This is an optimization exercise on Yosys and OpenROAD, whose aim is small area and a short achievable clock period, not a production implementation. Only simulation tests tie the RTL to the original design; equivalence was not proved. The series may have gaps, and a smaller design here may also do less where the tests do not look. Power and IR drop assume default switching activity.

==> design.v <==
module muitiplier(
    input clk,rstn,
    input pipeline_muitiplier_flush,
    input pipeline_muitiplier_stall,
    input [4:0] pipeline_muitiplier_subtype,
    input [31:0] pipeline_muitiplier_din1,
    input [31:0] pipeline_muitiplier_din2,
    output [31:0] muitiplier_pipeline_dout
);
    wire stall = pipeline_muitiplier_stall;
    wire flush = pipeline_muitiplier_flush;
    wire [4:0] mode = pipeline_muitiplier_subtype;
    wire [31:0] a = pipeline_muitiplier_din1;
    wire [31:0] b = pipeline_muitiplier_din2;
    wire sgn = (mode == 5'd1);
    wire a32 = sgn & a[31];
    wire b32 = sgn & b[31];
    wire one0 = b[0] ^ 1'b0;
    wire two0 = (b[1] & ~b[0] & ~1'b0) | (~b[1] & b[0] & 1'b0);
    wire neg0 = b[1];
    wire [33:0] pp0;
    assign pp0[0] = ((one0 & a[0]) | (two0 & 1'b0)) ^ neg0;
    assign pp0[1] = ((one0 & a[1]) | (two0 & a[0])) ^ neg0;
    assign pp0[2] = ((one0 & a[2]) | (two0 & a[1])) ^ neg0;
    assign pp0[3] = ((one0 & a[3]) | (two0 & a[2])) ^ neg0;
    assign pp0[4] = ((one0 & a[4]) | (two0 & a[3])) ^ neg0;
    assign pp0[5] = ((one0 & a[5]) | (two0 & a[4])) ^ neg0;
    assign pp0[6] = ((one0 & a[6]) | (two0 & a[5])) ^ neg0;
    assign pp0[7] = ((one0 & a[7]) | (two0 & a[6])) ^ neg0;
    assign pp0[8] = ((one0 & a[8]) | (two0 & a[7])) ^ neg0;
    assign pp0[9] = ((one0 & a[9]) | (two0 & a[8])) ^ neg0;
    assign pp0[10] = ((one0 & a[10]) | (two0 & a[9])) ^ neg0;
    assign pp0[11] = ((one0 & a[11]) | (two0 & a[10])) ^ neg0;
    assign pp0[12] = ((one0 & a[12]) | (two0 & a[11])) ^ neg0;
    assign pp0[13] = ((one0 & a[13]) | (two0 & a[12])) ^ neg0;
    assign pp0[14] = ((one0 & a[14]) | (two0 & a[13])) ^ neg0;
    assign pp0[15] = ((one0 & a[15]) | (two0 & a[14])) ^ neg0;
    assign pp0[16] = ((one0 & a[16]) | (two0 & a[15])) ^ neg0;
    assign pp0[17] = ((one0 & a[17]) | (two0 & a[16])) ^ neg0;
    assign pp0[18] = ((one0 & a[18]) | (two0 & a[17])) ^ neg0;
    assign pp0[19] = ((one0 & a[19]) | (two0 & a[18])) ^ neg0;
    assign pp0[20] = ((one0 & a[20]) | (two0 & a[19])) ^ neg0;
    assign pp0[21] = ((one0 & a[21]) | (two0 & a[20])) ^ neg0;
    assign pp0[22] = ((one0 & a[22]) | (two0 & a[21])) ^ neg0;
    assign pp0[23] = ((one0 & a[23]) | (two0 & a[22])) ^ neg0;
    assign pp0[24] = ((one0 & a[24]) | (two0 & a[23])) ^ neg0;
    assign pp0[25] = ((one0 & a[25]) | (two0 & a[24])) ^ neg0;
    assign pp0[26] = ((one0 & a[26]) | (two0 & a[25])) ^ neg0;
    assign pp0[27] = ((one0 & a[27]) | (two0 & a[26])) ^ neg0;
    assign pp0[28] = ((one0 & a[28]) | (two0 & a[27])) ^ neg0;
    assign pp0[29] = ((one0 & a[29]) | (two0 & a[28])) ^ neg0;
    assign pp0[30] = ((one0 & a[30]) | (two0 & a[29])) ^ neg0;
    assign pp0[31] = ((one0 & a[31]) | (two0 & a[30])) ^ neg0;
    assign pp0[32] = ((one0 & a32) | (two0 & a[31])) ^ neg0;
    assign pp0[33] = ((one0 & a32) | (two0 & a32)) ^ neg0;
    wire one1 = b[2] ^ b[1];
    wire two1 = (b[3] & ~b[2] & ~b[1]) | (~b[3] & b[2] & b[1]);
    wire neg1 = b[3];
    wire [33:0] pp1;
    assign pp1[0] = ((one1 & a[0]) | (two1 & 1'b0)) ^ neg1;
    assign pp1[1] = ((one1 & a[1]) | (two1 & a[0])) ^ neg1;
    assign pp1[2] = ((one1 & a[2]) | (two1 & a[1])) ^ neg1;
    assign pp1[3] = ((one1 & a[3]) | (two1 & a[2])) ^ neg1;
    assign pp1[4] = ((one1 & a[4]) | (two1 & a[3])) ^ neg1;
    assign pp1[5] = ((one1 & a[5]) | (two1 & a[4])) ^ neg1;
    assign pp1[6] = ((one1 & a[6]) | (two1 & a[5])) ^ neg1;
    assign pp1[7] = ((one1 & a[7]) | (two1 & a[6])) ^ neg1;
    assign pp1[8] = ((one1 & a[8]) | (two1 & a[7])) ^ neg1;
    assign pp1[9] = ((one1 & a[9]) | (two1 & a[8])) ^ neg1;
    assign pp1[10] = ((one1 & a[10]) | (two1 & a[9])) ^ neg1;
    assign pp1[11] = ((one1 & a[11]) | (two1 & a[10])) ^ neg1;
    assign pp1[12] = ((one1 & a[12]) | (two1 & a[11])) ^ neg1;
    assign pp1[13] = ((one1 & a[13]) | (two1 & a[12])) ^ neg1;
    assign pp1[14] = ((one1 & a[14]) | (two1 & a[13])) ^ neg1;
    assign pp1[15] = ((one1 & a[15]) | (two1 & a[14])) ^ neg1;
    assign pp1[16] = ((one1 & a[16]) | (two1 & a[15])) ^ neg1;
    assign pp1[17] = ((one1 & a[17]) | (two1 & a[16])) ^ neg1;
    assign pp1[18] = ((one1 & a[18]) | (two1 & a[17])) ^ neg1;
    assign pp1[19] = ((one1 & a[19]) | (two1 & a[18])) ^ neg1;
    assign pp1[20] = ((one1 & a[20]) | (two1 & a[19])) ^ neg1;
    assign pp1[21] = ((one1 & a[21]) | (two1 & a[20])) ^ neg1;
    assign pp1[22] = ((one1 & a[22]) | (two1 & a[21])) ^ neg1;
    assign pp1[23] = ((one1 & a[23]) | (two1 & a[22])) ^ neg1;
    assign pp1[24] = ((one1 & a[24]) | (two1 & a[23])) ^ neg1;
    assign pp1[25] = ((one1 & a[25]) | (two1 & a[24])) ^ neg1;
    assign pp1[26] = ((one1 & a[26]) | (two1 & a[25])) ^ neg1;
    assign pp1[27] = ((one1 & a[27]) | (two1 & a[26])) ^ neg1;
    assign pp1[28] = ((one1 & a[28]) | (two1 & a[27])) ^ neg1;
    assign pp1[29] = ((one1 & a[29]) | (two1 & a[28])) ^ neg1;
    assign pp1[30] = ((one1 & a[30]) | (two1 & a[29])) ^ neg1;
    assign pp1[31] = ((one1 & a[31]) | (two1 & a[30])) ^ neg1;
    assign pp1[32] = ((one1 & a32) | (two1 & a[31])) ^ neg1;
    assign pp1[33] = ((one1 & a32) | (two1 & a32)) ^ neg1;
    wire one2 = b[4] ^ b[3];
    wire two2 = (b[5] & ~b[4] & ~b[3]) | (~b[5] & b[4] & b[3]);
    wire neg2 = b[5];
    wire [33:0] pp2;
    assign pp2[0] = ((one2 & a[0]) | (two2 & 1'b0)) ^ neg2;
    assign pp2[1] = ((one2 & a[1]) | (two2 & a[0])) ^ neg2;
    assign pp2[2] = ((one2 & a[2]) | (two2 & a[1])) ^ neg2;
    assign pp2[3] = ((one2 & a[3]) | (two2 & a[2])) ^ neg2;
    assign pp2[4] = ((one2 & a[4]) | (two2 & a[3])) ^ neg2;
    assign pp2[5] = ((one2 & a[5]) | (two2 & a[4])) ^ neg2;
    assign pp2[6] = ((one2 & a[6]) | (two2 & a[5])) ^ neg2;
    assign pp2[7] = ((one2 & a[7]) | (two2 & a[6])) ^ neg2;
    assign pp2[8] = ((one2 & a[8]) | (two2 & a[7])) ^ neg2;
    assign pp2[9] = ((one2 & a[9]) | (two2 & a[8])) ^ neg2;
    assign pp2[10] = ((one2 & a[10]) | (two2 & a[9])) ^ neg2;
    assign pp2[11] = ((one2 & a[11]) | (two2 & a[10])) ^ neg2;
    assign pp2[12] = ((one2 & a[12]) | (two2 & a[11])) ^ neg2;
    assign pp2[13] = ((one2 & a[13]) | (two2 & a[12])) ^ neg2;
    assign pp2[14] = ((one2 & a[14]) | (two2 & a[13])) ^ neg2;
    assign pp2[15] = ((one2 & a[15]) | (two2 & a[14])) ^ neg2;
    assign pp2[16] = ((one2 & a[16]) | (two2 & a[15])) ^ neg2;
    assign pp2[17] = ((one2 & a[17]) | (two2 & a[16])) ^ neg2;
    assign pp2[18] = ((one2 & a[18]) | (two2 & a[17])) ^ neg2;
    assign pp2[19] = ((one2 & a[19]) | (two2 & a[18])) ^ neg2;
    assign pp2[20] = ((one2 & a[20]) | (two2 & a[19])) ^ neg2;
    assign pp2[21] = ((one2 & a[21]) | (two2 & a[20])) ^ neg2;
    assign pp2[22] = ((one2 & a[22]) | (two2 & a[21])) ^ neg2;
    assign pp2[23] = ((one2 & a[23]) | (two2 & a[22])) ^ neg2;
    assign pp2[24] = ((one2 & a[24]) | (two2 & a[23])) ^ neg2;
    assign pp2[25] = ((one2 & a[25]) | (two2 & a[24])) ^ neg2;
    assign pp2[26] = ((one2 & a[26]) | (two2 & a[25])) ^ neg2;
    assign pp2[27] = ((one2 & a[27]) | (two2 & a[26])) ^ neg2;
    assign pp2[28] = ((one2 & a[28]) | (two2 & a[27])) ^ neg2;
    assign pp2[29] = ((one2 & a[29]) | (two2 & a[28])) ^ neg2;
    assign pp2[30] = ((one2 & a[30]) | (two2 & a[29])) ^ neg2;
    assign pp2[31] = ((one2 & a[31]) | (two2 & a[30])) ^ neg2;
    assign pp2[32] = ((one2 & a32) | (two2 & a[31])) ^ neg2;
    assign pp2[33] = ((one2 & a32) | (two2 & a32)) ^ neg2;
    wire one3 = b[6] ^ b[5];
    wire two3 = (b[7] & ~b[6] & ~b[5]) | (~b[7] & b[6] & b[5]);
    wire neg3 = b[7];
    wire [33:0] pp3;
    assign pp3[0] = ((one3 & a[0]) | (two3 & 1'b0)) ^ neg3;
    assign pp3[1] = ((one3 & a[1]) | (two3 & a[0])) ^ neg3;
    assign pp3[2] = ((one3 & a[2]) | (two3 & a[1])) ^ neg3;
    assign pp3[3] = ((one3 & a[3]) | (two3 & a[2])) ^ neg3;
    assign pp3[4] = ((one3 & a[4]) | (two3 & a[3])) ^ neg3;
    assign pp3[5] = ((one3 & a[5]) | (two3 & a[4])) ^ neg3;
    assign pp3[6] = ((one3 & a[6]) | (two3 & a[5])) ^ neg3;
    assign pp3[7] = ((one3 & a[7]) | (two3 & a[6])) ^ neg3;
    assign pp3[8] = ((one3 & a[8]) | (two3 & a[7])) ^ neg3;
    assign pp3[9] = ((one3 & a[9]) | (two3 & a[8])) ^ neg3;
    assign pp3[10] = ((one3 & a[10]) | (two3 & a[9])) ^ neg3;
    assign pp3[11] = ((one3 & a[11]) | (two3 & a[10])) ^ neg3;
    assign pp3[12] = ((one3 & a[12]) | (two3 & a[11])) ^ neg3;
    assign pp3[13] = ((one3 & a[13]) | (two3 & a[12])) ^ neg3;
    assign pp3[14] = ((one3 & a[14]) | (two3 & a[13])) ^ neg3;
    assign pp3[15] = ((one3 & a[15]) | (two3 & a[14])) ^ neg3;
    assign pp3[16] = ((one3 & a[16]) | (two3 & a[15])) ^ neg3;
    assign pp3[17] = ((one3 & a[17]) | (two3 & a[16])) ^ neg3;
    assign pp3[18] = ((one3 & a[18]) | (two3 & a[17])) ^ neg3;
    assign pp3[19] = ((one3 & a[19]) | (two3 & a[18])) ^ neg3;
    assign pp3[20] = ((one3 & a[20]) | (two3 & a[19])) ^ neg3;
    assign pp3[21] = ((one3 & a[21]) | (two3 & a[20])) ^ neg3;
    assign pp3[22] = ((one3 & a[22]) | (two3 & a[21])) ^ neg3;
    assign pp3[23] = ((one3 & a[23]) | (two3 & a[22])) ^ neg3;
    assign pp3[24] = ((one3 & a[24]) | (two3 & a[23])) ^ neg3;
    assign pp3[25] = ((one3 & a[25]) | (two3 & a[24])) ^ neg3;
    assign pp3[26] = ((one3 & a[26]) | (two3 & a[25])) ^ neg3;
    assign pp3[27] = ((one3 & a[27]) | (two3 & a[26])) ^ neg3;
    assign pp3[28] = ((one3 & a[28]) | (two3 & a[27])) ^ neg3;
    assign pp3[29] = ((one3 & a[29]) | (two3 & a[28])) ^ neg3;
    assign pp3[30] = ((one3 & a[30]) | (two3 & a[29])) ^ neg3;
    assign pp3[31] = ((one3 & a[31]) | (two3 & a[30])) ^ neg3;
    assign pp3[32] = ((one3 & a32) | (two3 & a[31])) ^ neg3;
    assign pp3[33] = ((one3 & a32) | (two3 & a32)) ^ neg3;
    wire one4 = b[8] ^ b[7];
    wire two4 = (b[9] & ~b[8] & ~b[7]) | (~b[9] & b[8] & b[7]);
    wire neg4 = b[9];
    wire [33:0] pp4;
    assign pp4[0] = ((one4 & a[0]) | (two4 & 1'b0)) ^ neg4;
    assign pp4[1] = ((one4 & a[1]) | (two4 & a[0])) ^ neg4;
    assign pp4[2] = ((one4 & a[2]) | (two4 & a[1])) ^ neg4;
    assign pp4[3] = ((one4 & a[3]) | (two4 & a[2])) ^ neg4;
    assign pp4[4] = ((one4 & a[4]) | (two4 & a[3])) ^ neg4;
    assign pp4[5] = ((one4 & a[5]) | (two4 & a[4])) ^ neg4;
    assign pp4[6] = ((one4 & a[6]) | (two4 & a[5])) ^ neg4;
    assign pp4[7] = ((one4 & a[7]) | (two4 & a[6])) ^ neg4;
    assign pp4[8] = ((one4 & a[8]) | (two4 & a[7])) ^ neg4;
    assign pp4[9] = ((one4 & a[9]) | (two4 & a[8])) ^ neg4;
    assign pp4[10] = ((one4 & a[10]) | (two4 & a[9])) ^ neg4;
    assign pp4[11] = ((one4 & a[11]) | (two4 & a[10])) ^ neg4;
    assign pp4[12] = ((one4 & a[12]) | (two4 & a[11])) ^ neg4;
    assign pp4[13] = ((one4 & a[13]) | (two4 & a[12])) ^ neg4;
    assign pp4[14] = ((one4 & a[14]) | (two4 & a[13])) ^ neg4;
    assign pp4[15] = ((one4 & a[15]) | (two4 & a[14])) ^ neg4;
    assign pp4[16] = ((one4 & a[16]) | (two4 & a[15])) ^ neg4;
    assign pp4[17] = ((one4 & a[17]) | (two4 & a[16])) ^ neg4;
    assign pp4[18] = ((one4 & a[18]) | (two4 & a[17])) ^ neg4;
    assign pp4[19] = ((one4 & a[19]) | (two4 & a[18])) ^ neg4;
    assign pp4[20] = ((one4 & a[20]) | (two4 & a[19])) ^ neg4;
    assign pp4[21] = ((one4 & a[21]) | (two4 & a[20])) ^ neg4;
    assign pp4[22] = ((one4 & a[22]) | (two4 & a[21])) ^ neg4;
    assign pp4[23] = ((one4 & a[23]) | (two4 & a[22])) ^ neg4;
    assign pp4[24] = ((one4 & a[24]) | (two4 & a[23])) ^ neg4;
    assign pp4[25] = ((one4 & a[25]) | (two4 & a[24])) ^ neg4;
    assign pp4[26] = ((one4 & a[26]) | (two4 & a[25])) ^ neg4;
    assign pp4[27] = ((one4 & a[27]) | (two4 & a[26])) ^ neg4;
    assign pp4[28] = ((one4 & a[28]) | (two4 & a[27])) ^ neg4;
    assign pp4[29] = ((one4 & a[29]) | (two4 & a[28])) ^ neg4;
    assign pp4[30] = ((one4 & a[30]) | (two4 & a[29])) ^ neg4;
    assign pp4[31] = ((one4 & a[31]) | (two4 & a[30])) ^ neg4;
    assign pp4[32] = ((one4 & a32) | (two4 & a[31])) ^ neg4;
    assign pp4[33] = ((one4 & a32) | (two4 & a32)) ^ neg4;
    wire one5 = b[10] ^ b[9];
    wire two5 = (b[11] & ~b[10] & ~b[9]) | (~b[11] & b[10] & b[9]);
    wire neg5 = b[11];
    wire [33:0] pp5;
    assign pp5[0] = ((one5 & a[0]) | (two5 & 1'b0)) ^ neg5;
    assign pp5[1] = ((one5 & a[1]) | (two5 & a[0])) ^ neg5;
    assign pp5[2] = ((one5 & a[2]) | (two5 & a[1])) ^ neg5;
    assign pp5[3] = ((one5 & a[3]) | (two5 & a[2])) ^ neg5;
    assign pp5[4] = ((one5 & a[4]) | (two5 & a[3])) ^ neg5;
    assign pp5[5] = ((one5 & a[5]) | (two5 & a[4])) ^ neg5;
    assign pp5[6] = ((one5 & a[6]) | (two5 & a[5])) ^ neg5;
    assign pp5[7] = ((one5 & a[7]) | (two5 & a[6])) ^ neg5;
    assign pp5[8] = ((one5 & a[8]) | (two5 & a[7])) ^ neg5;
    assign pp5[9] = ((one5 & a[9]) | (two5 & a[8])) ^ neg5;
    assign pp5[10] = ((one5 & a[10]) | (two5 & a[9])) ^ neg5;
    assign pp5[11] = ((one5 & a[11]) | (two5 & a[10])) ^ neg5;
    assign pp5[12] = ((one5 & a[12]) | (two5 & a[11])) ^ neg5;
    assign pp5[13] = ((one5 & a[13]) | (two5 & a[12])) ^ neg5;
    assign pp5[14] = ((one5 & a[14]) | (two5 & a[13])) ^ neg5;
    assign pp5[15] = ((one5 & a[15]) | (two5 & a[14])) ^ neg5;
    assign pp5[16] = ((one5 & a[16]) | (two5 & a[15])) ^ neg5;
    assign pp5[17] = ((one5 & a[17]) | (two5 & a[16])) ^ neg5;
    assign pp5[18] = ((one5 & a[18]) | (two5 & a[17])) ^ neg5;
    assign pp5[19] = ((one5 & a[19]) | (two5 & a[18])) ^ neg5;
    assign pp5[20] = ((one5 & a[20]) | (two5 & a[19])) ^ neg5;
    assign pp5[21] = ((one5 & a[21]) | (two5 & a[20])) ^ neg5;
    assign pp5[22] = ((one5 & a[22]) | (two5 & a[21])) ^ neg5;
    assign pp5[23] = ((one5 & a[23]) | (two5 & a[22])) ^ neg5;
    assign pp5[24] = ((one5 & a[24]) | (two5 & a[23])) ^ neg5;
    assign pp5[25] = ((one5 & a[25]) | (two5 & a[24])) ^ neg5;
    assign pp5[26] = ((one5 & a[26]) | (two5 & a[25])) ^ neg5;
    assign pp5[27] = ((one5 & a[27]) | (two5 & a[26])) ^ neg5;
    assign pp5[28] = ((one5 & a[28]) | (two5 & a[27])) ^ neg5;
    assign pp5[29] = ((one5 & a[29]) | (two5 & a[28])) ^ neg5;
    assign pp5[30] = ((one5 & a[30]) | (two5 & a[29])) ^ neg5;
    assign pp5[31] = ((one5 & a[31]) | (two5 & a[30])) ^ neg5;
    assign pp5[32] = ((one5 & a32) | (two5 & a[31])) ^ neg5;
    assign pp5[33] = ((one5 & a32) | (two5 & a32)) ^ neg5;
    wire one6 = b[12] ^ b[11];
    wire two6 = (b[13] & ~b[12] & ~b[11]) | (~b[13] & b[12] & b[11]);
    wire neg6 = b[13];
    wire [33:0] pp6;
    assign pp6[0] = ((one6 & a[0]) | (two6 & 1'b0)) ^ neg6;
    assign pp6[1] = ((one6 & a[1]) | (two6 & a[0])) ^ neg6;
    assign pp6[2] = ((one6 & a[2]) | (two6 & a[1])) ^ neg6;
    assign pp6[3] = ((one6 & a[3]) | (two6 & a[2])) ^ neg6;
    assign pp6[4] = ((one6 & a[4]) | (two6 & a[3])) ^ neg6;
    assign pp6[5] = ((one6 & a[5]) | (two6 & a[4])) ^ neg6;
    assign pp6[6] = ((one6 & a[6]) | (two6 & a[5])) ^ neg6;
    assign pp6[7] = ((one6 & a[7]) | (two6 & a[6])) ^ neg6;
    assign pp6[8] = ((one6 & a[8]) | (two6 & a[7])) ^ neg6;
    assign pp6[9] = ((one6 & a[9]) | (two6 & a[8])) ^ neg6;
    assign pp6[10] = ((one6 & a[10]) | (two6 & a[9])) ^ neg6;
    assign pp6[11] = ((one6 & a[11]) | (two6 & a[10])) ^ neg6;
    assign pp6[12] = ((one6 & a[12]) | (two6 & a[11])) ^ neg6;
    assign pp6[13] = ((one6 & a[13]) | (two6 & a[12])) ^ neg6;
    assign pp6[14] = ((one6 & a[14]) | (two6 & a[13])) ^ neg6;
    assign pp6[15] = ((one6 & a[15]) | (two6 & a[14])) ^ neg6;
    assign pp6[16] = ((one6 & a[16]) | (two6 & a[15])) ^ neg6;
    assign pp6[17] = ((one6 & a[17]) | (two6 & a[16])) ^ neg6;
    assign pp6[18] = ((one6 & a[18]) | (two6 & a[17])) ^ neg6;
    assign pp6[19] = ((one6 & a[19]) | (two6 & a[18])) ^ neg6;
    assign pp6[20] = ((one6 & a[20]) | (two6 & a[19])) ^ neg6;
    assign pp6[21] = ((one6 & a[21]) | (two6 & a[20])) ^ neg6;
    assign pp6[22] = ((one6 & a[22]) | (two6 & a[21])) ^ neg6;
    assign pp6[23] = ((one6 & a[23]) | (two6 & a[22])) ^ neg6;
    assign pp6[24] = ((one6 & a[24]) | (two6 & a[23])) ^ neg6;
    assign pp6[25] = ((one6 & a[25]) | (two6 & a[24])) ^ neg6;
    assign pp6[26] = ((one6 & a[26]) | (two6 & a[25])) ^ neg6;
    assign pp6[27] = ((one6 & a[27]) | (two6 & a[26])) ^ neg6;
    assign pp6[28] = ((one6 & a[28]) | (two6 & a[27])) ^ neg6;
    assign pp6[29] = ((one6 & a[29]) | (two6 & a[28])) ^ neg6;
    assign pp6[30] = ((one6 & a[30]) | (two6 & a[29])) ^ neg6;
    assign pp6[31] = ((one6 & a[31]) | (two6 & a[30])) ^ neg6;
    assign pp6[32] = ((one6 & a32) | (two6 & a[31])) ^ neg6;
    assign pp6[33] = ((one6 & a32) | (two6 & a32)) ^ neg6;
    wire one7 = b[14] ^ b[13];
    wire two7 = (b[15] & ~b[14] & ~b[13]) | (~b[15] & b[14] & b[13]);
    wire neg7 = b[15];
    wire [33:0] pp7;
    assign pp7[0] = ((one7 & a[0]) | (two7 & 1'b0)) ^ neg7;
    assign pp7[1] = ((one7 & a[1]) | (two7 & a[0])) ^ neg7;
    assign pp7[2] = ((one7 & a[2]) | (two7 & a[1])) ^ neg7;
    assign pp7[3] = ((one7 & a[3]) | (two7 & a[2])) ^ neg7;
    assign pp7[4] = ((one7 & a[4]) | (two7 & a[3])) ^ neg7;
    assign pp7[5] = ((one7 & a[5]) | (two7 & a[4])) ^ neg7;
    assign pp7[6] = ((one7 & a[6]) | (two7 & a[5])) ^ neg7;
    assign pp7[7] = ((one7 & a[7]) | (two7 & a[6])) ^ neg7;
    assign pp7[8] = ((one7 & a[8]) | (two7 & a[7])) ^ neg7;
    assign pp7[9] = ((one7 & a[9]) | (two7 & a[8])) ^ neg7;
    assign pp7[10] = ((one7 & a[10]) | (two7 & a[9])) ^ neg7;
    assign pp7[11] = ((one7 & a[11]) | (two7 & a[10])) ^ neg7;
    assign pp7[12] = ((one7 & a[12]) | (two7 & a[11])) ^ neg7;
    assign pp7[13] = ((one7 & a[13]) | (two7 & a[12])) ^ neg7;
    assign pp7[14] = ((one7 & a[14]) | (two7 & a[13])) ^ neg7;
    assign pp7[15] = ((one7 & a[15]) | (two7 & a[14])) ^ neg7;
    assign pp7[16] = ((one7 & a[16]) | (two7 & a[15])) ^ neg7;
    assign pp7[17] = ((one7 & a[17]) | (two7 & a[16])) ^ neg7;
    assign pp7[18] = ((one7 & a[18]) | (two7 & a[17])) ^ neg7;
    assign pp7[19] = ((one7 & a[19]) | (two7 & a[18])) ^ neg7;
    assign pp7[20] = ((one7 & a[20]) | (two7 & a[19])) ^ neg7;
    assign pp7[21] = ((one7 & a[21]) | (two7 & a[20])) ^ neg7;
    assign pp7[22] = ((one7 & a[22]) | (two7 & a[21])) ^ neg7;
    assign pp7[23] = ((one7 & a[23]) | (two7 & a[22])) ^ neg7;
    assign pp7[24] = ((one7 & a[24]) | (two7 & a[23])) ^ neg7;
    assign pp7[25] = ((one7 & a[25]) | (two7 & a[24])) ^ neg7;
    assign pp7[26] = ((one7 & a[26]) | (two7 & a[25])) ^ neg7;
    assign pp7[27] = ((one7 & a[27]) | (two7 & a[26])) ^ neg7;
    assign pp7[28] = ((one7 & a[28]) | (two7 & a[27])) ^ neg7;
    assign pp7[29] = ((one7 & a[29]) | (two7 & a[28])) ^ neg7;
    assign pp7[30] = ((one7 & a[30]) | (two7 & a[29])) ^ neg7;
    assign pp7[31] = ((one7 & a[31]) | (two7 & a[30])) ^ neg7;
    assign pp7[32] = ((one7 & a32) | (two7 & a[31])) ^ neg7;
    assign pp7[33] = ((one7 & a32) | (two7 & a32)) ^ neg7;
    wire one8 = b[16] ^ b[15];
    wire two8 = (b[17] & ~b[16] & ~b[15]) | (~b[17] & b[16] & b[15]);
    wire neg8 = b[17];
    wire [33:0] pp8;
    assign pp8[0] = ((one8 & a[0]) | (two8 & 1'b0)) ^ neg8;
    assign pp8[1] = ((one8 & a[1]) | (two8 & a[0])) ^ neg8;
    assign pp8[2] = ((one8 & a[2]) | (two8 & a[1])) ^ neg8;
    assign pp8[3] = ((one8 & a[3]) | (two8 & a[2])) ^ neg8;
    assign pp8[4] = ((one8 & a[4]) | (two8 & a[3])) ^ neg8;
    assign pp8[5] = ((one8 & a[5]) | (two8 & a[4])) ^ neg8;
    assign pp8[6] = ((one8 & a[6]) | (two8 & a[5])) ^ neg8;
    assign pp8[7] = ((one8 & a[7]) | (two8 & a[6])) ^ neg8;
    assign pp8[8] = ((one8 & a[8]) | (two8 & a[7])) ^ neg8;
    assign pp8[9] = ((one8 & a[9]) | (two8 & a[8])) ^ neg8;
    assign pp8[10] = ((one8 & a[10]) | (two8 & a[9])) ^ neg8;
    assign pp8[11] = ((one8 & a[11]) | (two8 & a[10])) ^ neg8;
    assign pp8[12] = ((one8 & a[12]) | (two8 & a[11])) ^ neg8;
    assign pp8[13] = ((one8 & a[13]) | (two8 & a[12])) ^ neg8;
    assign pp8[14] = ((one8 & a[14]) | (two8 & a[13])) ^ neg8;
    assign pp8[15] = ((one8 & a[15]) | (two8 & a[14])) ^ neg8;
    assign pp8[16] = ((one8 & a[16]) | (two8 & a[15])) ^ neg8;
    assign pp8[17] = ((one8 & a[17]) | (two8 & a[16])) ^ neg8;
    assign pp8[18] = ((one8 & a[18]) | (two8 & a[17])) ^ neg8;
    assign pp8[19] = ((one8 & a[19]) | (two8 & a[18])) ^ neg8;
    assign pp8[20] = ((one8 & a[20]) | (two8 & a[19])) ^ neg8;
    assign pp8[21] = ((one8 & a[21]) | (two8 & a[20])) ^ neg8;
    assign pp8[22] = ((one8 & a[22]) | (two8 & a[21])) ^ neg8;
    assign pp8[23] = ((one8 & a[23]) | (two8 & a[22])) ^ neg8;
    assign pp8[24] = ((one8 & a[24]) | (two8 & a[23])) ^ neg8;
    assign pp8[25] = ((one8 & a[25]) | (two8 & a[24])) ^ neg8;
    assign pp8[26] = ((one8 & a[26]) | (two8 & a[25])) ^ neg8;
    assign pp8[27] = ((one8 & a[27]) | (two8 & a[26])) ^ neg8;
    assign pp8[28] = ((one8 & a[28]) | (two8 & a[27])) ^ neg8;
    assign pp8[29] = ((one8 & a[29]) | (two8 & a[28])) ^ neg8;
    assign pp8[30] = ((one8 & a[30]) | (two8 & a[29])) ^ neg8;
    assign pp8[31] = ((one8 & a[31]) | (two8 & a[30])) ^ neg8;
    assign pp8[32] = ((one8 & a32) | (two8 & a[31])) ^ neg8;
    assign pp8[33] = ((one8 & a32) | (two8 & a32)) ^ neg8;
    wire one9 = b[18] ^ b[17];
    wire two9 = (b[19] & ~b[18] & ~b[17]) | (~b[19] & b[18] & b[17]);
    wire neg9 = b[19];
    wire [33:0] pp9;
    assign pp9[0] = ((one9 & a[0]) | (two9 & 1'b0)) ^ neg9;
    assign pp9[1] = ((one9 & a[1]) | (two9 & a[0])) ^ neg9;
    assign pp9[2] = ((one9 & a[2]) | (two9 & a[1])) ^ neg9;
    assign pp9[3] = ((one9 & a[3]) | (two9 & a[2])) ^ neg9;
    assign pp9[4] = ((one9 & a[4]) | (two9 & a[3])) ^ neg9;
    assign pp9[5] = ((one9 & a[5]) | (two9 & a[4])) ^ neg9;
    assign pp9[6] = ((one9 & a[6]) | (two9 & a[5])) ^ neg9;
    assign pp9[7] = ((one9 & a[7]) | (two9 & a[6])) ^ neg9;
    assign pp9[8] = ((one9 & a[8]) | (two9 & a[7])) ^ neg9;
    assign pp9[9] = ((one9 & a[9]) | (two9 & a[8])) ^ neg9;
    assign pp9[10] = ((one9 & a[10]) | (two9 & a[9])) ^ neg9;
    assign pp9[11] = ((one9 & a[11]) | (two9 & a[10])) ^ neg9;
    assign pp9[12] = ((one9 & a[12]) | (two9 & a[11])) ^ neg9;
    assign pp9[13] = ((one9 & a[13]) | (two9 & a[12])) ^ neg9;
    assign pp9[14] = ((one9 & a[14]) | (two9 & a[13])) ^ neg9;
    assign pp9[15] = ((one9 & a[15]) | (two9 & a[14])) ^ neg9;
    assign pp9[16] = ((one9 & a[16]) | (two9 & a[15])) ^ neg9;
    assign pp9[17] = ((one9 & a[17]) | (two9 & a[16])) ^ neg9;
    assign pp9[18] = ((one9 & a[18]) | (two9 & a[17])) ^ neg9;
    assign pp9[19] = ((one9 & a[19]) | (two9 & a[18])) ^ neg9;
    assign pp9[20] = ((one9 & a[20]) | (two9 & a[19])) ^ neg9;
    assign pp9[21] = ((one9 & a[21]) | (two9 & a[20])) ^ neg9;
    assign pp9[22] = ((one9 & a[22]) | (two9 & a[21])) ^ neg9;
    assign pp9[23] = ((one9 & a[23]) | (two9 & a[22])) ^ neg9;
    assign pp9[24] = ((one9 & a[24]) | (two9 & a[23])) ^ neg9;
    assign pp9[25] = ((one9 & a[25]) | (two9 & a[24])) ^ neg9;
    assign pp9[26] = ((one9 & a[26]) | (two9 & a[25])) ^ neg9;
    assign pp9[27] = ((one9 & a[27]) | (two9 & a[26])) ^ neg9;
    assign pp9[28] = ((one9 & a[28]) | (two9 & a[27])) ^ neg9;
    assign pp9[29] = ((one9 & a[29]) | (two9 & a[28])) ^ neg9;
    assign pp9[30] = ((one9 & a[30]) | (two9 & a[29])) ^ neg9;
    assign pp9[31] = ((one9 & a[31]) | (two9 & a[30])) ^ neg9;
    assign pp9[32] = ((one9 & a32) | (two9 & a[31])) ^ neg9;
    assign pp9[33] = ((one9 & a32) | (two9 & a32)) ^ neg9;
    wire one10 = b[20] ^ b[19];
    wire two10 = (b[21] & ~b[20] & ~b[19]) | (~b[21] & b[20] & b[19]);
    wire neg10 = b[21];
    wire [33:0] pp10;
    assign pp10[0] = ((one10 & a[0]) | (two10 & 1'b0)) ^ neg10;
    assign pp10[1] = ((one10 & a[1]) | (two10 & a[0])) ^ neg10;
    assign pp10[2] = ((one10 & a[2]) | (two10 & a[1])) ^ neg10;
    assign pp10[3] = ((one10 & a[3]) | (two10 & a[2])) ^ neg10;
    assign pp10[4] = ((one10 & a[4]) | (two10 & a[3])) ^ neg10;
    assign pp10[5] = ((one10 & a[5]) | (two10 & a[4])) ^ neg10;
    assign pp10[6] = ((one10 & a[6]) | (two10 & a[5])) ^ neg10;
    assign pp10[7] = ((one10 & a[7]) | (two10 & a[6])) ^ neg10;
    assign pp10[8] = ((one10 & a[8]) | (two10 & a[7])) ^ neg10;
    assign pp10[9] = ((one10 & a[9]) | (two10 & a[8])) ^ neg10;
    assign pp10[10] = ((one10 & a[10]) | (two10 & a[9])) ^ neg10;
    assign pp10[11] = ((one10 & a[11]) | (two10 & a[10])) ^ neg10;
    assign pp10[12] = ((one10 & a[12]) | (two10 & a[11])) ^ neg10;
    assign pp10[13] = ((one10 & a[13]) | (two10 & a[12])) ^ neg10;
    assign pp10[14] = ((one10 & a[14]) | (two10 & a[13])) ^ neg10;
    assign pp10[15] = ((one10 & a[15]) | (two10 & a[14])) ^ neg10;
    assign pp10[16] = ((one10 & a[16]) | (two10 & a[15])) ^ neg10;
    assign pp10[17] = ((one10 & a[17]) | (two10 & a[16])) ^ neg10;
    assign pp10[18] = ((one10 & a[18]) | (two10 & a[17])) ^ neg10;
    assign pp10[19] = ((one10 & a[19]) | (two10 & a[18])) ^ neg10;
    assign pp10[20] = ((one10 & a[20]) | (two10 & a[19])) ^ neg10;
    assign pp10[21] = ((one10 & a[21]) | (two10 & a[20])) ^ neg10;
    assign pp10[22] = ((one10 & a[22]) | (two10 & a[21])) ^ neg10;
    assign pp10[23] = ((one10 & a[23]) | (two10 & a[22])) ^ neg10;
    assign pp10[24] = ((one10 & a[24]) | (two10 & a[23])) ^ neg10;
    assign pp10[25] = ((one10 & a[25]) | (two10 & a[24])) ^ neg10;
    assign pp10[26] = ((one10 & a[26]) | (two10 & a[25])) ^ neg10;
    assign pp10[27] = ((one10 & a[27]) | (two10 & a[26])) ^ neg10;
    assign pp10[28] = ((one10 & a[28]) | (two10 & a[27])) ^ neg10;
    assign pp10[29] = ((one10 & a[29]) | (two10 & a[28])) ^ neg10;
    assign pp10[30] = ((one10 & a[30]) | (two10 & a[29])) ^ neg10;
    assign pp10[31] = ((one10 & a[31]) | (two10 & a[30])) ^ neg10;
    assign pp10[32] = ((one10 & a32) | (two10 & a[31])) ^ neg10;
    assign pp10[33] = ((one10 & a32) | (two10 & a32)) ^ neg10;
    wire one11 = b[22] ^ b[21];
    wire two11 = (b[23] & ~b[22] & ~b[21]) | (~b[23] & b[22] & b[21]);
    wire neg11 = b[23];
    wire [33:0] pp11;
    assign pp11[0] = ((one11 & a[0]) | (two11 & 1'b0)) ^ neg11;
    assign pp11[1] = ((one11 & a[1]) | (two11 & a[0])) ^ neg11;
    assign pp11[2] = ((one11 & a[2]) | (two11 & a[1])) ^ neg11;
    assign pp11[3] = ((one11 & a[3]) | (two11 & a[2])) ^ neg11;
    assign pp11[4] = ((one11 & a[4]) | (two11 & a[3])) ^ neg11;
    assign pp11[5] = ((one11 & a[5]) | (two11 & a[4])) ^ neg11;
    assign pp11[6] = ((one11 & a[6]) | (two11 & a[5])) ^ neg11;
    assign pp11[7] = ((one11 & a[7]) | (two11 & a[6])) ^ neg11;
    assign pp11[8] = ((one11 & a[8]) | (two11 & a[7])) ^ neg11;
    assign pp11[9] = ((one11 & a[9]) | (two11 & a[8])) ^ neg11;
    assign pp11[10] = ((one11 & a[10]) | (two11 & a[9])) ^ neg11;
    assign pp11[11] = ((one11 & a[11]) | (two11 & a[10])) ^ neg11;
    assign pp11[12] = ((one11 & a[12]) | (two11 & a[11])) ^ neg11;
    assign pp11[13] = ((one11 & a[13]) | (two11 & a[12])) ^ neg11;
    assign pp11[14] = ((one11 & a[14]) | (two11 & a[13])) ^ neg11;
    assign pp11[15] = ((one11 & a[15]) | (two11 & a[14])) ^ neg11;
    assign pp11[16] = ((one11 & a[16]) | (two11 & a[15])) ^ neg11;
    assign pp11[17] = ((one11 & a[17]) | (two11 & a[16])) ^ neg11;
    assign pp11[18] = ((one11 & a[18]) | (two11 & a[17])) ^ neg11;
    assign pp11[19] = ((one11 & a[19]) | (two11 & a[18])) ^ neg11;
    assign pp11[20] = ((one11 & a[20]) | (two11 & a[19])) ^ neg11;
    assign pp11[21] = ((one11 & a[21]) | (two11 & a[20])) ^ neg11;
    assign pp11[22] = ((one11 & a[22]) | (two11 & a[21])) ^ neg11;
    assign pp11[23] = ((one11 & a[23]) | (two11 & a[22])) ^ neg11;
    assign pp11[24] = ((one11 & a[24]) | (two11 & a[23])) ^ neg11;
    assign pp11[25] = ((one11 & a[25]) | (two11 & a[24])) ^ neg11;
    assign pp11[26] = ((one11 & a[26]) | (two11 & a[25])) ^ neg11;
    assign pp11[27] = ((one11 & a[27]) | (two11 & a[26])) ^ neg11;
    assign pp11[28] = ((one11 & a[28]) | (two11 & a[27])) ^ neg11;
    assign pp11[29] = ((one11 & a[29]) | (two11 & a[28])) ^ neg11;
    assign pp11[30] = ((one11 & a[30]) | (two11 & a[29])) ^ neg11;
    assign pp11[31] = ((one11 & a[31]) | (two11 & a[30])) ^ neg11;
    assign pp11[32] = ((one11 & a32) | (two11 & a[31])) ^ neg11;
    assign pp11[33] = ((one11 & a32) | (two11 & a32)) ^ neg11;
    wire one12 = b[24] ^ b[23];
    wire two12 = (b[25] & ~b[24] & ~b[23]) | (~b[25] & b[24] & b[23]);
    wire neg12 = b[25];
    wire [33:0] pp12;
    assign pp12[0] = ((one12 & a[0]) | (two12 & 1'b0)) ^ neg12;
    assign pp12[1] = ((one12 & a[1]) | (two12 & a[0])) ^ neg12;
    assign pp12[2] = ((one12 & a[2]) | (two12 & a[1])) ^ neg12;
    assign pp12[3] = ((one12 & a[3]) | (two12 & a[2])) ^ neg12;
    assign pp12[4] = ((one12 & a[4]) | (two12 & a[3])) ^ neg12;
    assign pp12[5] = ((one12 & a[5]) | (two12 & a[4])) ^ neg12;
    assign pp12[6] = ((one12 & a[6]) | (two12 & a[5])) ^ neg12;
    assign pp12[7] = ((one12 & a[7]) | (two12 & a[6])) ^ neg12;
    assign pp12[8] = ((one12 & a[8]) | (two12 & a[7])) ^ neg12;
    assign pp12[9] = ((one12 & a[9]) | (two12 & a[8])) ^ neg12;
    assign pp12[10] = ((one12 & a[10]) | (two12 & a[9])) ^ neg12;
    assign pp12[11] = ((one12 & a[11]) | (two12 & a[10])) ^ neg12;
    assign pp12[12] = ((one12 & a[12]) | (two12 & a[11])) ^ neg12;
    assign pp12[13] = ((one12 & a[13]) | (two12 & a[12])) ^ neg12;
    assign pp12[14] = ((one12 & a[14]) | (two12 & a[13])) ^ neg12;
    assign pp12[15] = ((one12 & a[15]) | (two12 & a[14])) ^ neg12;
    assign pp12[16] = ((one12 & a[16]) | (two12 & a[15])) ^ neg12;
    assign pp12[17] = ((one12 & a[17]) | (two12 & a[16])) ^ neg12;
    assign pp12[18] = ((one12 & a[18]) | (two12 & a[17])) ^ neg12;
    assign pp12[19] = ((one12 & a[19]) | (two12 & a[18])) ^ neg12;
    assign pp12[20] = ((one12 & a[20]) | (two12 & a[19])) ^ neg12;
    assign pp12[21] = ((one12 & a[21]) | (two12 & a[20])) ^ neg12;
    assign pp12[22] = ((one12 & a[22]) | (two12 & a[21])) ^ neg12;
    assign pp12[23] = ((one12 & a[23]) | (two12 & a[22])) ^ neg12;
    assign pp12[24] = ((one12 & a[24]) | (two12 & a[23])) ^ neg12;
    assign pp12[25] = ((one12 & a[25]) | (two12 & a[24])) ^ neg12;
    assign pp12[26] = ((one12 & a[26]) | (two12 & a[25])) ^ neg12;
    assign pp12[27] = ((one12 & a[27]) | (two12 & a[26])) ^ neg12;
    assign pp12[28] = ((one12 & a[28]) | (two12 & a[27])) ^ neg12;
    assign pp12[29] = ((one12 & a[29]) | (two12 & a[28])) ^ neg12;
    assign pp12[30] = ((one12 & a[30]) | (two12 & a[29])) ^ neg12;
    assign pp12[31] = ((one12 & a[31]) | (two12 & a[30])) ^ neg12;
    assign pp12[32] = ((one12 & a32) | (two12 & a[31])) ^ neg12;
    assign pp12[33] = ((one12 & a32) | (two12 & a32)) ^ neg12;
    wire one13 = b[26] ^ b[25];
    wire two13 = (b[27] & ~b[26] & ~b[25]) | (~b[27] & b[26] & b[25]);
    wire neg13 = b[27];
    wire [33:0] pp13;
    assign pp13[0] = ((one13 & a[0]) | (two13 & 1'b0)) ^ neg13;
    assign pp13[1] = ((one13 & a[1]) | (two13 & a[0])) ^ neg13;
    assign pp13[2] = ((one13 & a[2]) | (two13 & a[1])) ^ neg13;
    assign pp13[3] = ((one13 & a[3]) | (two13 & a[2])) ^ neg13;
    assign pp13[4] = ((one13 & a[4]) | (two13 & a[3])) ^ neg13;
    assign pp13[5] = ((one13 & a[5]) | (two13 & a[4])) ^ neg13;
    assign pp13[6] = ((one13 & a[6]) | (two13 & a[5])) ^ neg13;
    assign pp13[7] = ((one13 & a[7]) | (two13 & a[6])) ^ neg13;
    assign pp13[8] = ((one13 & a[8]) | (two13 & a[7])) ^ neg13;
    assign pp13[9] = ((one13 & a[9]) | (two13 & a[8])) ^ neg13;
    assign pp13[10] = ((one13 & a[10]) | (two13 & a[9])) ^ neg13;
    assign pp13[11] = ((one13 & a[11]) | (two13 & a[10])) ^ neg13;
    assign pp13[12] = ((one13 & a[12]) | (two13 & a[11])) ^ neg13;
    assign pp13[13] = ((one13 & a[13]) | (two13 & a[12])) ^ neg13;
    assign pp13[14] = ((one13 & a[14]) | (two13 & a[13])) ^ neg13;
    assign pp13[15] = ((one13 & a[15]) | (two13 & a[14])) ^ neg13;
    assign pp13[16] = ((one13 & a[16]) | (two13 & a[15])) ^ neg13;
    assign pp13[17] = ((one13 & a[17]) | (two13 & a[16])) ^ neg13;
    assign pp13[18] = ((one13 & a[18]) | (two13 & a[17])) ^ neg13;
    assign pp13[19] = ((one13 & a[19]) | (two13 & a[18])) ^ neg13;
    assign pp13[20] = ((one13 & a[20]) | (two13 & a[19])) ^ neg13;
    assign pp13[21] = ((one13 & a[21]) | (two13 & a[20])) ^ neg13;
    assign pp13[22] = ((one13 & a[22]) | (two13 & a[21])) ^ neg13;
    assign pp13[23] = ((one13 & a[23]) | (two13 & a[22])) ^ neg13;
    assign pp13[24] = ((one13 & a[24]) | (two13 & a[23])) ^ neg13;
    assign pp13[25] = ((one13 & a[25]) | (two13 & a[24])) ^ neg13;
    assign pp13[26] = ((one13 & a[26]) | (two13 & a[25])) ^ neg13;
    assign pp13[27] = ((one13 & a[27]) | (two13 & a[26])) ^ neg13;
    assign pp13[28] = ((one13 & a[28]) | (two13 & a[27])) ^ neg13;
    assign pp13[29] = ((one13 & a[29]) | (two13 & a[28])) ^ neg13;
    assign pp13[30] = ((one13 & a[30]) | (two13 & a[29])) ^ neg13;
    assign pp13[31] = ((one13 & a[31]) | (two13 & a[30])) ^ neg13;
    assign pp13[32] = ((one13 & a32) | (two13 & a[31])) ^ neg13;
    assign pp13[33] = ((one13 & a32) | (two13 & a32)) ^ neg13;
    wire one14 = b[28] ^ b[27];
    wire two14 = (b[29] & ~b[28] & ~b[27]) | (~b[29] & b[28] & b[27]);
    wire neg14 = b[29];
    wire [33:0] pp14;
    assign pp14[0] = ((one14 & a[0]) | (two14 & 1'b0)) ^ neg14;
    assign pp14[1] = ((one14 & a[1]) | (two14 & a[0])) ^ neg14;
    assign pp14[2] = ((one14 & a[2]) | (two14 & a[1])) ^ neg14;
    assign pp14[3] = ((one14 & a[3]) | (two14 & a[2])) ^ neg14;
    assign pp14[4] = ((one14 & a[4]) | (two14 & a[3])) ^ neg14;
    assign pp14[5] = ((one14 & a[5]) | (two14 & a[4])) ^ neg14;
    assign pp14[6] = ((one14 & a[6]) | (two14 & a[5])) ^ neg14;
    assign pp14[7] = ((one14 & a[7]) | (two14 & a[6])) ^ neg14;
    assign pp14[8] = ((one14 & a[8]) | (two14 & a[7])) ^ neg14;
    assign pp14[9] = ((one14 & a[9]) | (two14 & a[8])) ^ neg14;
    assign pp14[10] = ((one14 & a[10]) | (two14 & a[9])) ^ neg14;
    assign pp14[11] = ((one14 & a[11]) | (two14 & a[10])) ^ neg14;
    assign pp14[12] = ((one14 & a[12]) | (two14 & a[11])) ^ neg14;
    assign pp14[13] = ((one14 & a[13]) | (two14 & a[12])) ^ neg14;
    assign pp14[14] = ((one14 & a[14]) | (two14 & a[13])) ^ neg14;
    assign pp14[15] = ((one14 & a[15]) | (two14 & a[14])) ^ neg14;
    assign pp14[16] = ((one14 & a[16]) | (two14 & a[15])) ^ neg14;
    assign pp14[17] = ((one14 & a[17]) | (two14 & a[16])) ^ neg14;
    assign pp14[18] = ((one14 & a[18]) | (two14 & a[17])) ^ neg14;
    assign pp14[19] = ((one14 & a[19]) | (two14 & a[18])) ^ neg14;
    assign pp14[20] = ((one14 & a[20]) | (two14 & a[19])) ^ neg14;
    assign pp14[21] = ((one14 & a[21]) | (two14 & a[20])) ^ neg14;
    assign pp14[22] = ((one14 & a[22]) | (two14 & a[21])) ^ neg14;
    assign pp14[23] = ((one14 & a[23]) | (two14 & a[22])) ^ neg14;
    assign pp14[24] = ((one14 & a[24]) | (two14 & a[23])) ^ neg14;
    assign pp14[25] = ((one14 & a[25]) | (two14 & a[24])) ^ neg14;
    assign pp14[26] = ((one14 & a[26]) | (two14 & a[25])) ^ neg14;
    assign pp14[27] = ((one14 & a[27]) | (two14 & a[26])) ^ neg14;
    assign pp14[28] = ((one14 & a[28]) | (two14 & a[27])) ^ neg14;
    assign pp14[29] = ((one14 & a[29]) | (two14 & a[28])) ^ neg14;
    assign pp14[30] = ((one14 & a[30]) | (two14 & a[29])) ^ neg14;
    assign pp14[31] = ((one14 & a[31]) | (two14 & a[30])) ^ neg14;
    assign pp14[32] = ((one14 & a32) | (two14 & a[31])) ^ neg14;
    assign pp14[33] = ((one14 & a32) | (two14 & a32)) ^ neg14;
    wire one15 = b[30] ^ b[29];
    wire two15 = (b[31] & ~b[30] & ~b[29]) | (~b[31] & b[30] & b[29]);
    wire neg15 = b[31];
    wire [33:0] pp15;
    assign pp15[0] = ((one15 & a[0]) | (two15 & 1'b0)) ^ neg15;
    assign pp15[1] = ((one15 & a[1]) | (two15 & a[0])) ^ neg15;
    assign pp15[2] = ((one15 & a[2]) | (two15 & a[1])) ^ neg15;
    assign pp15[3] = ((one15 & a[3]) | (two15 & a[2])) ^ neg15;
    assign pp15[4] = ((one15 & a[4]) | (two15 & a[3])) ^ neg15;
    assign pp15[5] = ((one15 & a[5]) | (two15 & a[4])) ^ neg15;
    assign pp15[6] = ((one15 & a[6]) | (two15 & a[5])) ^ neg15;
    assign pp15[7] = ((one15 & a[7]) | (two15 & a[6])) ^ neg15;
    assign pp15[8] = ((one15 & a[8]) | (two15 & a[7])) ^ neg15;
    assign pp15[9] = ((one15 & a[9]) | (two15 & a[8])) ^ neg15;
    assign pp15[10] = ((one15 & a[10]) | (two15 & a[9])) ^ neg15;
    assign pp15[11] = ((one15 & a[11]) | (two15 & a[10])) ^ neg15;
    assign pp15[12] = ((one15 & a[12]) | (two15 & a[11])) ^ neg15;
    assign pp15[13] = ((one15 & a[13]) | (two15 & a[12])) ^ neg15;
    assign pp15[14] = ((one15 & a[14]) | (two15 & a[13])) ^ neg15;
    assign pp15[15] = ((one15 & a[15]) | (two15 & a[14])) ^ neg15;
    assign pp15[16] = ((one15 & a[16]) | (two15 & a[15])) ^ neg15;
    assign pp15[17] = ((one15 & a[17]) | (two15 & a[16])) ^ neg15;
    assign pp15[18] = ((one15 & a[18]) | (two15 & a[17])) ^ neg15;
    assign pp15[19] = ((one15 & a[19]) | (two15 & a[18])) ^ neg15;
    assign pp15[20] = ((one15 & a[20]) | (two15 & a[19])) ^ neg15;
    assign pp15[21] = ((one15 & a[21]) | (two15 & a[20])) ^ neg15;
    assign pp15[22] = ((one15 & a[22]) | (two15 & a[21])) ^ neg15;
    assign pp15[23] = ((one15 & a[23]) | (two15 & a[22])) ^ neg15;
    assign pp15[24] = ((one15 & a[24]) | (two15 & a[23])) ^ neg15;
    assign pp15[25] = ((one15 & a[25]) | (two15 & a[24])) ^ neg15;
    assign pp15[26] = ((one15 & a[26]) | (two15 & a[25])) ^ neg15;
    assign pp15[27] = ((one15 & a[27]) | (two15 & a[26])) ^ neg15;
    assign pp15[28] = ((one15 & a[28]) | (two15 & a[27])) ^ neg15;
    assign pp15[29] = ((one15 & a[29]) | (two15 & a[28])) ^ neg15;
    assign pp15[30] = ((one15 & a[30]) | (two15 & a[29])) ^ neg15;
    assign pp15[31] = ((one15 & a[31]) | (two15 & a[30])) ^ neg15;
    assign pp15[32] = ((one15 & a32) | (two15 & a[31])) ^ neg15;
    assign pp15[33] = ((one15 & a32) | (two15 & a32)) ^ neg15;
    wire u31 = b[31] & ~sgn;
    wire s1, c2;
    mul_ha us1 (.a(neg12), .b(pp0[24]), .s(s1), .co(c2));
    wire s3, c4;
    mul_ha us3 (.a(pp0[25]), .b(pp1[23]), .s(s3), .co(c4));
    wire s5, c6;
    mul_fa us5 (.a(neg13), .b(pp0[26]), .c(pp1[24]), .s(s5), .co(c6));
    wire s7, c8;
    mul_ha us7 (.a(pp2[22]), .b(pp3[20]), .s(s7), .co(c8));
    wire s9, c10;
    mul_fa us9 (.a(pp0[27]), .b(pp1[25]), .c(pp2[23]), .s(s9), .co(c10));
    wire s11, c12;
    mul_ha us11 (.a(pp3[21]), .b(pp4[19]), .s(s11), .co(c12));
    wire s13, c14;
    mul_fa us13 (.a(neg14), .b(pp0[28]), .c(pp1[26]), .s(s13), .co(c14));
    wire s15, c16;
    mul_fa us15 (.a(pp2[24]), .b(pp3[22]), .c(pp4[20]), .s(s15), .co(c16));
    wire s17, c18;
    mul_ha us17 (.a(pp5[18]), .b(pp6[16]), .s(s17), .co(c18));
    wire s19, c20;
    mul_fa us19 (.a(pp0[29]), .b(pp1[27]), .c(pp2[25]), .s(s19), .co(c20));
    wire s21, c22;
    mul_fa us21 (.a(pp3[23]), .b(pp4[21]), .c(pp5[19]), .s(s21), .co(c22));
    wire s23, c24;
    mul_ha us23 (.a(pp6[17]), .b(pp7[15]), .s(s23), .co(c24));
    wire s25, c26;
    mul_fa us25 (.a(neg15), .b(pp0[30]), .c(pp1[28]), .s(s25), .co(c26));
    wire s27, c28;
    mul_fa us27 (.a(pp2[26]), .b(pp3[24]), .c(pp4[22]), .s(s27), .co(c28));
    wire s29, c30;
    mul_fa us29 (.a(pp5[20]), .b(pp6[18]), .c(pp7[16]), .s(s29), .co(c30));
    wire s31, c32;
    mul_ha us31 (.a(pp8[14]), .b(pp9[12]), .s(s31), .co(c32));
    wire s33, c34;
    mul_fa us33 (.a(pp0[31]), .b(pp1[29]), .c(pp2[27]), .s(s33), .co(c34));
    wire s35, c36;
    mul_fa us35 (.a(pp3[25]), .b(pp4[23]), .c(pp5[21]), .s(s35), .co(c36));
    wire s37, c38;
    mul_fa us37 (.a(pp6[19]), .b(pp7[17]), .c(pp8[15]), .s(s37), .co(c38));
    wire s39, c40;
    mul_ha us39 (.a(pp9[13]), .b(pp10[11]), .s(s39), .co(c40));
    wire s41, c42;
    mul_fa us41 (.a((a[0] & u31)), .b(pp0[32]), .c(pp1[30]), .s(s41), .co(c42));
    wire s43, c44;
    mul_fa us43 (.a(pp2[28]), .b(pp3[26]), .c(pp4[24]), .s(s43), .co(c44));
    wire s45, c46;
    mul_fa us45 (.a(pp5[22]), .b(pp6[20]), .c(pp7[18]), .s(s45), .co(c46));
    wire s47, c48;
    mul_fa us47 (.a(pp8[16]), .b(pp9[14]), .c(pp10[12]), .s(s47), .co(c48));
    wire s49 = ~((a[1] & u31) ^ ~pp0[33]);
    wire c50 = (a[1] & u31) | ~pp0[33];
    wire s51, c52;
    mul_fa us51 (.a(pp1[31]), .b(pp2[29]), .c(pp3[27]), .s(s51), .co(c52));
    wire s53, c54;
    mul_fa us53 (.a(pp4[25]), .b(pp5[23]), .c(pp6[21]), .s(s53), .co(c54));
    wire s55, c56;
    mul_fa us55 (.a(pp7[19]), .b(pp8[17]), .c(pp9[15]), .s(s55), .co(c56));
    wire s57, c58;
    mul_ha us57 (.a(pp10[13]), .b(pp11[11]), .s(s57), .co(c58));
    wire s59 = ~((a[2] & u31) ^ pp1[32]);
    wire c60 = (a[2] & u31) | pp1[32];
    wire s61, c62;
    mul_fa us61 (.a(pp2[30]), .b(pp3[28]), .c(pp4[26]), .s(s61), .co(c62));
    wire s63, c64;
    mul_fa us63 (.a(pp5[24]), .b(pp6[22]), .c(pp7[20]), .s(s63), .co(c64));
    wire s65, c66;
    mul_fa us65 (.a(pp8[18]), .b(pp9[16]), .c(pp10[14]), .s(s65), .co(c66));
    wire s67, c68;
    mul_ha us67 (.a(pp11[12]), .b(pp12[10]), .s(s67), .co(c68));
    wire s69, c70;
    mul_fa us69 (.a((a[3] & u31)), .b(~pp1[33]), .c(pp2[31]), .s(s69), .co(c70));
    wire s71, c72;
    mul_fa us71 (.a(pp3[29]), .b(pp4[27]), .c(pp5[25]), .s(s71), .co(c72));
    wire s73, c74;
    mul_fa us73 (.a(pp6[23]), .b(pp7[21]), .c(pp8[19]), .s(s73), .co(c74));
    wire s75, c76;
    mul_fa us75 (.a(pp9[17]), .b(pp10[15]), .c(pp11[13]), .s(s75), .co(c76));
    wire s77 = ~((a[4] & u31) ^ pp2[32]);
    wire c78 = (a[4] & u31) | pp2[32];
    wire s79, c80;
    mul_fa us79 (.a(pp3[30]), .b(pp4[28]), .c(pp5[26]), .s(s79), .co(c80));
    wire s81, c82;
    mul_fa us81 (.a(pp6[24]), .b(pp7[22]), .c(pp8[20]), .s(s81), .co(c82));
    wire s83, c84;
    mul_ha us83 (.a(pp9[18]), .b(pp10[16]), .s(s83), .co(c84));
    wire s85, c86;
    mul_fa us85 (.a((a[5] & u31)), .b(~pp2[33]), .c(pp3[31]), .s(s85), .co(c86));
    wire s87, c88;
    mul_fa us87 (.a(pp4[29]), .b(pp5[27]), .c(pp6[25]), .s(s87), .co(c88));
    wire s89, c90;
    mul_fa us89 (.a(pp7[23]), .b(pp8[21]), .c(pp9[19]), .s(s89), .co(c90));
    wire s91 = ~((a[6] & u31) ^ pp3[32]);
    wire c92 = (a[6] & u31) | pp3[32];
    wire s93, c94;
    mul_fa us93 (.a(pp4[30]), .b(pp5[28]), .c(pp6[26]), .s(s93), .co(c94));
    wire s95, c96;
    mul_ha us95 (.a(pp7[24]), .b(pp8[22]), .s(s95), .co(c96));
    wire s97, c98;
    mul_fa us97 (.a((a[7] & u31)), .b(~pp3[33]), .c(pp4[31]), .s(s97), .co(c98));
    wire s99, c100;
    mul_fa us99 (.a(pp5[29]), .b(pp6[27]), .c(pp7[25]), .s(s99), .co(c100));
    wire s101 = ~((a[8] & u31) ^ pp4[32]);
    wire c102 = (a[8] & u31) | pp4[32];
    wire s103, c104;
    mul_ha us103 (.a(pp5[30]), .b(pp6[28]), .s(s103), .co(c104));
    wire s105, c106;
    mul_fa us105 (.a((a[9] & u31)), .b(~pp4[33]), .c(pp5[31]), .s(s105), .co(c106));
    wire s107 = ~(a[10] & u31);
    wire c108 = (a[10] & u31);
    wire s109, c110;
    mul_ha us109 (.a(neg8), .b(pp0[16]), .s(s109), .co(c110));
    wire s111, c112;
    mul_ha us111 (.a(pp0[17]), .b(pp1[15]), .s(s111), .co(c112));
    wire s113, c114;
    mul_fa us113 (.a(neg9), .b(pp0[18]), .c(pp1[16]), .s(s113), .co(c114));
    wire s115, c116;
    mul_ha us115 (.a(pp2[14]), .b(pp3[12]), .s(s115), .co(c116));
    wire s117, c118;
    mul_fa us117 (.a(pp0[19]), .b(pp1[17]), .c(pp2[15]), .s(s117), .co(c118));
    wire s119, c120;
    mul_ha us119 (.a(pp3[13]), .b(pp4[11]), .s(s119), .co(c120));
    wire s121, c122;
    mul_fa us121 (.a(neg10), .b(pp0[20]), .c(pp1[18]), .s(s121), .co(c122));
    wire s123, c124;
    mul_fa us123 (.a(pp2[16]), .b(pp3[14]), .c(pp4[12]), .s(s123), .co(c124));
    wire s125, c126;
    mul_ha us125 (.a(pp5[10]), .b(pp6[8]), .s(s125), .co(c126));
    wire s127, c128;
    mul_fa us127 (.a(pp0[21]), .b(pp1[19]), .c(pp2[17]), .s(s127), .co(c128));
    wire s129, c130;
    mul_fa us129 (.a(pp3[15]), .b(pp4[13]), .c(pp5[11]), .s(s129), .co(c130));
    wire s131, c132;
    mul_ha us131 (.a(pp6[9]), .b(pp7[7]), .s(s131), .co(c132));
    wire s133, c134;
    mul_fa us133 (.a(neg11), .b(pp0[22]), .c(pp1[20]), .s(s133), .co(c134));
    wire s135, c136;
    mul_fa us135 (.a(pp2[18]), .b(pp3[16]), .c(pp4[14]), .s(s135), .co(c136));
    wire s137, c138;
    mul_fa us137 (.a(pp5[12]), .b(pp6[10]), .c(pp7[8]), .s(s137), .co(c138));
    wire s139, c140;
    mul_ha us139 (.a(pp8[6]), .b(pp9[4]), .s(s139), .co(c140));
    wire s141, c142;
    mul_fa us141 (.a(pp0[23]), .b(pp1[21]), .c(pp2[19]), .s(s141), .co(c142));
    wire s143, c144;
    mul_fa us143 (.a(pp3[17]), .b(pp4[15]), .c(pp5[13]), .s(s143), .co(c144));
    wire s145, c146;
    mul_fa us145 (.a(pp6[11]), .b(pp7[9]), .c(pp8[7]), .s(s145), .co(c146));
    wire s147, c148;
    mul_ha us147 (.a(pp9[5]), .b(pp10[3]), .s(s147), .co(c148));
    wire s149, c150;
    mul_fa us149 (.a(pp1[22]), .b(pp2[20]), .c(pp3[18]), .s(s149), .co(c150));
    wire s151, c152;
    mul_fa us151 (.a(pp4[16]), .b(pp5[14]), .c(pp6[12]), .s(s151), .co(c152));
    wire s153, c154;
    mul_fa us153 (.a(pp7[10]), .b(pp8[8]), .c(pp9[6]), .s(s153), .co(c154));
    wire s155, c156;
    mul_fa us155 (.a(pp10[4]), .b(pp11[2]), .c(pp12[0]), .s(s155), .co(c156));
    wire s157, c158;
    mul_fa us157 (.a(pp2[21]), .b(pp3[19]), .c(pp4[17]), .s(s157), .co(c158));
    wire s159, c160;
    mul_fa us159 (.a(pp5[15]), .b(pp6[13]), .c(pp7[11]), .s(s159), .co(c160));
    wire s161, c162;
    mul_fa us161 (.a(pp8[9]), .b(pp9[7]), .c(pp10[5]), .s(s161), .co(c162));
    wire s163, c164;
    mul_fa us163 (.a(pp11[3]), .b(pp12[1]), .c(c2), .s(s163), .co(c164));
    wire s165, c166;
    mul_fa us165 (.a(pp4[18]), .b(pp5[16]), .c(pp6[14]), .s(s165), .co(c166));
    wire s167, c168;
    mul_fa us167 (.a(pp7[12]), .b(pp8[10]), .c(pp9[8]), .s(s167), .co(c168));
    wire s169, c170;
    mul_fa us169 (.a(pp10[6]), .b(pp11[4]), .c(pp12[2]), .s(s169), .co(c170));
    wire s171, c172;
    mul_fa us171 (.a(pp13[0]), .b(c4), .c(s7), .s(s171), .co(c172));
    wire s173, c174;
    mul_fa us173 (.a(pp5[17]), .b(pp6[15]), .c(pp7[13]), .s(s173), .co(c174));
    wire s175, c176;
    mul_fa us175 (.a(pp8[11]), .b(pp9[9]), .c(pp10[7]), .s(s175), .co(c176));
    wire s177, c178;
    mul_fa us177 (.a(pp11[5]), .b(pp12[3]), .c(pp13[1]), .s(s177), .co(c178));
    wire s179, c180;
    mul_fa us179 (.a(c8), .b(s11), .c(c6), .s(s179), .co(c180));
    wire s181, c182;
    mul_fa us181 (.a(pp7[14]), .b(pp8[12]), .c(pp9[10]), .s(s181), .co(c182));
    wire s183, c184;
    mul_fa us183 (.a(pp10[8]), .b(pp11[6]), .c(pp12[4]), .s(s183), .co(c184));
    wire s185, c186;
    mul_fa us185 (.a(pp13[2]), .b(pp14[0]), .c(c12), .s(s185), .co(c186));
    wire s187, c188;
    mul_fa us187 (.a(s17), .b(c10), .c(s13), .s(s187), .co(c188));
    wire s189, c190;
    mul_fa us189 (.a(pp8[13]), .b(pp9[11]), .c(pp10[9]), .s(s189), .co(c190));
    wire s191, c192;
    mul_fa us191 (.a(pp11[7]), .b(pp12[5]), .c(pp13[3]), .s(s191), .co(c192));
    wire s193, c194;
    mul_fa us193 (.a(pp14[1]), .b(c18), .c(s23), .s(s193), .co(c194));
    wire s195, c196;
    mul_fa us195 (.a(c14), .b(c16), .c(s19), .s(s195), .co(c196));
    wire s197, c198;
    mul_fa us197 (.a(pp10[10]), .b(pp11[8]), .c(pp12[6]), .s(s197), .co(c198));
    wire s199, c200;
    mul_fa us199 (.a(pp13[4]), .b(pp14[2]), .c(pp15[0]), .s(s199), .co(c200));
    wire s201, c202;
    mul_fa us201 (.a(c24), .b(s31), .c(c20), .s(s201), .co(c202));
    wire s203, c204;
    mul_fa us203 (.a(c22), .b(s25), .c(s27), .s(s203), .co(c204));
    wire s205, c206;
    mul_fa us205 (.a(pp11[9]), .b(pp12[7]), .c(pp13[5]), .s(s205), .co(c206));
    wire s207, c208;
    mul_fa us207 (.a(pp14[3]), .b(pp15[1]), .c(c32), .s(s207), .co(c208));
    wire s209, c210;
    mul_fa us209 (.a(s39), .b(c26), .c(c28), .s(s209), .co(c210));
    wire s211, c212;
    mul_fa us211 (.a(c30), .b(s33), .c(s35), .s(s211), .co(c212));
    wire s213, c214;
    mul_fa us213 (.a(pp11[10]), .b(pp12[8]), .c(pp13[6]), .s(s213), .co(c214));
    wire s215, c216;
    mul_fa us215 (.a(pp14[4]), .b(pp15[2]), .c(c40), .s(s215), .co(c216));
    wire s217, c218;
    mul_fa us217 (.a(c34), .b(c36), .c(c38), .s(s217), .co(c218));
    wire s219, c220;
    mul_fa us219 (.a(s41), .b(s43), .c(s45), .s(s219), .co(c220));
    wire s221, c222;
    mul_fa us221 (.a(pp12[9]), .b(pp13[7]), .c(pp14[5]), .s(s221), .co(c222));
    wire s223, c224;
    mul_fa us223 (.a(pp15[3]), .b(s49), .c(s57), .s(s223), .co(c224));
    wire s225, c226;
    mul_fa us225 (.a(c42), .b(c44), .c(c46), .s(s225), .co(c226));
    wire s227, c228;
    mul_fa us227 (.a(c48), .b(s51), .c(s53), .s(s227), .co(c228));
    wire s229, c230;
    mul_fa us229 (.a(pp13[8]), .b(pp14[6]), .c(pp15[4]), .s(s229), .co(c230));
    wire s231, c232;
    mul_fa us231 (.a(c50), .b(c58), .c(s59), .s(s231), .co(c232));
    wire s233, c234;
    mul_fa us233 (.a(s67), .b(c52), .c(c54), .s(s233), .co(c234));
    wire s235, c236;
    mul_fa us235 (.a(c56), .b(s61), .c(s63), .s(s235), .co(c236));
    wire s237, c238;
    mul_fa us237 (.a(pp12[11]), .b(pp13[9]), .c(pp14[7]), .s(s237), .co(c238));
    wire s239, c240;
    mul_fa us239 (.a(pp15[5]), .b(c60), .c(c68), .s(s239), .co(c240));
    wire s241, c242;
    mul_fa us241 (.a(c62), .b(c64), .c(c66), .s(s241), .co(c242));
    wire s243, c244;
    mul_fa us243 (.a(s69), .b(s71), .c(s73), .s(s243), .co(c244));
    wire s245, c246;
    mul_fa us245 (.a(pp11[14]), .b(pp12[12]), .c(pp13[10]), .s(s245), .co(c246));
    wire s247, c248;
    mul_fa us247 (.a(pp14[8]), .b(pp15[6]), .c(s77), .s(s247), .co(c248));
    wire s249, c250;
    mul_fa us249 (.a(s83), .b(c70), .c(c72), .s(s249), .co(c250));
    wire s251, c252;
    mul_fa us251 (.a(c74), .b(c76), .c(s79), .s(s251), .co(c252));
    wire s253, c254;
    mul_fa us253 (.a(pp10[17]), .b(pp11[15]), .c(pp12[13]), .s(s253), .co(c254));
    wire s255, c256;
    mul_fa us255 (.a(pp13[11]), .b(pp14[9]), .c(pp15[7]), .s(s255), .co(c256));
    wire s257, c258;
    mul_fa us257 (.a(c78), .b(c84), .c(c80), .s(s257), .co(c258));
    wire s259, c260;
    mul_fa us259 (.a(c82), .b(s85), .c(s87), .s(s259), .co(c260));
    wire s261, c262;
    mul_fa us261 (.a(pp9[20]), .b(pp10[18]), .c(pp11[16]), .s(s261), .co(c262));
    wire s263, c264;
    mul_fa us263 (.a(pp12[14]), .b(pp13[12]), .c(pp14[10]), .s(s263), .co(c264));
    wire s265, c266;
    mul_fa us265 (.a(pp15[8]), .b(s91), .c(s95), .s(s265), .co(c266));
    wire s267, c268;
    mul_fa us267 (.a(c86), .b(c88), .c(c90), .s(s267), .co(c268));
    wire s269, c270;
    mul_fa us269 (.a(pp8[23]), .b(pp9[21]), .c(pp10[19]), .s(s269), .co(c270));
    wire s271, c272;
    mul_fa us271 (.a(pp11[17]), .b(pp12[15]), .c(pp13[13]), .s(s271), .co(c272));
    wire s273, c274;
    mul_fa us273 (.a(pp14[11]), .b(pp15[9]), .c(c92), .s(s273), .co(c274));
    wire s275, c276;
    mul_fa us275 (.a(c96), .b(c94), .c(s97), .s(s275), .co(c276));
    wire s277, c278;
    mul_fa us277 (.a(pp7[26]), .b(pp8[24]), .c(pp9[22]), .s(s277), .co(c278));
    wire s279, c280;
    mul_fa us279 (.a(pp10[20]), .b(pp11[18]), .c(pp12[16]), .s(s279), .co(c280));
    wire s281, c282;
    mul_fa us281 (.a(pp13[14]), .b(pp14[12]), .c(pp15[10]), .s(s281), .co(c282));
    wire s283, c284;
    mul_fa us283 (.a(s101), .b(s103), .c(c98), .s(s283), .co(c284));
    wire s285, c286;
    mul_fa us285 (.a(pp6[29]), .b(pp7[27]), .c(pp8[25]), .s(s285), .co(c286));
    wire s287, c288;
    mul_fa us287 (.a(pp9[23]), .b(pp10[21]), .c(pp11[19]), .s(s287), .co(c288));
    wire s289, c290;
    mul_fa us289 (.a(pp12[17]), .b(pp13[15]), .c(pp14[13]), .s(s289), .co(c290));
    wire s291, c292;
    mul_fa us291 (.a(pp15[11]), .b(c102), .c(c104), .s(s291), .co(c292));
    wire s293, c294;
    mul_fa us293 (.a(s107), .b(pp5[32]), .c(pp6[30]), .s(s293), .co(c294));
    wire s295, c296;
    mul_fa us295 (.a(pp7[28]), .b(pp8[26]), .c(pp9[24]), .s(s295), .co(c296));
    wire s297, c298;
    mul_fa us297 (.a(pp10[22]), .b(pp11[20]), .c(pp12[18]), .s(s297), .co(c298));
    wire s299, c300;
    mul_fa us299 (.a(pp13[16]), .b(pp14[14]), .c(pp15[12]), .s(s299), .co(c300));
    wire s301, c302;
    mul_fa us301 (.a((a[11] & u31)), .b(c108), .c(~pp5[33]), .s(s301), .co(c302));
    wire s303, c304;
    mul_fa us303 (.a(pp6[31]), .b(pp7[29]), .c(pp8[27]), .s(s303), .co(c304));
    wire s305, c306;
    mul_fa us305 (.a(pp9[25]), .b(pp10[23]), .c(pp11[21]), .s(s305), .co(c306));
    wire s307, c308;
    mul_fa us307 (.a(pp12[19]), .b(pp13[17]), .c(pp14[15]), .s(s307), .co(c308));
    wire s309 = ~((a[12] & u31) ^ pp6[32]);
    wire c310 = (a[12] & u31) | pp6[32];
    wire s311, c312;
    mul_fa us311 (.a(pp7[30]), .b(pp8[28]), .c(pp9[26]), .s(s311), .co(c312));
    wire s313, c314;
    mul_fa us313 (.a(pp10[24]), .b(pp11[22]), .c(pp12[20]), .s(s313), .co(c314));
    wire s315, c316;
    mul_ha us315 (.a(pp13[18]), .b(pp14[16]), .s(s315), .co(c316));
    wire s317, c318;
    mul_fa us317 (.a((a[13] & u31)), .b(~pp6[33]), .c(pp7[31]), .s(s317), .co(c318));
    wire s319, c320;
    mul_fa us319 (.a(pp8[29]), .b(pp9[27]), .c(pp10[25]), .s(s319), .co(c320));
    wire s321, c322;
    mul_fa us321 (.a(pp11[23]), .b(pp12[21]), .c(pp13[19]), .s(s321), .co(c322));
    wire s323 = ~((a[14] & u31) ^ pp7[32]);
    wire c324 = (a[14] & u31) | pp7[32];
    wire s325, c326;
    mul_fa us325 (.a(pp8[30]), .b(pp9[28]), .c(pp10[26]), .s(s325), .co(c326));
    wire s327, c328;
    mul_ha us327 (.a(pp11[24]), .b(pp12[22]), .s(s327), .co(c328));
    wire s329, c330;
    mul_fa us329 (.a((a[15] & u31)), .b(~pp7[33]), .c(pp8[31]), .s(s329), .co(c330));
    wire s331, c332;
    mul_fa us331 (.a(pp9[29]), .b(pp10[27]), .c(pp11[25]), .s(s331), .co(c332));
    wire s333 = ~((a[16] & u31) ^ pp8[32]);
    wire c334 = (a[16] & u31) | pp8[32];
    wire s335, c336;
    mul_ha us335 (.a(pp9[30]), .b(pp10[28]), .s(s335), .co(c336));
    wire s337, c338;
    mul_fa us337 (.a((a[17] & u31)), .b(~pp8[33]), .c(pp9[31]), .s(s337), .co(c338));
    wire s339 = ~(a[18] & u31);
    wire c340 = (a[18] & u31);
    wire s341, c342;
    mul_ha us341 (.a(neg5), .b(pp0[10]), .s(s341), .co(c342));
    wire s343, c344;
    mul_ha us343 (.a(pp0[11]), .b(pp1[9]), .s(s343), .co(c344));
    wire s345, c346;
    mul_fa us345 (.a(neg6), .b(pp0[12]), .c(pp1[10]), .s(s345), .co(c346));
    wire s347, c348;
    mul_ha us347 (.a(pp2[8]), .b(pp3[6]), .s(s347), .co(c348));
    wire s349, c350;
    mul_fa us349 (.a(pp0[13]), .b(pp1[11]), .c(pp2[9]), .s(s349), .co(c350));
    wire s351, c352;
    mul_ha us351 (.a(pp3[7]), .b(pp4[5]), .s(s351), .co(c352));
    wire s353, c354;
    mul_fa us353 (.a(neg7), .b(pp0[14]), .c(pp1[12]), .s(s353), .co(c354));
    wire s355, c356;
    mul_fa us355 (.a(pp2[10]), .b(pp3[8]), .c(pp4[6]), .s(s355), .co(c356));
    wire s357, c358;
    mul_ha us357 (.a(pp5[4]), .b(pp6[2]), .s(s357), .co(c358));
    wire s359, c360;
    mul_fa us359 (.a(pp0[15]), .b(pp1[13]), .c(pp2[11]), .s(s359), .co(c360));
    wire s361, c362;
    mul_fa us361 (.a(pp3[9]), .b(pp4[7]), .c(pp5[5]), .s(s361), .co(c362));
    wire s363, c364;
    mul_ha us363 (.a(pp6[3]), .b(pp7[1]), .s(s363), .co(c364));
    wire s365, c366;
    mul_fa us365 (.a(pp1[14]), .b(pp2[12]), .c(pp3[10]), .s(s365), .co(c366));
    wire s367, c368;
    mul_fa us367 (.a(pp4[8]), .b(pp5[6]), .c(pp6[4]), .s(s367), .co(c368));
    wire s369, c370;
    mul_fa us369 (.a(pp7[2]), .b(pp8[0]), .c(s109), .s(s369), .co(c370));
    wire s371, c372;
    mul_fa us371 (.a(pp2[13]), .b(pp3[11]), .c(pp4[9]), .s(s371), .co(c372));
    wire s373, c374;
    mul_fa us373 (.a(pp5[7]), .b(pp6[5]), .c(pp7[3]), .s(s373), .co(c374));
    wire s375, c376;
    mul_fa us375 (.a(pp8[1]), .b(c110), .c(s111), .s(s375), .co(c376));
    wire s377, c378;
    mul_fa us377 (.a(pp4[10]), .b(pp5[8]), .c(pp6[6]), .s(s377), .co(c378));
    wire s379, c380;
    mul_fa us379 (.a(pp7[4]), .b(pp8[2]), .c(pp9[0]), .s(s379), .co(c380));
    wire s381, c382;
    mul_fa us381 (.a(c112), .b(s115), .c(s113), .s(s381), .co(c382));
    wire s383, c384;
    mul_fa us383 (.a(pp5[9]), .b(pp6[7]), .c(pp7[5]), .s(s383), .co(c384));
    wire s385, c386;
    mul_fa us385 (.a(pp8[3]), .b(pp9[1]), .c(c116), .s(s385), .co(c386));
    wire s387, c388;
    mul_fa us387 (.a(s119), .b(c114), .c(s117), .s(s387), .co(c388));
    wire s389, c390;
    mul_fa us389 (.a(pp7[6]), .b(pp8[4]), .c(pp9[2]), .s(s389), .co(c390));
    wire s391, c392;
    mul_fa us391 (.a(pp10[0]), .b(c120), .c(s125), .s(s391), .co(c392));
    wire s393, c394;
    mul_fa us393 (.a(c118), .b(s121), .c(s123), .s(s393), .co(c394));
    wire s395, c396;
    mul_fa us395 (.a(pp8[5]), .b(pp9[3]), .c(pp10[1]), .s(s395), .co(c396));
    wire s397, c398;
    mul_fa us397 (.a(c126), .b(s131), .c(c122), .s(s397), .co(c398));
    wire s399, c400;
    mul_fa us399 (.a(c124), .b(s127), .c(s129), .s(s399), .co(c400));
    wire s401, c402;
    mul_fa us401 (.a(pp10[2]), .b(pp11[0]), .c(c132), .s(s401), .co(c402));
    wire s403, c404;
    mul_fa us403 (.a(s139), .b(c128), .c(c130), .s(s403), .co(c404));
    wire s405, c406;
    mul_fa us405 (.a(s133), .b(s135), .c(s137), .s(s405), .co(c406));
    wire s407, c408;
    mul_fa us407 (.a(pp11[1]), .b(c140), .c(s147), .s(s407), .co(c408));
    wire s409, c410;
    mul_fa us409 (.a(c134), .b(c136), .c(c138), .s(s409), .co(c410));
    wire s411, c412;
    mul_fa us411 (.a(s141), .b(s143), .c(s145), .s(s411), .co(c412));
    wire s413, c414;
    mul_fa us413 (.a(c148), .b(s1), .c(c142), .s(s413), .co(c414));
    wire s415, c416;
    mul_fa us415 (.a(c144), .b(c146), .c(s149), .s(s415), .co(c416));
    wire s417, c418;
    mul_fa us417 (.a(s151), .b(s153), .c(s155), .s(s417), .co(c418));
    wire s419, c420;
    mul_fa us419 (.a(s3), .b(c150), .c(c152), .s(s419), .co(c420));
    wire s421, c422;
    mul_fa us421 (.a(c154), .b(c156), .c(s157), .s(s421), .co(c422));
    wire s423, c424;
    mul_fa us423 (.a(s159), .b(s161), .c(s163), .s(s423), .co(c424));
    wire s425, c426;
    mul_fa us425 (.a(c158), .b(c160), .c(c162), .s(s425), .co(c426));
    wire s427, c428;
    mul_fa us427 (.a(s5), .b(s165), .c(s167), .s(s427), .co(c428));
    wire s429, c430;
    mul_fa us429 (.a(s169), .b(c164), .c(s171), .s(s429), .co(c430));
    wire s431, c432;
    mul_fa us431 (.a(c166), .b(c168), .c(c170), .s(s431), .co(c432));
    wire s433, c434;
    mul_fa us433 (.a(s9), .b(s173), .c(s175), .s(s433), .co(c434));
    wire s435, c436;
    mul_fa us435 (.a(s177), .b(c172), .c(s179), .s(s435), .co(c436));
    wire s437, c438;
    mul_fa us437 (.a(c174), .b(c176), .c(c178), .s(s437), .co(c438));
    wire s439, c440;
    mul_fa us439 (.a(s15), .b(s181), .c(s183), .s(s439), .co(c440));
    wire s441, c442;
    mul_fa us441 (.a(s185), .b(c180), .c(s187), .s(s441), .co(c442));
    wire s443, c444;
    mul_fa us443 (.a(c182), .b(c184), .c(s21), .s(s443), .co(c444));
    wire s445, c446;
    mul_fa us445 (.a(s189), .b(s191), .c(c186), .s(s445), .co(c446));
    wire s447, c448;
    mul_fa us447 (.a(s193), .b(c188), .c(s195), .s(s447), .co(c448));
    wire s449, c450;
    mul_fa us449 (.a(c190), .b(c192), .c(s29), .s(s449), .co(c450));
    wire s451, c452;
    mul_fa us451 (.a(s197), .b(s199), .c(c194), .s(s451), .co(c452));
    wire s453, c454;
    mul_fa us453 (.a(s201), .b(c196), .c(s203), .s(s453), .co(c454));
    wire s455, c456;
    mul_fa us455 (.a(c198), .b(c200), .c(s37), .s(s455), .co(c456));
    wire s457, c458;
    mul_fa us457 (.a(s205), .b(s207), .c(c202), .s(s457), .co(c458));
    wire s459, c460;
    mul_fa us459 (.a(s209), .b(c204), .c(s211), .s(s459), .co(c460));
    wire s461, c462;
    mul_fa us461 (.a(c206), .b(s47), .c(s213), .s(s461), .co(c462));
    wire s463, c464;
    mul_fa us463 (.a(c208), .b(s215), .c(c210), .s(s463), .co(c464));
    wire s465, c466;
    mul_fa us465 (.a(s217), .b(c212), .c(s219), .s(s465), .co(c466));
    wire s467, c468;
    mul_fa us467 (.a(c214), .b(s55), .c(s221), .s(s467), .co(c468));
    wire s469, c470;
    mul_fa us469 (.a(c216), .b(s223), .c(c218), .s(s469), .co(c470));
    wire s471, c472;
    mul_fa us471 (.a(s225), .b(c220), .c(s227), .s(s471), .co(c472));
    wire s473, c474;
    mul_fa us473 (.a(c222), .b(s65), .c(s229), .s(s473), .co(c474));
    wire s475, c476;
    mul_fa us475 (.a(c224), .b(s231), .c(c226), .s(s475), .co(c476));
    wire s477, c478;
    mul_fa us477 (.a(s233), .b(c228), .c(s235), .s(s477), .co(c478));
    wire s479, c480;
    mul_fa us479 (.a(c230), .b(s75), .c(s237), .s(s479), .co(c480));
    wire s481, c482;
    mul_fa us481 (.a(c232), .b(s239), .c(c234), .s(s481), .co(c482));
    wire s483, c484;
    mul_fa us483 (.a(s241), .b(c236), .c(s243), .s(s483), .co(c484));
    wire s485, c486;
    mul_fa us485 (.a(c238), .b(s81), .c(s245), .s(s485), .co(c486));
    wire s487, c488;
    mul_fa us487 (.a(c240), .b(s247), .c(c242), .s(s487), .co(c488));
    wire s489, c490;
    mul_fa us489 (.a(s249), .b(c244), .c(s251), .s(s489), .co(c490));
    wire s491, c492;
    mul_fa us491 (.a(c246), .b(s89), .c(s253), .s(s491), .co(c492));
    wire s493, c494;
    mul_fa us493 (.a(s255), .b(c248), .c(c250), .s(s493), .co(c494));
    wire s495, c496;
    mul_fa us495 (.a(s257), .b(c252), .c(s259), .s(s495), .co(c496));
    wire s497, c498;
    mul_fa us497 (.a(c254), .b(c256), .c(s93), .s(s497), .co(c498));
    wire s499, c500;
    mul_fa us499 (.a(s261), .b(s263), .c(s265), .s(s499), .co(c500));
    wire s501, c502;
    mul_fa us501 (.a(c258), .b(s267), .c(c260), .s(s501), .co(c502));
    wire s503, c504;
    mul_fa us503 (.a(c262), .b(c264), .c(s99), .s(s503), .co(c504));
    wire s505, c506;
    mul_fa us505 (.a(s269), .b(s271), .c(s273), .s(s505), .co(c506));
    wire s507, c508;
    mul_fa us507 (.a(c266), .b(c268), .c(s275), .s(s507), .co(c508));
    wire s509, c510;
    mul_fa us509 (.a(c100), .b(c270), .c(c272), .s(s509), .co(c510));
    wire s511, c512;
    mul_fa us511 (.a(s277), .b(s279), .c(s281), .s(s511), .co(c512));
    wire s513, c514;
    mul_fa us513 (.a(c274), .b(s283), .c(c276), .s(s513), .co(c514));
    wire s515, c516;
    mul_fa us515 (.a(c278), .b(c280), .c(c282), .s(s515), .co(c516));
    wire s517, c518;
    mul_fa us517 (.a(s105), .b(s285), .c(s287), .s(s517), .co(c518));
    wire s519, c520;
    mul_fa us519 (.a(s289), .b(s291), .c(c284), .s(s519), .co(c520));
    wire s521, c522;
    mul_fa us521 (.a(c106), .b(c286), .c(c288), .s(s521), .co(c522));
    wire s523, c524;
    mul_fa us523 (.a(c290), .b(s293), .c(s295), .s(s523), .co(c524));
    wire s525, c526;
    mul_fa us525 (.a(s297), .b(s299), .c(c292), .s(s525), .co(c526));
    wire s527, c528;
    mul_fa us527 (.a(pp15[13]), .b(c294), .c(c296), .s(s527), .co(c528));
    wire s529, c530;
    mul_fa us529 (.a(c298), .b(c300), .c(s301), .s(s529), .co(c530));
    wire s531, c532;
    mul_fa us531 (.a(s303), .b(s305), .c(s307), .s(s531), .co(c532));
    wire s533, c534;
    mul_fa us533 (.a(pp15[14]), .b(s309), .c(s315), .s(s533), .co(c534));
    wire s535, c536;
    mul_fa us535 (.a(c302), .b(c304), .c(c306), .s(s535), .co(c536));
    wire s537, c538;
    mul_fa us537 (.a(c308), .b(s311), .c(s313), .s(s537), .co(c538));
    wire s539, c540;
    mul_fa us539 (.a(pp14[17]), .b(pp15[15]), .c(c310), .s(s539), .co(c540));
    wire s541, c542;
    mul_fa us541 (.a(c316), .b(c312), .c(c314), .s(s541), .co(c542));
    wire s543, c544;
    mul_fa us543 (.a(s317), .b(s319), .c(s321), .s(s543), .co(c544));
    wire s545, c546;
    mul_fa us545 (.a(pp13[20]), .b(pp14[18]), .c(pp15[16]), .s(s545), .co(c546));
    wire s547, c548;
    mul_fa us547 (.a(s323), .b(s327), .c(c318), .s(s547), .co(c548));
    wire s549, c550;
    mul_fa us549 (.a(c320), .b(c322), .c(s325), .s(s549), .co(c550));
    wire s551, c552;
    mul_fa us551 (.a(pp12[23]), .b(pp13[21]), .c(pp14[19]), .s(s551), .co(c552));
    wire s553, c554;
    mul_fa us553 (.a(pp15[17]), .b(c324), .c(c328), .s(s553), .co(c554));
    wire s555, c556;
    mul_fa us555 (.a(c326), .b(s329), .c(s331), .s(s555), .co(c556));
    wire s557, c558;
    mul_fa us557 (.a(pp11[26]), .b(pp12[24]), .c(pp13[22]), .s(s557), .co(c558));
    wire s559, c560;
    mul_fa us559 (.a(pp14[20]), .b(pp15[18]), .c(s333), .s(s559), .co(c560));
    wire s561, c562;
    mul_fa us561 (.a(s335), .b(c330), .c(c332), .s(s561), .co(c562));
    wire s563, c564;
    mul_fa us563 (.a(pp10[29]), .b(pp11[27]), .c(pp12[25]), .s(s563), .co(c564));
    wire s565, c566;
    mul_fa us565 (.a(pp13[23]), .b(pp14[21]), .c(pp15[19]), .s(s565), .co(c566));
    wire s567, c568;
    mul_fa us567 (.a(c334), .b(c336), .c(s337), .s(s567), .co(c568));
    wire s569, c570;
    mul_fa us569 (.a(s339), .b(pp9[32]), .c(pp10[30]), .s(s569), .co(c570));
    wire s571, c572;
    mul_fa us571 (.a(pp11[28]), .b(pp12[26]), .c(pp13[24]), .s(s571), .co(c572));
    wire s573, c574;
    mul_fa us573 (.a(pp14[22]), .b(pp15[20]), .c(c338), .s(s573), .co(c574));
    wire s575, c576;
    mul_fa us575 (.a((a[19] & u31)), .b(c340), .c(~pp9[33]), .s(s575), .co(c576));
    wire s577, c578;
    mul_fa us577 (.a(pp10[31]), .b(pp11[29]), .c(pp12[27]), .s(s577), .co(c578));
    wire s579, c580;
    mul_fa us579 (.a(pp13[25]), .b(pp14[23]), .c(pp15[21]), .s(s579), .co(c580));
    wire s581 = ~((a[20] & u31) ^ pp10[32]);
    wire c582 = (a[20] & u31) | pp10[32];
    wire s583, c584;
    mul_fa us583 (.a(pp11[30]), .b(pp12[28]), .c(pp13[26]), .s(s583), .co(c584));
    wire s585, c586;
    mul_ha us585 (.a(pp14[24]), .b(pp15[22]), .s(s585), .co(c586));
    wire s587, c588;
    mul_fa us587 (.a((a[21] & u31)), .b(~pp10[33]), .c(pp11[31]), .s(s587), .co(c588));
    wire s589, c590;
    mul_fa us589 (.a(pp12[29]), .b(pp13[27]), .c(pp14[25]), .s(s589), .co(c590));
    wire s591 = ~((a[22] & u31) ^ pp11[32]);
    wire c592 = (a[22] & u31) | pp11[32];
    wire s593, c594;
    mul_ha us593 (.a(pp12[30]), .b(pp13[28]), .s(s593), .co(c594));
    wire s595, c596;
    mul_fa us595 (.a((a[23] & u31)), .b(~pp11[33]), .c(pp12[31]), .s(s595), .co(c596));
    wire s597 = ~(a[24] & u31);
    wire c598 = (a[24] & u31);
    wire s599, c600;
    mul_ha us599 (.a(neg3), .b(pp0[6]), .s(s599), .co(c600));
    wire s601, c602;
    mul_ha us601 (.a(pp0[7]), .b(pp1[5]), .s(s601), .co(c602));
    wire s603, c604;
    mul_fa us603 (.a(neg4), .b(pp0[8]), .c(pp1[6]), .s(s603), .co(c604));
    wire s605, c606;
    mul_ha us605 (.a(pp2[4]), .b(pp3[2]), .s(s605), .co(c606));
    wire s607, c608;
    mul_fa us607 (.a(pp0[9]), .b(pp1[7]), .c(pp2[5]), .s(s607), .co(c608));
    wire s609, c610;
    mul_ha us609 (.a(pp3[3]), .b(pp4[1]), .s(s609), .co(c610));
    wire s611, c612;
    mul_fa us611 (.a(pp1[8]), .b(pp2[6]), .c(pp3[4]), .s(s611), .co(c612));
    wire s613, c614;
    mul_fa us613 (.a(pp4[2]), .b(pp5[0]), .c(s341), .s(s613), .co(c614));
    wire s615, c616;
    mul_fa us615 (.a(pp2[7]), .b(pp3[5]), .c(pp4[3]), .s(s615), .co(c616));
    wire s617, c618;
    mul_fa us617 (.a(pp5[1]), .b(c342), .c(s343), .s(s617), .co(c618));
    wire s619, c620;
    mul_fa us619 (.a(pp4[4]), .b(pp5[2]), .c(pp6[0]), .s(s619), .co(c620));
    wire s621, c622;
    mul_fa us621 (.a(c344), .b(s347), .c(s345), .s(s621), .co(c622));
    wire s623, c624;
    mul_fa us623 (.a(pp5[3]), .b(pp6[1]), .c(c348), .s(s623), .co(c624));
    wire s625, c626;
    mul_fa us625 (.a(s351), .b(c346), .c(s349), .s(s625), .co(c626));
    wire s627, c628;
    mul_fa us627 (.a(pp7[0]), .b(c352), .c(s357), .s(s627), .co(c628));
    wire s629, c630;
    mul_fa us629 (.a(c350), .b(s353), .c(s355), .s(s629), .co(c630));
    wire s631, c632;
    mul_fa us631 (.a(c358), .b(s363), .c(c354), .s(s631), .co(c632));
    wire s633, c634;
    mul_fa us633 (.a(c356), .b(s359), .c(s361), .s(s633), .co(c634));
    wire s635, c636;
    mul_fa us635 (.a(c364), .b(c360), .c(c362), .s(s635), .co(c636));
    wire s637, c638;
    mul_fa us637 (.a(s365), .b(s367), .c(s369), .s(s637), .co(c638));
    wire s639, c640;
    mul_fa us639 (.a(c366), .b(c368), .c(s371), .s(s639), .co(c640));
    wire s641, c642;
    mul_fa us641 (.a(s373), .b(c370), .c(s375), .s(s641), .co(c642));
    wire s643, c644;
    mul_fa us643 (.a(c372), .b(c374), .c(s377), .s(s643), .co(c644));
    wire s645, c646;
    mul_fa us645 (.a(s379), .b(c376), .c(s381), .s(s645), .co(c646));
    wire s647, c648;
    mul_fa us647 (.a(c378), .b(c380), .c(s383), .s(s647), .co(c648));
    wire s649, c650;
    mul_fa us649 (.a(s385), .b(c382), .c(s387), .s(s649), .co(c650));
    wire s651, c652;
    mul_fa us651 (.a(c384), .b(s389), .c(c386), .s(s651), .co(c652));
    wire s653, c654;
    mul_fa us653 (.a(s391), .b(c388), .c(s393), .s(s653), .co(c654));
    wire s655, c656;
    mul_fa us655 (.a(c390), .b(s395), .c(c392), .s(s655), .co(c656));
    wire s657, c658;
    mul_fa us657 (.a(s397), .b(c394), .c(s399), .s(s657), .co(c658));
    wire s659, c660;
    mul_fa us659 (.a(c396), .b(s401), .c(c398), .s(s659), .co(c660));
    wire s661, c662;
    mul_fa us661 (.a(s403), .b(c400), .c(s405), .s(s661), .co(c662));
    wire s663, c664;
    mul_fa us663 (.a(c402), .b(s407), .c(c404), .s(s663), .co(c664));
    wire s665, c666;
    mul_fa us665 (.a(s409), .b(c406), .c(s411), .s(s665), .co(c666));
    wire s667, c668;
    mul_fa us667 (.a(c408), .b(c410), .c(s413), .s(s667), .co(c668));
    wire s669, c670;
    mul_fa us669 (.a(c412), .b(s415), .c(s417), .s(s669), .co(c670));
    wire s671, c672;
    mul_fa us671 (.a(c414), .b(s419), .c(c416), .s(s671), .co(c672));
    wire s673, c674;
    mul_fa us673 (.a(c418), .b(s421), .c(s423), .s(s673), .co(c674));
    wire s675, c676;
    mul_fa us675 (.a(c420), .b(s425), .c(c422), .s(s675), .co(c676));
    wire s677, c678;
    mul_fa us677 (.a(s427), .b(c424), .c(s429), .s(s677), .co(c678));
    wire s679, c680;
    mul_fa us679 (.a(c426), .b(s431), .c(c428), .s(s679), .co(c680));
    wire s681, c682;
    mul_fa us681 (.a(s433), .b(c430), .c(s435), .s(s681), .co(c682));
    wire s683, c684;
    mul_fa us683 (.a(c432), .b(s437), .c(c434), .s(s683), .co(c684));
    wire s685, c686;
    mul_fa us685 (.a(s439), .b(c436), .c(s441), .s(s685), .co(c686));
    wire s687, c688;
    mul_fa us687 (.a(c438), .b(c440), .c(s443), .s(s687), .co(c688));
    wire s689, c690;
    mul_fa us689 (.a(s445), .b(c442), .c(s447), .s(s689), .co(c690));
    wire s691, c692;
    mul_fa us691 (.a(c444), .b(c446), .c(s449), .s(s691), .co(c692));
    wire s693, c694;
    mul_fa us693 (.a(s451), .b(c448), .c(s453), .s(s693), .co(c694));
    wire s695, c696;
    mul_fa us695 (.a(c450), .b(s455), .c(c452), .s(s695), .co(c696));
    wire s697, c698;
    mul_fa us697 (.a(s457), .b(c454), .c(s459), .s(s697), .co(c698));
    wire s699, c700;
    mul_fa us699 (.a(c456), .b(s461), .c(c458), .s(s699), .co(c700));
    wire s701, c702;
    mul_fa us701 (.a(s463), .b(c460), .c(s465), .s(s701), .co(c702));
    wire s703, c704;
    mul_fa us703 (.a(c462), .b(s467), .c(c464), .s(s703), .co(c704));
    wire s705, c706;
    mul_fa us705 (.a(s469), .b(c466), .c(s471), .s(s705), .co(c706));
    wire s707, c708;
    mul_fa us707 (.a(c468), .b(s473), .c(c470), .s(s707), .co(c708));
    wire s709, c710;
    mul_fa us709 (.a(s475), .b(c472), .c(s477), .s(s709), .co(c710));
    wire s711, c712;
    mul_fa us711 (.a(c474), .b(s479), .c(c476), .s(s711), .co(c712));
    wire s713, c714;
    mul_fa us713 (.a(s481), .b(c478), .c(s483), .s(s713), .co(c714));
    wire s715, c716;
    mul_fa us715 (.a(c480), .b(s485), .c(c482), .s(s715), .co(c716));
    wire s717, c718;
    mul_fa us717 (.a(s487), .b(c484), .c(s489), .s(s717), .co(c718));
    wire s719, c720;
    mul_fa us719 (.a(c486), .b(s491), .c(c488), .s(s719), .co(c720));
    wire s721, c722;
    mul_fa us721 (.a(s493), .b(c490), .c(s495), .s(s721), .co(c722));
    wire s723, c724;
    mul_fa us723 (.a(c492), .b(s497), .c(c494), .s(s723), .co(c724));
    wire s725, c726;
    mul_fa us725 (.a(s499), .b(s501), .c(c496), .s(s725), .co(c726));
    wire s727, c728;
    mul_fa us727 (.a(c498), .b(s503), .c(s505), .s(s727), .co(c728));
    wire s729, c730;
    mul_fa us729 (.a(c500), .b(c502), .c(s507), .s(s729), .co(c730));
    wire s731, c732;
    mul_fa us731 (.a(s509), .b(c504), .c(s511), .s(s731), .co(c732));
    wire s733, c734;
    mul_fa us733 (.a(c506), .b(s513), .c(c508), .s(s733), .co(c734));
    wire s735, c736;
    mul_fa us735 (.a(c510), .b(s515), .c(c512), .s(s735), .co(c736));
    wire s737, c738;
    mul_fa us737 (.a(s517), .b(s519), .c(c514), .s(s737), .co(c738));
    wire s739, c740;
    mul_fa us739 (.a(c516), .b(s521), .c(c518), .s(s739), .co(c740));
    wire s741, c742;
    mul_fa us741 (.a(s523), .b(s525), .c(c520), .s(s741), .co(c742));
    wire s743, c744;
    mul_fa us743 (.a(c522), .b(s527), .c(c524), .s(s743), .co(c744));
    wire s745, c746;
    mul_fa us745 (.a(c526), .b(s529), .c(s531), .s(s745), .co(c746));
    wire s747, c748;
    mul_fa us747 (.a(s533), .b(c528), .c(s535), .s(s747), .co(c748));
    wire s749, c750;
    mul_fa us749 (.a(c530), .b(c532), .c(s537), .s(s749), .co(c750));
    wire s751, c752;
    mul_fa us751 (.a(s539), .b(c534), .c(c536), .s(s751), .co(c752));
    wire s753, c754;
    mul_fa us753 (.a(s541), .b(c538), .c(s543), .s(s753), .co(c754));
    wire s755, c756;
    mul_fa us755 (.a(s545), .b(c540), .c(c542), .s(s755), .co(c756));
    wire s757, c758;
    mul_fa us757 (.a(s547), .b(c544), .c(s549), .s(s757), .co(c758));
    wire s759, c760;
    mul_fa us759 (.a(c546), .b(s551), .c(s553), .s(s759), .co(c760));
    wire s761, c762;
    mul_fa us761 (.a(c548), .b(c550), .c(s555), .s(s761), .co(c762));
    wire s763, c764;
    mul_fa us763 (.a(c552), .b(s557), .c(c554), .s(s763), .co(c764));
    wire s765, c766;
    mul_fa us765 (.a(s559), .b(s561), .c(c556), .s(s765), .co(c766));
    wire s767, c768;
    mul_fa us767 (.a(c558), .b(s563), .c(s565), .s(s767), .co(c768));
    wire s769, c770;
    mul_fa us769 (.a(c560), .b(c562), .c(s567), .s(s769), .co(c770));
    wire s771, c772;
    mul_fa us771 (.a(c564), .b(c566), .c(s569), .s(s771), .co(c772));
    wire s773, c774;
    mul_fa us773 (.a(s571), .b(s573), .c(c568), .s(s773), .co(c774));
    wire s775, c776;
    mul_fa us775 (.a(c570), .b(c572), .c(s575), .s(s775), .co(c776));
    wire s777, c778;
    mul_fa us777 (.a(s577), .b(s579), .c(c574), .s(s777), .co(c778));
    wire s779, c780;
    mul_fa us779 (.a(s581), .b(s585), .c(c576), .s(s779), .co(c780));
    wire s781, c782;
    mul_fa us781 (.a(c578), .b(c580), .c(s583), .s(s781), .co(c782));
    wire s783, c784;
    mul_fa us783 (.a(pp15[23]), .b(c582), .c(c586), .s(s783), .co(c784));
    wire s785, c786;
    mul_fa us785 (.a(c584), .b(s587), .c(s589), .s(s785), .co(c786));
    wire s787, c788;
    mul_fa us787 (.a(pp14[26]), .b(pp15[24]), .c(s591), .s(s787), .co(c788));
    wire s789, c790;
    mul_fa us789 (.a(s593), .b(c588), .c(c590), .s(s789), .co(c790));
    wire s791, c792;
    mul_fa us791 (.a(pp13[29]), .b(pp14[27]), .c(pp15[25]), .s(s791), .co(c792));
    wire s793, c794;
    mul_fa us793 (.a(c592), .b(c594), .c(s595), .s(s793), .co(c794));
    wire s795, c796;
    mul_fa us795 (.a(s597), .b(pp12[32]), .c(pp13[30]), .s(s795), .co(c796));
    wire s797, c798;
    mul_fa us797 (.a(pp14[28]), .b(pp15[26]), .c(c596), .s(s797), .co(c798));
    wire s799, c800;
    mul_fa us799 (.a((a[25] & u31)), .b(c598), .c(~pp12[33]), .s(s799), .co(c800));
    wire s801, c802;
    mul_fa us801 (.a(pp13[31]), .b(pp14[29]), .c(pp15[27]), .s(s801), .co(c802));
    wire s803 = ~((a[26] & u31) ^ pp13[32]);
    wire c804 = (a[26] & u31) | pp13[32];
    wire s805, c806;
    mul_ha us805 (.a(pp14[30]), .b(pp15[28]), .s(s805), .co(c806));
    wire s807, c808;
    mul_fa us807 (.a((a[27] & u31)), .b(~pp13[33]), .c(pp14[31]), .s(s807), .co(c808));
    wire s809 = ~(a[28] & u31);
    wire c810 = (a[28] & u31);
    wire s811, c812;
    mul_ha us811 (.a(neg2), .b(pp0[4]), .s(s811), .co(c812));
    wire s813, c814;
    mul_ha us813 (.a(pp0[5]), .b(pp1[3]), .s(s813), .co(c814));
    wire s815, c816;
    mul_fa us815 (.a(pp1[4]), .b(pp2[2]), .c(pp3[0]), .s(s815), .co(c816));
    wire s817, c818;
    mul_fa us817 (.a(pp2[3]), .b(pp3[1]), .c(c600), .s(s817), .co(c818));
    wire s819, c820;
    mul_fa us819 (.a(pp4[0]), .b(c602), .c(s605), .s(s819), .co(c820));
    wire s821, c822;
    mul_fa us821 (.a(c606), .b(s609), .c(c604), .s(s821), .co(c822));
    wire s823, c824;
    mul_fa us823 (.a(c610), .b(c608), .c(s611), .s(s823), .co(c824));
    wire s825, c826;
    mul_fa us825 (.a(c612), .b(s615), .c(c614), .s(s825), .co(c826));
    wire s827, c828;
    mul_fa us827 (.a(c616), .b(s619), .c(c618), .s(s827), .co(c828));
    wire s829, c830;
    mul_fa us829 (.a(c620), .b(s623), .c(c622), .s(s829), .co(c830));
    wire s831, c832;
    mul_fa us831 (.a(c624), .b(s627), .c(c626), .s(s831), .co(c832));
    wire s833, c834;
    mul_fa us833 (.a(c628), .b(s631), .c(c630), .s(s833), .co(c834));
    wire s835, c836;
    mul_fa us835 (.a(c632), .b(s635), .c(c634), .s(s835), .co(c836));
    wire s837, c838;
    mul_fa us837 (.a(c636), .b(s639), .c(c638), .s(s837), .co(c838));
    wire s839, c840;
    mul_fa us839 (.a(c640), .b(s643), .c(c642), .s(s839), .co(c840));
    wire s841, c842;
    mul_fa us841 (.a(c644), .b(s647), .c(c646), .s(s841), .co(c842));
    wire s843, c844;
    mul_fa us843 (.a(c648), .b(s651), .c(c650), .s(s843), .co(c844));
    wire s845, c846;
    mul_fa us845 (.a(c652), .b(s655), .c(c654), .s(s845), .co(c846));
    wire s847, c848;
    mul_fa us847 (.a(c656), .b(s659), .c(c658), .s(s847), .co(c848));
    wire s849, c850;
    mul_fa us849 (.a(c660), .b(s663), .c(c662), .s(s849), .co(c850));
    wire s851, c852;
    mul_fa us851 (.a(c664), .b(s667), .c(c666), .s(s851), .co(c852));
    wire s853, c854;
    mul_fa us853 (.a(c668), .b(s671), .c(c670), .s(s853), .co(c854));
    wire s855, c856;
    mul_fa us855 (.a(c672), .b(s675), .c(c674), .s(s855), .co(c856));
    wire s857, c858;
    mul_fa us857 (.a(c676), .b(s679), .c(c678), .s(s857), .co(c858));
    wire s859, c860;
    mul_fa us859 (.a(c680), .b(s683), .c(c682), .s(s859), .co(c860));
    wire s861, c862;
    mul_fa us861 (.a(c684), .b(s687), .c(c686), .s(s861), .co(c862));
    wire s863, c864;
    mul_fa us863 (.a(c688), .b(s691), .c(c690), .s(s863), .co(c864));
    wire s865, c866;
    mul_fa us865 (.a(c692), .b(s695), .c(c694), .s(s865), .co(c866));
    wire s867, c868;
    mul_fa us867 (.a(c696), .b(s699), .c(c698), .s(s867), .co(c868));
    wire s869, c870;
    mul_fa us869 (.a(c700), .b(s703), .c(c702), .s(s869), .co(c870));
    wire s871, c872;
    mul_fa us871 (.a(c704), .b(s707), .c(c706), .s(s871), .co(c872));
    wire s873, c874;
    mul_fa us873 (.a(c708), .b(s711), .c(c710), .s(s873), .co(c874));
    wire s875, c876;
    mul_fa us875 (.a(c712), .b(s715), .c(c714), .s(s875), .co(c876));
    wire s877, c878;
    mul_fa us877 (.a(c716), .b(s719), .c(c718), .s(s877), .co(c878));
    wire s879, c880;
    mul_fa us879 (.a(c720), .b(s723), .c(s725), .s(s879), .co(c880));
    wire s881, c882;
    mul_fa us881 (.a(c724), .b(s727), .c(c726), .s(s881), .co(c882));
    wire s883, c884;
    mul_fa us883 (.a(s731), .b(c728), .c(s733), .s(s883), .co(c884));
    wire s885, c886;
    mul_fa us885 (.a(s735), .b(c732), .c(s737), .s(s885), .co(c886));
    wire s887, c888;
    mul_fa us887 (.a(c736), .b(s739), .c(s741), .s(s887), .co(c888));
    wire s889, c890;
    mul_fa us889 (.a(c740), .b(s743), .c(s745), .s(s889), .co(c890));
    wire s891, c892;
    mul_fa us891 (.a(c744), .b(s747), .c(c746), .s(s891), .co(c892));
    wire s893, c894;
    mul_fa us893 (.a(s751), .b(c748), .c(c750), .s(s893), .co(c894));
    wire s895, c896;
    mul_fa us895 (.a(c752), .b(s755), .c(c754), .s(s895), .co(c896));
    wire s897, c898;
    mul_fa us897 (.a(s759), .b(c756), .c(c758), .s(s897), .co(c898));
    wire s899, c900;
    mul_fa us899 (.a(s763), .b(c760), .c(s765), .s(s899), .co(c900));
    wire s901, c902;
    mul_fa us901 (.a(c764), .b(s767), .c(c766), .s(s901), .co(c902));
    wire s903, c904;
    mul_fa us903 (.a(c768), .b(s771), .c(s773), .s(s903), .co(c904));
    wire s905, c906;
    mul_fa us905 (.a(c772), .b(s775), .c(s777), .s(s905), .co(c906));
    wire s907, c908;
    mul_fa us907 (.a(s779), .b(c776), .c(s781), .s(s907), .co(c908));
    wire s909, c910;
    mul_fa us909 (.a(s783), .b(c780), .c(c782), .s(s909), .co(c910));
    wire s911, c912;
    mul_fa us911 (.a(c784), .b(s787), .c(s789), .s(s911), .co(c912));
    wire s913, c914;
    mul_fa us913 (.a(s791), .b(c788), .c(c790), .s(s913), .co(c914));
    wire s915, c916;
    mul_fa us915 (.a(c792), .b(s795), .c(s797), .s(s915), .co(c916));
    wire s917, c918;
    mul_fa us917 (.a(c796), .b(s799), .c(s801), .s(s917), .co(c918));
    wire s919, c920;
    mul_fa us919 (.a(s803), .b(s805), .c(c800), .s(s919), .co(c920));
    wire s921, c922;
    mul_fa us921 (.a(pp15[29]), .b(c804), .c(c806), .s(s921), .co(c922));
    wire s923, c924;
    mul_fa us923 (.a(s809), .b(pp14[32]), .c(pp15[30]), .s(s923), .co(c924));
    wire s925, c926;
    mul_fa us925 (.a((a[29] & u31)), .b(c810), .c(~pp14[33]), .s(s925), .co(c926));
    wire s927 = ~(a[30] & u31);
    wire c928 = (a[30] & u31);
    wire s929, c930;
    mul_ha us929 (.a(neg1), .b(pp0[2]), .s(s929), .co(c930));
    wire s931, c932;
    mul_ha us931 (.a(pp0[3]), .b(pp1[1]), .s(s931), .co(c932));
    wire s933, c934;
    mul_fa us933 (.a(pp1[2]), .b(pp2[0]), .c(s811), .s(s933), .co(c934));
    wire s935, c936;
    mul_fa us935 (.a(pp2[1]), .b(c812), .c(s813), .s(s935), .co(c936));
    wire s937, c938;
    mul_fa us937 (.a(c814), .b(s599), .c(s815), .s(s937), .co(c938));
    wire s939, c940;
    mul_fa us939 (.a(s601), .b(c816), .c(s817), .s(s939), .co(c940));
    wire s941, c942;
    mul_fa us941 (.a(s603), .b(c818), .c(s819), .s(s941), .co(c942));
    wire s943, c944;
    mul_fa us943 (.a(s607), .b(c820), .c(s821), .s(s943), .co(c944));
    wire s945, c946;
    mul_fa us945 (.a(s613), .b(c822), .c(s823), .s(s945), .co(c946));
    wire s947, c948;
    mul_fa us947 (.a(s617), .b(c824), .c(s825), .s(s947), .co(c948));
    wire s949, c950;
    mul_fa us949 (.a(s621), .b(c826), .c(s827), .s(s949), .co(c950));
    wire s951, c952;
    mul_fa us951 (.a(s625), .b(c828), .c(s829), .s(s951), .co(c952));
    wire s953, c954;
    mul_fa us953 (.a(s629), .b(c830), .c(s831), .s(s953), .co(c954));
    wire s955, c956;
    mul_fa us955 (.a(s633), .b(c832), .c(s833), .s(s955), .co(c956));
    wire s957, c958;
    mul_fa us957 (.a(s637), .b(c834), .c(s835), .s(s957), .co(c958));
    wire s959, c960;
    mul_fa us959 (.a(s641), .b(c836), .c(s837), .s(s959), .co(c960));
    wire s961, c962;
    mul_fa us961 (.a(s645), .b(c838), .c(s839), .s(s961), .co(c962));
    wire s963, c964;
    mul_fa us963 (.a(s649), .b(c840), .c(s841), .s(s963), .co(c964));
    wire s965, c966;
    mul_fa us965 (.a(s653), .b(c842), .c(s843), .s(s965), .co(c966));
    wire s967, c968;
    mul_fa us967 (.a(s657), .b(c844), .c(s845), .s(s967), .co(c968));
    wire s969, c970;
    mul_fa us969 (.a(s661), .b(c846), .c(s847), .s(s969), .co(c970));
    wire s971, c972;
    mul_fa us971 (.a(s665), .b(c848), .c(s849), .s(s971), .co(c972));
    wire s973, c974;
    mul_fa us973 (.a(s669), .b(c850), .c(s851), .s(s973), .co(c974));
    wire s975, c976;
    mul_fa us975 (.a(s673), .b(c852), .c(s853), .s(s975), .co(c976));
    wire s977, c978;
    mul_fa us977 (.a(s677), .b(c854), .c(s855), .s(s977), .co(c978));
    wire s979, c980;
    mul_fa us979 (.a(s681), .b(c856), .c(s857), .s(s979), .co(c980));
    wire s981, c982;
    mul_fa us981 (.a(s685), .b(c858), .c(s859), .s(s981), .co(c982));
    wire s983, c984;
    mul_fa us983 (.a(s689), .b(c860), .c(s861), .s(s983), .co(c984));
    wire s985, c986;
    mul_fa us985 (.a(s693), .b(c862), .c(s863), .s(s985), .co(c986));
    wire s987, c988;
    mul_fa us987 (.a(s697), .b(c864), .c(s865), .s(s987), .co(c988));
    wire s989, c990;
    mul_fa us989 (.a(s701), .b(c866), .c(s867), .s(s989), .co(c990));
    wire s991, c992;
    mul_fa us991 (.a(s705), .b(c868), .c(s869), .s(s991), .co(c992));
    wire s993, c994;
    mul_fa us993 (.a(s709), .b(c870), .c(s871), .s(s993), .co(c994));
    wire s995, c996;
    mul_fa us995 (.a(s713), .b(c872), .c(s873), .s(s995), .co(c996));
    wire s997, c998;
    mul_fa us997 (.a(s717), .b(c874), .c(s875), .s(s997), .co(c998));
    wire s999, c1000;
    mul_fa us999 (.a(s721), .b(c876), .c(s877), .s(s999), .co(c1000));
    wire s1001, c1002;
    mul_fa us1001 (.a(c722), .b(c878), .c(s879), .s(s1001), .co(c1002));
    wire s1003, c1004;
    mul_fa us1003 (.a(s729), .b(s881), .c(c880), .s(s1003), .co(c1004));
    wire s1005, c1006;
    mul_fa us1005 (.a(c730), .b(c882), .c(s883), .s(s1005), .co(c1006));
    wire s1007, c1008;
    mul_fa us1007 (.a(c734), .b(s885), .c(c884), .s(s1007), .co(c1008));
    wire s1009, c1010;
    mul_fa us1009 (.a(c738), .b(s887), .c(c886), .s(s1009), .co(c1010));
    wire s1011, c1012;
    mul_fa us1011 (.a(c742), .b(s889), .c(c888), .s(s1011), .co(c1012));
    wire s1013, c1014;
    mul_fa us1013 (.a(s749), .b(s891), .c(c890), .s(s1013), .co(c1014));
    wire s1015, c1016;
    mul_fa us1015 (.a(s753), .b(c892), .c(s893), .s(s1015), .co(c1016));
    wire s1017, c1018;
    mul_fa us1017 (.a(s757), .b(c894), .c(s895), .s(s1017), .co(c1018));
    wire s1019, c1020;
    mul_fa us1019 (.a(s761), .b(c896), .c(s897), .s(s1019), .co(c1020));
    wire s1021, c1022;
    mul_fa us1021 (.a(c762), .b(c898), .c(s899), .s(s1021), .co(c1022));
    wire s1023, c1024;
    mul_fa us1023 (.a(s769), .b(s901), .c(c900), .s(s1023), .co(c1024));
    wire s1025, c1026;
    mul_fa us1025 (.a(c770), .b(c902), .c(s903), .s(s1025), .co(c1026));
    wire s1027, c1028;
    mul_fa us1027 (.a(c774), .b(s905), .c(c904), .s(s1027), .co(c1028));
    wire s1029, c1030;
    mul_fa us1029 (.a(c778), .b(s907), .c(c906), .s(s1029), .co(c1030));
    wire s1031, c1032;
    mul_fa us1031 (.a(s785), .b(s909), .c(c908), .s(s1031), .co(c1032));
    wire s1033, c1034;
    mul_fa us1033 (.a(c786), .b(c910), .c(s911), .s(s1033), .co(c1034));
    wire s1035, c1036;
    mul_fa us1035 (.a(s793), .b(s913), .c(c912), .s(s1035), .co(c1036));
    wire s1037, c1038;
    mul_fa us1037 (.a(c794), .b(c914), .c(s915), .s(s1037), .co(c1038));
    wire s1039, c1040;
    mul_fa us1039 (.a(c798), .b(s917), .c(c916), .s(s1039), .co(c1040));
    wire s1041, c1042;
    mul_fa us1041 (.a(c802), .b(s919), .c(c918), .s(s1041), .co(c1042));
    wire s1043, c1044;
    mul_fa us1043 (.a(s807), .b(s921), .c(c920), .s(s1043), .co(c1044));
    wire s1045, c1046;
    mul_fa us1045 (.a(c808), .b(s923), .c(c922), .s(s1045), .co(c1046));
    wire s1047, c1048;
    mul_fa us1047 (.a(pp15[31]), .b(c924), .c(s925), .s(s1047), .co(c1048));
    wire s1049, c1050;
    mul_fa us1049 (.a(s927), .b(pp15[32]), .c(c926), .s(s1049), .co(c1050));
    wire s1051, c1052;
    mul_fa us1051 (.a((a[31] & u31)), .b(c928), .c(~pp15[33]), .s(s1051), .co(c1052));
    wire [63:13] row0;
    assign row0[13] = s951;
    assign row0[14] = s953;
    assign row0[15] = s955;
    assign row0[16] = s957;
    assign row0[17] = s959;
    assign row0[18] = s961;
    assign row0[19] = s963;
    assign row0[20] = s965;
    assign row0[21] = s967;
    assign row0[22] = s969;
    assign row0[23] = s971;
    assign row0[24] = s973;
    assign row0[25] = s975;
    assign row0[26] = s977;
    assign row0[27] = s979;
    assign row0[28] = s981;
    assign row0[29] = s983;
    assign row0[30] = s985;
    assign row0[31] = s987;
    assign row0[32] = s989;
    assign row0[33] = s991;
    assign row0[34] = s993;
    assign row0[35] = s995;
    assign row0[36] = s997;
    assign row0[37] = s999;
    assign row0[38] = s1001;
    assign row0[39] = s1003;
    assign row0[40] = s1005;
    assign row0[41] = s1007;
    assign row0[42] = s1009;
    assign row0[43] = s1011;
    assign row0[44] = s1013;
    assign row0[45] = s1015;
    assign row0[46] = s1017;
    assign row0[47] = s1019;
    assign row0[48] = s1021;
    assign row0[49] = s1023;
    assign row0[50] = s1025;
    assign row0[51] = s1027;
    assign row0[52] = s1029;
    assign row0[53] = s1031;
    assign row0[54] = s1033;
    assign row0[55] = s1035;
    assign row0[56] = s1037;
    assign row0[57] = s1039;
    assign row0[58] = s1041;
    assign row0[59] = s1043;
    assign row0[60] = s1045;
    assign row0[61] = s1047;
    assign row0[62] = s1049;
    assign row0[63] = s1051;
    wire [63:13] row1;
    assign row1[13] = c950;
    assign row1[14] = c952;
    assign row1[15] = c954;
    assign row1[16] = c956;
    assign row1[17] = c958;
    assign row1[18] = c960;
    assign row1[19] = c962;
    assign row1[20] = c964;
    assign row1[21] = c966;
    assign row1[22] = c968;
    assign row1[23] = c970;
    assign row1[24] = c972;
    assign row1[25] = c974;
    assign row1[26] = c976;
    assign row1[27] = c978;
    assign row1[28] = c980;
    assign row1[29] = c982;
    assign row1[30] = c984;
    assign row1[31] = c986;
    assign row1[32] = c988;
    assign row1[33] = c990;
    assign row1[34] = c992;
    assign row1[35] = c994;
    assign row1[36] = c996;
    assign row1[37] = c998;
    assign row1[38] = c1000;
    assign row1[39] = c1002;
    assign row1[40] = c1004;
    assign row1[41] = c1006;
    assign row1[42] = c1008;
    assign row1[43] = c1010;
    assign row1[44] = c1012;
    assign row1[45] = c1014;
    assign row1[46] = c1016;
    assign row1[47] = c1018;
    assign row1[48] = c1020;
    assign row1[49] = c1022;
    assign row1[50] = c1024;
    assign row1[51] = c1026;
    assign row1[52] = c1028;
    assign row1[53] = c1030;
    assign row1[54] = c1032;
    assign row1[55] = c1034;
    assign row1[56] = c1036;
    assign row1[57] = c1038;
    assign row1[58] = c1040;
    assign row1[59] = c1042;
    assign row1[60] = c1044;
    assign row1[61] = c1046;
    assign row1[62] = c1048;
    assign row1[63] = c1050;
    wire [13:0] lowsum;
    wire lag0, lap0;
    mul_ha ulah0 (.a(neg0), .b(pp0[0]), .s(lap0), .co(lag0));
    wire lag1, lap1;
    mul_ha ulah1 (.a(pp0[1]), .b(1'b0), .s(lap1), .co(lag1));
    wire lag2, lap2;
    mul_ha ulah2 (.a(pp1[0]), .b(s929), .s(lap2), .co(lag2));
    wire lag3, lap3;
    mul_ha ulah3 (.a(s931), .b(c930), .s(lap3), .co(lag3));
    wire lag4, lap4;
    mul_ha ulah4 (.a(s933), .b(c932), .s(lap4), .co(lag4));
    wire lag5, lap5;
    mul_ha ulah5 (.a(s935), .b(c934), .s(lap5), .co(lag5));
    wire lag6, lap6;
    mul_ha ulah6 (.a(s937), .b(c936), .s(lap6), .co(lag6));
    wire lag7, lap7;
    mul_ha ulah7 (.a(s939), .b(c938), .s(lap7), .co(lag7));
    wire lag8, lap8;
    mul_ha ulah8 (.a(s941), .b(c940), .s(lap8), .co(lag8));
    wire lag9, lap9;
    mul_ha ulah9 (.a(s943), .b(c942), .s(lap9), .co(lag9));
    wire lag10, lap10;
    mul_ha ulah10 (.a(s945), .b(c944), .s(lap10), .co(lag10));
    wire lag11, lap11;
    mul_ha ulah11 (.a(s947), .b(c946), .s(lap11), .co(lag11));
    wire lag12, lap12;
    mul_ha ulah12 (.a(s949), .b(c948), .s(lap12), .co(lag12));
    wire laG1_0 = lag1 | (lap1 & lag0);
    wire laP1_0 = lap1 & lap0;
    wire laG3_2 = lag3 | (lap3 & lag2);
    wire laP3_2 = lap3 & lap2;
    wire laG5_4 = lag5 | (lap5 & lag4);
    wire laP5_4 = lap5 & lap4;
    wire laG7_6 = lag7 | (lap7 & lag6);
    wire laP7_6 = lap7 & lap6;
    wire laG9_8 = lag9 | (lap9 & lag8);
    wire laP9_8 = lap9 & lap8;
    wire laG11_10 = lag11 | (lap11 & lag10);
    wire laP11_10 = lap11 & lap10;
    wire laG3_1 = laG3_2 | (laP3_2 & laG1_0);
    wire laP3_1 = laP3_2 & laP1_0;
    wire laG7_5 = laG7_6 | (laP7_6 & laG5_4);
    wire laP7_5 = laP7_6 & laP5_4;
    wire laG11_9 = laG11_10 | (laP11_10 & laG9_8);
    wire laP11_9 = laP11_10 & laP9_8;
    wire laG7_3 = laG7_5 | (laP7_5 & laG3_1);
    wire laP7_3 = laP7_5 & laP3_1;
    wire laG11_7 = laG11_9 | (laP11_9 & laG7_3);
    wire laP11_7 = laP11_9 & laP7_3;
    wire laG5_3 = laG5_4 | (laP5_4 & laG3_1);
    wire laP5_3 = laP5_4 & laP3_1;
    wire laG9_7 = laG9_8 | (laP9_8 & laG7_3);
    wire laP9_7 = laP9_8 & laP7_3;
    wire laG2_1 = lag2 | (lap2 & laG1_0);
    wire laP2_1 = lap2 & laP1_0;
    wire laG4_3 = lag4 | (lap4 & laG3_1);
    wire laP4_3 = lap4 & laP3_1;
    wire laG6_5 = lag6 | (lap6 & laG5_3);
    wire laP6_5 = lap6 & laP5_3;
    wire laG8_7 = lag8 | (lap8 & laG7_3);
    wire laP8_7 = lap8 & laP7_3;
    wire laG10_9 = lag10 | (lap10 & laG9_7);
    wire laP10_9 = lap10 & laP9_7;
    wire laG12_11 = lag12 | (lap12 & laG11_7);
    wire laP12_11 = lap12 & laP11_7;
    assign lowsum[0] = lap0;
    assign lowsum[1] = lap1 ^ lag0;
    assign lowsum[2] = lap2 ^ laG1_0;
    assign lowsum[3] = lap3 ^ laG2_1;
    assign lowsum[4] = lap4 ^ laG3_1;
    assign lowsum[5] = lap5 ^ laG4_3;
    assign lowsum[6] = lap6 ^ laG5_3;
    assign lowsum[7] = lap7 ^ laG6_5;
    assign lowsum[8] = lap8 ^ laG7_3;
    assign lowsum[9] = lap9 ^ laG8_7;
    assign lowsum[10] = lap10 ^ laG9_7;
    assign lowsum[11] = lap11 ^ laG10_9;
    assign lowsum[12] = lap12 ^ laG11_7;
    assign lowsum[13] = laG12_11;
    reg [63:13] r0;
    reg [63:13] r1;
    reg [13:0] rl;
    reg hi;     
    reg zero;   
    always @(posedge clk) begin
        if (!rstn || (flush && !stall)) begin
            zero <= 1'b1;
            hi <= 1'b0;
        end else if (!stall) begin
            zero <= 1'b0;
            hi <= (mode != 5'd0);
        end
    end
    always @(posedge clk) begin
        if (!stall) begin
            r0 <= row0;
            r1 <= row1;
            rl <= lowsum;
        end
    end
    wire [63:0] prod;
    assign prod[12:0] = rl[12:0];
    wire fag0, fap0;
    mul_ha ufah0 (.a(r0[13]), .b(r1[13]), .s(fap0), .co(fag0));
    wire fag1, fap1;
    mul_ha ufah1 (.a(r0[14]), .b(r1[14]), .s(fap1), .co(fag1));
    wire fag2, fap2;
    mul_ha ufah2 (.a(r0[15]), .b(r1[15]), .s(fap2), .co(fag2));
    wire fag3, fap3;
    mul_ha ufah3 (.a(r0[16]), .b(r1[16]), .s(fap3), .co(fag3));
    wire fag4, fap4;
    mul_ha ufah4 (.a(r0[17]), .b(r1[17]), .s(fap4), .co(fag4));
    wire fag5, fap5;
    mul_ha ufah5 (.a(r0[18]), .b(r1[18]), .s(fap5), .co(fag5));
    wire fag6, fap6;
    mul_ha ufah6 (.a(r0[19]), .b(r1[19]), .s(fap6), .co(fag6));
    wire fag7, fap7;
    mul_ha ufah7 (.a(r0[20]), .b(r1[20]), .s(fap7), .co(fag7));
    wire fag8, fap8;
    mul_ha ufah8 (.a(r0[21]), .b(r1[21]), .s(fap8), .co(fag8));
    wire fag9, fap9;
    mul_ha ufah9 (.a(r0[22]), .b(r1[22]), .s(fap9), .co(fag9));
    wire fag10, fap10;
    mul_ha ufah10 (.a(r0[23]), .b(r1[23]), .s(fap10), .co(fag10));
    wire fag11, fap11;
    mul_ha ufah11 (.a(r0[24]), .b(r1[24]), .s(fap11), .co(fag11));
    wire fag12, fap12;
    mul_ha ufah12 (.a(r0[25]), .b(r1[25]), .s(fap12), .co(fag12));
    wire fag13, fap13;
    mul_ha ufah13 (.a(r0[26]), .b(r1[26]), .s(fap13), .co(fag13));
    wire fag14, fap14;
    mul_ha ufah14 (.a(r0[27]), .b(r1[27]), .s(fap14), .co(fag14));
    wire fag15, fap15;
    mul_ha ufah15 (.a(r0[28]), .b(r1[28]), .s(fap15), .co(fag15));
    wire fag16, fap16;
    mul_ha ufah16 (.a(r0[29]), .b(r1[29]), .s(fap16), .co(fag16));
    wire fag17, fap17;
    mul_ha ufah17 (.a(r0[30]), .b(r1[30]), .s(fap17), .co(fag17));
    wire fag18, fap18;
    mul_ha ufah18 (.a(r0[31]), .b(r1[31]), .s(fap18), .co(fag18));
    wire fag19, fap19;
    mul_ha ufah19 (.a(r0[32]), .b(r1[32]), .s(fap19), .co(fag19));
    wire fag20, fap20;
    mul_ha ufah20 (.a(r0[33]), .b(r1[33]), .s(fap20), .co(fag20));
    wire fag21, fap21;
    mul_ha ufah21 (.a(r0[34]), .b(r1[34]), .s(fap21), .co(fag21));
    wire fag22, fap22;
    mul_ha ufah22 (.a(r0[35]), .b(r1[35]), .s(fap22), .co(fag22));
    wire fag23, fap23;
    mul_ha ufah23 (.a(r0[36]), .b(r1[36]), .s(fap23), .co(fag23));
    wire fag24, fap24;
    mul_ha ufah24 (.a(r0[37]), .b(r1[37]), .s(fap24), .co(fag24));
    wire fag25, fap25;
    mul_ha ufah25 (.a(r0[38]), .b(r1[38]), .s(fap25), .co(fag25));
    wire fag26, fap26;
    mul_ha ufah26 (.a(r0[39]), .b(r1[39]), .s(fap26), .co(fag26));
    wire fag27, fap27;
    mul_ha ufah27 (.a(r0[40]), .b(r1[40]), .s(fap27), .co(fag27));
    wire fag28, fap28;
    mul_ha ufah28 (.a(r0[41]), .b(r1[41]), .s(fap28), .co(fag28));
    wire fag29, fap29;
    mul_ha ufah29 (.a(r0[42]), .b(r1[42]), .s(fap29), .co(fag29));
    wire fag30, fap30;
    mul_ha ufah30 (.a(r0[43]), .b(r1[43]), .s(fap30), .co(fag30));
    wire fag31, fap31;
    mul_ha ufah31 (.a(r0[44]), .b(r1[44]), .s(fap31), .co(fag31));
    wire fag32, fap32;
    mul_ha ufah32 (.a(r0[45]), .b(r1[45]), .s(fap32), .co(fag32));
    wire fag33, fap33;
    mul_ha ufah33 (.a(r0[46]), .b(r1[46]), .s(fap33), .co(fag33));
    wire fag34, fap34;
    mul_ha ufah34 (.a(r0[47]), .b(r1[47]), .s(fap34), .co(fag34));
    wire fag35, fap35;
    mul_ha ufah35 (.a(r0[48]), .b(r1[48]), .s(fap35), .co(fag35));
    wire fag36, fap36;
    mul_ha ufah36 (.a(r0[49]), .b(r1[49]), .s(fap36), .co(fag36));
    wire fag37, fap37;
    mul_ha ufah37 (.a(r0[50]), .b(r1[50]), .s(fap37), .co(fag37));
    wire fag38, fap38;
    mul_ha ufah38 (.a(r0[51]), .b(r1[51]), .s(fap38), .co(fag38));
    wire fag39, fap39;
    mul_ha ufah39 (.a(r0[52]), .b(r1[52]), .s(fap39), .co(fag39));
    wire fag40, fap40;
    mul_ha ufah40 (.a(r0[53]), .b(r1[53]), .s(fap40), .co(fag40));
    wire fag41, fap41;
    mul_ha ufah41 (.a(r0[54]), .b(r1[54]), .s(fap41), .co(fag41));
    wire fag42, fap42;
    mul_ha ufah42 (.a(r0[55]), .b(r1[55]), .s(fap42), .co(fag42));
    wire fag43, fap43;
    mul_ha ufah43 (.a(r0[56]), .b(r1[56]), .s(fap43), .co(fag43));
    wire fag44, fap44;
    mul_ha ufah44 (.a(r0[57]), .b(r1[57]), .s(fap44), .co(fag44));
    wire fag45, fap45;
    mul_ha ufah45 (.a(r0[58]), .b(r1[58]), .s(fap45), .co(fag45));
    wire fag46, fap46;
    mul_ha ufah46 (.a(r0[59]), .b(r1[59]), .s(fap46), .co(fag46));
    wire fag47, fap47;
    mul_ha ufah47 (.a(r0[60]), .b(r1[60]), .s(fap47), .co(fag47));
    wire fag48, fap48;
    mul_ha ufah48 (.a(r0[61]), .b(r1[61]), .s(fap48), .co(fag48));
    wire fag49, fap49;
    mul_ha ufah49 (.a(r0[62]), .b(r1[62]), .s(fap49), .co(fag49));
    wire fag50, fap50;
    mul_ha ufah50 (.a(r0[63]), .b(r1[63]), .s(fap50), .co(fag50));
    wire fagc = fag0 | (fap0 & rl[13]);
    wire faG1_0 = fag1 | (fap1 & fagc);
    wire faP1_0 = fap1 & fap0;
    wire faG3_2 = fag3 | (fap3 & fag2);
    wire faP3_2 = fap3 & fap2;
    wire faG5_4 = fag5 | (fap5 & fag4);
    wire faP5_4 = fap5 & fap4;
    wire faG7_6 = fag7 | (fap7 & fag6);
    wire faP7_6 = fap7 & fap6;
    wire faG9_8 = fag9 | (fap9 & fag8);
    wire faP9_8 = fap9 & fap8;
    wire faG11_10 = fag11 | (fap11 & fag10);
    wire faP11_10 = fap11 & fap10;
    wire faG13_12 = fag13 | (fap13 & fag12);
    wire faP13_12 = fap13 & fap12;
    wire faG15_14 = fag15 | (fap15 & fag14);
    wire faP15_14 = fap15 & fap14;
    wire faG17_16 = fag17 | (fap17 & fag16);
    wire faP17_16 = fap17 & fap16;
    wire faG19_18 = fag19 | (fap19 & fag18);
    wire faP19_18 = fap19 & fap18;
    wire faG21_20 = fag21 | (fap21 & fag20);
    wire faP21_20 = fap21 & fap20;
    wire faG23_22 = fag23 | (fap23 & fag22);
    wire faP23_22 = fap23 & fap22;
    wire faG25_24 = fag25 | (fap25 & fag24);
    wire faP25_24 = fap25 & fap24;
    wire faG27_26 = fag27 | (fap27 & fag26);
    wire faP27_26 = fap27 & fap26;
    wire faG29_28 = fag29 | (fap29 & fag28);
    wire faP29_28 = fap29 & fap28;
    wire faG31_30 = fag31 | (fap31 & fag30);
    wire faP31_30 = fap31 & fap30;
    wire faG33_32 = fag33 | (fap33 & fag32);
    wire faP33_32 = fap33 & fap32;
    wire faG35_34 = fag35 | (fap35 & fag34);
    wire faP35_34 = fap35 & fap34;
    wire faG37_36 = fag37 | (fap37 & fag36);
    wire faP37_36 = fap37 & fap36;
    wire faG39_38 = fag39 | (fap39 & fag38);
    wire faP39_38 = fap39 & fap38;
    wire faG41_40 = fag41 | (fap41 & fag40);
    wire faP41_40 = fap41 & fap40;
    wire faG43_42 = fag43 | (fap43 & fag42);
    wire faP43_42 = fap43 & fap42;
    wire faG45_44 = fag45 | (fap45 & fag44);
    wire faP45_44 = fap45 & fap44;
    wire faG47_46 = fag47 | (fap47 & fag46);
    wire faP47_46 = fap47 & fap46;
    wire faG49_48 = fag49 | (fap49 & fag48);
    wire faP49_48 = fap49 & fap48;
    wire faG3_1 = faG3_2 | (faP3_2 & faG1_0);
    wire faP3_1 = faP3_2 & faP1_0;
    wire faG7_5 = faG7_6 | (faP7_6 & faG5_4);
    wire faP7_5 = faP7_6 & faP5_4;
    wire faG11_9 = faG11_10 | (faP11_10 & faG9_8);
    wire faP11_9 = faP11_10 & faP9_8;
    wire faG15_13 = faG15_14 | (faP15_14 & faG13_12);
    wire faP15_13 = faP15_14 & faP13_12;
    wire faG19_17 = faG19_18 | (faP19_18 & faG17_16);
    wire faP19_17 = faP19_18 & faP17_16;
    wire faG23_21 = faG23_22 | (faP23_22 & faG21_20);
    wire faP23_21 = faP23_22 & faP21_20;
    wire faG27_25 = faG27_26 | (faP27_26 & faG25_24);
    wire faP27_25 = faP27_26 & faP25_24;
    wire faG31_29 = faG31_30 | (faP31_30 & faG29_28);
    wire faP31_29 = faP31_30 & faP29_28;
    wire faG35_33 = faG35_34 | (faP35_34 & faG33_32);
    wire faP35_33 = faP35_34 & faP33_32;
    wire faG39_37 = faG39_38 | (faP39_38 & faG37_36);
    wire faP39_37 = faP39_38 & faP37_36;
    wire faG43_41 = faG43_42 | (faP43_42 & faG41_40);
    wire faP43_41 = faP43_42 & faP41_40;
    wire faG47_45 = faG47_46 | (faP47_46 & faG45_44);
    wire faP47_45 = faP47_46 & faP45_44;
    wire faG7_3 = faG7_5 | (faP7_5 & faG3_1);
    wire faP7_3 = faP7_5 & faP3_1;
    wire faG15_11 = faG15_13 | (faP15_13 & faG11_9);
    wire faP15_11 = faP15_13 & faP11_9;
    wire faG23_19 = faG23_21 | (faP23_21 & faG19_17);
    wire faP23_19 = faP23_21 & faP19_17;
    wire faG31_27 = faG31_29 | (faP31_29 & faG27_25);
    wire faP31_27 = faP31_29 & faP27_25;
    wire faG39_35 = faG39_37 | (faP39_37 & faG35_33);
    wire faP39_35 = faP39_37 & faP35_33;
    wire faG47_43 = faG47_45 | (faP47_45 & faG43_41);
    wire faP47_43 = faP47_45 & faP43_41;
    wire faG15_7 = faG15_11 | (faP15_11 & faG7_3);
    wire faP15_7 = faP15_11 & faP7_3;
    wire faG31_23 = faG31_27 | (faP31_27 & faG23_19);
    wire faP31_23 = faP31_27 & faP23_19;
    wire faG47_39 = faG47_43 | (faP47_43 & faG39_35);
    wire faP47_39 = faP47_43 & faP39_35;
    wire faG31_15 = faG31_23 | (faP31_23 & faG15_7);
    wire faP31_15 = faP31_23 & faP15_7;
    wire faG47_31 = faG47_39 | (faP47_39 & faG31_15);
    wire faP47_31 = faP47_39 & faP31_15;
    wire faG23_15 = faG23_19 | (faP23_19 & faG15_7);
    wire faP23_15 = faP23_19 & faP15_7;
    wire faG39_31 = faG39_35 | (faP39_35 & faG31_15);
    wire faP39_31 = faP39_35 & faP31_15;
    wire faG11_7 = faG11_9 | (faP11_9 & faG7_3);
    wire faP11_7 = faP11_9 & faP7_3;
    wire faG19_15 = faG19_17 | (faP19_17 & faG15_7);
    wire faP19_15 = faP19_17 & faP15_7;
    wire faG27_23 = faG27_25 | (faP27_25 & faG23_15);
    wire faP27_23 = faP27_25 & faP23_15;
    wire faG35_31 = faG35_33 | (faP35_33 & faG31_15);
    wire faP35_31 = faP35_33 & faP31_15;
    wire faG43_39 = faG43_41 | (faP43_41 & faG39_31);
    wire faP43_39 = faP43_41 & faP39_31;
    wire faG5_3 = faG5_4 | (faP5_4 & faG3_1);
    wire faP5_3 = faP5_4 & faP3_1;
    wire faG9_7 = faG9_8 | (faP9_8 & faG7_3);
    wire faP9_7 = faP9_8 & faP7_3;
    wire faG13_11 = faG13_12 | (faP13_12 & faG11_7);
    wire faP13_11 = faP13_12 & faP11_7;
    wire faG17_15 = faG17_16 | (faP17_16 & faG15_7);
    wire faP17_15 = faP17_16 & faP15_7;
    wire faG21_19 = faG21_20 | (faP21_20 & faG19_15);
    wire faP21_19 = faP21_20 & faP19_15;
    wire faG25_23 = faG25_24 | (faP25_24 & faG23_15);
    wire faP25_23 = faP25_24 & faP23_15;
    wire faG29_27 = faG29_28 | (faP29_28 & faG27_23);
    wire faP29_27 = faP29_28 & faP27_23;
    wire faG33_31 = faG33_32 | (faP33_32 & faG31_15);
    wire faP33_31 = faP33_32 & faP31_15;
    wire faG37_35 = faG37_36 | (faP37_36 & faG35_31);
    wire faP37_35 = faP37_36 & faP35_31;
    wire faG41_39 = faG41_40 | (faP41_40 & faG39_31);
    wire faP41_39 = faP41_40 & faP39_31;
    wire faG45_43 = faG45_44 | (faP45_44 & faG43_39);
    wire faP45_43 = faP45_44 & faP43_39;
    wire faG49_47 = faG49_48 | (faP49_48 & faG47_31);
    wire faP49_47 = faP49_48 & faP47_31;
    wire faG2_1 = fag2 | (fap2 & faG1_0);
    wire faP2_1 = fap2 & faP1_0;
    wire faG4_3 = fag4 | (fap4 & faG3_1);
    wire faP4_3 = fap4 & faP3_1;
    wire faG6_5 = fag6 | (fap6 & faG5_3);
    wire faP6_5 = fap6 & faP5_3;
    wire faG8_7 = fag8 | (fap8 & faG7_3);
    wire faP8_7 = fap8 & faP7_3;
    wire faG10_9 = fag10 | (fap10 & faG9_7);
    wire faP10_9 = fap10 & faP9_7;
    wire faG12_11 = fag12 | (fap12 & faG11_7);
    wire faP12_11 = fap12 & faP11_7;
    wire faG14_13 = fag14 | (fap14 & faG13_11);
    wire faP14_13 = fap14 & faP13_11;
    wire faG16_15 = fag16 | (fap16 & faG15_7);
    wire faP16_15 = fap16 & faP15_7;
    wire faG18_17 = fag18 | (fap18 & faG17_15);
    wire faP18_17 = fap18 & faP17_15;
    wire faG20_19 = fag20 | (fap20 & faG19_15);
    wire faP20_19 = fap20 & faP19_15;
    wire faG22_21 = fag22 | (fap22 & faG21_19);
    wire faP22_21 = fap22 & faP21_19;
    wire faG24_23 = fag24 | (fap24 & faG23_15);
    wire faP24_23 = fap24 & faP23_15;
    wire faG26_25 = fag26 | (fap26 & faG25_23);
    wire faP26_25 = fap26 & faP25_23;
    wire faG28_27 = fag28 | (fap28 & faG27_23);
    wire faP28_27 = fap28 & faP27_23;
    wire faG30_29 = fag30 | (fap30 & faG29_27);
    wire faP30_29 = fap30 & faP29_27;
    wire faG32_31 = fag32 | (fap32 & faG31_15);
    wire faP32_31 = fap32 & faP31_15;
    wire faG34_33 = fag34 | (fap34 & faG33_31);
    wire faP34_33 = fap34 & faP33_31;
    wire faG36_35 = fag36 | (fap36 & faG35_31);
    wire faP36_35 = fap36 & faP35_31;
    wire faG38_37 = fag38 | (fap38 & faG37_35);
    wire faP38_37 = fap38 & faP37_35;
    wire faG40_39 = fag40 | (fap40 & faG39_31);
    wire faP40_39 = fap40 & faP39_31;
    wire faG42_41 = fag42 | (fap42 & faG41_39);
    wire faP42_41 = fap42 & faP41_39;
    wire faG44_43 = fag44 | (fap44 & faG43_39);
    wire faP44_43 = fap44 & faP43_39;
    wire faG46_45 = fag46 | (fap46 & faG45_43);
    wire faP46_45 = fap46 & faP45_43;
    wire faG48_47 = fag48 | (fap48 & faG47_31);
    wire faP48_47 = fap48 & faP47_31;
    wire faG50_49 = fag50 | (fap50 & faG49_47);
    wire faP50_49 = fap50 & faP49_47;
    assign prod[13] = fap0 ^ rl[13];
    assign prod[14] = fap1 ^ fagc;
    assign prod[15] = fap2 ^ faG1_0;
    assign prod[16] = fap3 ^ faG2_1;
    assign prod[17] = fap4 ^ faG3_1;
    assign prod[18] = fap5 ^ faG4_3;
    assign prod[19] = fap6 ^ faG5_3;
    assign prod[20] = fap7 ^ faG6_5;
    assign prod[21] = fap8 ^ faG7_3;
    assign prod[22] = fap9 ^ faG8_7;
    assign prod[23] = fap10 ^ faG9_7;
    assign prod[24] = fap11 ^ faG10_9;
    assign prod[25] = fap12 ^ faG11_7;
    assign prod[26] = fap13 ^ faG12_11;
    assign prod[27] = fap14 ^ faG13_11;
    assign prod[28] = fap15 ^ faG14_13;
    assign prod[29] = fap16 ^ faG15_7;
    assign prod[30] = fap17 ^ faG16_15;
    assign prod[31] = fap18 ^ faG17_15;
    assign prod[32] = fap19 ^ faG18_17;
    assign prod[33] = fap20 ^ faG19_15;
    assign prod[34] = fap21 ^ faG20_19;
    assign prod[35] = fap22 ^ faG21_19;
    assign prod[36] = fap23 ^ faG22_21;
    assign prod[37] = fap24 ^ faG23_15;
    assign prod[38] = fap25 ^ faG24_23;
    assign prod[39] = fap26 ^ faG25_23;
    assign prod[40] = fap27 ^ faG26_25;
    assign prod[41] = fap28 ^ faG27_23;
    assign prod[42] = fap29 ^ faG28_27;
    assign prod[43] = fap30 ^ faG29_27;
    assign prod[44] = fap31 ^ faG30_29;
    assign prod[45] = fap32 ^ faG31_15;
    assign prod[46] = fap33 ^ faG32_31;
    assign prod[47] = fap34 ^ faG33_31;
    assign prod[48] = fap35 ^ faG34_33;
    assign prod[49] = fap36 ^ faG35_31;
    assign prod[50] = fap37 ^ faG36_35;
    assign prod[51] = fap38 ^ faG37_35;
    assign prod[52] = fap39 ^ faG38_37;
    assign prod[53] = fap40 ^ faG39_31;
    assign prod[54] = fap41 ^ faG40_39;
    assign prod[55] = fap42 ^ faG41_39;
    assign prod[56] = fap43 ^ faG42_41;
    assign prod[57] = fap44 ^ faG43_39;
    assign prod[58] = fap45 ^ faG44_43;
    assign prod[59] = fap46 ^ faG45_43;
    assign prod[60] = fap47 ^ faG46_45;
    assign prod[61] = fap48 ^ faG47_31;
    assign prod[62] = fap49 ^ faG48_47;
    assign prod[63] = fap50 ^ faG49_47;
    assign muitiplier_pipeline_dout = zero ? 32'd0 : (hi ? prod[63:32] : prod[31:0]);
endmodule
module mul_fa(input a, input b, input c, output s, output co);
    assign s = a ^ b ^ c;
    assign co = (a & b) | (a & c) | (b & c);
endmodule
module mul_ha(input a, input b, output s, output co);
    assign s = a ^ b;
    assign co = a & b;
endmodule
==> run.sh <==
#!/bin/bash
# synth_recipe.tcl (not shown) runs the flow's synth.tcl, then flattens the netlist and writes it again
# the make line also repeats each setting of config.mk as NAME=value (left out here)
make -C /OpenROAD-flow-scripts/flow DESIGN_CONFIG=/design/flow/config.mk WORK_HOME=/design/flow/orfs CLKGATE_MAP_FILE= SYNTH_SCRIPT=/design/flow/synth_recipe.tcl finish
==> config.mk <==
export PLATFORM = sky130hd
export DESIGN_NAME = muitiplier
export DESIGN_NICKNAME = muitiplier
export VERILOG_FILES = /design/flow/design.v
export SDC_FILE = /design/flow/constraint.sdc
export NUM_CORES = 4
export LEC_CHECK = 0
export ABC_AREA = 1
export CAP_MARGIN = 20
export CORE_MARGIN = 2
export CORE_UTILIZATION = 55
export SETUP_SLACK_MARGIN = 5
export SLEW_MARGIN = 20
export SYNTH_HIERARCHICAL = 1
==> constraint.sdc <==
create_clock -name core_clock -period 12.0 [get_ports {clk}]
set_input_delay 2.4000 -clock core_clock [delete_from_list [all_inputs] [get_ports {clk}]]
set_output_delay 2.4000 -clock core_clock [all_outputs]
set_load 0.01 [all_outputs]
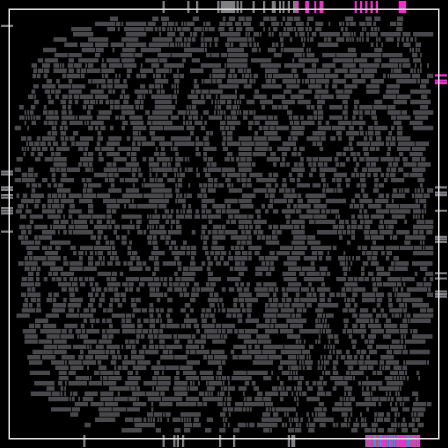
Figure 1: run 1, ports around the boundary.
Pins as bars across the die edge, other pins in grey.
| colour | port | pins | direction | edge |
|---|---|---|---|---|
| magenta | muitiplier_pipeline_dout | 32 | output | 15 top, 14 bottom, 3 right |
| blue | pipeline_muitiplier_subtype | 5 | input | bottom |
| red | pipeline_muitiplier_stall | 1 | input | bottom |
all pins by edge: 41 bottom, 38 top, 15 right, 11 left
floorplan die height: 223 µm
x dimension of the die: 223 µm
port buffer count: 104

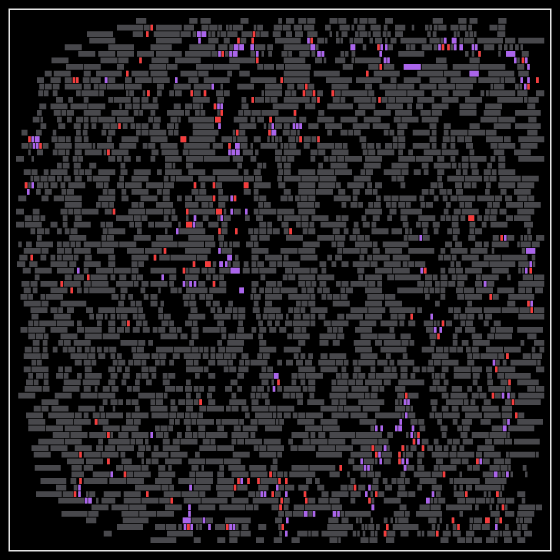
Figure 2: run 1, logic cells by family.
| colour | family | cells | where |
|---|---|---|---|
| red | inverters | 138 | widely spread |
| purple | NAND gates | 149 | widely spread |

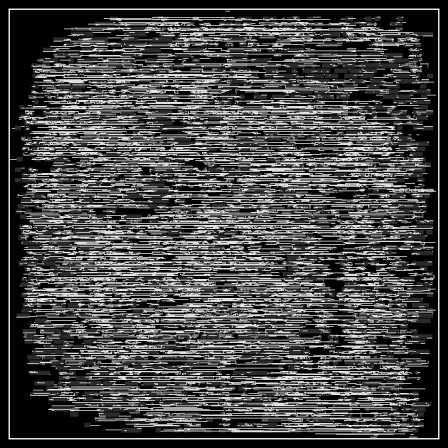
Figure 3: run 1, the metal 1 layer.
wire length on this layer: 37.5 mm
main direction: horizontal
Total Wirelength: 100,000 µm
global-route track usage on met1: 0.538
routed vias: 22.6k

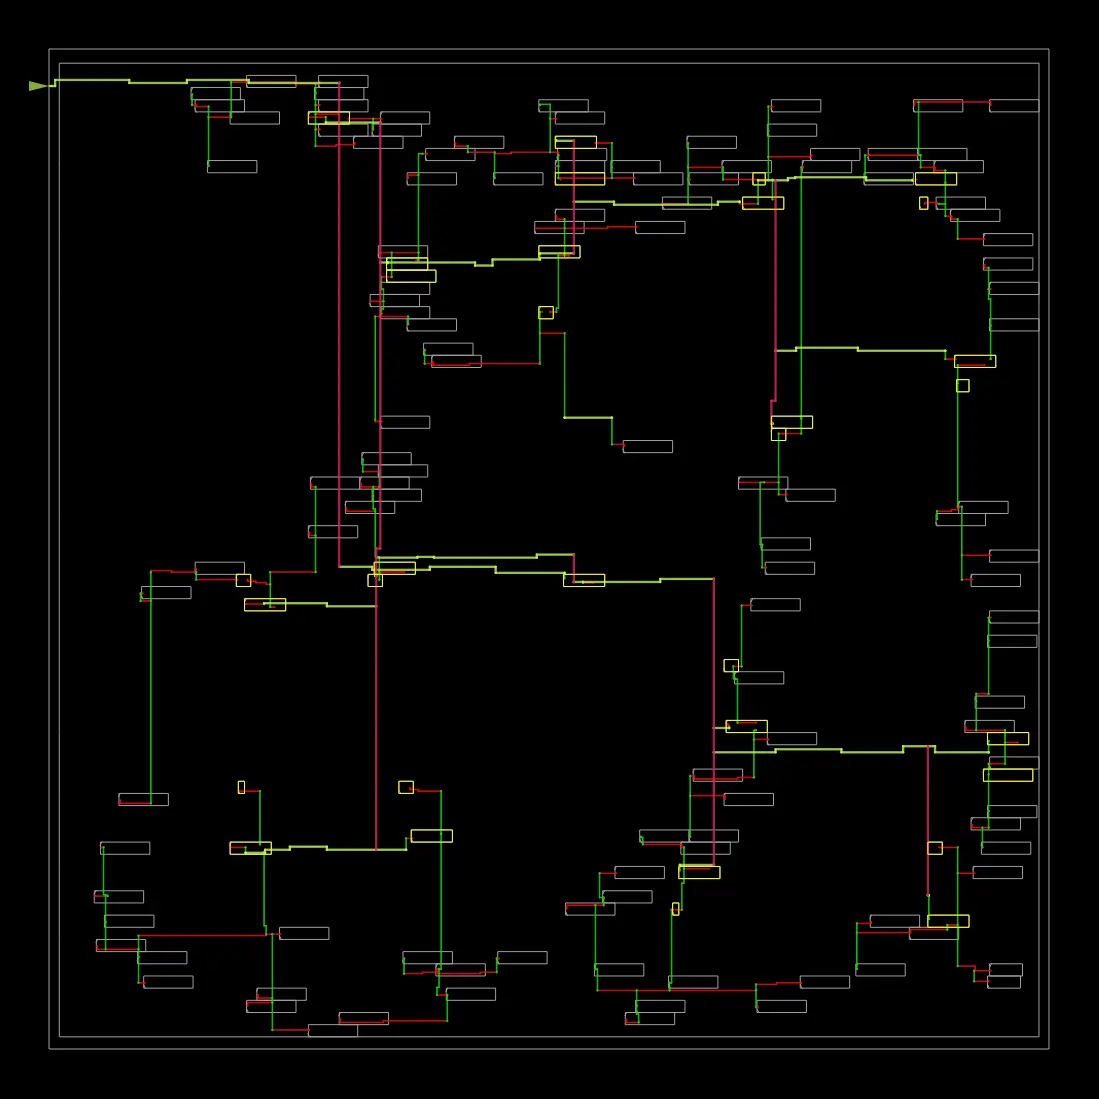
Figure 4: run 1, clock wiring as the flow saved it.
TritonCTS Sinks: 118
post-route clock skew: 0 ps
count of sequential standard cells: 118

==> summary.md, run 1 <==
The run finished with no timing, DRC or antenna violations. The startpoint of the most critical register-to-register path is zero. The count of pins on the block boundary was 105; the upper clock frequency limit was 0.144 GHz. The logs give 0.407 for the global router's overall resource usage and 0 for the total global routing overflow. The pre-antenna-repair detailed-routing pass consisted of 8 iterations. For this block, the initial DRC count from the detailed router was 3,026. The number of setup violations in the final report is 0.

The diode insertion count for antenna repair was 0. The commonest cells after synthesis are 525 x sky130_fd_sc_hd__xor2_1, 508 x sky130_fd_sc_hd__o22ai_1, 469 x sky130_fd_sc_hd__fa_1. Averaged over all synthesized cells, the footprint is 9.97 µm². In the final routing, the length of wire on met1 measures 37,500 µm. The fraction of final layout cells sized beyond drive strength 1 was 0.0813; the number of library cell types mapped by synthesis was 42.

Power spread over the standard cell area amounts to 293 mW/mm². The non-clock inverters instantiated in the layout total 138. The full die area was 0.0500 mm²; the data required time of the critical path was 12,250 ps.

The async set or reset register ratio after synthesis is 0. For the fill cell total of the finished layout, the log shows 4,046. The share of cell area taken by multi-input logic gates was 0.749. Most common flop cell mapped by yosys: sky130_fd_sc_hd__edfxtp_1. The share of the clock period used by the worst path after layout works out to 0.580. The min-delay analysis places its worst path in the category flip-flop to flip-flop. Setup repair after global routing could not meet its margin everywhere.

The worst register-to-register path ends at zero. Highest net fanout along the worst path: 22. Across the VDD grid, the largest voltage drop is 0.276 mV. Pin count of the biggest net entering global routing: 67. The synthesized-area fraction occupied by ao, oa, aoi and oai cells was 0.152. The final HPWL from detailed placement is 67,100 µm, and the simple-gate share of the synthesized area is 0.0480. For the starting density of the core, the log shows 0.556. Dominant cell type by area after synthesis: sky130_fd_sc_hd__fa_1. The CTS buffer count was 17.

In the routed layout, each cell is associated on average with a via count of 6.98. The worst slew margin relative to its limit is 0.327, and the minimum clock period is 6960 ps. Ranked by total cell area, the synthesized netlist is headed by sky130_fd_sc_hd__fa_1 35%, sky130_fd_sc_hd__xor2_1 17%, sky130_fd_sc_hd__edfxtp_1 13%, sky130_fd_sc_hd__o22ai_1 12%, sky130_fd_sc_hd__ha_1 7.0%. Among the stages of the critical path, the cell type that occurs most often is sky130_fd_sc_hd__fa_1. By area, the combinational part of the netlist is dominated by adder cells. Across all hold checks on the routed design, the worst slack comes to 850 ps. The hold-critical path endpoint was hi.

The maximum root-to-sink buffer count was 2. Counting plain and timing-repair buffers in the layout gives 201. The synthesized design contains 116 enable-type register cells.

Summing all multi-input logic gate instances after layout gives 0.0215 mm². For the final weighted congestion of routability-driven global placement, the log shows 0.916. The post-synthesis mux area share was 0; the footprint of the flip-flops and latches was 0.00352 mm². Broken down by cell family, the worst path's largest delay share belongs to adder cells. Category of the most critical setup path: input port to flip-flop. The detail route stage leaves a number of antenna-violating nets equal to 0. The relative area of non-clock buffer cells in the final design came out at 0.0612. TritonCTS built the clock tree.

The highest layer used for signal routing is met5. In this run the static leakage power is 11.8 nW. The fraction of area in registers is 0.123. The master cell of the clock root buffer is sky130_fd_sc_hd__clkbuf_16.

After synthesis the netlist holds a flip-flop and latch count of 118. The finished cells cover 0.0287 mm². For the placed cell area, the log shows 0.0278 mm². For the accumulated negative setup slack, the log shows 0 ps.

Count of standard-cell rows: 80. In this design, the stage delay of the slowest critical-path cell is 670 ps. Counting both buffers and inverters, the worst setup path holds a total of 3.

The detailed-route DRC error count was 0. Post-synth net total: 3,349. Endpoint class of the critical path: a flip-flop. The final-report hold violation count is 0. The setup check on the worst reg-to-reg path leaves a slack of 9970 ps.

The final-layout clock-cell area share was 0.0210; the area of the core was 0.0476 mm².
==> run 1: stage by stage <==
| stage | utilization | power, mW | cells | setup slack [ps] |
|---|---|---|---|---|
| 2_1_floorplan | - | 5.61 | 2658 | 5520 |
| 3_5_place_dp | 0.584 | 7.70 | 3194 | 4280 |
| 3_3_place_gp | 0.584 | 7.48 | 3194 | 4380 |
| 5_1_grt | 0.603 | 9.22 | 3235 | 4970 |
| 4_1_cts | 0.599 | 8.32 | 3227 | 5000 |
| 6_report | 0.603 | 8.42 | 3235 | 5040 |
==> run 1: power by group <==
| part | total (mW) | switching, mW | internal, mW |
|---|---|---|---|
| registers | 1.29 | 0.0736 | 1.21 |
| logic | 6.57 | 3.72 | 2.86 |
| clock network | 0.563 | 0.236 | 0.327 |
==> run 1: kinds of logic (layout without fill, tap and decap cells) <==
family,after synthesis,after routing
AO/OA/AOI/OAI,653,653
XOR/XNOR,548,548
adder cells (fa/ha/maj),618,618
buffers and inverters,409,371
flip-flops,118,118
other,1,1
AND/OR/NAND/NOR,311,311
==> run 1: modules after synthesis (local to each module, per instance) <==
module	area, µm²	copies in the design	cells inside	flip-flops and latches
muitiplier	15800	1	2084	118
mul_fa	20.0	469	1	0
mul_ha	12.5	105	1	0
==> run 1: what timing repair did <==
item / CTS / global route
gates resized for setup: 15 / 38
hold endpoints to repair: 0 / 0
buffers inserted: 1 / 8
pin swaps: 0 / 2
setup endpoints to repair: 21 / 37
==> run 1: cells in the final DEF, fill, tap and decap left out, types with 17 or more instances in the layout <==
cell type | synthesis | layout
sky130_fd_sc_hd__xor2_1 | 525 | 524
sky130_fd_sc_hd__o22ai_1 | 508 | 508
sky130_fd_sc_hd__fa_1 | 469 | 469
sky130_fd_sc_hd__ha_1 | 149 | 148
sky130_fd_sc_hd__nor2_1 | 146 | 144
sky130_fd_sc_hd__inv_1 | 131 | 119
sky130_fd_sc_hd__nand2_1 | 119 | 116
sky130_fd_sc_hd__edfxtp_1 | 116 | 116
sky130_fd_sc_hd__buf_4 | 0 | 86
sky130_fd_sc_hd__clkdlybuf4s50_1 | 0 | 85
sky130_fd_sc_hd__a21oi_1 | 53 | 48
sky130_fd_sc_hd__o21ai_0 | 44 | 43
sky130_fd_sc_hd__xnor2_1 | 23 | 21
sky130_fd_sc_hd__clkbuf_16 | 0 | 17
==> run 1 -> run 2 <==
--- a/config.mk
+++ b/config.mk
@@ -14 +14,2 @@
 export SYNTH_HIERARCHICAL = 1
+export TNS_END_PERCENT = 5
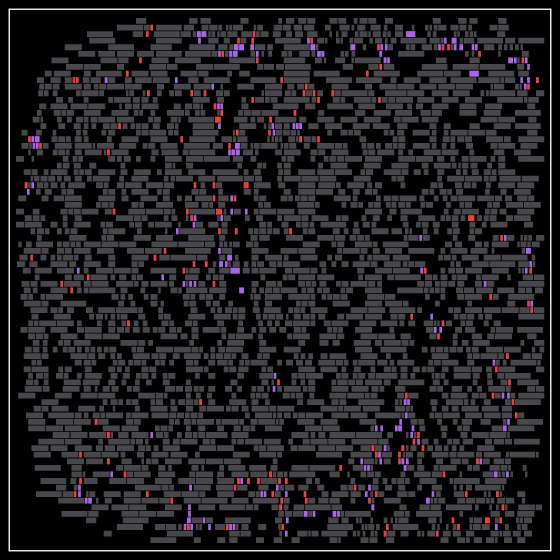
Figure 5: run 2, logic cells by family.
| colour | family | cells | where |
|---|---|---|---|
| purple | NAND gates | 149 | widely spread |
| red | inverters | 138 | widely spread |

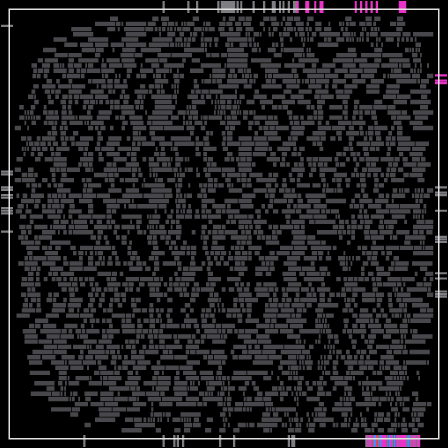
Figure 6: run 2, ports around the boundary.
Pins as bars across the die edge, other pins in grey.
| colour | port | pins | direction | edge |
|---|---|---|---|---|
| blue | pipeline_muitiplier_subtype | 5 | input | bottom |
| magenta | muitiplier_pipeline_dout | 32 | output | 15 top, 14 bottom, 3 right |
| red | pipeline_muitiplier_stall | 1 | input | bottom |

==> run 2 against run 1 <==
Compared with the run above: critical path depth unchanged; fmax decreased by 3.1%; critical endpoint is now r0[31]; routed wire length decreased by 0.27%; non-clock buffer count decreased by 2; global-route usage decreased by 0.053 points; worst setup slack got worse by 220 ps; critical path type unchanged; via count decreased by 0.57%.
==> summary.md, run 2 <==
The flow ran to the end and the layout has no timing, DRC or antenna violations. The tools report the final clock skew as 0 ps. Dividing the synthesized area by the synthesized cell count gives 9.97 µm². The global router's overall resource usage came out at 0.407. The class of the tightest hold or removal check was flip-flop to flip-flop. Dividing total power by cell area gives a power density of 292 mW/mm². Upper clock frequency limit: 0.139 GHz. The logs give 6 for the number of search-and-repair iterations in the first detailed-routing pass and 4830 ps for the final worst setup slack. The floorplan step defined a core boundary enclosing 0.0476 mm². The number of library cell types mapped by synthesis is 42.

Most common flop cell mapped by yosys: sky130_fd_sc_hd__edfxtp_1. Fraction of final layout cells sized beyond drive strength 1: 0.0764. The run gives 0 as the number of setup violations in the final report.

For the portion of total power attributed to sequential cells, the log shows 0.154. CTS placed an instance of sky130_fd_sc_hd__clkbuf_16 at the clock tree root. The internal power of the cells totals 4.36 mW.

Counting instances in the post-synthesis netlist gives the leading cell types as 525 x sky130_fd_sc_hd__xor2_1, 508 x sky130_fd_sc_hd__o22ai_1, 469 x sky130_fd_sc_hd__fa_1. Count of flip-flops with a built-in enable after synthesis: 116. The part of the power in combinational logic was 0.779; the maximum root-to-sink buffer count was 2.

The analysis attributes to cell leakage a power of 11.8 nW. The most numerous cell type found on the critical path is sky130_fd_sc_hd__fa_1. The tools report the final HPWL from detailed placement as 67,100 µm. The dominant cell type by area after synthesis was sky130_fd_sc_hd__fa_1. The height of the die is 223 µm, and the via count is 22.5k. The post-detailed-route count of antenna-violating nets is 0. The share of the clock period used by the worst path after layout came out at 0.598. Setup repair after global routing could not meet its margin everywhere. The post-synth net total was 3,349. For the wire length after detailed routing, the log shows 99,700 µm. By startpoint and endpoint, the worst setup path is classified as input port to flip-flop. Along the worst path, the maximum fanout reaches 32. For this design the top-level I/O count stands at 105. The worst supply voltage drop on vdd came out at 0.275 mV. At the end of routability-driven placement, the weighted congestion stood at 0.916.

In the final timing run, aggregate negative setup slack is 0 ps. The tools report the starting density of the core as 0.556. Most common cell after layout, fill and taps aside: sky130_fd_sc_hd__xor2_1. Detailed-route DRC error count: 0. For the worst slew margin relative to its limit, the log shows 0.316. For the total global routing overflow, the log shows 0.
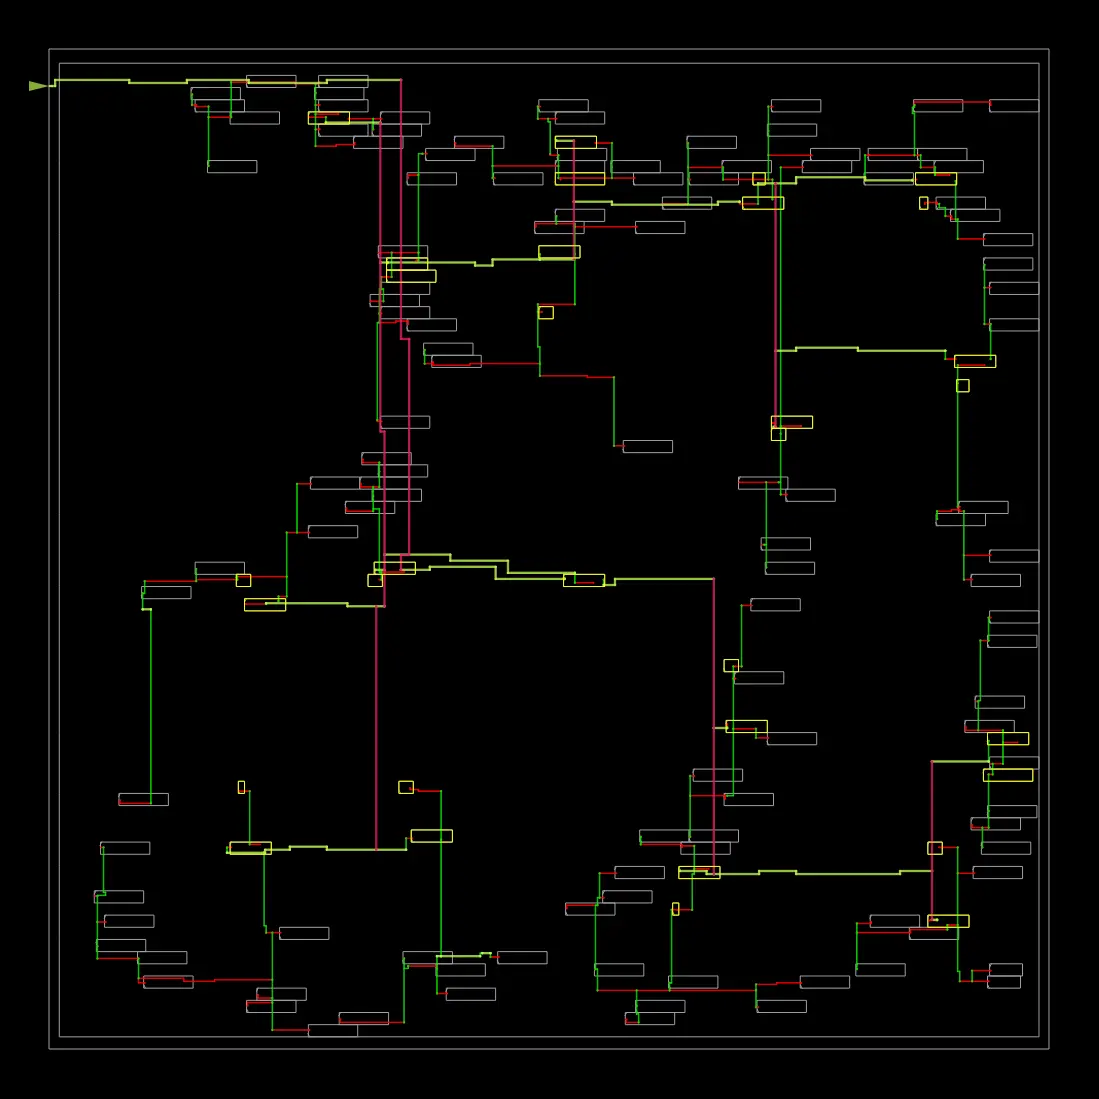
Figure 7: run 2, clock wiring as the flow saved it.
Clock Latency Late Sink: 490 ps
layout clock buffer count: 18
CTS buffer count: 17

run 2: critical path, delay by kind of cell:
kind,cells,cell delay [ps]
AOI/OAI and AO/OA,1,610
buffers and inverters,3,1340
adders and majority gates,6,2920
and+or+nand+nor,1,100
run 2: metrics by stage:
step / instances / hold slack (ps) / total power [mW] / area (µm²) / util
floorplan: 2658 / 711 / 5.61 / 26500 / -
global placement: 3194 / 829 / 7.48 / 27800 / 0.584
detailed placement: 3194 / 844 / 7.70 / 27800 / 0.584
CTS: 3226 / 853 / 8.31 / 28500 / 0.598
global route: 3233 / 873 / 9.17 / 28600 / 0.601
finish: 3233 / 852 / 8.37 / 28600 / 0.601
run 2: cell families after synthesis:
logic type               Yosys count  share of synthesized area
AO/OA/AOI/OAI                    653                      0.152
adder cells (fa/ha/maj)          618                      0.425
XOR/XNOR                         548                      0.181
buffers and inverters            409                     0.0613
AND/OR/NAND/NOR                  311                     0.0480
flip-flops                       118                      0.133
other                              1                   0.000142
run 2: area by class of cell:
cell class / count / area [µm²]
Fill cell: 4063 / 19000
Clock inverter: 14 / 175
Inverter: 138 / 534
Clock buffer: 18 / 429
Sequential cell: 118 / 3520
Tap cell: 615 / 769
Multi-Input combinational cell: 2131 / 21500
Timing Repair Buffer: 199 / 1730
run 2: power by group through the flow:
stage	combinational, mW	clock, mW	sequential, mW
5_1_grt	7.28	0.583	1.30
3_3_place_gp	6.18	0	1.29
4_1_cts	6.45	0.572	1.29
3_5_place_dp	6.40	0	1.30
2_1_floorplan	4.34	0	1.26
6_report	6.52	0.562	1.29
run 2: metal layers:
metal	wire [µm]	GRT usage	up-vias
li1	-	-	9009
met5	159	0.0186	-
met4	6230	0.226	6
met3	12600	0.120	451
met1	37600	0.537	11200
met2	43100	0.602	1783
run 2: modules after synthesis (local to each module, per instance):
module      times used  flip-flops and latches  cell area [µm²]  cells inside
muitiplier           1                     118            15800          2084
mul_fa             469                       0             20.0             1
mul_ha             105                       0             12.5             1
run 2: repair_timing:
| item | CTS | global route |
|---|---|---|
| setup endpoints to repair | 21 | 42 |
| gates resized for setup | 7 | 23 |
| buffers inserted | 0 | 7 |
| hold endpoints to repair | 0 | 0 |
run 2: final timing paths:
| path | startpoint | end | slack [ps] |
|---|---|---|---|
| max | pipeline_muitiplier_din2[1] | r0[31] | 4830 |
| min | hi | hi | 850 |
| max reg2reg | zero | zero | 9980 |
| min reg2reg | hi | hi | 850 |
==> run 2 -> run 3 <==
==> flow/run.sh (new file) <==
#!/bin/bash
# The standard ORFS layout (standard.sh) with three changes:
#  - every port still gets a buffer, but a buf_2 instead of the slow
#    clkdlybuf4s50_1 that buffer_ports picks by default;
#  - clock tree synthesis without dummy loads;
#  - timing repair aims for the setup slack in SETUP_SLACK_MARGIN below.
set -euo pipefail
export BUFFER_PORTS_ARGS="-buffer_cell sky130_fd_sc_hd__buf_2"
export CTS_ARGS="-sink_clustering_enable -repair_clock_nets -dont_use_dummy_load"
export SETUP_SLACK_MARGIN=5
bash standard.sh > standard_flow.log 2>&1
==> standard.sh (new file) <==
#!/bin/bash
# synth_recipe.tcl (not shown) runs the flow's synth.tcl, then flattens the netlist and writes it again
# the make line also repeats each setting of config.mk as NAME=value (left out here)
make -C /OpenROAD-flow-scripts/flow DESIGN_CONFIG=/design/flow/config.mk WORK_HOME=/design/flow/orfs CLKGATE_MAP_FILE= SYNTH_SCRIPT=/design/flow/synth_recipe.tcl "${@:-finish}"
--- a/config.mk
+++ b/config.mk
@@ -11,5 +11,3 @@
 export CORE_UTILIZATION = 55
-export SETUP_SLACK_MARGIN = 5
 export SLEW_MARGIN = 20
 export SYNTH_HIERARCHICAL = 1
-export TNS_END_PERCENT = 5
removed: run.sh
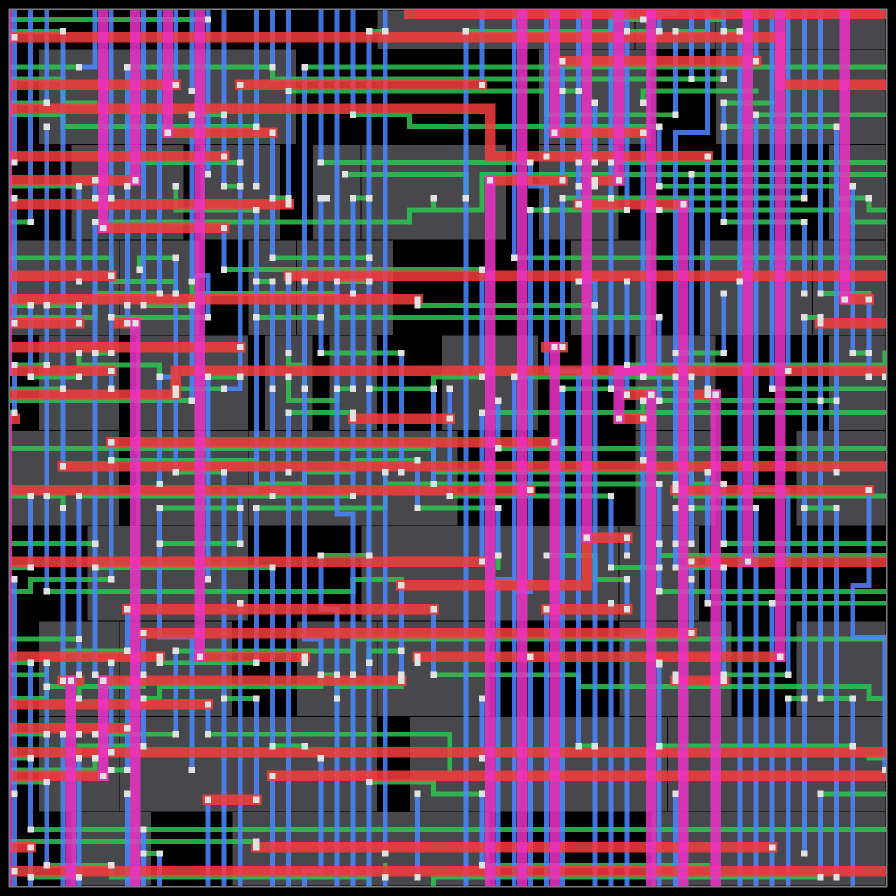
Figure 8: run 3, a small window of the routed layout.
Window x 99 to 124, y 55 to 80 µm. Cells in grey, sequential cells in the stronger grey; small squares are vias.
| colour | layer |
|---|---|
| red | met3 |
| green | met1 |
| magenta | met4 |
| blue | met2 |
sequential cells in the window: 0
cells with their middle in the window: 39
most frequent: o22ai_1 (12), xor2_1 (9), fa_1 (8)

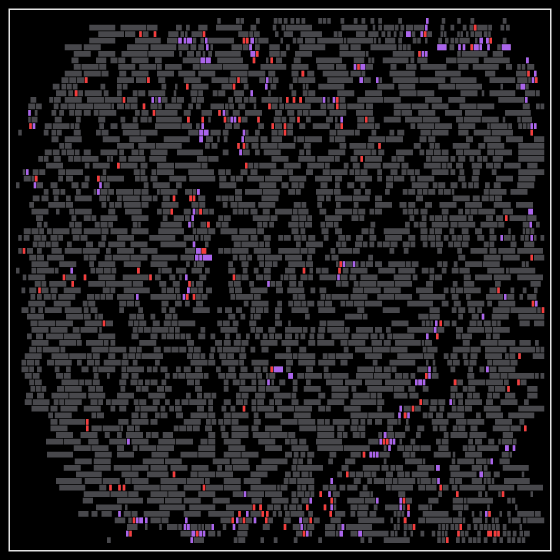
Figure 9: run 3, logic cells by family.
| colour | family | cells | where |
|---|---|---|---|
| purple | NAND gates | 149 | widely spread |
| red | inverters | 138 | widely spread |

==> run 3 against run 2 <==
Compared with the run above: still clean on timing, DRC and antenna; critical path depth rose by 1; die area unchanged; first-iteration DRC count decreased by 5.8%; via count rose by 0.30%; synthesized area did not move; cell count shrank 0.65%; synthesized cell count unchanged; fmax is 2.5% higher; sequential share of layout area up 0.29 points; critical endpoint is now r0[29]; largest power group unchanged; highest routed layer is now met4.
==> summary.md, run 3 <==
Leakage power: 11.7 nW. Counting every net in the synthesized netlist gives 3,349. Simple-gate share of the synthesized area: 0.0480. The final-report hold violation count came out at 0.

The H-tree was split into 4 levels. Async set or reset register ratio after synthesis: 0. The family of cells with the greatest summed delay on the critical path is adder cells. The endpoint class of the critical path is a flip-flop.

For the worst slew margin relative to its limit, the log shows 0.339. The starting DRC count in detailed routing is 2,797. The global router's overall resource usage was 0.401.

The largest stage delay on the critical path came out at 530 ps. The number of cells after detailed placement is 3,190. For the worst setup path, the data required time is 12,220 ps. The biggest area contributor in the post-synthesis netlist is sky130_fd_sc_hd__fa_1. The tools report the detailed-route DRC error count as 0. The run finished with no timing, DRC or antenna violations. The most common flop cell mapped by yosys was sky130_fd_sc_hd__edfxtp_1. Clock tree synthesis selected as its root buffer the cell sky130_fd_sc_hd__clkbuf_16. TritonCTS built the clock tree. The most common cell after layout, fill and taps aside is sky130_fd_sc_hd__xor2_1. The dominant combinational cell family by area after synthesis is adder cells. The longest clock path from root to sink contains 2 buffers. The setup path with the least slack is of type input port to flip-flop. Share of the clock period used by the worst path after layout: 0.583.

The logs give 5000 ps for the final worst setup slack and 0.0476 mm² for the area of the core. By count the netlist is led by 525 x sky130_fd_sc_hd__xor2_1, 508 x sky130_fd_sc_hd__o22ai_1, 469 x sky130_fd_sc_hd__fa_1. The starting density of the core is 0.556, and the minimum clock period is 7000 ps. Number of search-and-repair iterations in the first detailed-routing pass: 6.

The library cells used most frequently in the layout, excluding fill and tap cells, are 523 x sky130_fd_sc_hd__xor2_1, 508 x sky130_fd_sc_hd__o22ai_1, 469 x sky130_fd_sc_hd__fa_1, 149 x sky130_fd_sc_hd__ha_1, 146 x sky130_fd_sc_hd__nor2_1. VDD sags by at most 0.283 mV. In this run the worst hold path is classified as flip-flop to flip-flop. The clock net sink count came out at 118. Setup repair after global routing could not meet its margin everywhere.

In the final timing run, aggregate negative setup slack is 0 ps. The detail route stage leaves a number of antenna-violating nets equal to 0. Sorting the synthesized cells by area gives the leading types as sky130_fd_sc_hd__fa_1 35%, sky130_fd_sc_hd__xor2_1 17%, sky130_fd_sc_hd__edfxtp_1 13%, sky130_fd_sc_hd__o22ai_1 12%, sky130_fd_sc_hd__ha_1 7.0%. In the routed layout, each cell is associated on average with a via count of 7.01.

The congestion estimate from routability-driven global placement came to 0.937. The tools report the total global routing overflow as 0. Final hold analysis gives a worst-case slack of 842 ps.

The wire length after detailed routing was 98,300 µm; the average footprint of a synthesized cell was 9.97 µm². The wire-length estimate of the detail-placed layout is 65,600 µm. During placement, the flow inserted port buffers numbering 104. The number of antenna diodes in the final layout is 0. After the flow finishes, the layout carries non-filler instances totaling 3,212. The final clock skew is 0 ps, and the placed cell area is 0.0274 mm². The via count was 22.5k; the buffer and inverter count on the worst path was 4. After filler insertion, the fill cell instance count of the layout stands at 4,138.

The count of standard-cell rows came out at 80. Final design area excluding fillers: 0.0280 mm². The fraction of final layout cells sized beyond drive strength 1 was 0.103. Setup violations remaining at the end of the flow were counted as 0.

The width of the die was 223 µm. Timing would allow up to 0.143 GHz. The highest net fanout along the worst path was 30; the CTS buffer count was 17. The count of flip-flops with a built-in enable after synthesis was 116; the power density normalized to cell area was 295 mW/mm². Entering global routing, the biggest net connects 64 pins. The floorplan step defined a die boundary enclosing 0.0500 mm².

The clock insertion delay at the later pin of the skew report is 480 ps, and the post-synthesis mux area share is 0. The xor and xnor fraction of the mapped netlist area is 0.181, and the number of library cell types mapped by synthesis is 42. At the placement stage, the worst setup path has a slack of 4290 ps. The share of synthesized cell area in full adder, half adder and majority cells was 0.425; the post-synthesis register bit count was 118.
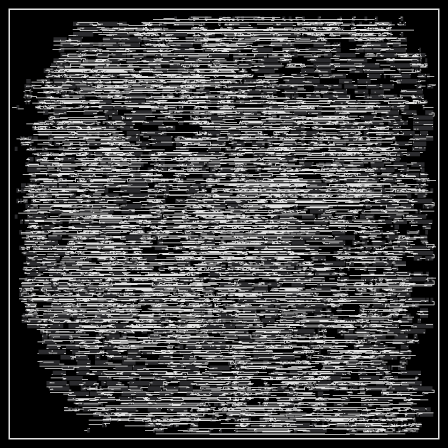
Figure 10: run 3, the metal 1 layer.
longest straight run: 116 µm
nets with wire on the layer: 2,991
wire length on this layer: 36.5 mm

==> run 3: cell types whose count changed in the layout (fill, tap and decap cells not counted), sizes merged, moves of 2 or more <==
cell	before	now
inv	132	134
buf	109	190
clkdlybuf4s50	87	0
bufinv	3	0
clkinv	12	4
clkinvlp	5	0
==> run 3: cell families (layout without fill, tap and decap cells) <==
logic type | count (synthesis) | count (layout)
buffers and inverters | 409 | 348
adders and majority gates | 618 | 618
other | 1 | 1
xor gates and xnor gates | 548 | 548
DFF | 118 | 118
AOI/OAI and AO/OA | 653 | 653
and+or+nand+nor | 311 | 311
==> run 3: report_power, final <==
| group | leakage [nW] | internal [mW] | switching (mW) |
|---|---|---|---|
| clock | 0.209 | 0.243 | 0.184 |
| sequential | 1.15 | 1.21 | 0.0681 |
| combinational | 10.4 | 2.80 | 3.74 |
==> run 3: final cells by class <==
cell class,instances,area [µm²],area share
tap,615,769,0.0275
timing repair buffer,193,1240,0.0443
multi-input combinational,2131,21500,0.768
sequential,118,3520,0.126
clock buffer,17,425,0.0152
inverter,138,523,0.0187
==> run 3: per-layer routing <==
layer | GRT usage | share of wire | vias up
li1 | - | - | 9000
met5 | 0 | 0 | -
met4 | 0.221 | 0.057 | 0
met3 | 0.142 | 0.13 | 419
met2 | 0.594 | 0.44 | 1757
met1 | 0.516 | 0.37 | 11300
==> run 3: modules after synthesis (local to each module, per instance) <==
| module | flops+latches | cells inside | cell area, µm² | times used |
|---|---|---|---|---|
| muitiplier | 118 | 2084 | 15800 | 1 |
| mul_fa | 0 | 1 | 20.0 | 469 |
| mul_ha | 0 | 1 | 12.5 | 105 |
==> run 3: worst paths after layout <==
path / startpoint / to / slack, ps / depth (start not counted)
worst max register to register: zero / zero / 10030 / 2
worst min-delay path: hi / hi / 840 / 3
worst min register to register: hi / hi / 840 / 3
worst max-delay path: pipeline_muitiplier_din2[0] / r0[29] / 5000 / 12
==> run 3: metrics by stage <==
step | power, mW | utilization
6_report | 8.25 | 0.587
5_1_grt | 9.08 | 0.587
4_1_cts | 8.19 | 0.585
3_5_place_dp | 7.73 | 0.575
3_3_place_gp | 7.51 | 0.575
2_1_floorplan | 5.61 | -
==> run 3: timing repair <==
item,in CTS,in global routing
hold buffers,0,0
setup buffers,0,5
resized for setup,9,18
pin swaps,0,3
endpoints found under the setup margin,35,39
==> run 3 -> run 4 <==
--- a/flow/run.sh
+++ b/flow/run.sh
@@ -8,3 +8,3 @@
 export BUFFER_PORTS_ARGS="-buffer_cell sky130_fd_sc_hd__buf_2"
-export CTS_ARGS="-sink_clustering_enable -repair_clock_nets -dont_use_dummy_load"
+export CTS_ARGS="-sink_clustering_enable -repair_clock_nets -dont_use_dummy_load -buf_list {sky130_fd_sc_hd__clkbuf_4 sky130_fd_sc_hd__clkbuf_8}"
 export SETUP_SLACK_MARGIN=5
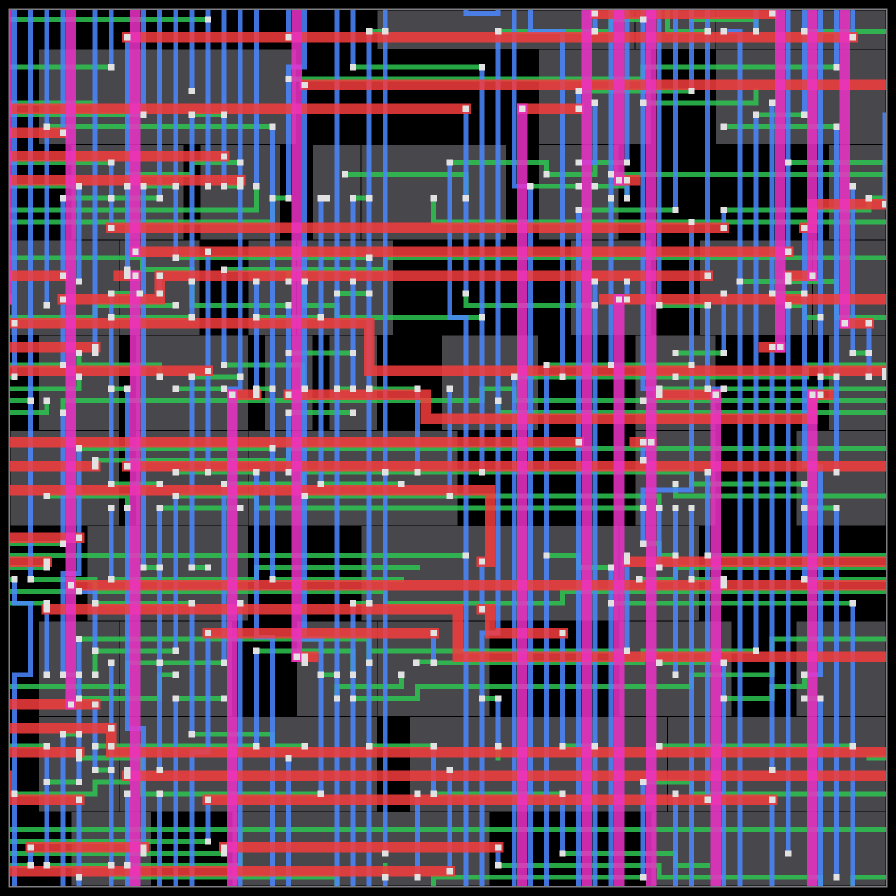
Figure 11: run 4, a small window of the routed layout.
Window x 99 to 124, y 55 to 80 µm. Cells in grey, sequential cells in the stronger grey; small squares are vias.
| colour | layer |
|---|---|
| red | met3 |
| magenta | met4 |
| green | met1 |
| blue | met2 |
cells with their middle in the window: 39
sequential cells in the window: 0
most frequent: o22ai_1 (12), xor2_1 (9), fa_1 (8)

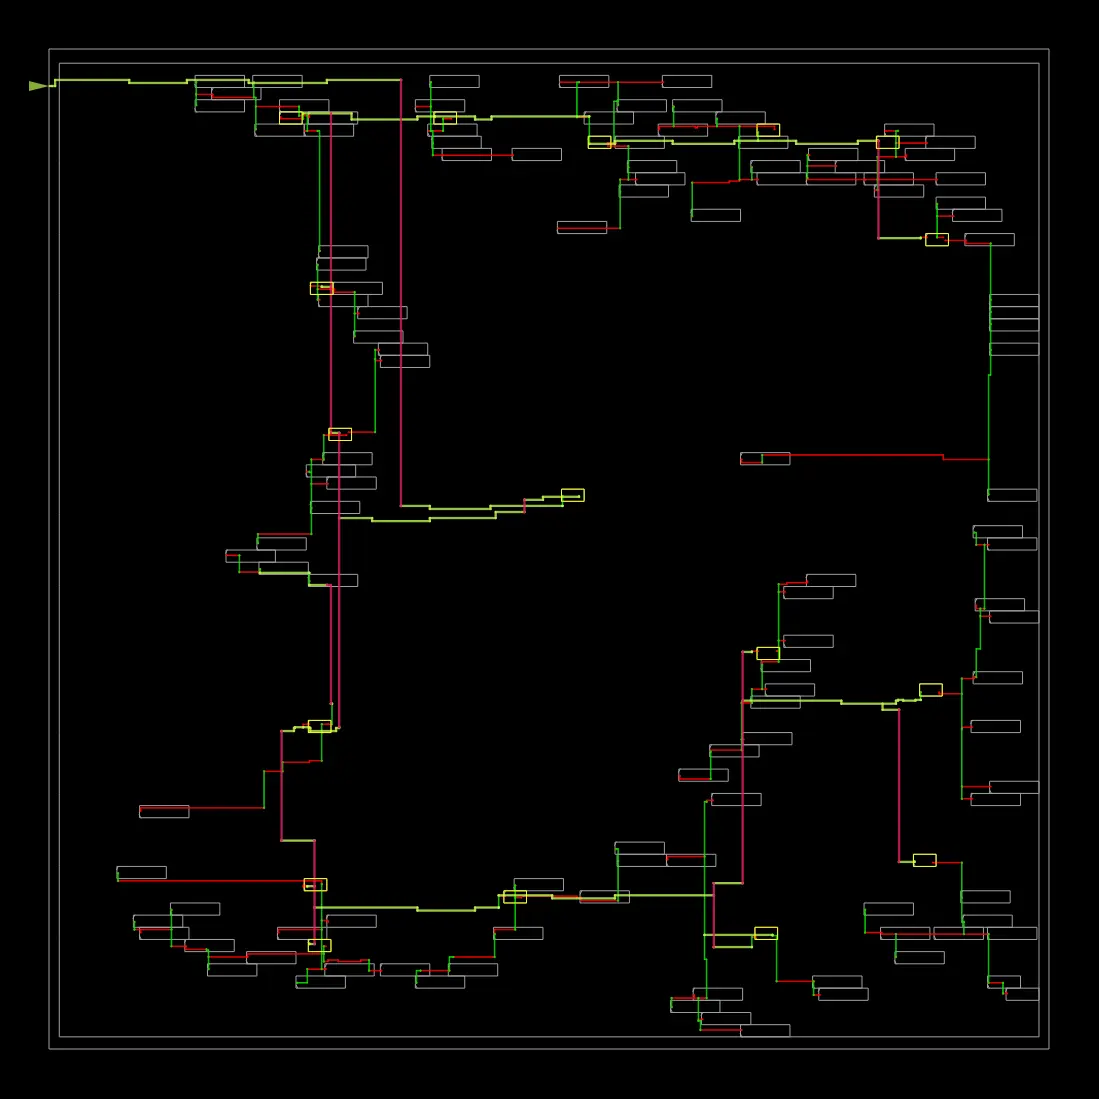
Figure 12: run 4, clock wiring as the flow saved it.
power consumed by the clock network: 291 µW
Clock Latency Late Sink: 550 ps
layout clock buffer count: 17

==> run 4 against run 3 <==
Compared with the run above: still clean; die area is the same; register-to-register slack worse by 40 ps; hold slack gained 11 ps; first-iteration DRC count rose by 0.79%; worst setup slack improved by 97 ps; non-clock buffer count shrank 5; final area is 0.80% lower; sequential power about the same; routed wire length shrank 0.22%; clock-buffer cell count did not move; fmax increased by 1.4%; critical path type unchanged; critical endpoint is now r0[40].
==> summary.md, run 4 <==
The flow ran to the end and the layout has no timing, DRC or antenna violations. Summed over all nets, the half-perimeter wirelength after detailed placement is 65,600 µm. By startpoint and endpoint, the worst setup path is classified as input port to flip-flop.

The most common cell after layout, fill and taps aside is sky130_fd_sc_hd__xor2_1. Sorting the synthesized cells by how often they occur yields 525 x sky130_fd_sc_hd__xor2_1, 508 x sky130_fd_sc_hd__o22ai_1, 469 x sky130_fd_sc_hd__fa_1. The final-report hold violation count was 0; the post-synthesis mux area share was 0. Starting DRC count in detailed routing: 2,819. For the met3 usage in global routing, the log shows 0.132. For the worst flop-to-flop path, the logic depth is 2. The final clock skew is 0 ps, and the worst reg-to-reg setup slack is 9990 ps. Together, buffers and inverters on the worst path number 3. The share of the clock period used by the worst path after layout works out to 0.575.

In the final layout, the multi-input gates occupy 0.0215 mm². The congestion estimate from routability-driven global placement came to 0.937. Hold-critical path endpoint: hi. Yosys mapped a number of flops with a built-in enable equal to 116.

The async set or reset register ratio after synthesis came out at 0. Dominant cell type by area after synthesis: sky130_fd_sc_hd__fa_1. The fraction of final layout cells sized beyond drive strength 1 came out at 0.101. In this run the mean area of a mapped cell was 9.97 µm².

The worst register-to-register path begins at zero. The tools report the fill cell total of the finished layout as 4,147. In this run the most used layer during global routing was met2.

Quantity of I/O buffers inserted on ports: 104. The logs give 0.582 for the end-of-flow core utilization and 4 for the CTS H-tree depth. The xor and xnor fraction of the mapped netlist area was 0.181; the detailed-route DRC error count was 0. The number of library cell types mapped by synthesis is 42, and the number of search-and-repair iterations in the first detailed-routing pass is 9. Data on the critical path is required at its endpoint by 12,280 ps. The tools report the master cell of the clock root buffer as sky130_fd_sc_hd__clkbuf_8. The clock passes through at most 2 buffers. Pin count of the biggest net entering global routing: 64.

The simple-gate share of the synthesized area was 0.0480. The starting density of the core is 0.556. The share of synthesized cell area in full adder, half adder and majority cells came out at 0.425. TritonCTS built the clock tree. Power comes to 8.13 mW. In this run the most critical hold path is launched from hi. The most common flop cell mapped by yosys was sky130_fd_sc_hd__edfxtp_1. The synthesized-area fraction occupied by ao, oa, aoi and oai cells came out at 0.152. The worst hold path belongs to the class flip-flop to flip-flop. In the layout the commonest cells are 523 x sky130_fd_sc_hd__xor2_1, 508 x sky130_fd_sc_hd__o22ai_1, 469 x sky130_fd_sc_hd__fa_1, 149 x sky130_fd_sc_hd__ha_1, 145 x sky130_fd_sc_hd__nor2_1.

For this run the aggregate overflow at the end of global routing stands at 0. The number of antenna diodes in the final layout is 0. The global-route met2 utilization is 0.592, and the via count is 22.3k. Summed over all layers, the routed wires come to 98,100 µm.
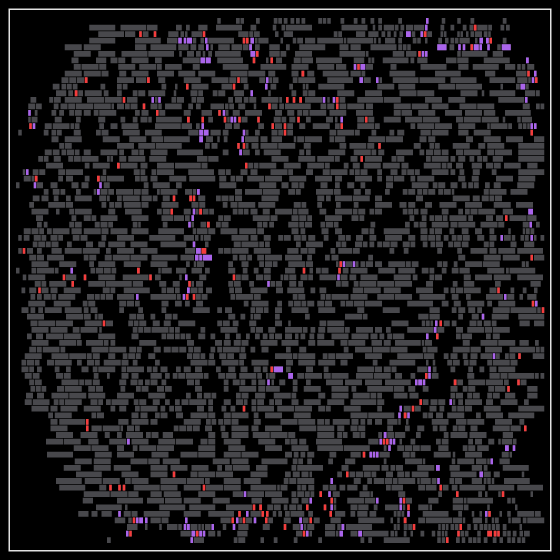
Figure 13: run 4, logic cells by family.
| colour | family | cells | where |
|---|---|---|---|
| red | inverters | 138 | widely spread |
| purple | NAND gates | 149 | widely spread |

run 4: logic make-up after synthesis:
group / Yosys count
AOI/OAI and AO/OA: 653
adders and majority gates: 618
xor gates and xnor gates: 548
buffers and inverters: 409
and+or+nand+nor: 311
DFF: 118
other: 1
run 4: report_power, final:
part           total, mW  switching [mW]  internal, mW
sequential          1.28          0.0675          1.21
clock              0.291           0.168         0.124
combinational       6.55            3.75          2.81
run 4: routing by layer:
metal  wire, µm  up-vias
met5          0        -
met4       5460        0
met3      12700      400
met2      43200     1756
met1      36700    11200
li1           -     8981
run 4: how the worst max path moves through the flow:
stage | cells after the start | start | slack, ps | to
after detailed placement | 13 | pipeline_muitiplier_din2[9] | 4290 | r0[32]
after global routing | 13 | pipeline_muitiplier_din2[15] | 4990 | r0[35]
after CTS | 13 | pipeline_muitiplier_din2[9] | 5000 | r0[36]
after global placement | 13 | pipeline_muitiplier_din2[7] | 4360 | r0[28]
after floorplan | 13 | pipeline_muitiplier_din2[9] | 5520 | r0[38]
final | 13 | pipeline_muitiplier_din2[7] | 5100 | r0[40]
run 4: final cells by class:
type / count / area share
multi-input combinational: 2131 / 0.775
sequential: 118 / 0.127
timing repair buffer: 188 / 0.0432
tap: 615 / 0.0278
inverter: 138 / 0.0189
clock buffer: 17 / 0.00844
run 4: per-module statistics from Yosys, one instance, submodules excluded:
module / flip-flops and latches / area [µm²] / cells / times used
muitiplier: 118 / 15800 / 2084 / 1
mul_fa: 0 / 20.0 / 1 / 469
mul_ha: 0 / 12.5 / 1 / 105
run 4: stage by stage:
| stage | hold slack (ps) | area [µm²] | setup slack (ps) |
|---|---|---|---|
| final | 852 | 27700 | 5100 |
| after global routing | 920 | 27700 | 4990 |
| after CTS | 842 | 27600 | 5000 |
| after detailed placement | 832 | 27400 | 4290 |
| after global placement | 820 | 27400 | 4360 |
| after floorplan | 711 | 26500 | 5520 |
run 4: worst reg2reg max path, delay by kind of cell, from the launching register on:
family | cells | cell delay [ps]
AOI/OAI and AO/OA | 1 | 290
buffers and inverters | 1 | 680
DFF | 1 | 960
run 4: what timing repair did:
action | in CTS | in global routing
hold buffers | 0 | 0
pin swaps | 0 | 1
resized for setup | 6 | 21
setup endpoints to repair | 20 | 31
==> run 4 -> run 5 <==
--- a/flow/run.sh
+++ b/flow/run.sh
@@ -9,3 +9,3 @@
 export CTS_ARGS="-sink_clustering_enable -repair_clock_nets -dont_use_dummy_load -buf_list {sky130_fd_sc_hd__clkbuf_4 sky130_fd_sc_hd__clkbuf_8}"
-export SETUP_SLACK_MARGIN=5
+export SETUP_SLACK_MARGIN=5.6
 bash standard.sh > standard_flow.log 2>&1
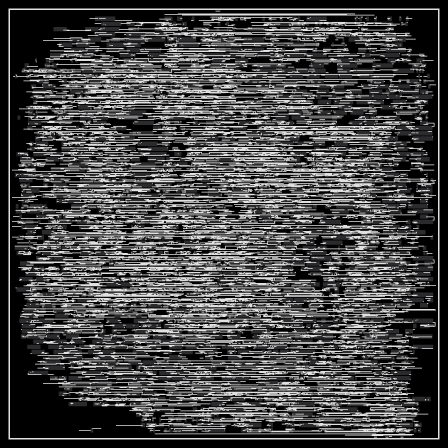
Figure 14: run 5, the metal 1 layer.
wire length on this layer: 37.3 mm
main direction: horizontal
nets with wire on the layer: 3,090
share of all routed wire: 36%
longest straight run: 116 µm

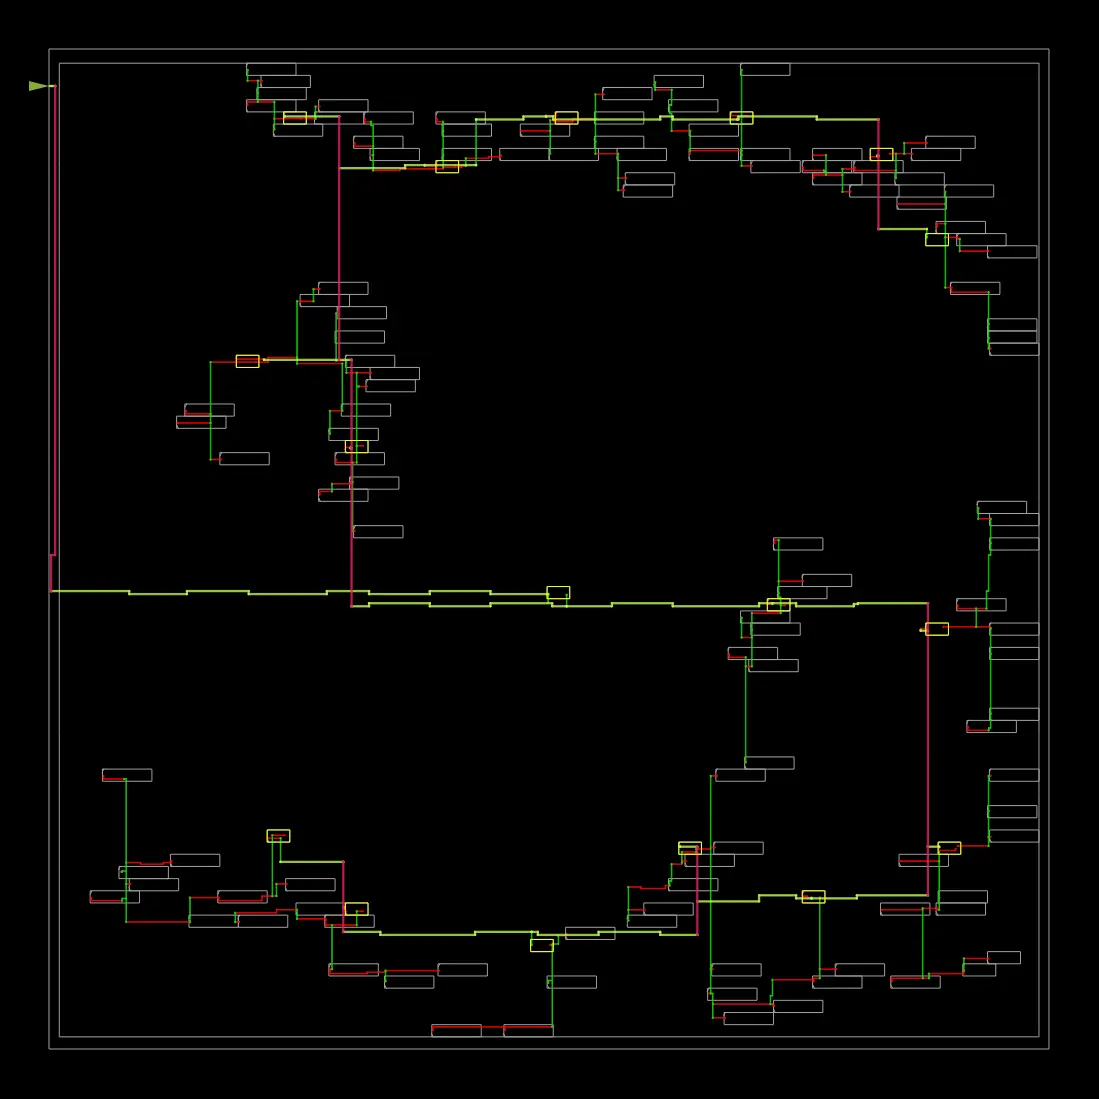
Figure 15: run 5, clock wiring as the flow saved it.
Clock Latency Late Sink: 560 ps
power consumed by the clock network: 285 µW

==> run 5 against run 4 <==
Compared with the run above: sequential share of layout area shrank 0.71 points; total power grew 4.0%; synthesized cell count is the same; fmax grew 6.6%; clock skew is the same; synthesized area is the same; global-route usage is essentially flat; combinational power grew 5.0%; worst setup slack gained 430 ps; routed wire length grew 4.7%; utilization grew 3.5 points; largest power group unchanged.
==> summary.md, run 5 <==
By count the netlist is led by 525 x sky130_fd_sc_hd__xor2_1, 508 x sky130_fd_sc_hd__o22ai_1, 469 x sky130_fd_sc_hd__fa_1. The data required time of the critical path came out at 12,270 ps. In this design, the stage delay of the slowest critical-path cell is 530 ps. For this design the ratio of total power to cell area is 288 mW/mm².

The final-report hold violation count is 0, and the share of synthesized cell area in full adder, half adder and majority cells is 0.425. Number of buffers inserted for hold repair after clock tree synthesis: 0. The startpoint of the most critical register-to-register path is zero. By area the synthesized netlist is led by sky130_fd_sc_hd__fa_1 35%, sky130_fd_sc_hd__xor2_1 17%, sky130_fd_sc_hd__edfxtp_1 13%, sky130_fd_sc_hd__o22ai_1 12%, sky130_fd_sc_hd__ha_1 7.0%. For this run, the detailed router's first-pass iteration total came to 9.

Xor and xnor fraction of the mapped netlist area: 0.181. In this run the clock root is driven by a sky130_fd_sc_hd__clkbuf_8. The fill cell total of the finished layout was 3,964; the post-detailed-route count of antenna-violating nets was 0. The top cell types in the final layout, fill and taps aside, are 517 x sky130_fd_sc_hd__xor2_1, 506 x sky130_fd_sc_hd__o22ai_1, 469 x sky130_fd_sc_hd__fa_1, 145 x sky130_fd_sc_hd__ha_1, 134 x sky130_fd_sc_hd__nor2_1. Entering global routing, the biggest net connects 61 pins. The post-synthesis register bit count was 118. The final worst setup slack was 5530 ps.

For the area of the core, the log shows 0.0476 mm². For the upper clock frequency limit, the log shows 0.154 GHz. The clock net in this run drives a total of 118 sinks. The most used flip-flop cell after synthesis is sky130_fd_sc_hd__edfxtp_1. The tools report the start point of the worst hold path as hi. OpenSTA, run right after detailed placement, puts the worst setup slack at 4320 ps.

Summed over all layers, the routed wires come to 103,000 µm. TritonCTS built the clock tree. The async set or reset register ratio after synthesis came out at 0.

Average footprint of a synthesized cell: 9.97 µm². In the routed layout, each cell is associated on average with a via count of 6.95. Counting stages on the worst path, the most repeated cell is sky130_fd_sc_hd__fa_1. On the critical path the largest part of the delay comes from adder cells. The simple-gate share of the synthesized area is 0.0480. After routing, the total negative slack on setup checks comes to 0 ps. The finished layout holds 3,299 standard cells, fillers aside. The number of stages on the worst hold path was 3.

After detailed routing, the number of remaining DRC violations is 0. The tools report the count of pins on the block boundary as 105. Between clock sinks in the finished design, the worst skew comes to 0 ps. Across the VDD grid, the largest voltage drop is 0.337 mV. Setup repair after global routing could not meet its margin everywhere. The flow ran to the end and the layout has no timing, DRC or antenna violations. The share of the clock period used by the worst path after layout is 0.540.

By area, the combinational part of the netlist is dominated by adder cells. The endpoint of the worst-slack reg-to-reg timing path is zero. The global router's overall resource usage was 0.400. The category of the most critical setup path is input port to flip-flop.

Counting tap cells, the placed design contains a total of 3,191 instances. TritonCTS created 17 clock buffers. The tools report the final total power as 8.45 mW. The worst hold path terminates at hi. Total global routing overflow: 0. For the number of setup violations in the final report, the log shows 0. Row generation in the floorplan step produced 80 rows. The library cell used most frequently in the layout, excluding fill and tap cells, is sky130_fd_sc_hd__xor2_1. Routability-driven placement finished with a final weighted congestion of 0.968. The dominant cell type by area after synthesis was sky130_fd_sc_hd__fa_1. The maximum root-to-sink buffer count is 2, and the minimum clock period is 6470 ps. The run gives 67,100 µm as the final HPWL from detailed placement.
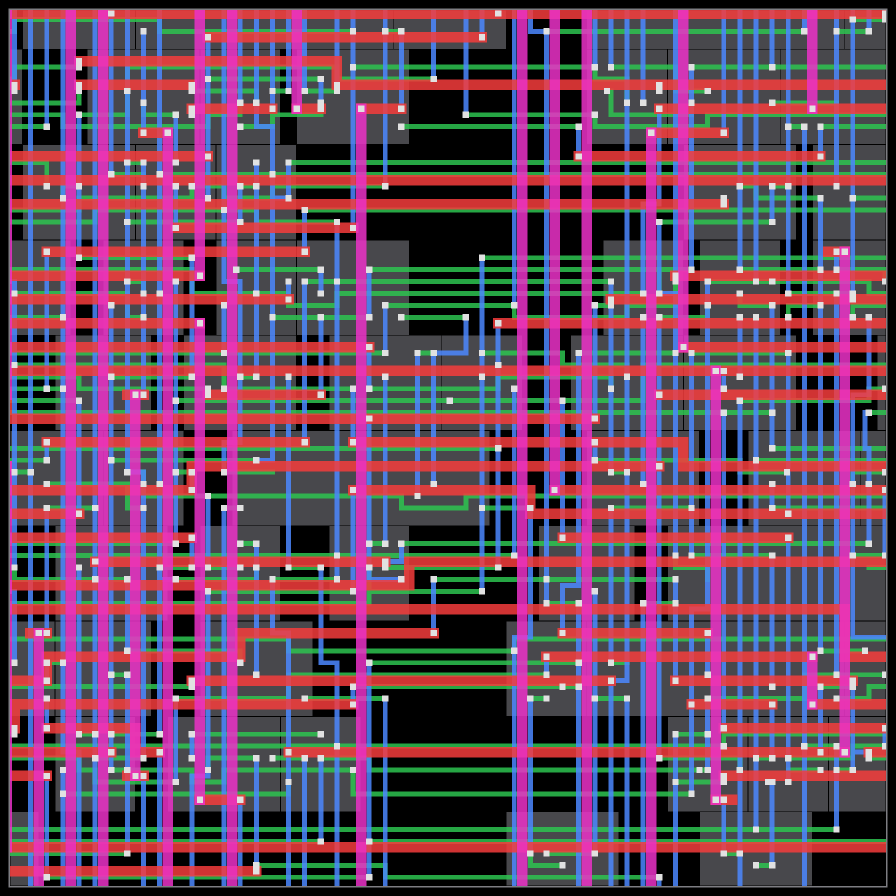
Figure 16: run 5, a small window of the routed layout.
Window x 99 to 124, y 55 to 80 µm. Cells in grey, sequential cells in the stronger grey; small squares are vias.
| colour | layer |
|---|---|
| red | met3 |
| green | met1 |
| blue | met2 |
| magenta | met4 |
cells with their middle in the window: 46
most frequent: xor2_1 (20), o22ai_1 (19), buf_4 (4)
sequential cells in the window: 0

[run 5: cells by family (layout without fill, tap and decap cells)]
| group | count (synthesis) | in the layout |
|---|---|---|
| flip-flops | 118 | 118 |
| adder cells (fa/ha/maj) | 618 | 618 |
| AO/OA/AOI/OAI | 653 | 653 |
| XOR/XNOR | 548 | 548 |
| other | 1 | 2 |
| buffers and inverters | 409 | 434 |
| AND/OR/NAND/NOR | 311 | 311 |
[run 5: final cells by class]
| cell class | instances | area (µm²) | area share |
|---|---|---|---|
| clock buffers | 17 | 234 | 0.00796 |
| flip-flops and latches | 118 | 3520 | 0.120 |
| well taps | 615 | 769 | 0.0262 |
| inverters | 138 | 566 | 0.0193 |
| repair buffers | 279 | 2490 | 0.0848 |
| multi-input cells | 2131 | 21800 | 0.742 |
| diodes | 1 | 2.50 | 0.0000852 |
[run 5: layer usage]
| metal | GRT usage | wire [µm] |
|---|---|---|
| met1 | 0.511 | 37300 |
| met2 | 0.599 | 45100 |
| met3 | 0.141 | 14300 |
| met4 | 0.212 | 6060 |
| met5 | 0 | 0 |
[run 5: repair_timing]
item	4_1_cts	5_1_grt
resized for setup	99	87
buffers inserted	8	67
gates cloned	1	14
endpoints found under the setup margin	74	52
pin swaps	8	32
[run 5: worst max path at each step]
stage,from,end,cells past startpoint,slack [ps]
finish,pipeline_muitiplier_din2[17],r0[36],14,5530
global route,r0[13],muitiplier_pipeline_dout[20],21,5500
detailed placement,pipeline_muitiplier_din2[19],r0[36],15,4320
CTS,pipeline_muitiplier_din2[3],r0[36],13,5540
global placement,pipeline_muitiplier_din2[19],r0[37],15,4340
floorplan,pipeline_muitiplier_din2[17],r0[38],13,5600
[run 5: through the flow]
step,instance area (µm²),util
final,29400,0.617
after global routing,29400,0.617
after CTS,28200,0.591
after detailed placement,27400,0.575
after global placement,27400,0.575
after floorplan,26500,-
[run 5: per-module statistics from Yosys, one instance, submodules excluded]
module	cell area (µm²)	copies in the design	flops+latches
mul_fa	20.0	469	0
mul_ha	12.5	105	0
muitiplier	15800	1	118
[run 5: power breakdown]
group / total [mW] / switching [mW] / internal, mW
Combinational: 6.88 / 3.92 / 2.97
Sequential: 1.28 / 0.0719 / 1.21
Clock: 0.285 / 0.161 / 0.124
Total: 8.45 / 4.15 / 4.30
==> run 5 -> run 6 <==
--- a/config.mk
+++ b/config.mk
@@ -10,3 +10,3 @@
 export CORE_MARGIN = 2
-export CORE_UTILIZATION = 55
+export CORE_UTILIZATION = 70
 export SLEW_MARGIN = 20
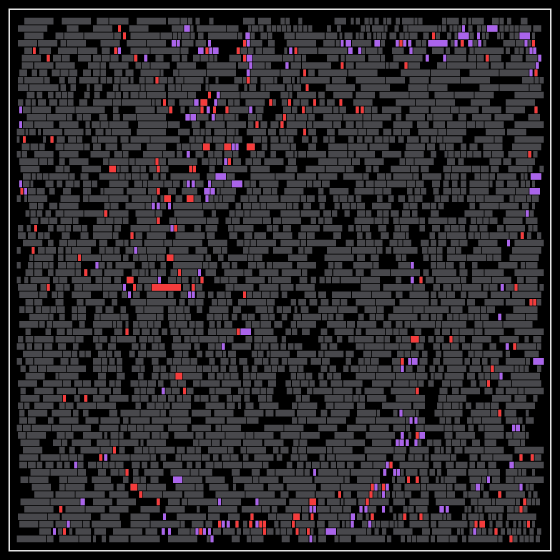
Figure 17: run 6, logic cells by family.
| colour | family | cells | where |
|---|---|---|---|
| purple | NAND gates | 149 | widely spread |
| red | inverters | 138 | widely spread |
fraction of area in multi-input gates: 0.743
final cell count without fillers: 3,211
most common cell after layout, fill and taps aside: sky130_fd_sc_hd__xor2_1

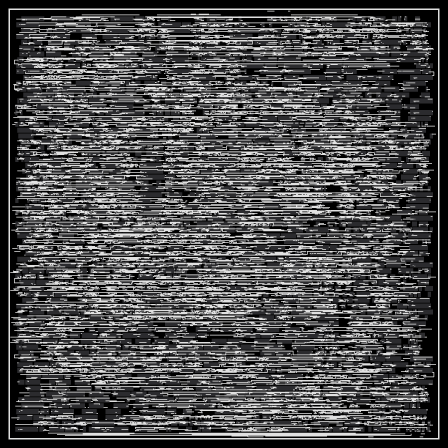
Figure 18: run 6, the metal 1 layer.
main direction: horizontal
nets with wire on the layer: 3,112
wire length on this layer: 33.3 mm
longest straight run: 161 µm
share of all routed wire: 33%
global-route track usage on met1: 0.621
Total Wirelength: 101,000 µm
routed vias: 24.0k

==> run 6 against run 5 <==
Compared with the run above: still clean on timing, DRC and antenna; utilization up 16 points; sequential share of layout area about the same; total power fell by 0.37%; global-route usage grew 11 points; final area down 0.26%; critical path type unchanged.
==> summary.md, run 6 <==
Category of the most critical setup path: input port to flip-flop. Dividing total power by cell area gives a power density of 287 mW/mm². Highest layer used for signal routing: met5. No sink is reached through more buffers than the 2 on the longest clock path. For the end-of-flow core utilization, the log shows 0.782. Static timing analysis puts the maximum clock frequency at 0.156 GHz.

The CTS buffer count is 17. The area used by multi-input combinational logic was 0.0218 mm²; the global router's overall resource usage was 0.506. The quantity of I/O buffers inserted on ports is 104. In this design, the stage delay of the slowest critical-path cell is 570 ps.

The fraction of final layout cells sized beyond drive strength 1 came out at 0.155. The run gives 0.812 as the part of the power in combinational logic. Setup repair after global routing could not meet its margin everywhere. The number of cell instances on the worst register-to-register path works out to 2. Registers take 0.00352 mm². Detailed placement finished with a half-perimeter wire length of 62,800 µm.

Clock tree synthesis found a total of 118 sinks. The die covers 0.0394 mm². The number of different library cells used by synthesis comes to 42.

The path with the worst hold slack has its endpoint at hi. The number of instances resized during post-cts repair was 95. Wire segments on met3 add up to 16,600 µm in the final route. The tree is rooted in a sky130_fd_sc_hd__clkbuf_8. The flow ran to the end and the layout has no timing, DRC or antenna violations. Once placement finished, the instance area stood at 0.0273 mm². The area of the core is 0.0375 mm², and the share of the clock period used by the worst path after layout is 0.533. The minimum clock period works out to 6400 ps. Net switching component of the power: 4.15 mW. For the pin count of the biggest net entering global routing, the log shows 63. Setup violations remaining at the end of the flow were counted as 0. The run gives 0 as the post-detailed-route count of antenna-violating nets. The worst setup path is captured at a flip-flop.

TritonCTS built the clock tree. The final design area excluding fillers was 0.0293 mm²; the worst slew margin relative to its limit was 0.347. By count the netlist is led by 525 x sky130_fd_sc_hd__xor2_1, 508 x sky130_fd_sc_hd__o22ai_1, 469 x sky130_fd_sc_hd__fa_1.

The async set or reset register ratio after synthesis works out to 0. In the synthesized netlist the dominant register cell turns out to be sky130_fd_sc_hd__edfxtp_1. In the routed design, unresolved DRC markers number 0.

In this run the critical register-to-register path is launched from zero. The share of total power consumed by net switching is 0.493. The initialized floorplan defines 71 standard-cell rows.

For the worst setup path, the data required time is 12,300 ps. In this run the post-CTS setup repair buffer count came out at 23. The die is 199 µm tall. The logs give 4 for the CTS H-tree depth and 0.707 for the starting density of the core.

In the routed layout, each cell is associated on average with a via count of 7.48. The post-synthesis register bit count is 118, and the starting DRC count in detailed routing is 3,923. The run gives 0.153 as the portion of total power attributed to sequential cells.

The met2 wire length is 42,000 µm, and the post-synth net total is 3,349. After clock tree synthesis, the flow added hold-fix buffers numbering 0. The worst-case IR drop observed on VDD is 0.472 mV. The accumulated negative setup slack was 0 ps; the count of pins on the block boundary was 105. In this design, the critical path's most frequently occurring cell is sky130_fd_sc_hd__fa_1. In the post-synthesis netlist, the biggest area contributors are sky130_fd_sc_hd__fa_1 35%, sky130_fd_sc_hd__xor2_1 17%, sky130_fd_sc_hd__edfxtp_1 13%, sky130_fd_sc_hd__o22ai_1 12%, sky130_fd_sc_hd__ha_1 7.0%. The number of stages on the worst hold path was 3; the final clock skew was 0 ps.

Across all register-to-register paths, the minimum setup slack is 9940 ps. The global-route met2 utilization is 0.719, and the final weighted congestion of routability-driven global placement is 1.00. The power share of the clock group was 0.036. After global routing the overflow that remains totals 0. The dominant cell type by area after synthesis is sky130_fd_sc_hd__fa_1. The busiest layer in global routing is met2. The leakage power is 12.4 nW, and the final total power is 8.42 mW. The average footprint of a synthesized cell came out at 9.97 µm².

The tools report the number of search-and-repair iterations in the first detailed-routing pass as 9. The count of flip-flops with a built-in enable after synthesis was 116.
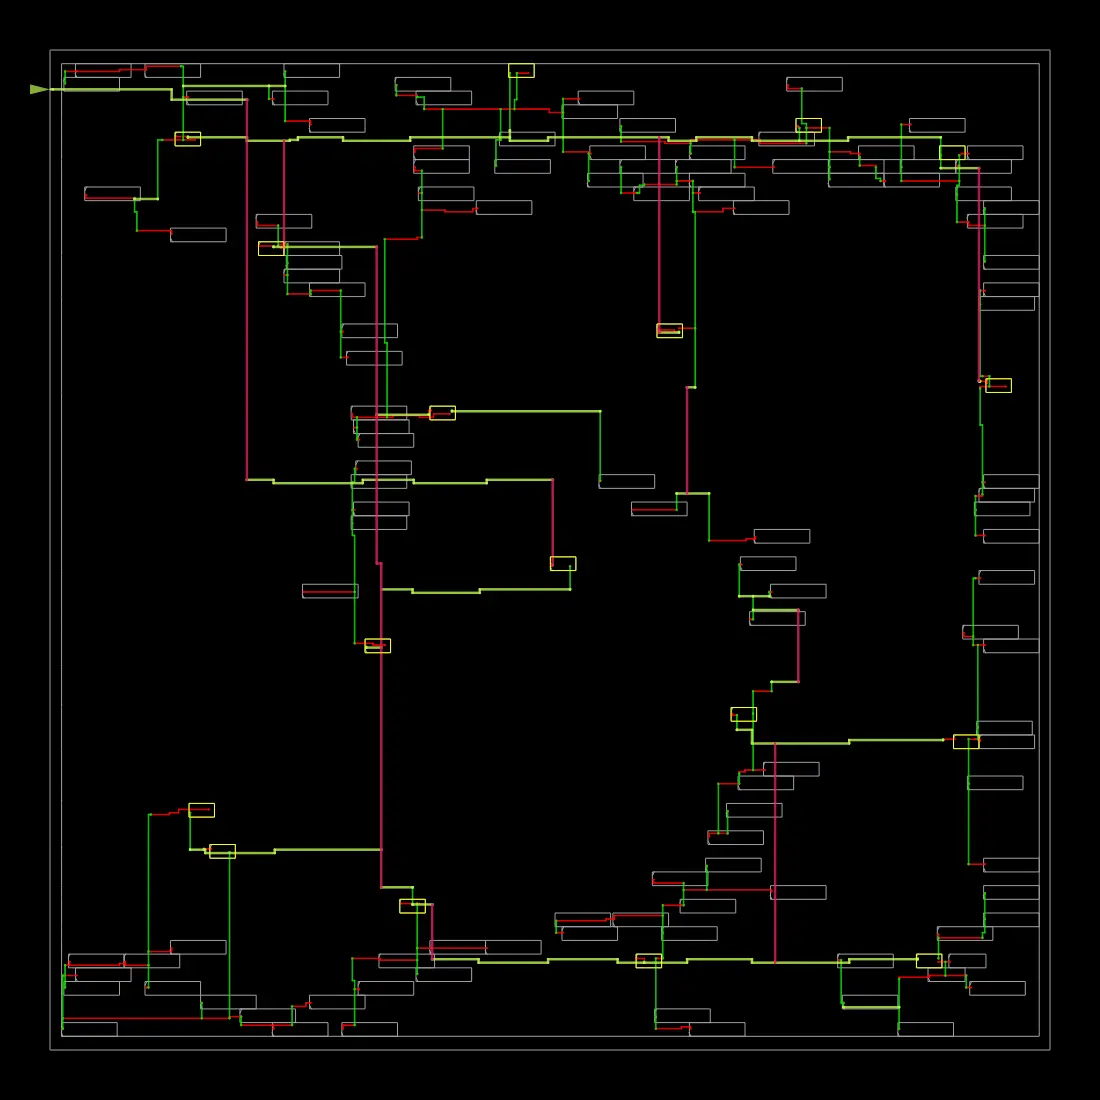
Figure 19: run 6, clock wiring as the flow saved it.
Clock Latency Late Sink: 570 ps
power consumed by the clock network: 301 µW

-- run 6: changes by cell type in the layout (fill, tap and decap cells not counted), sizes merged --
cell,change
buf,+18
bufbuf,-1
bufinv,+1
clkbuf,-3
clkinv,+3
clkinvlp,+2
diode,+2
inv,-6
-- run 6: final cells by class --
class,instances,share of cell area
clock buffers,17,0.00799
diodes,3,0.000256
multi-input cells,2131,0.743
flip-flops and latches,118,0.120
inverters,138,0.0205
repair buffers,293,0.0866
well taps,511,0.0218
-- run 6: power by group through the flow --
stage	clock network, mW	registers, mW	logic, mW
global route	0.313	1.30	7.45
global placement	0	1.29	6.06
detailed placement	0	1.29	6.33
CTS	0.305	1.28	6.49
finish	0.301	1.29	6.83
floorplan	0	1.26	4.35
-- run 6: worst max path at each step --
stage	from	to	slack [ps]	cells after the start
after floorplan	pipeline_muitiplier_din2[17]	r0[38]	5600	13
after global placement	pipeline_muitiplier_din2[9]	r0[38]	4120	13
after detailed placement	pipeline_muitiplier_din2[9]	r0[38]	4020	13
after CTS	pipeline_muitiplier_din2[9]	r0[38]	5570	14
after global routing	pipeline_muitiplier_din2[7]	r0[38]	5550	13
final	pipeline_muitiplier_din2[1]	r0[36]	5600	14
-- run 6: through the flow --
step	std cells	hold WS, ps	worst slack, ps
3_3_place_gp	3088	812	4120
5_1_grt	3209	875	5550
3_5_place_dp	3088	813	4020
6_report	3211	831	5600
2_1_floorplan	2658	711	5600
4_1_cts	3128	824	5570
-- run 6: cell families (layout without fill, tap and decap cells) --
logic type	count (synthesis)	in the layout	share of synthesized area
fa+ha+maj	618	618	0.425
compound gates	653	653	0.152
buf+inv	409	448	0.0613
other cells	1	4	0.000142
xor+xnor	548	548	0.181
simple gates	311	311	0.0480
flops	118	118	0.133
-- run 6: modules after synthesis, one instance, submodules excluded --
| module | flip-flops and latches | copies in the design | cells |
|---|---|---|---|
| muitiplier | 118 | 1 | 2084 |
| mul_ha | 0 | 105 | 1 |
| mul_fa | 0 | 469 | 1 |
-- run 6: critical path, delay by kind of cell --
family / cells / cell delay (ps)
adder cells (fa/ha/maj): 6 / 2860
buffers and inverters: 4 / 710
AND/OR/NAND/NOR: 2 / 290
XOR/XNOR: 1 / 250
AO/OA/AOI/OAI: 1 / 180
==> run 6 -> run 7 <==
--- a/design.v
+++ b/design.v
@@ -19,3 +19,3 @@
     wire two0 = (b[1] & ~b[0] & ~1'b0) | (~b[1] & b[0] & 1'b0);
-    wire neg0 = b[1];
+    wire neg0 = b[1] & ~(b[0] & 1'b0);
     wire [33:0] pp0;
@@ -57,3 +57,3 @@
     wire two1 = (b[3] & ~b[2] & ~b[1]) | (~b[3] & b[2] & b[1]);
-    wire neg1 = b[3];
+    wire neg1 = b[3] & ~(b[2] & b[1]);
     wire [33:0] pp1;
@@ -95,3 +95,3 @@
     wire two2 = (b[5] & ~b[4] & ~b[3]) | (~b[5] & b[4] & b[3]);
-    wire neg2 = b[5];
+    wire neg2 = b[5] & ~(b[4] & b[3]);
     wire [33:0] pp2;
@@ -133,3 +133,3 @@
     wire two3 = (b[7] & ~b[6] & ~b[5]) | (~b[7] & b[6] & b[5]);
-    wire neg3 = b[7];
+    wire neg3 = b[7] & ~(b[6] & b[5]);
     wire [33:0] pp3;
@@ -171,3 +171,3 @@
     wire two4 = (b[9] & ~b[8] & ~b[7]) | (~b[9] & b[8] & b[7]);
-    wire neg4 = b[9];
+    wire neg4 = b[9] & ~(b[8] & b[7]);
     wire [33:0] pp4;
@@ -209,3 +209,3 @@
     wire two5 = (b[11] & ~b[10] & ~b[9]) | (~b[11] & b[10] & b[9]);
-    wire neg5 = b[11];
+    wire neg5 = b[11] & ~(b[10] & b[9]);
     wire [33:0] pp5;
@@ -247,3 +247,3 @@
     wire two6 = (b[13] & ~b[12] & ~b[11]) | (~b[13] & b[12] & b[11]);
-    wire neg6 = b[13];
+    wire neg6 = b[13] & ~(b[12] & b[11]);
     wire [33:0] pp6;
@@ -285,3 +285,3 @@
     wire two7 = (b[15] & ~b[14] & ~b[13]) | (~b[15] & b[14] & b[13]);
-    wire neg7 = b[15];
+    wire neg7 = b[15] & ~(b[14] & b[13]);
     wire [33:0] pp7;
@@ -323,3 +323,3 @@
     wire two8 = (b[17] & ~b[16] & ~b[15]) | (~b[17] & b[16] & b[15]);
-    wire neg8 = b[17];
+    wire neg8 = b[17] & ~(b[16] & b[15]);
     wire [33:0] pp8;
@@ -361,3 +361,3 @@
     wire two9 = (b[19] & ~b[18] & ~b[17]) | (~b[19] & b[18] & b[17]);
-    wire neg9 = b[19];
+    wire neg9 = b[19] & ~(b[18] & b[17]);
     wire [33:0] pp9;
@@ -399,3 +399,3 @@
     wire two10 = (b[21] & ~b[20] & ~b[19]) | (~b[21] & b[20] & b[19]);
-    wire neg10 = b[21];
+    wire neg10 = b[21] & ~(b[20] & b[19]);
     wire [33:0] pp10;
@@ -437,3 +437,3 @@
     wire two11 = (b[23] & ~b[22] & ~b[21]) | (~b[23] & b[22] & b[21]);
-    wire neg11 = b[23];
+    wire neg11 = b[23] & ~(b[22] & b[21]);
     wire [33:0] pp11;
@@ -475,3 +475,3 @@
     wire two12 = (b[25] & ~b[24] & ~b[23]) | (~b[25] & b[24] & b[23]);
-    wire neg12 = b[25];
+    wire neg12 = b[25] & ~(b[24] & b[23]);
     wire [33:0] pp12;
@@ -513,3 +513,3 @@
     wire two13 = (b[27] & ~b[26] & ~b[25]) | (~b[27] & b[26] & b[25]);
-    wire neg13 = b[27];
+    wire neg13 = b[27] & ~(b[26] & b[25]);
     wire [33:0] pp13;
@@ -551,3 +551,3 @@
     wire two14 = (b[29] & ~b[28] & ~b[27]) | (~b[29] & b[28] & b[27]);
-    wire neg14 = b[29];
+    wire neg14 = b[29] & ~(b[28] & b[27]);
     wire [33:0] pp14;
@@ -589,3 +589,3 @@
     wire two15 = (b[31] & ~b[30] & ~b[29]) | (~b[31] & b[30] & b[29]);
-    wire neg15 = b[31];
+    wire neg15 = b[31] & ~(b[30] & b[29]);
     wire [33:0] pp15;
--- a/flow/run.sh
+++ b/flow/run.sh
@@ -9,3 +9,3 @@
 export CTS_ARGS="-sink_clustering_enable -repair_clock_nets -dont_use_dummy_load -buf_list {sky130_fd_sc_hd__clkbuf_4 sky130_fd_sc_hd__clkbuf_8}"
-export SETUP_SLACK_MARGIN=5.6
+export SETUP_SLACK_MARGIN=5.8
 bash standard.sh > standard_flow.log 2>&1
--- a/config.mk
+++ b/config.mk
@@ -10,3 +10,3 @@
 export CORE_MARGIN = 2
-export CORE_UTILIZATION = 70
+export CORE_UTILIZATION = 55
 export SLEW_MARGIN = 20
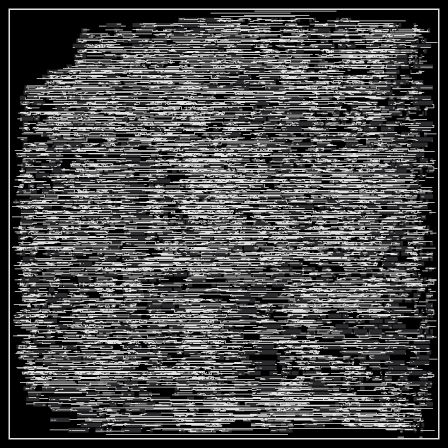
Figure 20: run 7, the metal 1 layer.
share of all routed wire: 36%
main direction: horizontal
nets with wire on the layer: 3,061
wire length on this layer: 40.0 mm
global-route track usage on met1: 0.547
routed vias: 23.6k
Total Wirelength: 111,000 µm

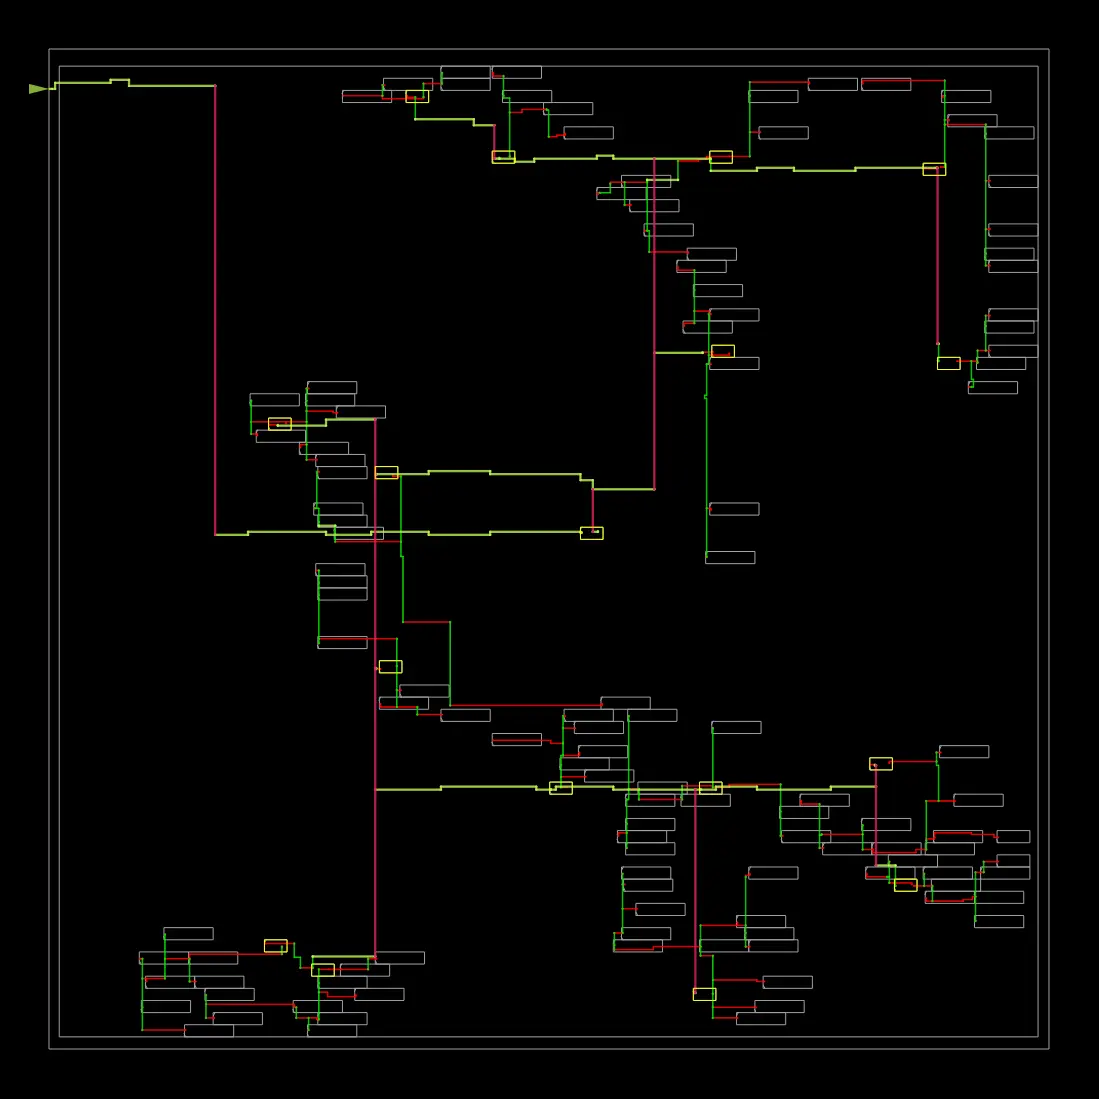
Figure 21: run 7, clock wiring as the flow saved it.
Clock Latency Late Sink: 560 ps
power consumed by the clock network: 287 µW

==> run 7 against run 6 <==
Compared with the run above: total power increased by 16%; still clean on timing, DRC and antenna; die area rose by 27%; critical path depth decreased by 3; non-clock buffer count fell by 56; fmax rose by 2.5%; hold slack improved by 42 ps; flip-flop and latch count unchanged; synthesized cell count decreased by 0.19%.
==> summary.md, run 7 <==
The CTS buffer count came out at 17. The xor and xnor fraction of the mapped netlist area works out to 0.181. The run gives 118 as the clock net sink count.

The most numerous cell type found on the critical path is sky130_fd_sc_hd__fa_1. For the detailed-route DRC error count, the log shows 0. The run gives 2 as the number of antenna violations at the first check in global routing. The run gives 0.622 as the end-of-flow core utilization. The tools report the worst supply voltage drop on vdd as 0.295 mV.

Counting instances in the post-synthesis netlist gives the leading cell types as 506 x sky130_fd_sc_hd__xor2_1, 505 x sky130_fd_sc_hd__o22ai_1, 469 x sky130_fd_sc_hd__fa_1. The critical path goes through buf_2, inv_1, buf_4, o22ai_1, xor2_1, fa_1, fa_1, fa_2, fa_2, fa_1, fa_1. The final HPWL from detailed placement is 70,200 µm. For this design the top-level I/O count stands at 105.

The number of cell instances on the worst register-to-register path came out at 2. The final design area excluding fillers is 0.0297 mm². The filler cells instantiated in the layout total 4,040.

The tools report the portion of total power attributed to sequential cells as 0.143. The clock transition time at the flip-flop clock pins of the worst setup and hold paths works out to 80 ps. The run gives 79 as the pin count of the biggest net entering global routing. By area, the combinational part of the netlist is dominated by adder cells. The part of the power in combinational logic is 0.828, and the share of total power consumed by net switching is 0.492. The share of synthesized cell area in full adder, half adder and majority cells was 0.429; the signed area change from the synthesized netlist to the final layout was 11.4%. The post-detailed-route count of antenna-violating nets was 0; the highest net fanout along the worst path was 32. Counting instances, the worst hold path has a depth of 3. After detailed routing, the average wire length per cell comes to 33.8 µm. The run gives 0 as the total global routing overflow. The most frequent cell after synthesis was sky130_fd_sc_hd__xor2_1.

The die covers 0.0502 mm². The count of standard-cell rows is 80. For this run, the detailed router's first-pass iteration total came to 10. Buffers added to address setup during post-CTS repair amount to 23.

STA classifies the critical path endpoint as a flip-flop. The post-synthesis register bit count came out at 118. The async set or reset register ratio after synthesis came out at 0.

The largest stage delay on the critical path was 610 ps; the power share of the clock group was 0.029. The via count of the first global-routing pass is 24.3k. The tools report the accumulated negative setup slack as 0 ps. In this run, distinct cell masters in the synthesized netlist total 44. The number of vias per cell came out at 7.20. During synthesis, Yosys emitted a total of 7 warnings. In this run the power spent charging and discharging nets is 4.79 mW. The die is 224 µm tall. STA puts the critical path data arrival time at 6510 ps.

Once the clock tree was built, the resizer swapped 110 gates to a different size. The clock passes through at most 2 buffers. The post-synth net total is 3,359.

In this run the most critical hold path is launched from hi. The worst setup path is of the input port to flip-flop kind. The worst path meets setup with 5760 ps of slack. In this run the number of H-tree levels came out at 4.

Internal power comes to 4.94 mW. The final-report hold violation count was 0; the synthesized-area fraction occupied by ao, oa, aoi and oai cells was 0.150. The run gives 0 as the number of buffers inserted for hold repair after clock tree synthesis. Measured along the x axis, the die boundary spans 224 µm. Summed over all instances, the cell type with the most area after synthesis is sky130_fd_sc_hd__fa_1. The quantity of I/O buffers inserted on ports was 104. Worst reg-to-reg setup slack: 9740 ps.

In this run the clock root is driven by a sky130_fd_sc_hd__clkbuf_8. Leaving out fill and tap cells, the most frequent cell in the layout is sky130_fd_sc_hd__xor2_1. The kind of cell with the highest combined delay along the critical path is adder cells. In this run, the number of DRC markers left after iteration 0 of detailed routing was 3,742. The minimum clock period was 6240 ps.

The area of the core is 0.0477 mm². Startpoint of the most critical register-to-register path: zero. The fraction of final layout cells sized beyond drive strength 1 was 0.172; the upper clock frequency limit was 0.160 GHz.

In the layout the commonest cells are 500 x sky130_fd_sc_hd__xor2_1, 496 x sky130_fd_sc_hd__o22ai_1, 457 x sky130_fd_sc_hd__fa_1, 145 x sky130_fd_sc_hd__ha_1, 118 x sky130_fd_sc_hd__nand2_1. The worst hold path terminates at hi. Hold timing on the final database bottoms out at a slack of 872 ps. The tools report the leakage power as 12.4 nW. Final clock skew: 0 ps.

TritonCTS built the clock tree. Average footprint of a synthesized cell: 10.0 µm². The tools report the placed cell area as 0.0277 mm². The flow ran to the end and the layout has no timing, DRC or antenna violations. The tools report the worst slew margin relative to its limit as 0.243. The critical path contains buffers and inverters numbering 3 combined. At the placement stage, the worst setup path has a slack of 4000 ps. The run gives 0 as the number of setup violations in the final report.

Setup repair after global routing could not meet its margin everywhere. STA classifies the critical path startpoint as an input port. Dividing total power by cell area gives a power density of 328 mW/mm². Sequential share of the synthesized area: 0.132. Routability-driven placement finished with a final weighted congestion of 0.950. The post-synthesis mux area share was 0; the data required time of the critical path was 12,270 ps. The worst register-to-register path ends at zero. The tightest min-delay check is of the flip-flop to flip-flop type.

The share of the clock period used by the worst path after layout is 0.520, and the global router's overall resource usage is 0.436. Among all flip-flop cells after synthesis, the most frequent one is sky130_fd_sc_hd__edfxtp_1. By area the synthesized netlist is led by sky130_fd_sc_hd__fa_1 35%, sky130_fd_sc_hd__xor2_1 17%, sky130_fd_sc_hd__edfxtp_1 13%, sky130_fd_sc_hd__o22ai_1 12%, sky130_fd_sc_hd__ha_1 7.7%. The starting density of the core came out at 0.558.

Counting flops with a built-in enable in the synthesized netlist gives 116. The highest-delay cell along the critical path was sky130_fd_sc_hd__fa_1. Simple-gate share of the synthesized area: 0.0505.
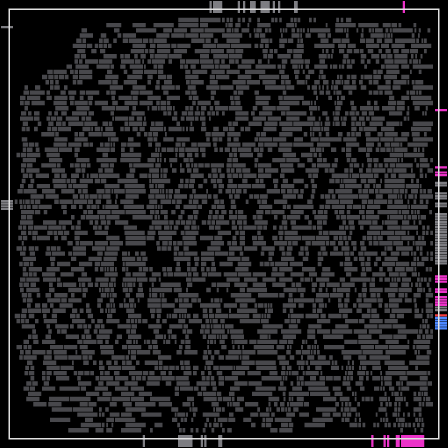
Figure 22: run 7, ports around the boundary.
Pins as bars across the die edge, other pins in grey.
| colour | port | pins | direction | edge |
|---|---|---|---|---|
| blue | pipeline_muitiplier_subtype | 5 | input | right |
| red | pipeline_muitiplier_stall | 1 | input | right |
| magenta | muitiplier_pipeline_dout | 32 | output | 18 bottom, 13 right, 1 top |

run 7: cell types whose count changed after synthesis, moves of 12 or more:
cell,previous run,this run
sky130_fd_sc_hd__a21oi_1,53,37
sky130_fd_sc_hd__nor2_1,146,123
sky130_fd_sc_hd__buf_2,72,48
sky130_fd_sc_hd__xnor2_1,23,44
sky130_fd_sc_hd__nor2_2,2,15
sky130_fd_sc_hd__o21ai_0,44,56
sky130_fd_sc_hd__xor2_1,525,506
sky130_fd_sc_hd__clkbuf_1,164,194
sky130_fd_sc_hd__ha_1,149,164
sky130_fd_sc_hd__buf_1,35,12
run 7: per-module statistics from Yosys, one instance, submodules excluded:
module      area (µm²)  copies in the design  flops+latches  cells
muitiplier       16000                     1            118   2079
mul_fa            20.0                   469              0      1
mul_ha            12.5                   105              0      1
run 7: power groups by stage:
stage | Sequential (mW) | Clock, mW | Combinational (mW)
floorplan | 1.35 | 0 | 4.91
global placement | 1.39 | 0 | 7.07
detailed placement | 1.40 | 0 | 7.34
CTS | 1.39 | 0.296 | 7.60
global route | 1.40 | 0.306 | 8.82
finish | 1.39 | 0.287 | 8.06
run 7: routing by layer:
layer,wire [µm],GRT usage,vias to the layer above
met5,0,0.0147,-
met4,8280,0.298,0
met3,15600,0.166,568
met2,46800,0.624,2156
met1,40000,0.547,11700
li1,-,-,9135
run 7: worst max-delay path by stage:
stage,startpoint,to,slack [ps],depth (start not counted)
global placement,pipeline_muitiplier_din2[0],r0[32],4100,11
detailed placement,pipeline_muitiplier_din2[0],r0[34],4000,11
finish,pipeline_muitiplier_din1[24],r0[36],5760,11
global route,pipeline_muitiplier_din2[9],r0[36],5680,13
floorplan,pipeline_muitiplier_subtype[2],r0[38],5770,16
CTS,r1[13],muitiplier_pipeline_dout[28],5720,24
run 7: area by class of cell:
type                            count  area (µm²)  area share
Multi-Input combinational cell   2145       22400       0.754
Sequential cell                   118        3520       0.119
Timing Repair Buffer              237        1990      0.0668
Tap cell                          615         769      0.0259
Inverter                          136         758      0.0255
Clock buffer                       17         234     0.00788
Timing Repair inverter              6        48.8     0.00164
Antenna cell                        1        2.50   0.0000842
run 7: stage by stage:
step | power [mW] | instances
2_1_floorplan | 6.26 | 2653
3_3_place_gp | 8.46 | 3193
4_1_cts | 9.29 | 3235
3_5_place_dp | 8.74 | 3193
5_1_grt | 10.5 | 3274
6_report | 9.74 | 3275
==> run 7 -> run 8 <==
--- a/flow/run.sh
+++ b/flow/run.sh
@@ -9,3 +9,3 @@
 export CTS_ARGS="-sink_clustering_enable -repair_clock_nets -dont_use_dummy_load -buf_list {sky130_fd_sc_hd__clkbuf_4 sky130_fd_sc_hd__clkbuf_8}"
-export SETUP_SLACK_MARGIN=5.8
+export SETUP_SLACK_MARGIN=5.5
 bash standard.sh > standard_flow.log 2>&1
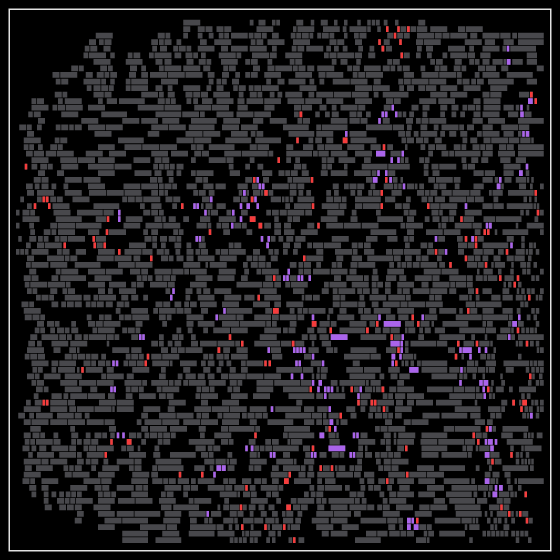
Figure 23: run 8, logic cells by family.
| colour | family | cells |
|---|---|---|
| red | inverters | 136 |
| purple | NAND gates | 155 |
fraction of area in multi-input gates: 0.776
final cell count without fillers: 3,225

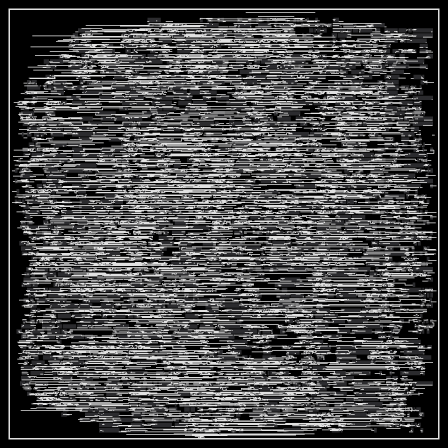
Figure 24: run 8, the metal 1 layer.
nets with wire on the layer: 3,025
wire length on this layer: 40.1 mm
routed vias: 23.3k
global-route track usage on met1: 0.566
Total Wirelength: 110,000 µm

==> run 8 against run 7 <==
Compared with the run above: clock-buffer cell count did not move; synthesized cell count did not move; hold slack got worse by 54 ps; total power fell by 0.88%; via count fell by 1.2%; worst setup slack got worse by 300 ps; utilization fell by 3.2 points; first-iteration DRC count fell by 8.4%; final area fell by 5.2%; highest routed layer unchanged.
==> summary.md, run 8 <==
The most frequent cell after synthesis is sky130_fd_sc_hd__xor2_1. Timing would allow up to 0.153 GHz. OpenSTA, run right after detailed placement, puts the worst setup slack at 4290 ps. The fraction of final layout cells sized beyond drive strength 1 is 0.120.

The internal power component was 4.75 mW. The tools report the start point of the worst hold path as hi. The worst setup path is captured at a flip-flop. The analysis attributes to cell leakage a power of 12.0 nW. The run gives 0.031 as the power share of the clock group. The tools report the number of library cell types mapped by synthesis as 44. Yosys attributes the largest share of cell area to sky130_fd_sc_hd__fa_1 35%, sky130_fd_sc_hd__xor2_1 17%, sky130_fd_sc_hd__edfxtp_1 13%, sky130_fd_sc_hd__o22ai_1 12%, sky130_fd_sc_hd__ha_1 7.7%. In this run, CTS created clock tree buffers numbering 17.

The clock transition time at the flip-flop clock pins of the worst setup and hold paths came out at 70 ps. The portion of total power attributed to sequential cells is 0.145, and the highest net fanout along the worst path is 33. Counting cells, the worst reg-to-reg path comes to 2.

Pin placement for this block handled 105 I/O pins. TritonCTS built the clock tree. The final clock skew is 0 ps.

The tools report the number of antenna violations at the first check in global routing as 2. The buffer and inverter count on the worst path came out at 3. STA classifies the critical path startpoint as an input port. Ranked by instance count, the synthesized netlist is headed by 506 x sky130_fd_sc_hd__xor2_1, 505 x sky130_fd_sc_hd__o22ai_1, 469 x sky130_fd_sc_hd__fa_1.

The async set or reset register ratio after synthesis is 0, and the final total power is 9.65 mW. The logs give 10,280 ps for the worst reg-to-reg setup slack and 40,100 µm for the detailed-routing wirelength on met1. Worst slew margin relative to its limit: 0.293.

The clock reaches the later pin of the worst-skew pair after 570 ps. Master cell of the clock root buffer: sky130_fd_sc_hd__clkbuf_8. After detailed routing, the met3 layer carries 16,700 µm of wire. Post-detailed-route count of antenna-violating nets: 0. Global router's overall resource usage: 0.444. The tools report the clock net sink count as 118. The class of the tightest hold or removal check was flip-flop to flip-flop. The run finished with no timing, DRC or antenna violations. After the first detailed-routing iteration, the DRC count stood at 3,426.

The data required time of the critical path came out at 12,310 ps. The run gives 80 as the count of standard-cell rows. The final HPWL from detailed placement came out at 70,900 µm.

Setup repair after global routing left no endpoint under its margin. The analysis attributes to net switching a power of 4.90 mW. Maximum root-to-sink buffer count: 2.

The end-of-flow core utilization came out at 0.590. Family of cells with the greatest summed delay on the critical path: adder cells. The setup path with the least slack is of type input port to flip-flop. The via count of the first global-routing pass was 24.0k; the accumulated negative setup slack was 0 ps. The power density normalized to cell area was 343 mW/mm².

Data on the critical path arrives at its endpoint at 6850 ps. Entering global routing, the biggest net connects 61 pins. Buffers inserted to repair hold after CTS numbered 0. The height of the die was 224 µm.
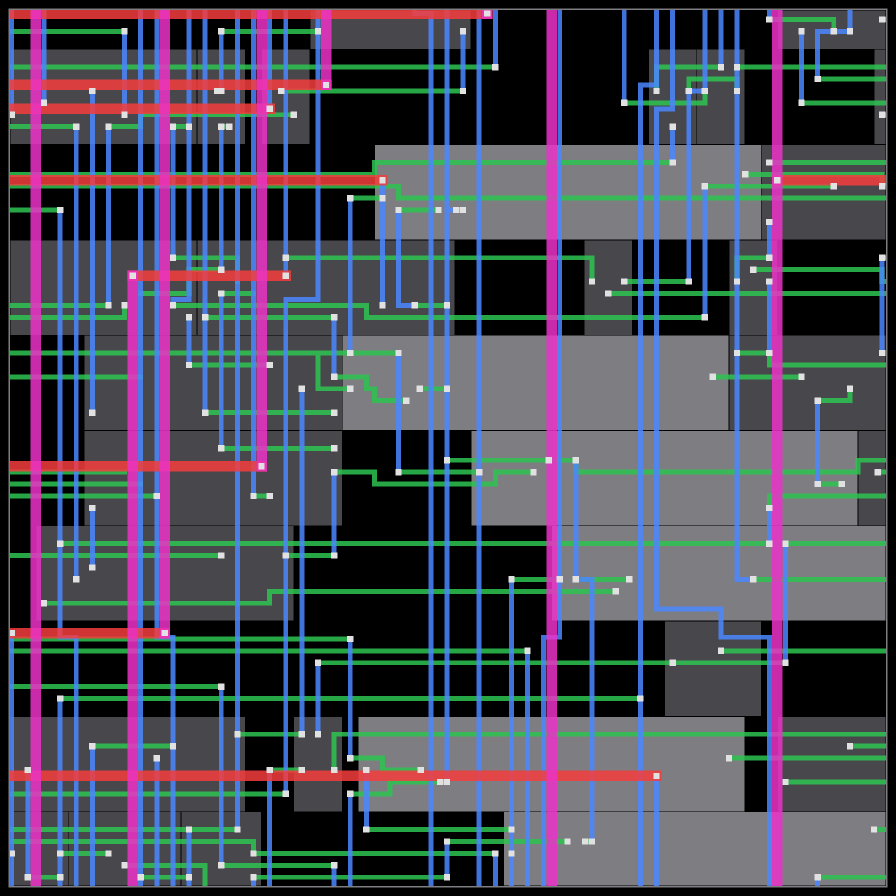
Figure 25: run 8, a small window of the routed layout.
Window x 100 to 125, y 55 to 80 µm. Cells in grey, sequential cells in the stronger grey; small squares are vias.
| colour | layer |
|---|---|
| blue | met2 |
| red | met3 |
| magenta | met4 |
| green | met1 |
cells with their middle in the window: 28
most frequent: fa_1 (7), edfxtp_1 (6), nand2_1 (5)
netlist names of flops here include: r0 (3), r1 (3)
sequential cells in the window: 6

run 8: cell counts after synthesis:
Identical to the previous run, type by type.
run 8: worst min path at each step:
stage	cells after the start	end	slack (ps)
final	3	hi	820
after global routing	3	hi	960
after CTS	3	hi	820
after detailed placement	3	hi	810
after global placement	3	hi	800
after floorplan	3	zero	710
run 8: power groups by stage:
stage / Sequential [mW] / Clock (mW) / Combinational (mW)
finish: 1.40 / 0.299 / 7.95
global placement: 1.40 / 0 / 7.36
global route: 1.41 / 0.316 / 8.72
floorplan: 1.35 / 0 / 4.87
detailed placement: 1.40 / 0 / 7.61
CTS: 1.39 / 0.305 / 7.67
run 8: kinds of logic after synthesis:
family                     Yosys count  share of synthesized area
other                                1                   0.000141
adders and majority gates          633                      0.429
AOI/OAI and AO/OA                  650                      0.150
xor gates and xnor gates           550                      0.181
and+or+nand+nor                    311                     0.0505
DFF                                118                      0.132
buffers and inverters              390                     0.0572
run 8: area by class of cell:
type | instances | area [µm²]
Antenna cell | 1 | 2.50
Clock buffer | 17 | 234
Fill cell | 4130 | 19600
Inverter | 136 | 536
Multi-Input combinational cell | 2147 | 21900
Sequential cell | 118 | 3520
Tap cell | 615 | 769
Timing Repair Buffer | 191 | 1240
run 8: tightest hold or removal path, stage by stage (launching register included):
cell	delay (ps)
sky130_fd_sc_hd__dfxtp_1	300
sky130_fd_sc_hd__buf_4	230
sky130_fd_sc_hd__o21ai_0	190
sky130_fd_sc_hd__nor2_1	50
run 8: per-layer routing:
layer  track usage  up-vias
met2         0.639     2226
met1         0.566    11600
li1              -     9028
met4         0.240        0
met5      0.000978        -
met3         0.188      480
run 8: Yosys stat by module (local to each module, per instance):
module | copies in the design | cell area, µm²
muitiplier | 1 | 16000
mul_fa | 469 | 20.0
mul_ha | 105 | 12.5
run 8: timing repair:
action / CTS / global route
setup endpoints to repair: 46 / 36
pin swaps: 5 / 21
gates resized for setup: 11 / 41
gates cloned: 2 / 1
buffers inserted: 1 / 10
==> run 8 -> run 9 <==
--- a/flow/run.sh
+++ b/flow/run.sh
@@ -9,3 +9,3 @@
 export CTS_ARGS="-sink_clustering_enable -repair_clock_nets -dont_use_dummy_load -buf_list {sky130_fd_sc_hd__clkbuf_4 sky130_fd_sc_hd__clkbuf_8}"
-export SETUP_SLACK_MARGIN=5.5
+export SETUP_SLACK_MARGIN=5.6
 bash standard.sh > standard_flow.log 2>&1
--- a/config.mk
+++ b/config.mk
@@ -10,3 +10,4 @@
 export CORE_MARGIN = 2
-export CORE_UTILIZATION = 55
+export CORE_UTILIZATION = 65
+export PLACE_DENSITY = 0.7
 export SLEW_MARGIN = 20
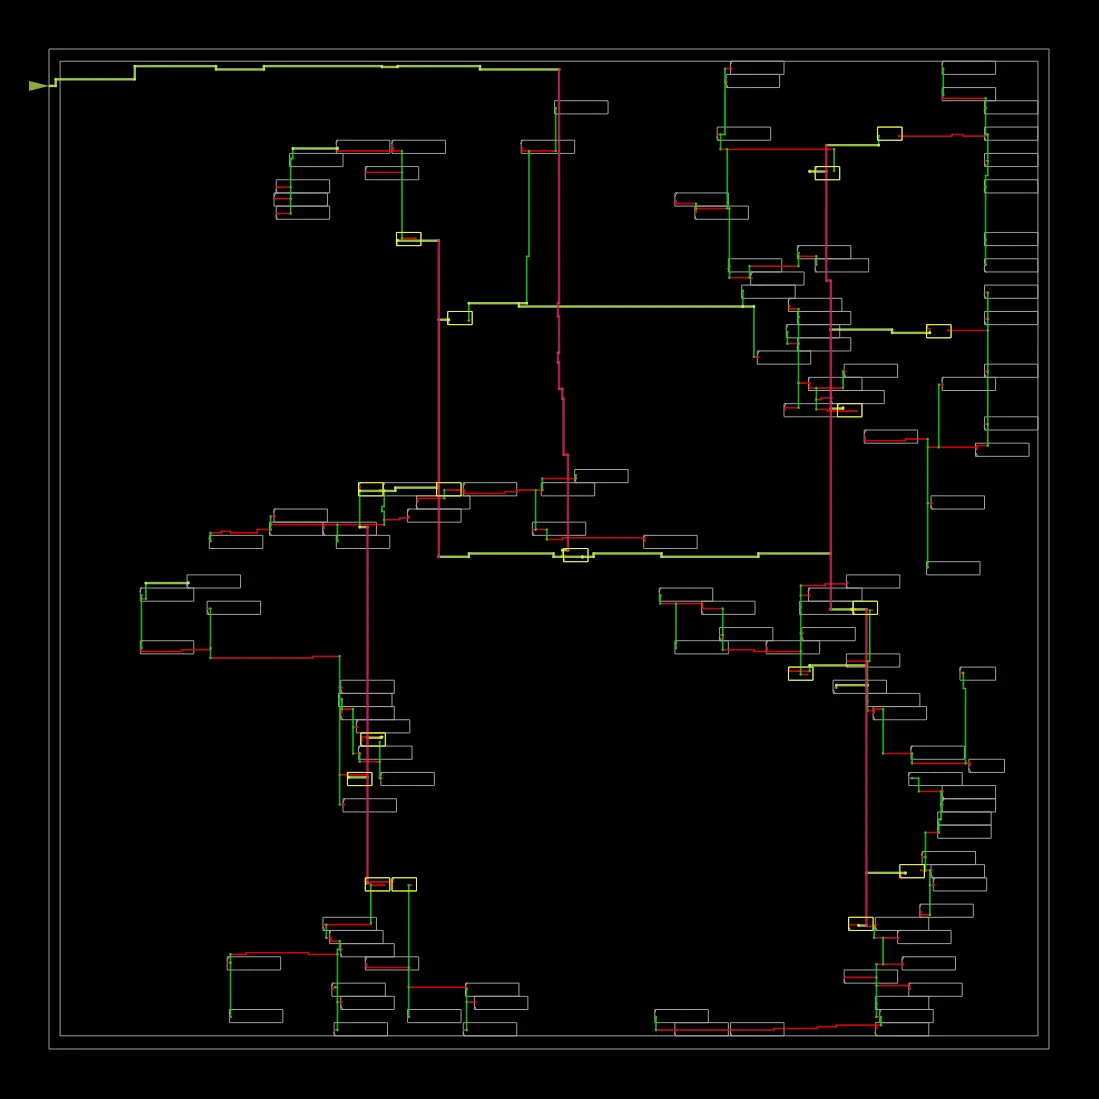
Figure 26: run 9, clock wiring as the flow saved it.
Clock Latency Late Sink: 500 ps
power consumed by the clock network: 286 µW

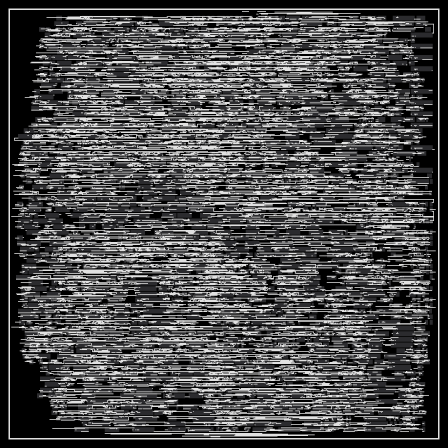
Figure 27: run 9, the metal 1 layer.
share of all routed wire: 34%
nets with wire on the layer: 3,035
wire length on this layer: 35.1 mm

==> run 9 against run 8 <==
Compared with the run above: still clean; combinational power down 2%; hold slack better by 15 ps; flip-flop and latch count unchanged; sequential share of layout area down 0.19 points; cell count down 1.8%; critical endpoint is now r0[35]; highest routed layer is now met5.
==> summary.md, run 9 <==
The mapped netlist covers 0.0267 mm². The fraction of final layout cells sized beyond drive strength 1 is 0.131. In this run the cell area measured after placement is 0.0276 mm². Static timing analysis puts the maximum clock frequency at 0.156 GHz.

The worst-case IR drop observed on VDD is 0.308 mV. The category of the most critical setup path was input port to flip-flop. Clock skew on the completed layout was measured at 0 ps. The number of nets in the synthesized netlist is 3,359. The area used by multi-input combinational logic was 0.0219 mm². After synthesis, the cell types taking the most area are sky130_fd_sc_hd__fa_1 35%, sky130_fd_sc_hd__xor2_1 17%, sky130_fd_sc_hd__edfxtp_1 13%, sky130_fd_sc_hd__o22ai_1 12%, sky130_fd_sc_hd__ha_1 7.7%. Along the worst path, the maximum fanout reaches 31. The tools report the global router's overall resource usage as 0.499. The post-synthesis register bit count was 118. In this run, the number of DRC markers left after iteration 0 of detailed routing was 3,830. Yosys printed 7 warnings.

After clock tree synthesis, the flow added hold-fix buffers numbering 0. The top cell types in the final layout, fill and taps aside, are 502 x sky130_fd_sc_hd__xor2_1, 500 x sky130_fd_sc_hd__o22ai_1, 469 x sky130_fd_sc_hd__fa_1, 161 x sky130_fd_sc_hd__ha_1, 120 x sky130_fd_sc_hd__nand2_1. In this run the count of I/O pins placed on the die edge is 105. Power comes to 9.50 mW. The count of standard-cell rows is 74, and the CTS buffer count is 17. The biggest area contributor in the post-synthesis netlist is sky130_fd_sc_hd__fa_1.

For the final routed database, the setup TNS stands at 0 ps. For the wire length of the first global-routing pass, the log shows 152,000 µm. The quantity of I/O buffers inserted on ports came out at 104. Across all setup checks in the final design, the least slack found is 5580 ps.

The library cell used most frequently in the layout, excluding fill and tap cells, is sky130_fd_sc_hd__xor2_1. The tools report the starting density of the core as 0.656. The largest individual stage delay along the critical path comes from the cell sky130_fd_sc_hd__fa_1. For the max-slew violation count, the log shows 0.

Compared with the post-synthesis result, the final layout area differs by 7.22%. The via count is 23.5k, and the setup slack after placement is 4740 ps. Setup repair after global routing could not meet its margin everywhere.

The finished layout holds 3,168 standard cells, fillers aside. Data on the critical path arrives at its endpoint at 6650 ps. The final-report hold violation count is 0. The share of the clock period used by the worst path after layout works out to 0.535. Power spread over the standard cell area amounts to 332 mW/mm². Transition time of the tightest slew-check pin: 973 ps. Clock-pin slew was measured on the worst setup and hold paths at 60 ps. The total global routing overflow was 0; the number of search-and-repair iterations in the first detailed-routing pass was 9. The sequential share of the synthesized area came out at 0.132. In the routed design, unresolved DRC markers number 0. Via count of the first global-routing pass: 24.1k. By instance count, the cell type seen most on the critical path is sky130_fd_sc_hd__fa_1.

For this run, the leading register cell type out of synthesis is sky130_fd_sc_hd__edfxtp_1. Summing all flip-flop and latch instances after layout gives 0.00352 mm². Once detail routing completed, the nets flagged for antenna violations numbered 0. The class of the tightest hold or removal check is flip-flop to flip-flop. The largest stage delay on the critical path is 590 ps.

The tools report the number of antenna violations at the first check in global routing as 4. The run gives 4 as the CTS H-tree depth. The worst setup path is captured at a flip-flop. After synthesis, the netlist uses 44 different library cells. In the final routed layout, each cell accounts on average for 33.1 µm. Using the TritonRoute via totals, the vias-per-cell ratio works out to 7.42. Number of cells after detailed placement: 3,119. The clock passes through at most 2 buffers.

Entering global routing, the biggest net connects 71 pins. The most frequent cell after synthesis is sky130_fd_sc_hd__xor2_1. The tools report the wire length after detailed routing as 105,000 µm.

The async set or reset register ratio after synthesis was 0. The tree is rooted in a sky130_fd_sc_hd__clkbuf_8. TritonCTS built the clock tree. The fill cell total of the finished layout was 3,105. The tools report the gate count of the mapped netlist as 2,653. The number of setup violations in the final report was 0; the height of the die was 207 µm.

After layout, the minimum clock period comes to 6420 ps. Measured along the x axis, the die boundary spans 207 µm. Traced cell by cell, the critical path runs through buf_2, clkinvlp_4, buf_12, o21ai_2, o21ai_2, buf_8, o22ai_1, xor2_1, fa_1, fa_1, fa_1, fa_1, fa_1, fa_1. Detailed placement ended at an HPWL of 67,200 µm.

At the end of routability-driven placement, the weighted congestion stood at 1.07. A synthesized cell averages 10.0 µm². The run gives 118 as the clock net sink count. The worst setup path is launched from an input port.

The logs give 0.352 for the worst slew margin relative to its limit and 0 for the number of max-capacitance violations reported. Counting both buffers and inverters, the worst setup path holds a total of 4. The area share of the leading cell type in the synthesized netlist is 0.352. Family of cells with the greatest summed delay on the critical path: adder cells. The tools report the worst hold-check slack as 834 ps.

The logs give 0.0286 mm² for the final design area excluding fillers and 0.703 for the end-of-flow core utilization. The die covers 0.0427 mm². The run finished with no timing, DRC or antenna violations. By count the netlist is led by 506 x sky130_fd_sc_hd__xor2_1, 505 x sky130_fd_sc_hd__o22ai_1, 469 x sky130_fd_sc_hd__fa_1.

Counting flops with a built-in enable in the synthesized netlist gives 116. At the end of the flow, the number of nets in the layout was 3,340. After floorplanning, the core was sized to cover 0.0406 mm². For the data required time of the critical path, the log shows 12,240 ps. The largest registers in the layout are r0 x51, r1 x51, rl x14. In this run the static leakage power is 12.2 nW.
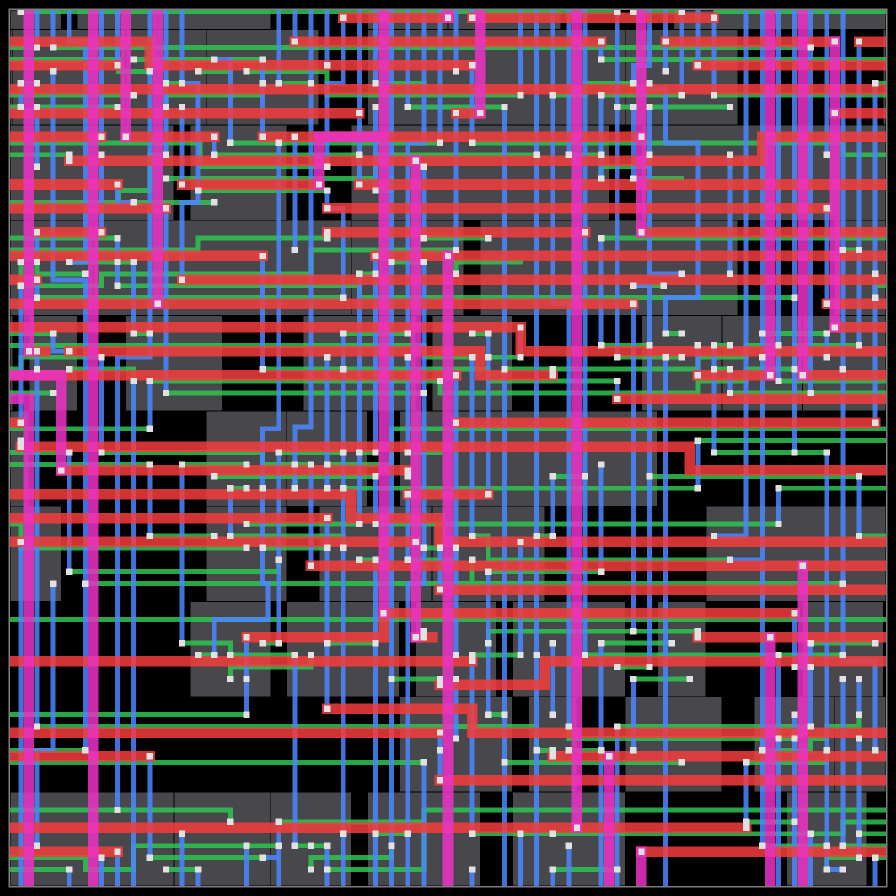
Figure 28: run 9, a small window of the routed layout.
Window x 91 to 116, y 49 to 74 µm. Cells in grey, sequential cells in the stronger grey; small squares are vias.
| colour | layer |
|---|---|
| magenta | met4 |
| green | met1 |
| blue | met2 |
| red | met3 |
sequential cells in the window: 0
most frequent: o22ai_1 (14), xor2_1 (13), fa_1 (8)
cells with their middle in the window: 44

==> run 9: per-layer routing <==
metal / up-vias / track usage / share of wire
li1: 9076 / - / -
met1: 11400 / 0.606 / 0.34
met2: 2354 / 0.696 / 0.41
met3: 635 / 0.247 / 0.17
met4: 4 / 0.341 / 0.082
met5: - / 0 / 0.00028
==> run 9: kinds of logic (layout without fill, tap and decap cells) <==
family / after synthesis / in the layout / share of synthesized area
AO/OA/AOI/OAI: 650 / 650 / 0.150
XOR/XNOR: 550 / 550 / 0.181
adder cells (fa/ha/maj): 633 / 633 / 0.429
buffers and inverters: 390 / 369 / 0.0572
flip-flops: 118 / 118 / 0.132
other: 1 / 5 / 0.000141
AND/OR/NAND/NOR: 311 / 311 / 0.0505
==> run 9: worst reg2reg max path: cells and delay by family (launching register included) <==
kind	cells	cell delay, ps
AOI/OAI and AO/OA	1	260
DFF	1	820
buffers and inverters	1	450
==> run 9: modules after synthesis, one instance, submodules excluded <==
| module | cells inside | copies in the design | area, µm² |
|---|---|---|---|
| muitiplier | 2079 | 1 | 16000 |
| mul_fa | 1 | 469 | 20.0 |
| mul_ha | 1 | 105 | 12.5 |
==> run 9: where the power goes <==
part | switching, mW | total [mW] | internal (mW) | leakage (nW)
sequential | 0.110 | 1.41 | 1.30 | 1.15
combinational | 4.51 | 7.80 | 3.30 | 10.9
clock | 0.162 | 0.286 | 0.124 | 0.122
total | 4.78 | 9.50 | 4.72 | 12.2
==> run 9: timing repair <==
action                     4_1_cts  5_1_grt
gates resized for setup         19      103
buffers inserted                 3       21
setup endpoints to repair       30       39
pin swaps                        1       10
gates cloned                     1        3
==> run 9: layout make-up <==
cell class                 count  share of cell area
clock buffer                  17             0.00819
timing repair inverter         1            0.000175
inverter                     136              0.0199
timing repair buffer         215              0.0581
antenna                        4            0.000350
multi-input combinational   2145               0.767
tap                          532              0.0233
sequential                   118               0.123
==> run 9: worst paths after layout <==
| kind | startpoint | to | slack [ps] | cells after the start |
|---|---|---|---|---|
| max | pipeline_muitiplier_din2[17] | r0[35] | 5580 | 14 |
| min | hi | hi | 830 | 3 |
| max reg2reg | zero | zero | 10400 | 2 |
| min reg2reg | hi | hi | 830 | 3 |
==> run 9 -> run 10 <==
--- a/config.mk
+++ b/config.mk
@@ -8,7 +8,6 @@
 export ABC_AREA = 1
-export CAP_MARGIN = 20
+export CAP_MARGIN = 5
 export CORE_MARGIN = 2
-export CORE_UTILIZATION = 65
-export PLACE_DENSITY = 0.7
-export SLEW_MARGIN = 20
+export CORE_UTILIZATION = 55
+export SLEW_MARGIN = 5
 export SYNTH_HIERARCHICAL = 1
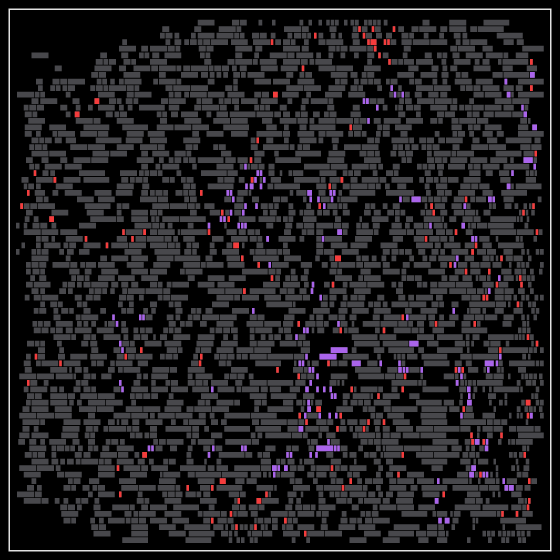
Figure 29: run 10, logic cells by family.
| colour | family | cells |
|---|---|---|
| purple | NAND gates | 155 |
| red | inverters | 136 |

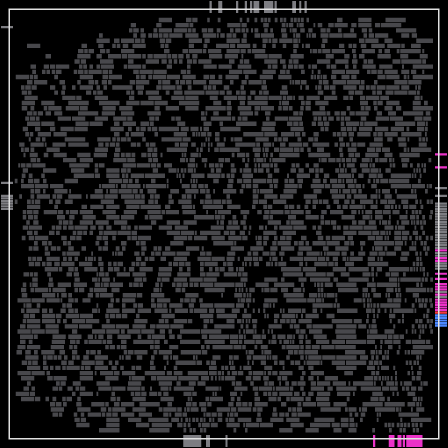
Figure 30: run 10, ports around the boundary.
Pins as bars across the die edge, other pins in grey.
| colour | port | pins | direction | edge |
|---|---|---|---|---|
| red | pipeline_muitiplier_stall | 1 | input | right |
| blue | pipeline_muitiplier_subtype | 5 | input | right |
| magenta | muitiplier_pipeline_dout | 32 | output | 16 right, 16 bottom |
floorplan die height: 224 µm
x dimension of the die: 224 µm

==> run 10 against run 9 <==
Compared with the run above: still clean; synthesized area unchanged; via count decreased by 1.2%; clock power increased by 3%; non-clock buffer count decreased by 18; combinational power increased by 4.2%; critical path type unchanged; critical endpoint is now r0[33]; largest power group unchanged.
==> summary.md, run 10 <==
The largest registers in the layout are r0 x51, r1 x51, rl x14. The tools report the master cell of the clock root buffer as sky130_fd_sc_hd__clkbuf_8. The first detailed-routing pass ran for 6 iterations.

The run finished with no timing, DRC or antenna violations. The count of pins on the block boundary was 105; the average footprint of a synthesized cell was 10.0 µm². Worst supply voltage drop on vdd: 0.244 mV. The tools report the starting density of the core as 0.558. For this design, the slowest cell found on the critical path is sky130_fd_sc_hd__inv_2. Highest net fanout along the worst path: 32. At the worst endpoint, the required time is 12,250 ps. The final HPWL from detailed placement is 70,800 µm. The first global-routing pass estimated 159,000 µm of wire.

The count of flip-flops with a built-in enable after synthesis is 116. After the first detailed-routing iteration, the DRC count stood at 3,213. Summed over all nets, wire length on met3 after detailed routing comes to 16,400 µm. The share of the clock period used by the worst path after layout is 0.533. Based on the critical path, the design can be clocked at up to 0.156 GHz. Measured in cells, the most critical reg-to-reg path has a length of 2. The quantity of I/O buffers inserted on ports was 104; the final-report hold violation count was 0. The final weighted congestion of routability-driven global placement was 0.979; the met2 wire length was 45,800 µm.

The most frequent cell after synthesis was sky130_fd_sc_hd__xor2_1. The library cells used most frequently in the layout, excluding fill and tap cells, are 505 x sky130_fd_sc_hd__xor2_1, 505 x sky130_fd_sc_hd__o22ai_1, 469 x sky130_fd_sc_hd__fa_1, 161 x sky130_fd_sc_hd__ha_1, 120 x sky130_fd_sc_hd__nand2_1. Ranked by instance count, the synthesized netlist is headed by 506 x sky130_fd_sc_hd__xor2_1, 505 x sky130_fd_sc_hd__o22ai_1, 469 x sky130_fd_sc_hd__fa_1. The number of cells after detailed placement is 3,194, and the post-synth design cell area is 0.0267 mm². For the area of the core, the log shows 0.0477 mm². The post-detailed-route count of antenna-violating nets was 0. Highest layer used for signal routing: met4. Across all hold checks on the routed design, the worst slack comes to 807 ps. For this run, design rule violations remaining after detail routing come to 0. The total global routing overflow is 0. Maximum root-to-sink buffer count: 2.

Synthesis inferred 118 register bits. TritonCTS built the clock tree. The fill cell total of the finished layout was 4,049.

In this run the worst setup path begins at pipeline_muitiplier_din1[17]. The worst setup path is launched from an input port. The clock transition time at the flip-flop clock pins of the worst setup and hold paths was 80 ps. The sequential share of the synthesized area was 0.132; the count of standard-cell rows was 80. For the final routed database, the setup TNS stands at 0 ps. The most common flop cell mapped by yosys was sky130_fd_sc_hd__edfxtp_1. Setup repair after global routing could not meet its margin everywhere. Across the routed clock network, the largest skew measured is 0 ps. Yosys printed 7 warnings. The class of the tightest hold or removal check is flip-flop to flip-flop. After detailed routing, the number of vias per cell comes to 7.19.

Walking the worst path, the cells encountered are buf_2, inv_2, o22ai_1, xor2_1, fa_1, fa_1, fa_1, fa_1, fa_1, fa_1. The logs give 4 for the number of antenna violations at the first check in global routing and 0 for the max-slew violation count. The worst setup path is captured at a flip-flop. In this run the critical register-to-register path is launched from zero.

The gate count of the mapped netlist is 2,653, and the async set or reset register ratio after synthesis is 0. By area the synthesized netlist is led by sky130_fd_sc_hd__fa_1 35%, sky130_fd_sc_hd__xor2_1 17%, sky130_fd_sc_hd__edfxtp_1 13%, sky130_fd_sc_hd__o22ai_1 12%, sky130_fd_sc_hd__ha_1 7.7%. The tools report the number of buffers inserted for hold repair after clock tree synthesis as 0. Counting instances, the worst hold path has a depth of 3.

The dominant cell type by area after synthesis was sky130_fd_sc_hd__fa_1. The CTS buffer count was 17. The tools report the number of setup violations in the final report as 0. Area share of the leading cell type in the synthesized netlist: 0.352.

Synthesis instantiated 44 different standard cells from the library. For this design the static power due to leakage is 12.0 nW. For this design, the sink count on the clock tree is 118. The signed area change from the synthesized netlist to the final layout came out at 6.57%.
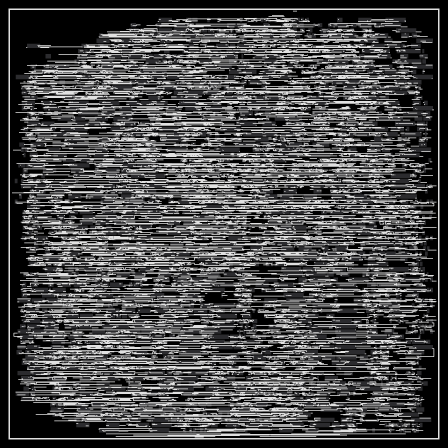
Figure 31: run 10, the metal 1 layer.
longest straight run: 98.0 µm
nets with wire on the layer: 3,037
Total Wirelength: 110,000 µm
global-route track usage on met1: 0.567
routed vias: 23.2k

==> run 10: cell counts after synthesis <==
No cell type changed its count.
==> run 10: final timing paths <==
path         slack, ps  endpoint
min reg2reg        810        hi
max reg2reg      10310      zero
min                810        hi
max               5600    r0[33]
==> run 10: layout make-up <==
class	instances	area (µm²)	share of cell area
Inverter	136	546	0.0192
Antenna cell	1	2.50	0.0000881
Timing Repair Buffer	197	1420	0.0499
Tap cell	615	769	0.0271
Sequential cell	118	3520	0.124
Multi-Input combinational cell	2145	21900	0.772
Clock buffer	17	234	0.00823
==> run 10: what timing repair did <==
action                                  in CTS  in global routing
endpoints found under the setup margin      46                 41
buffers inserted                             5                 10
hold endpoints to repair                     0                  0
gates resized for setup                     25                 75
cloned                                       1                  1
pin swaps                                    6                 18
==> run 10: logic make-up (layout without fill, tap and decap cells) <==
| group | count (synthesis) | after routing | share of synthesized area |
|---|---|---|---|
| xor+xnor | 550 | 550 | 0.181 |
| other cells | 1 | 2 | 0.000141 |
| buf+inv | 390 | 350 | 0.0572 |
| compound gates | 650 | 650 | 0.150 |
| fa+ha+maj | 633 | 633 | 0.429 |
| simple gates | 311 | 311 | 0.0505 |
| flops | 118 | 118 | 0.132 |
==> run 10: where the power goes <==
| group | switching [mW] | internal (mW) | leakage (nW) |
|---|---|---|---|
| clock network | 0.170 | 0.124 | 0.122 |
| registers | 0.102 | 1.30 | 1.15 |
| logic | 4.70 | 3.43 | 10.8 |
| total | 4.97 | 4.85 | 12.0 |
==> run 10: metrics by stage <==
step | instance area (µm²) | worst slack, ps | util
5_1_grt | 28400 | 5580 | 0.595
3_3_place_gp | 27600 | 4770 | 0.579
4_1_cts | 28000 | 5610 | 0.587
3_5_place_dp | 27600 | 4740 | 0.579
2_1_floorplan | 26700 | 5600 | -
6_report | 28400 | 5600 | 0.595
==> run 10: per-layer routing <==
metal / GRT usage / up-vias
met1: 0.567 / 11500
met5: 0 / -
li1: - / 9031
met4: 0.267 / 0
met2: 0.632 / 2171
met3: 0.172 / 533
==> run 10: worst max-delay path, delay by kind of cell <==
family / cells / cell delay [ps]
adders and majority gates: 6 / 2820
AOI/OAI and AO/OA: 1 / 230
buffers and inverters: 2 / 940
xor gates and xnor gates: 1 / 250

==> layout pictures side by side <==
Logic cells by family.
(a)
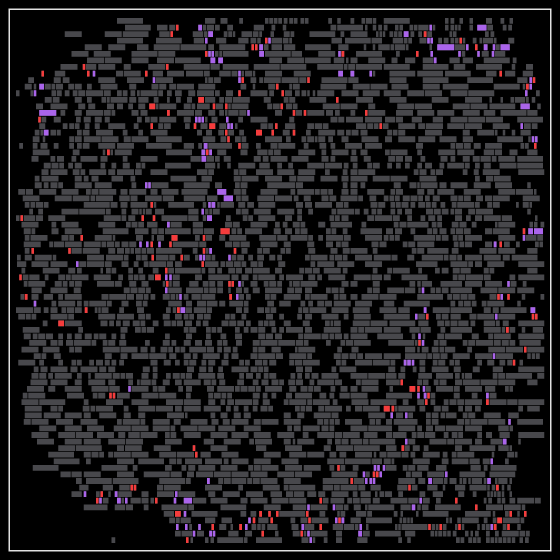
(b)
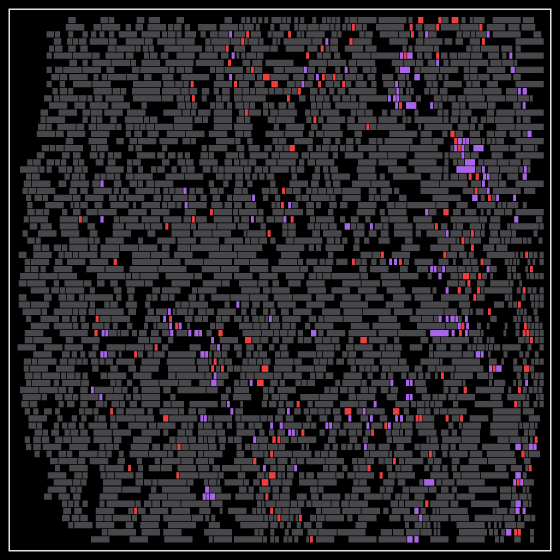
(c)
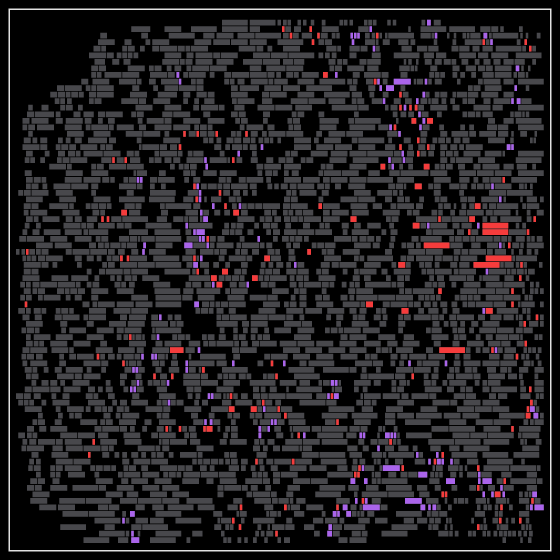
| picture | from |
|---|---|
| (b) | run 9 |
| (a) | run 5 |
| (c) | run 7 |

## static timing again, ports no longer ideal
Ports are ideal in the flow. The routed layouts listed here were re-timed in OpenROAD.
Step 1, drivers: a clkbuf_16 drives clk and a buf_2 each remaining input, both assumed.
Step 2 adds t to the input delays and takes it off the output delays; t is the mean of the earliest and latest rising clock arrival at the registers after step 1. Input paths then give back, and output paths get back, about the clock's delay inside the block.
a / b / c = no drivers / after step 1 / after step 2; a / b = the first two.
run	t (ns)	setup WS [ns]	cell pins on the clock port's net
run 1	0.561	5.045 / 5.085 / 4.524	1
run 2	0.558	4.826 / 4.864 / 4.306	1
run 3	0.538	5.001 / 5.036 / 4.498	1
run 4	0.599	5.098 / 5.103 / 4.504	1
run 5	0.605	5.526 / 5.562 / 4.957	1
run 6	0.621	5.603 / 5.601 / 5.013	1
run 7	0.612	5.760 / 5.734 / 5.178	1
run 8	0.627	5.456 / 5.496 / 4.868	1
run 9	0.554	5.585 / 5.616 / 5.062	1
run 10	0.557	5.598 / 5.628 / 5.071	1
After both steps setup and hold are still met in every run listed. For run 4, which loses most, drivers alone change the setup slack by +0.005 ns; drivers and shift together by -0.594 ns.
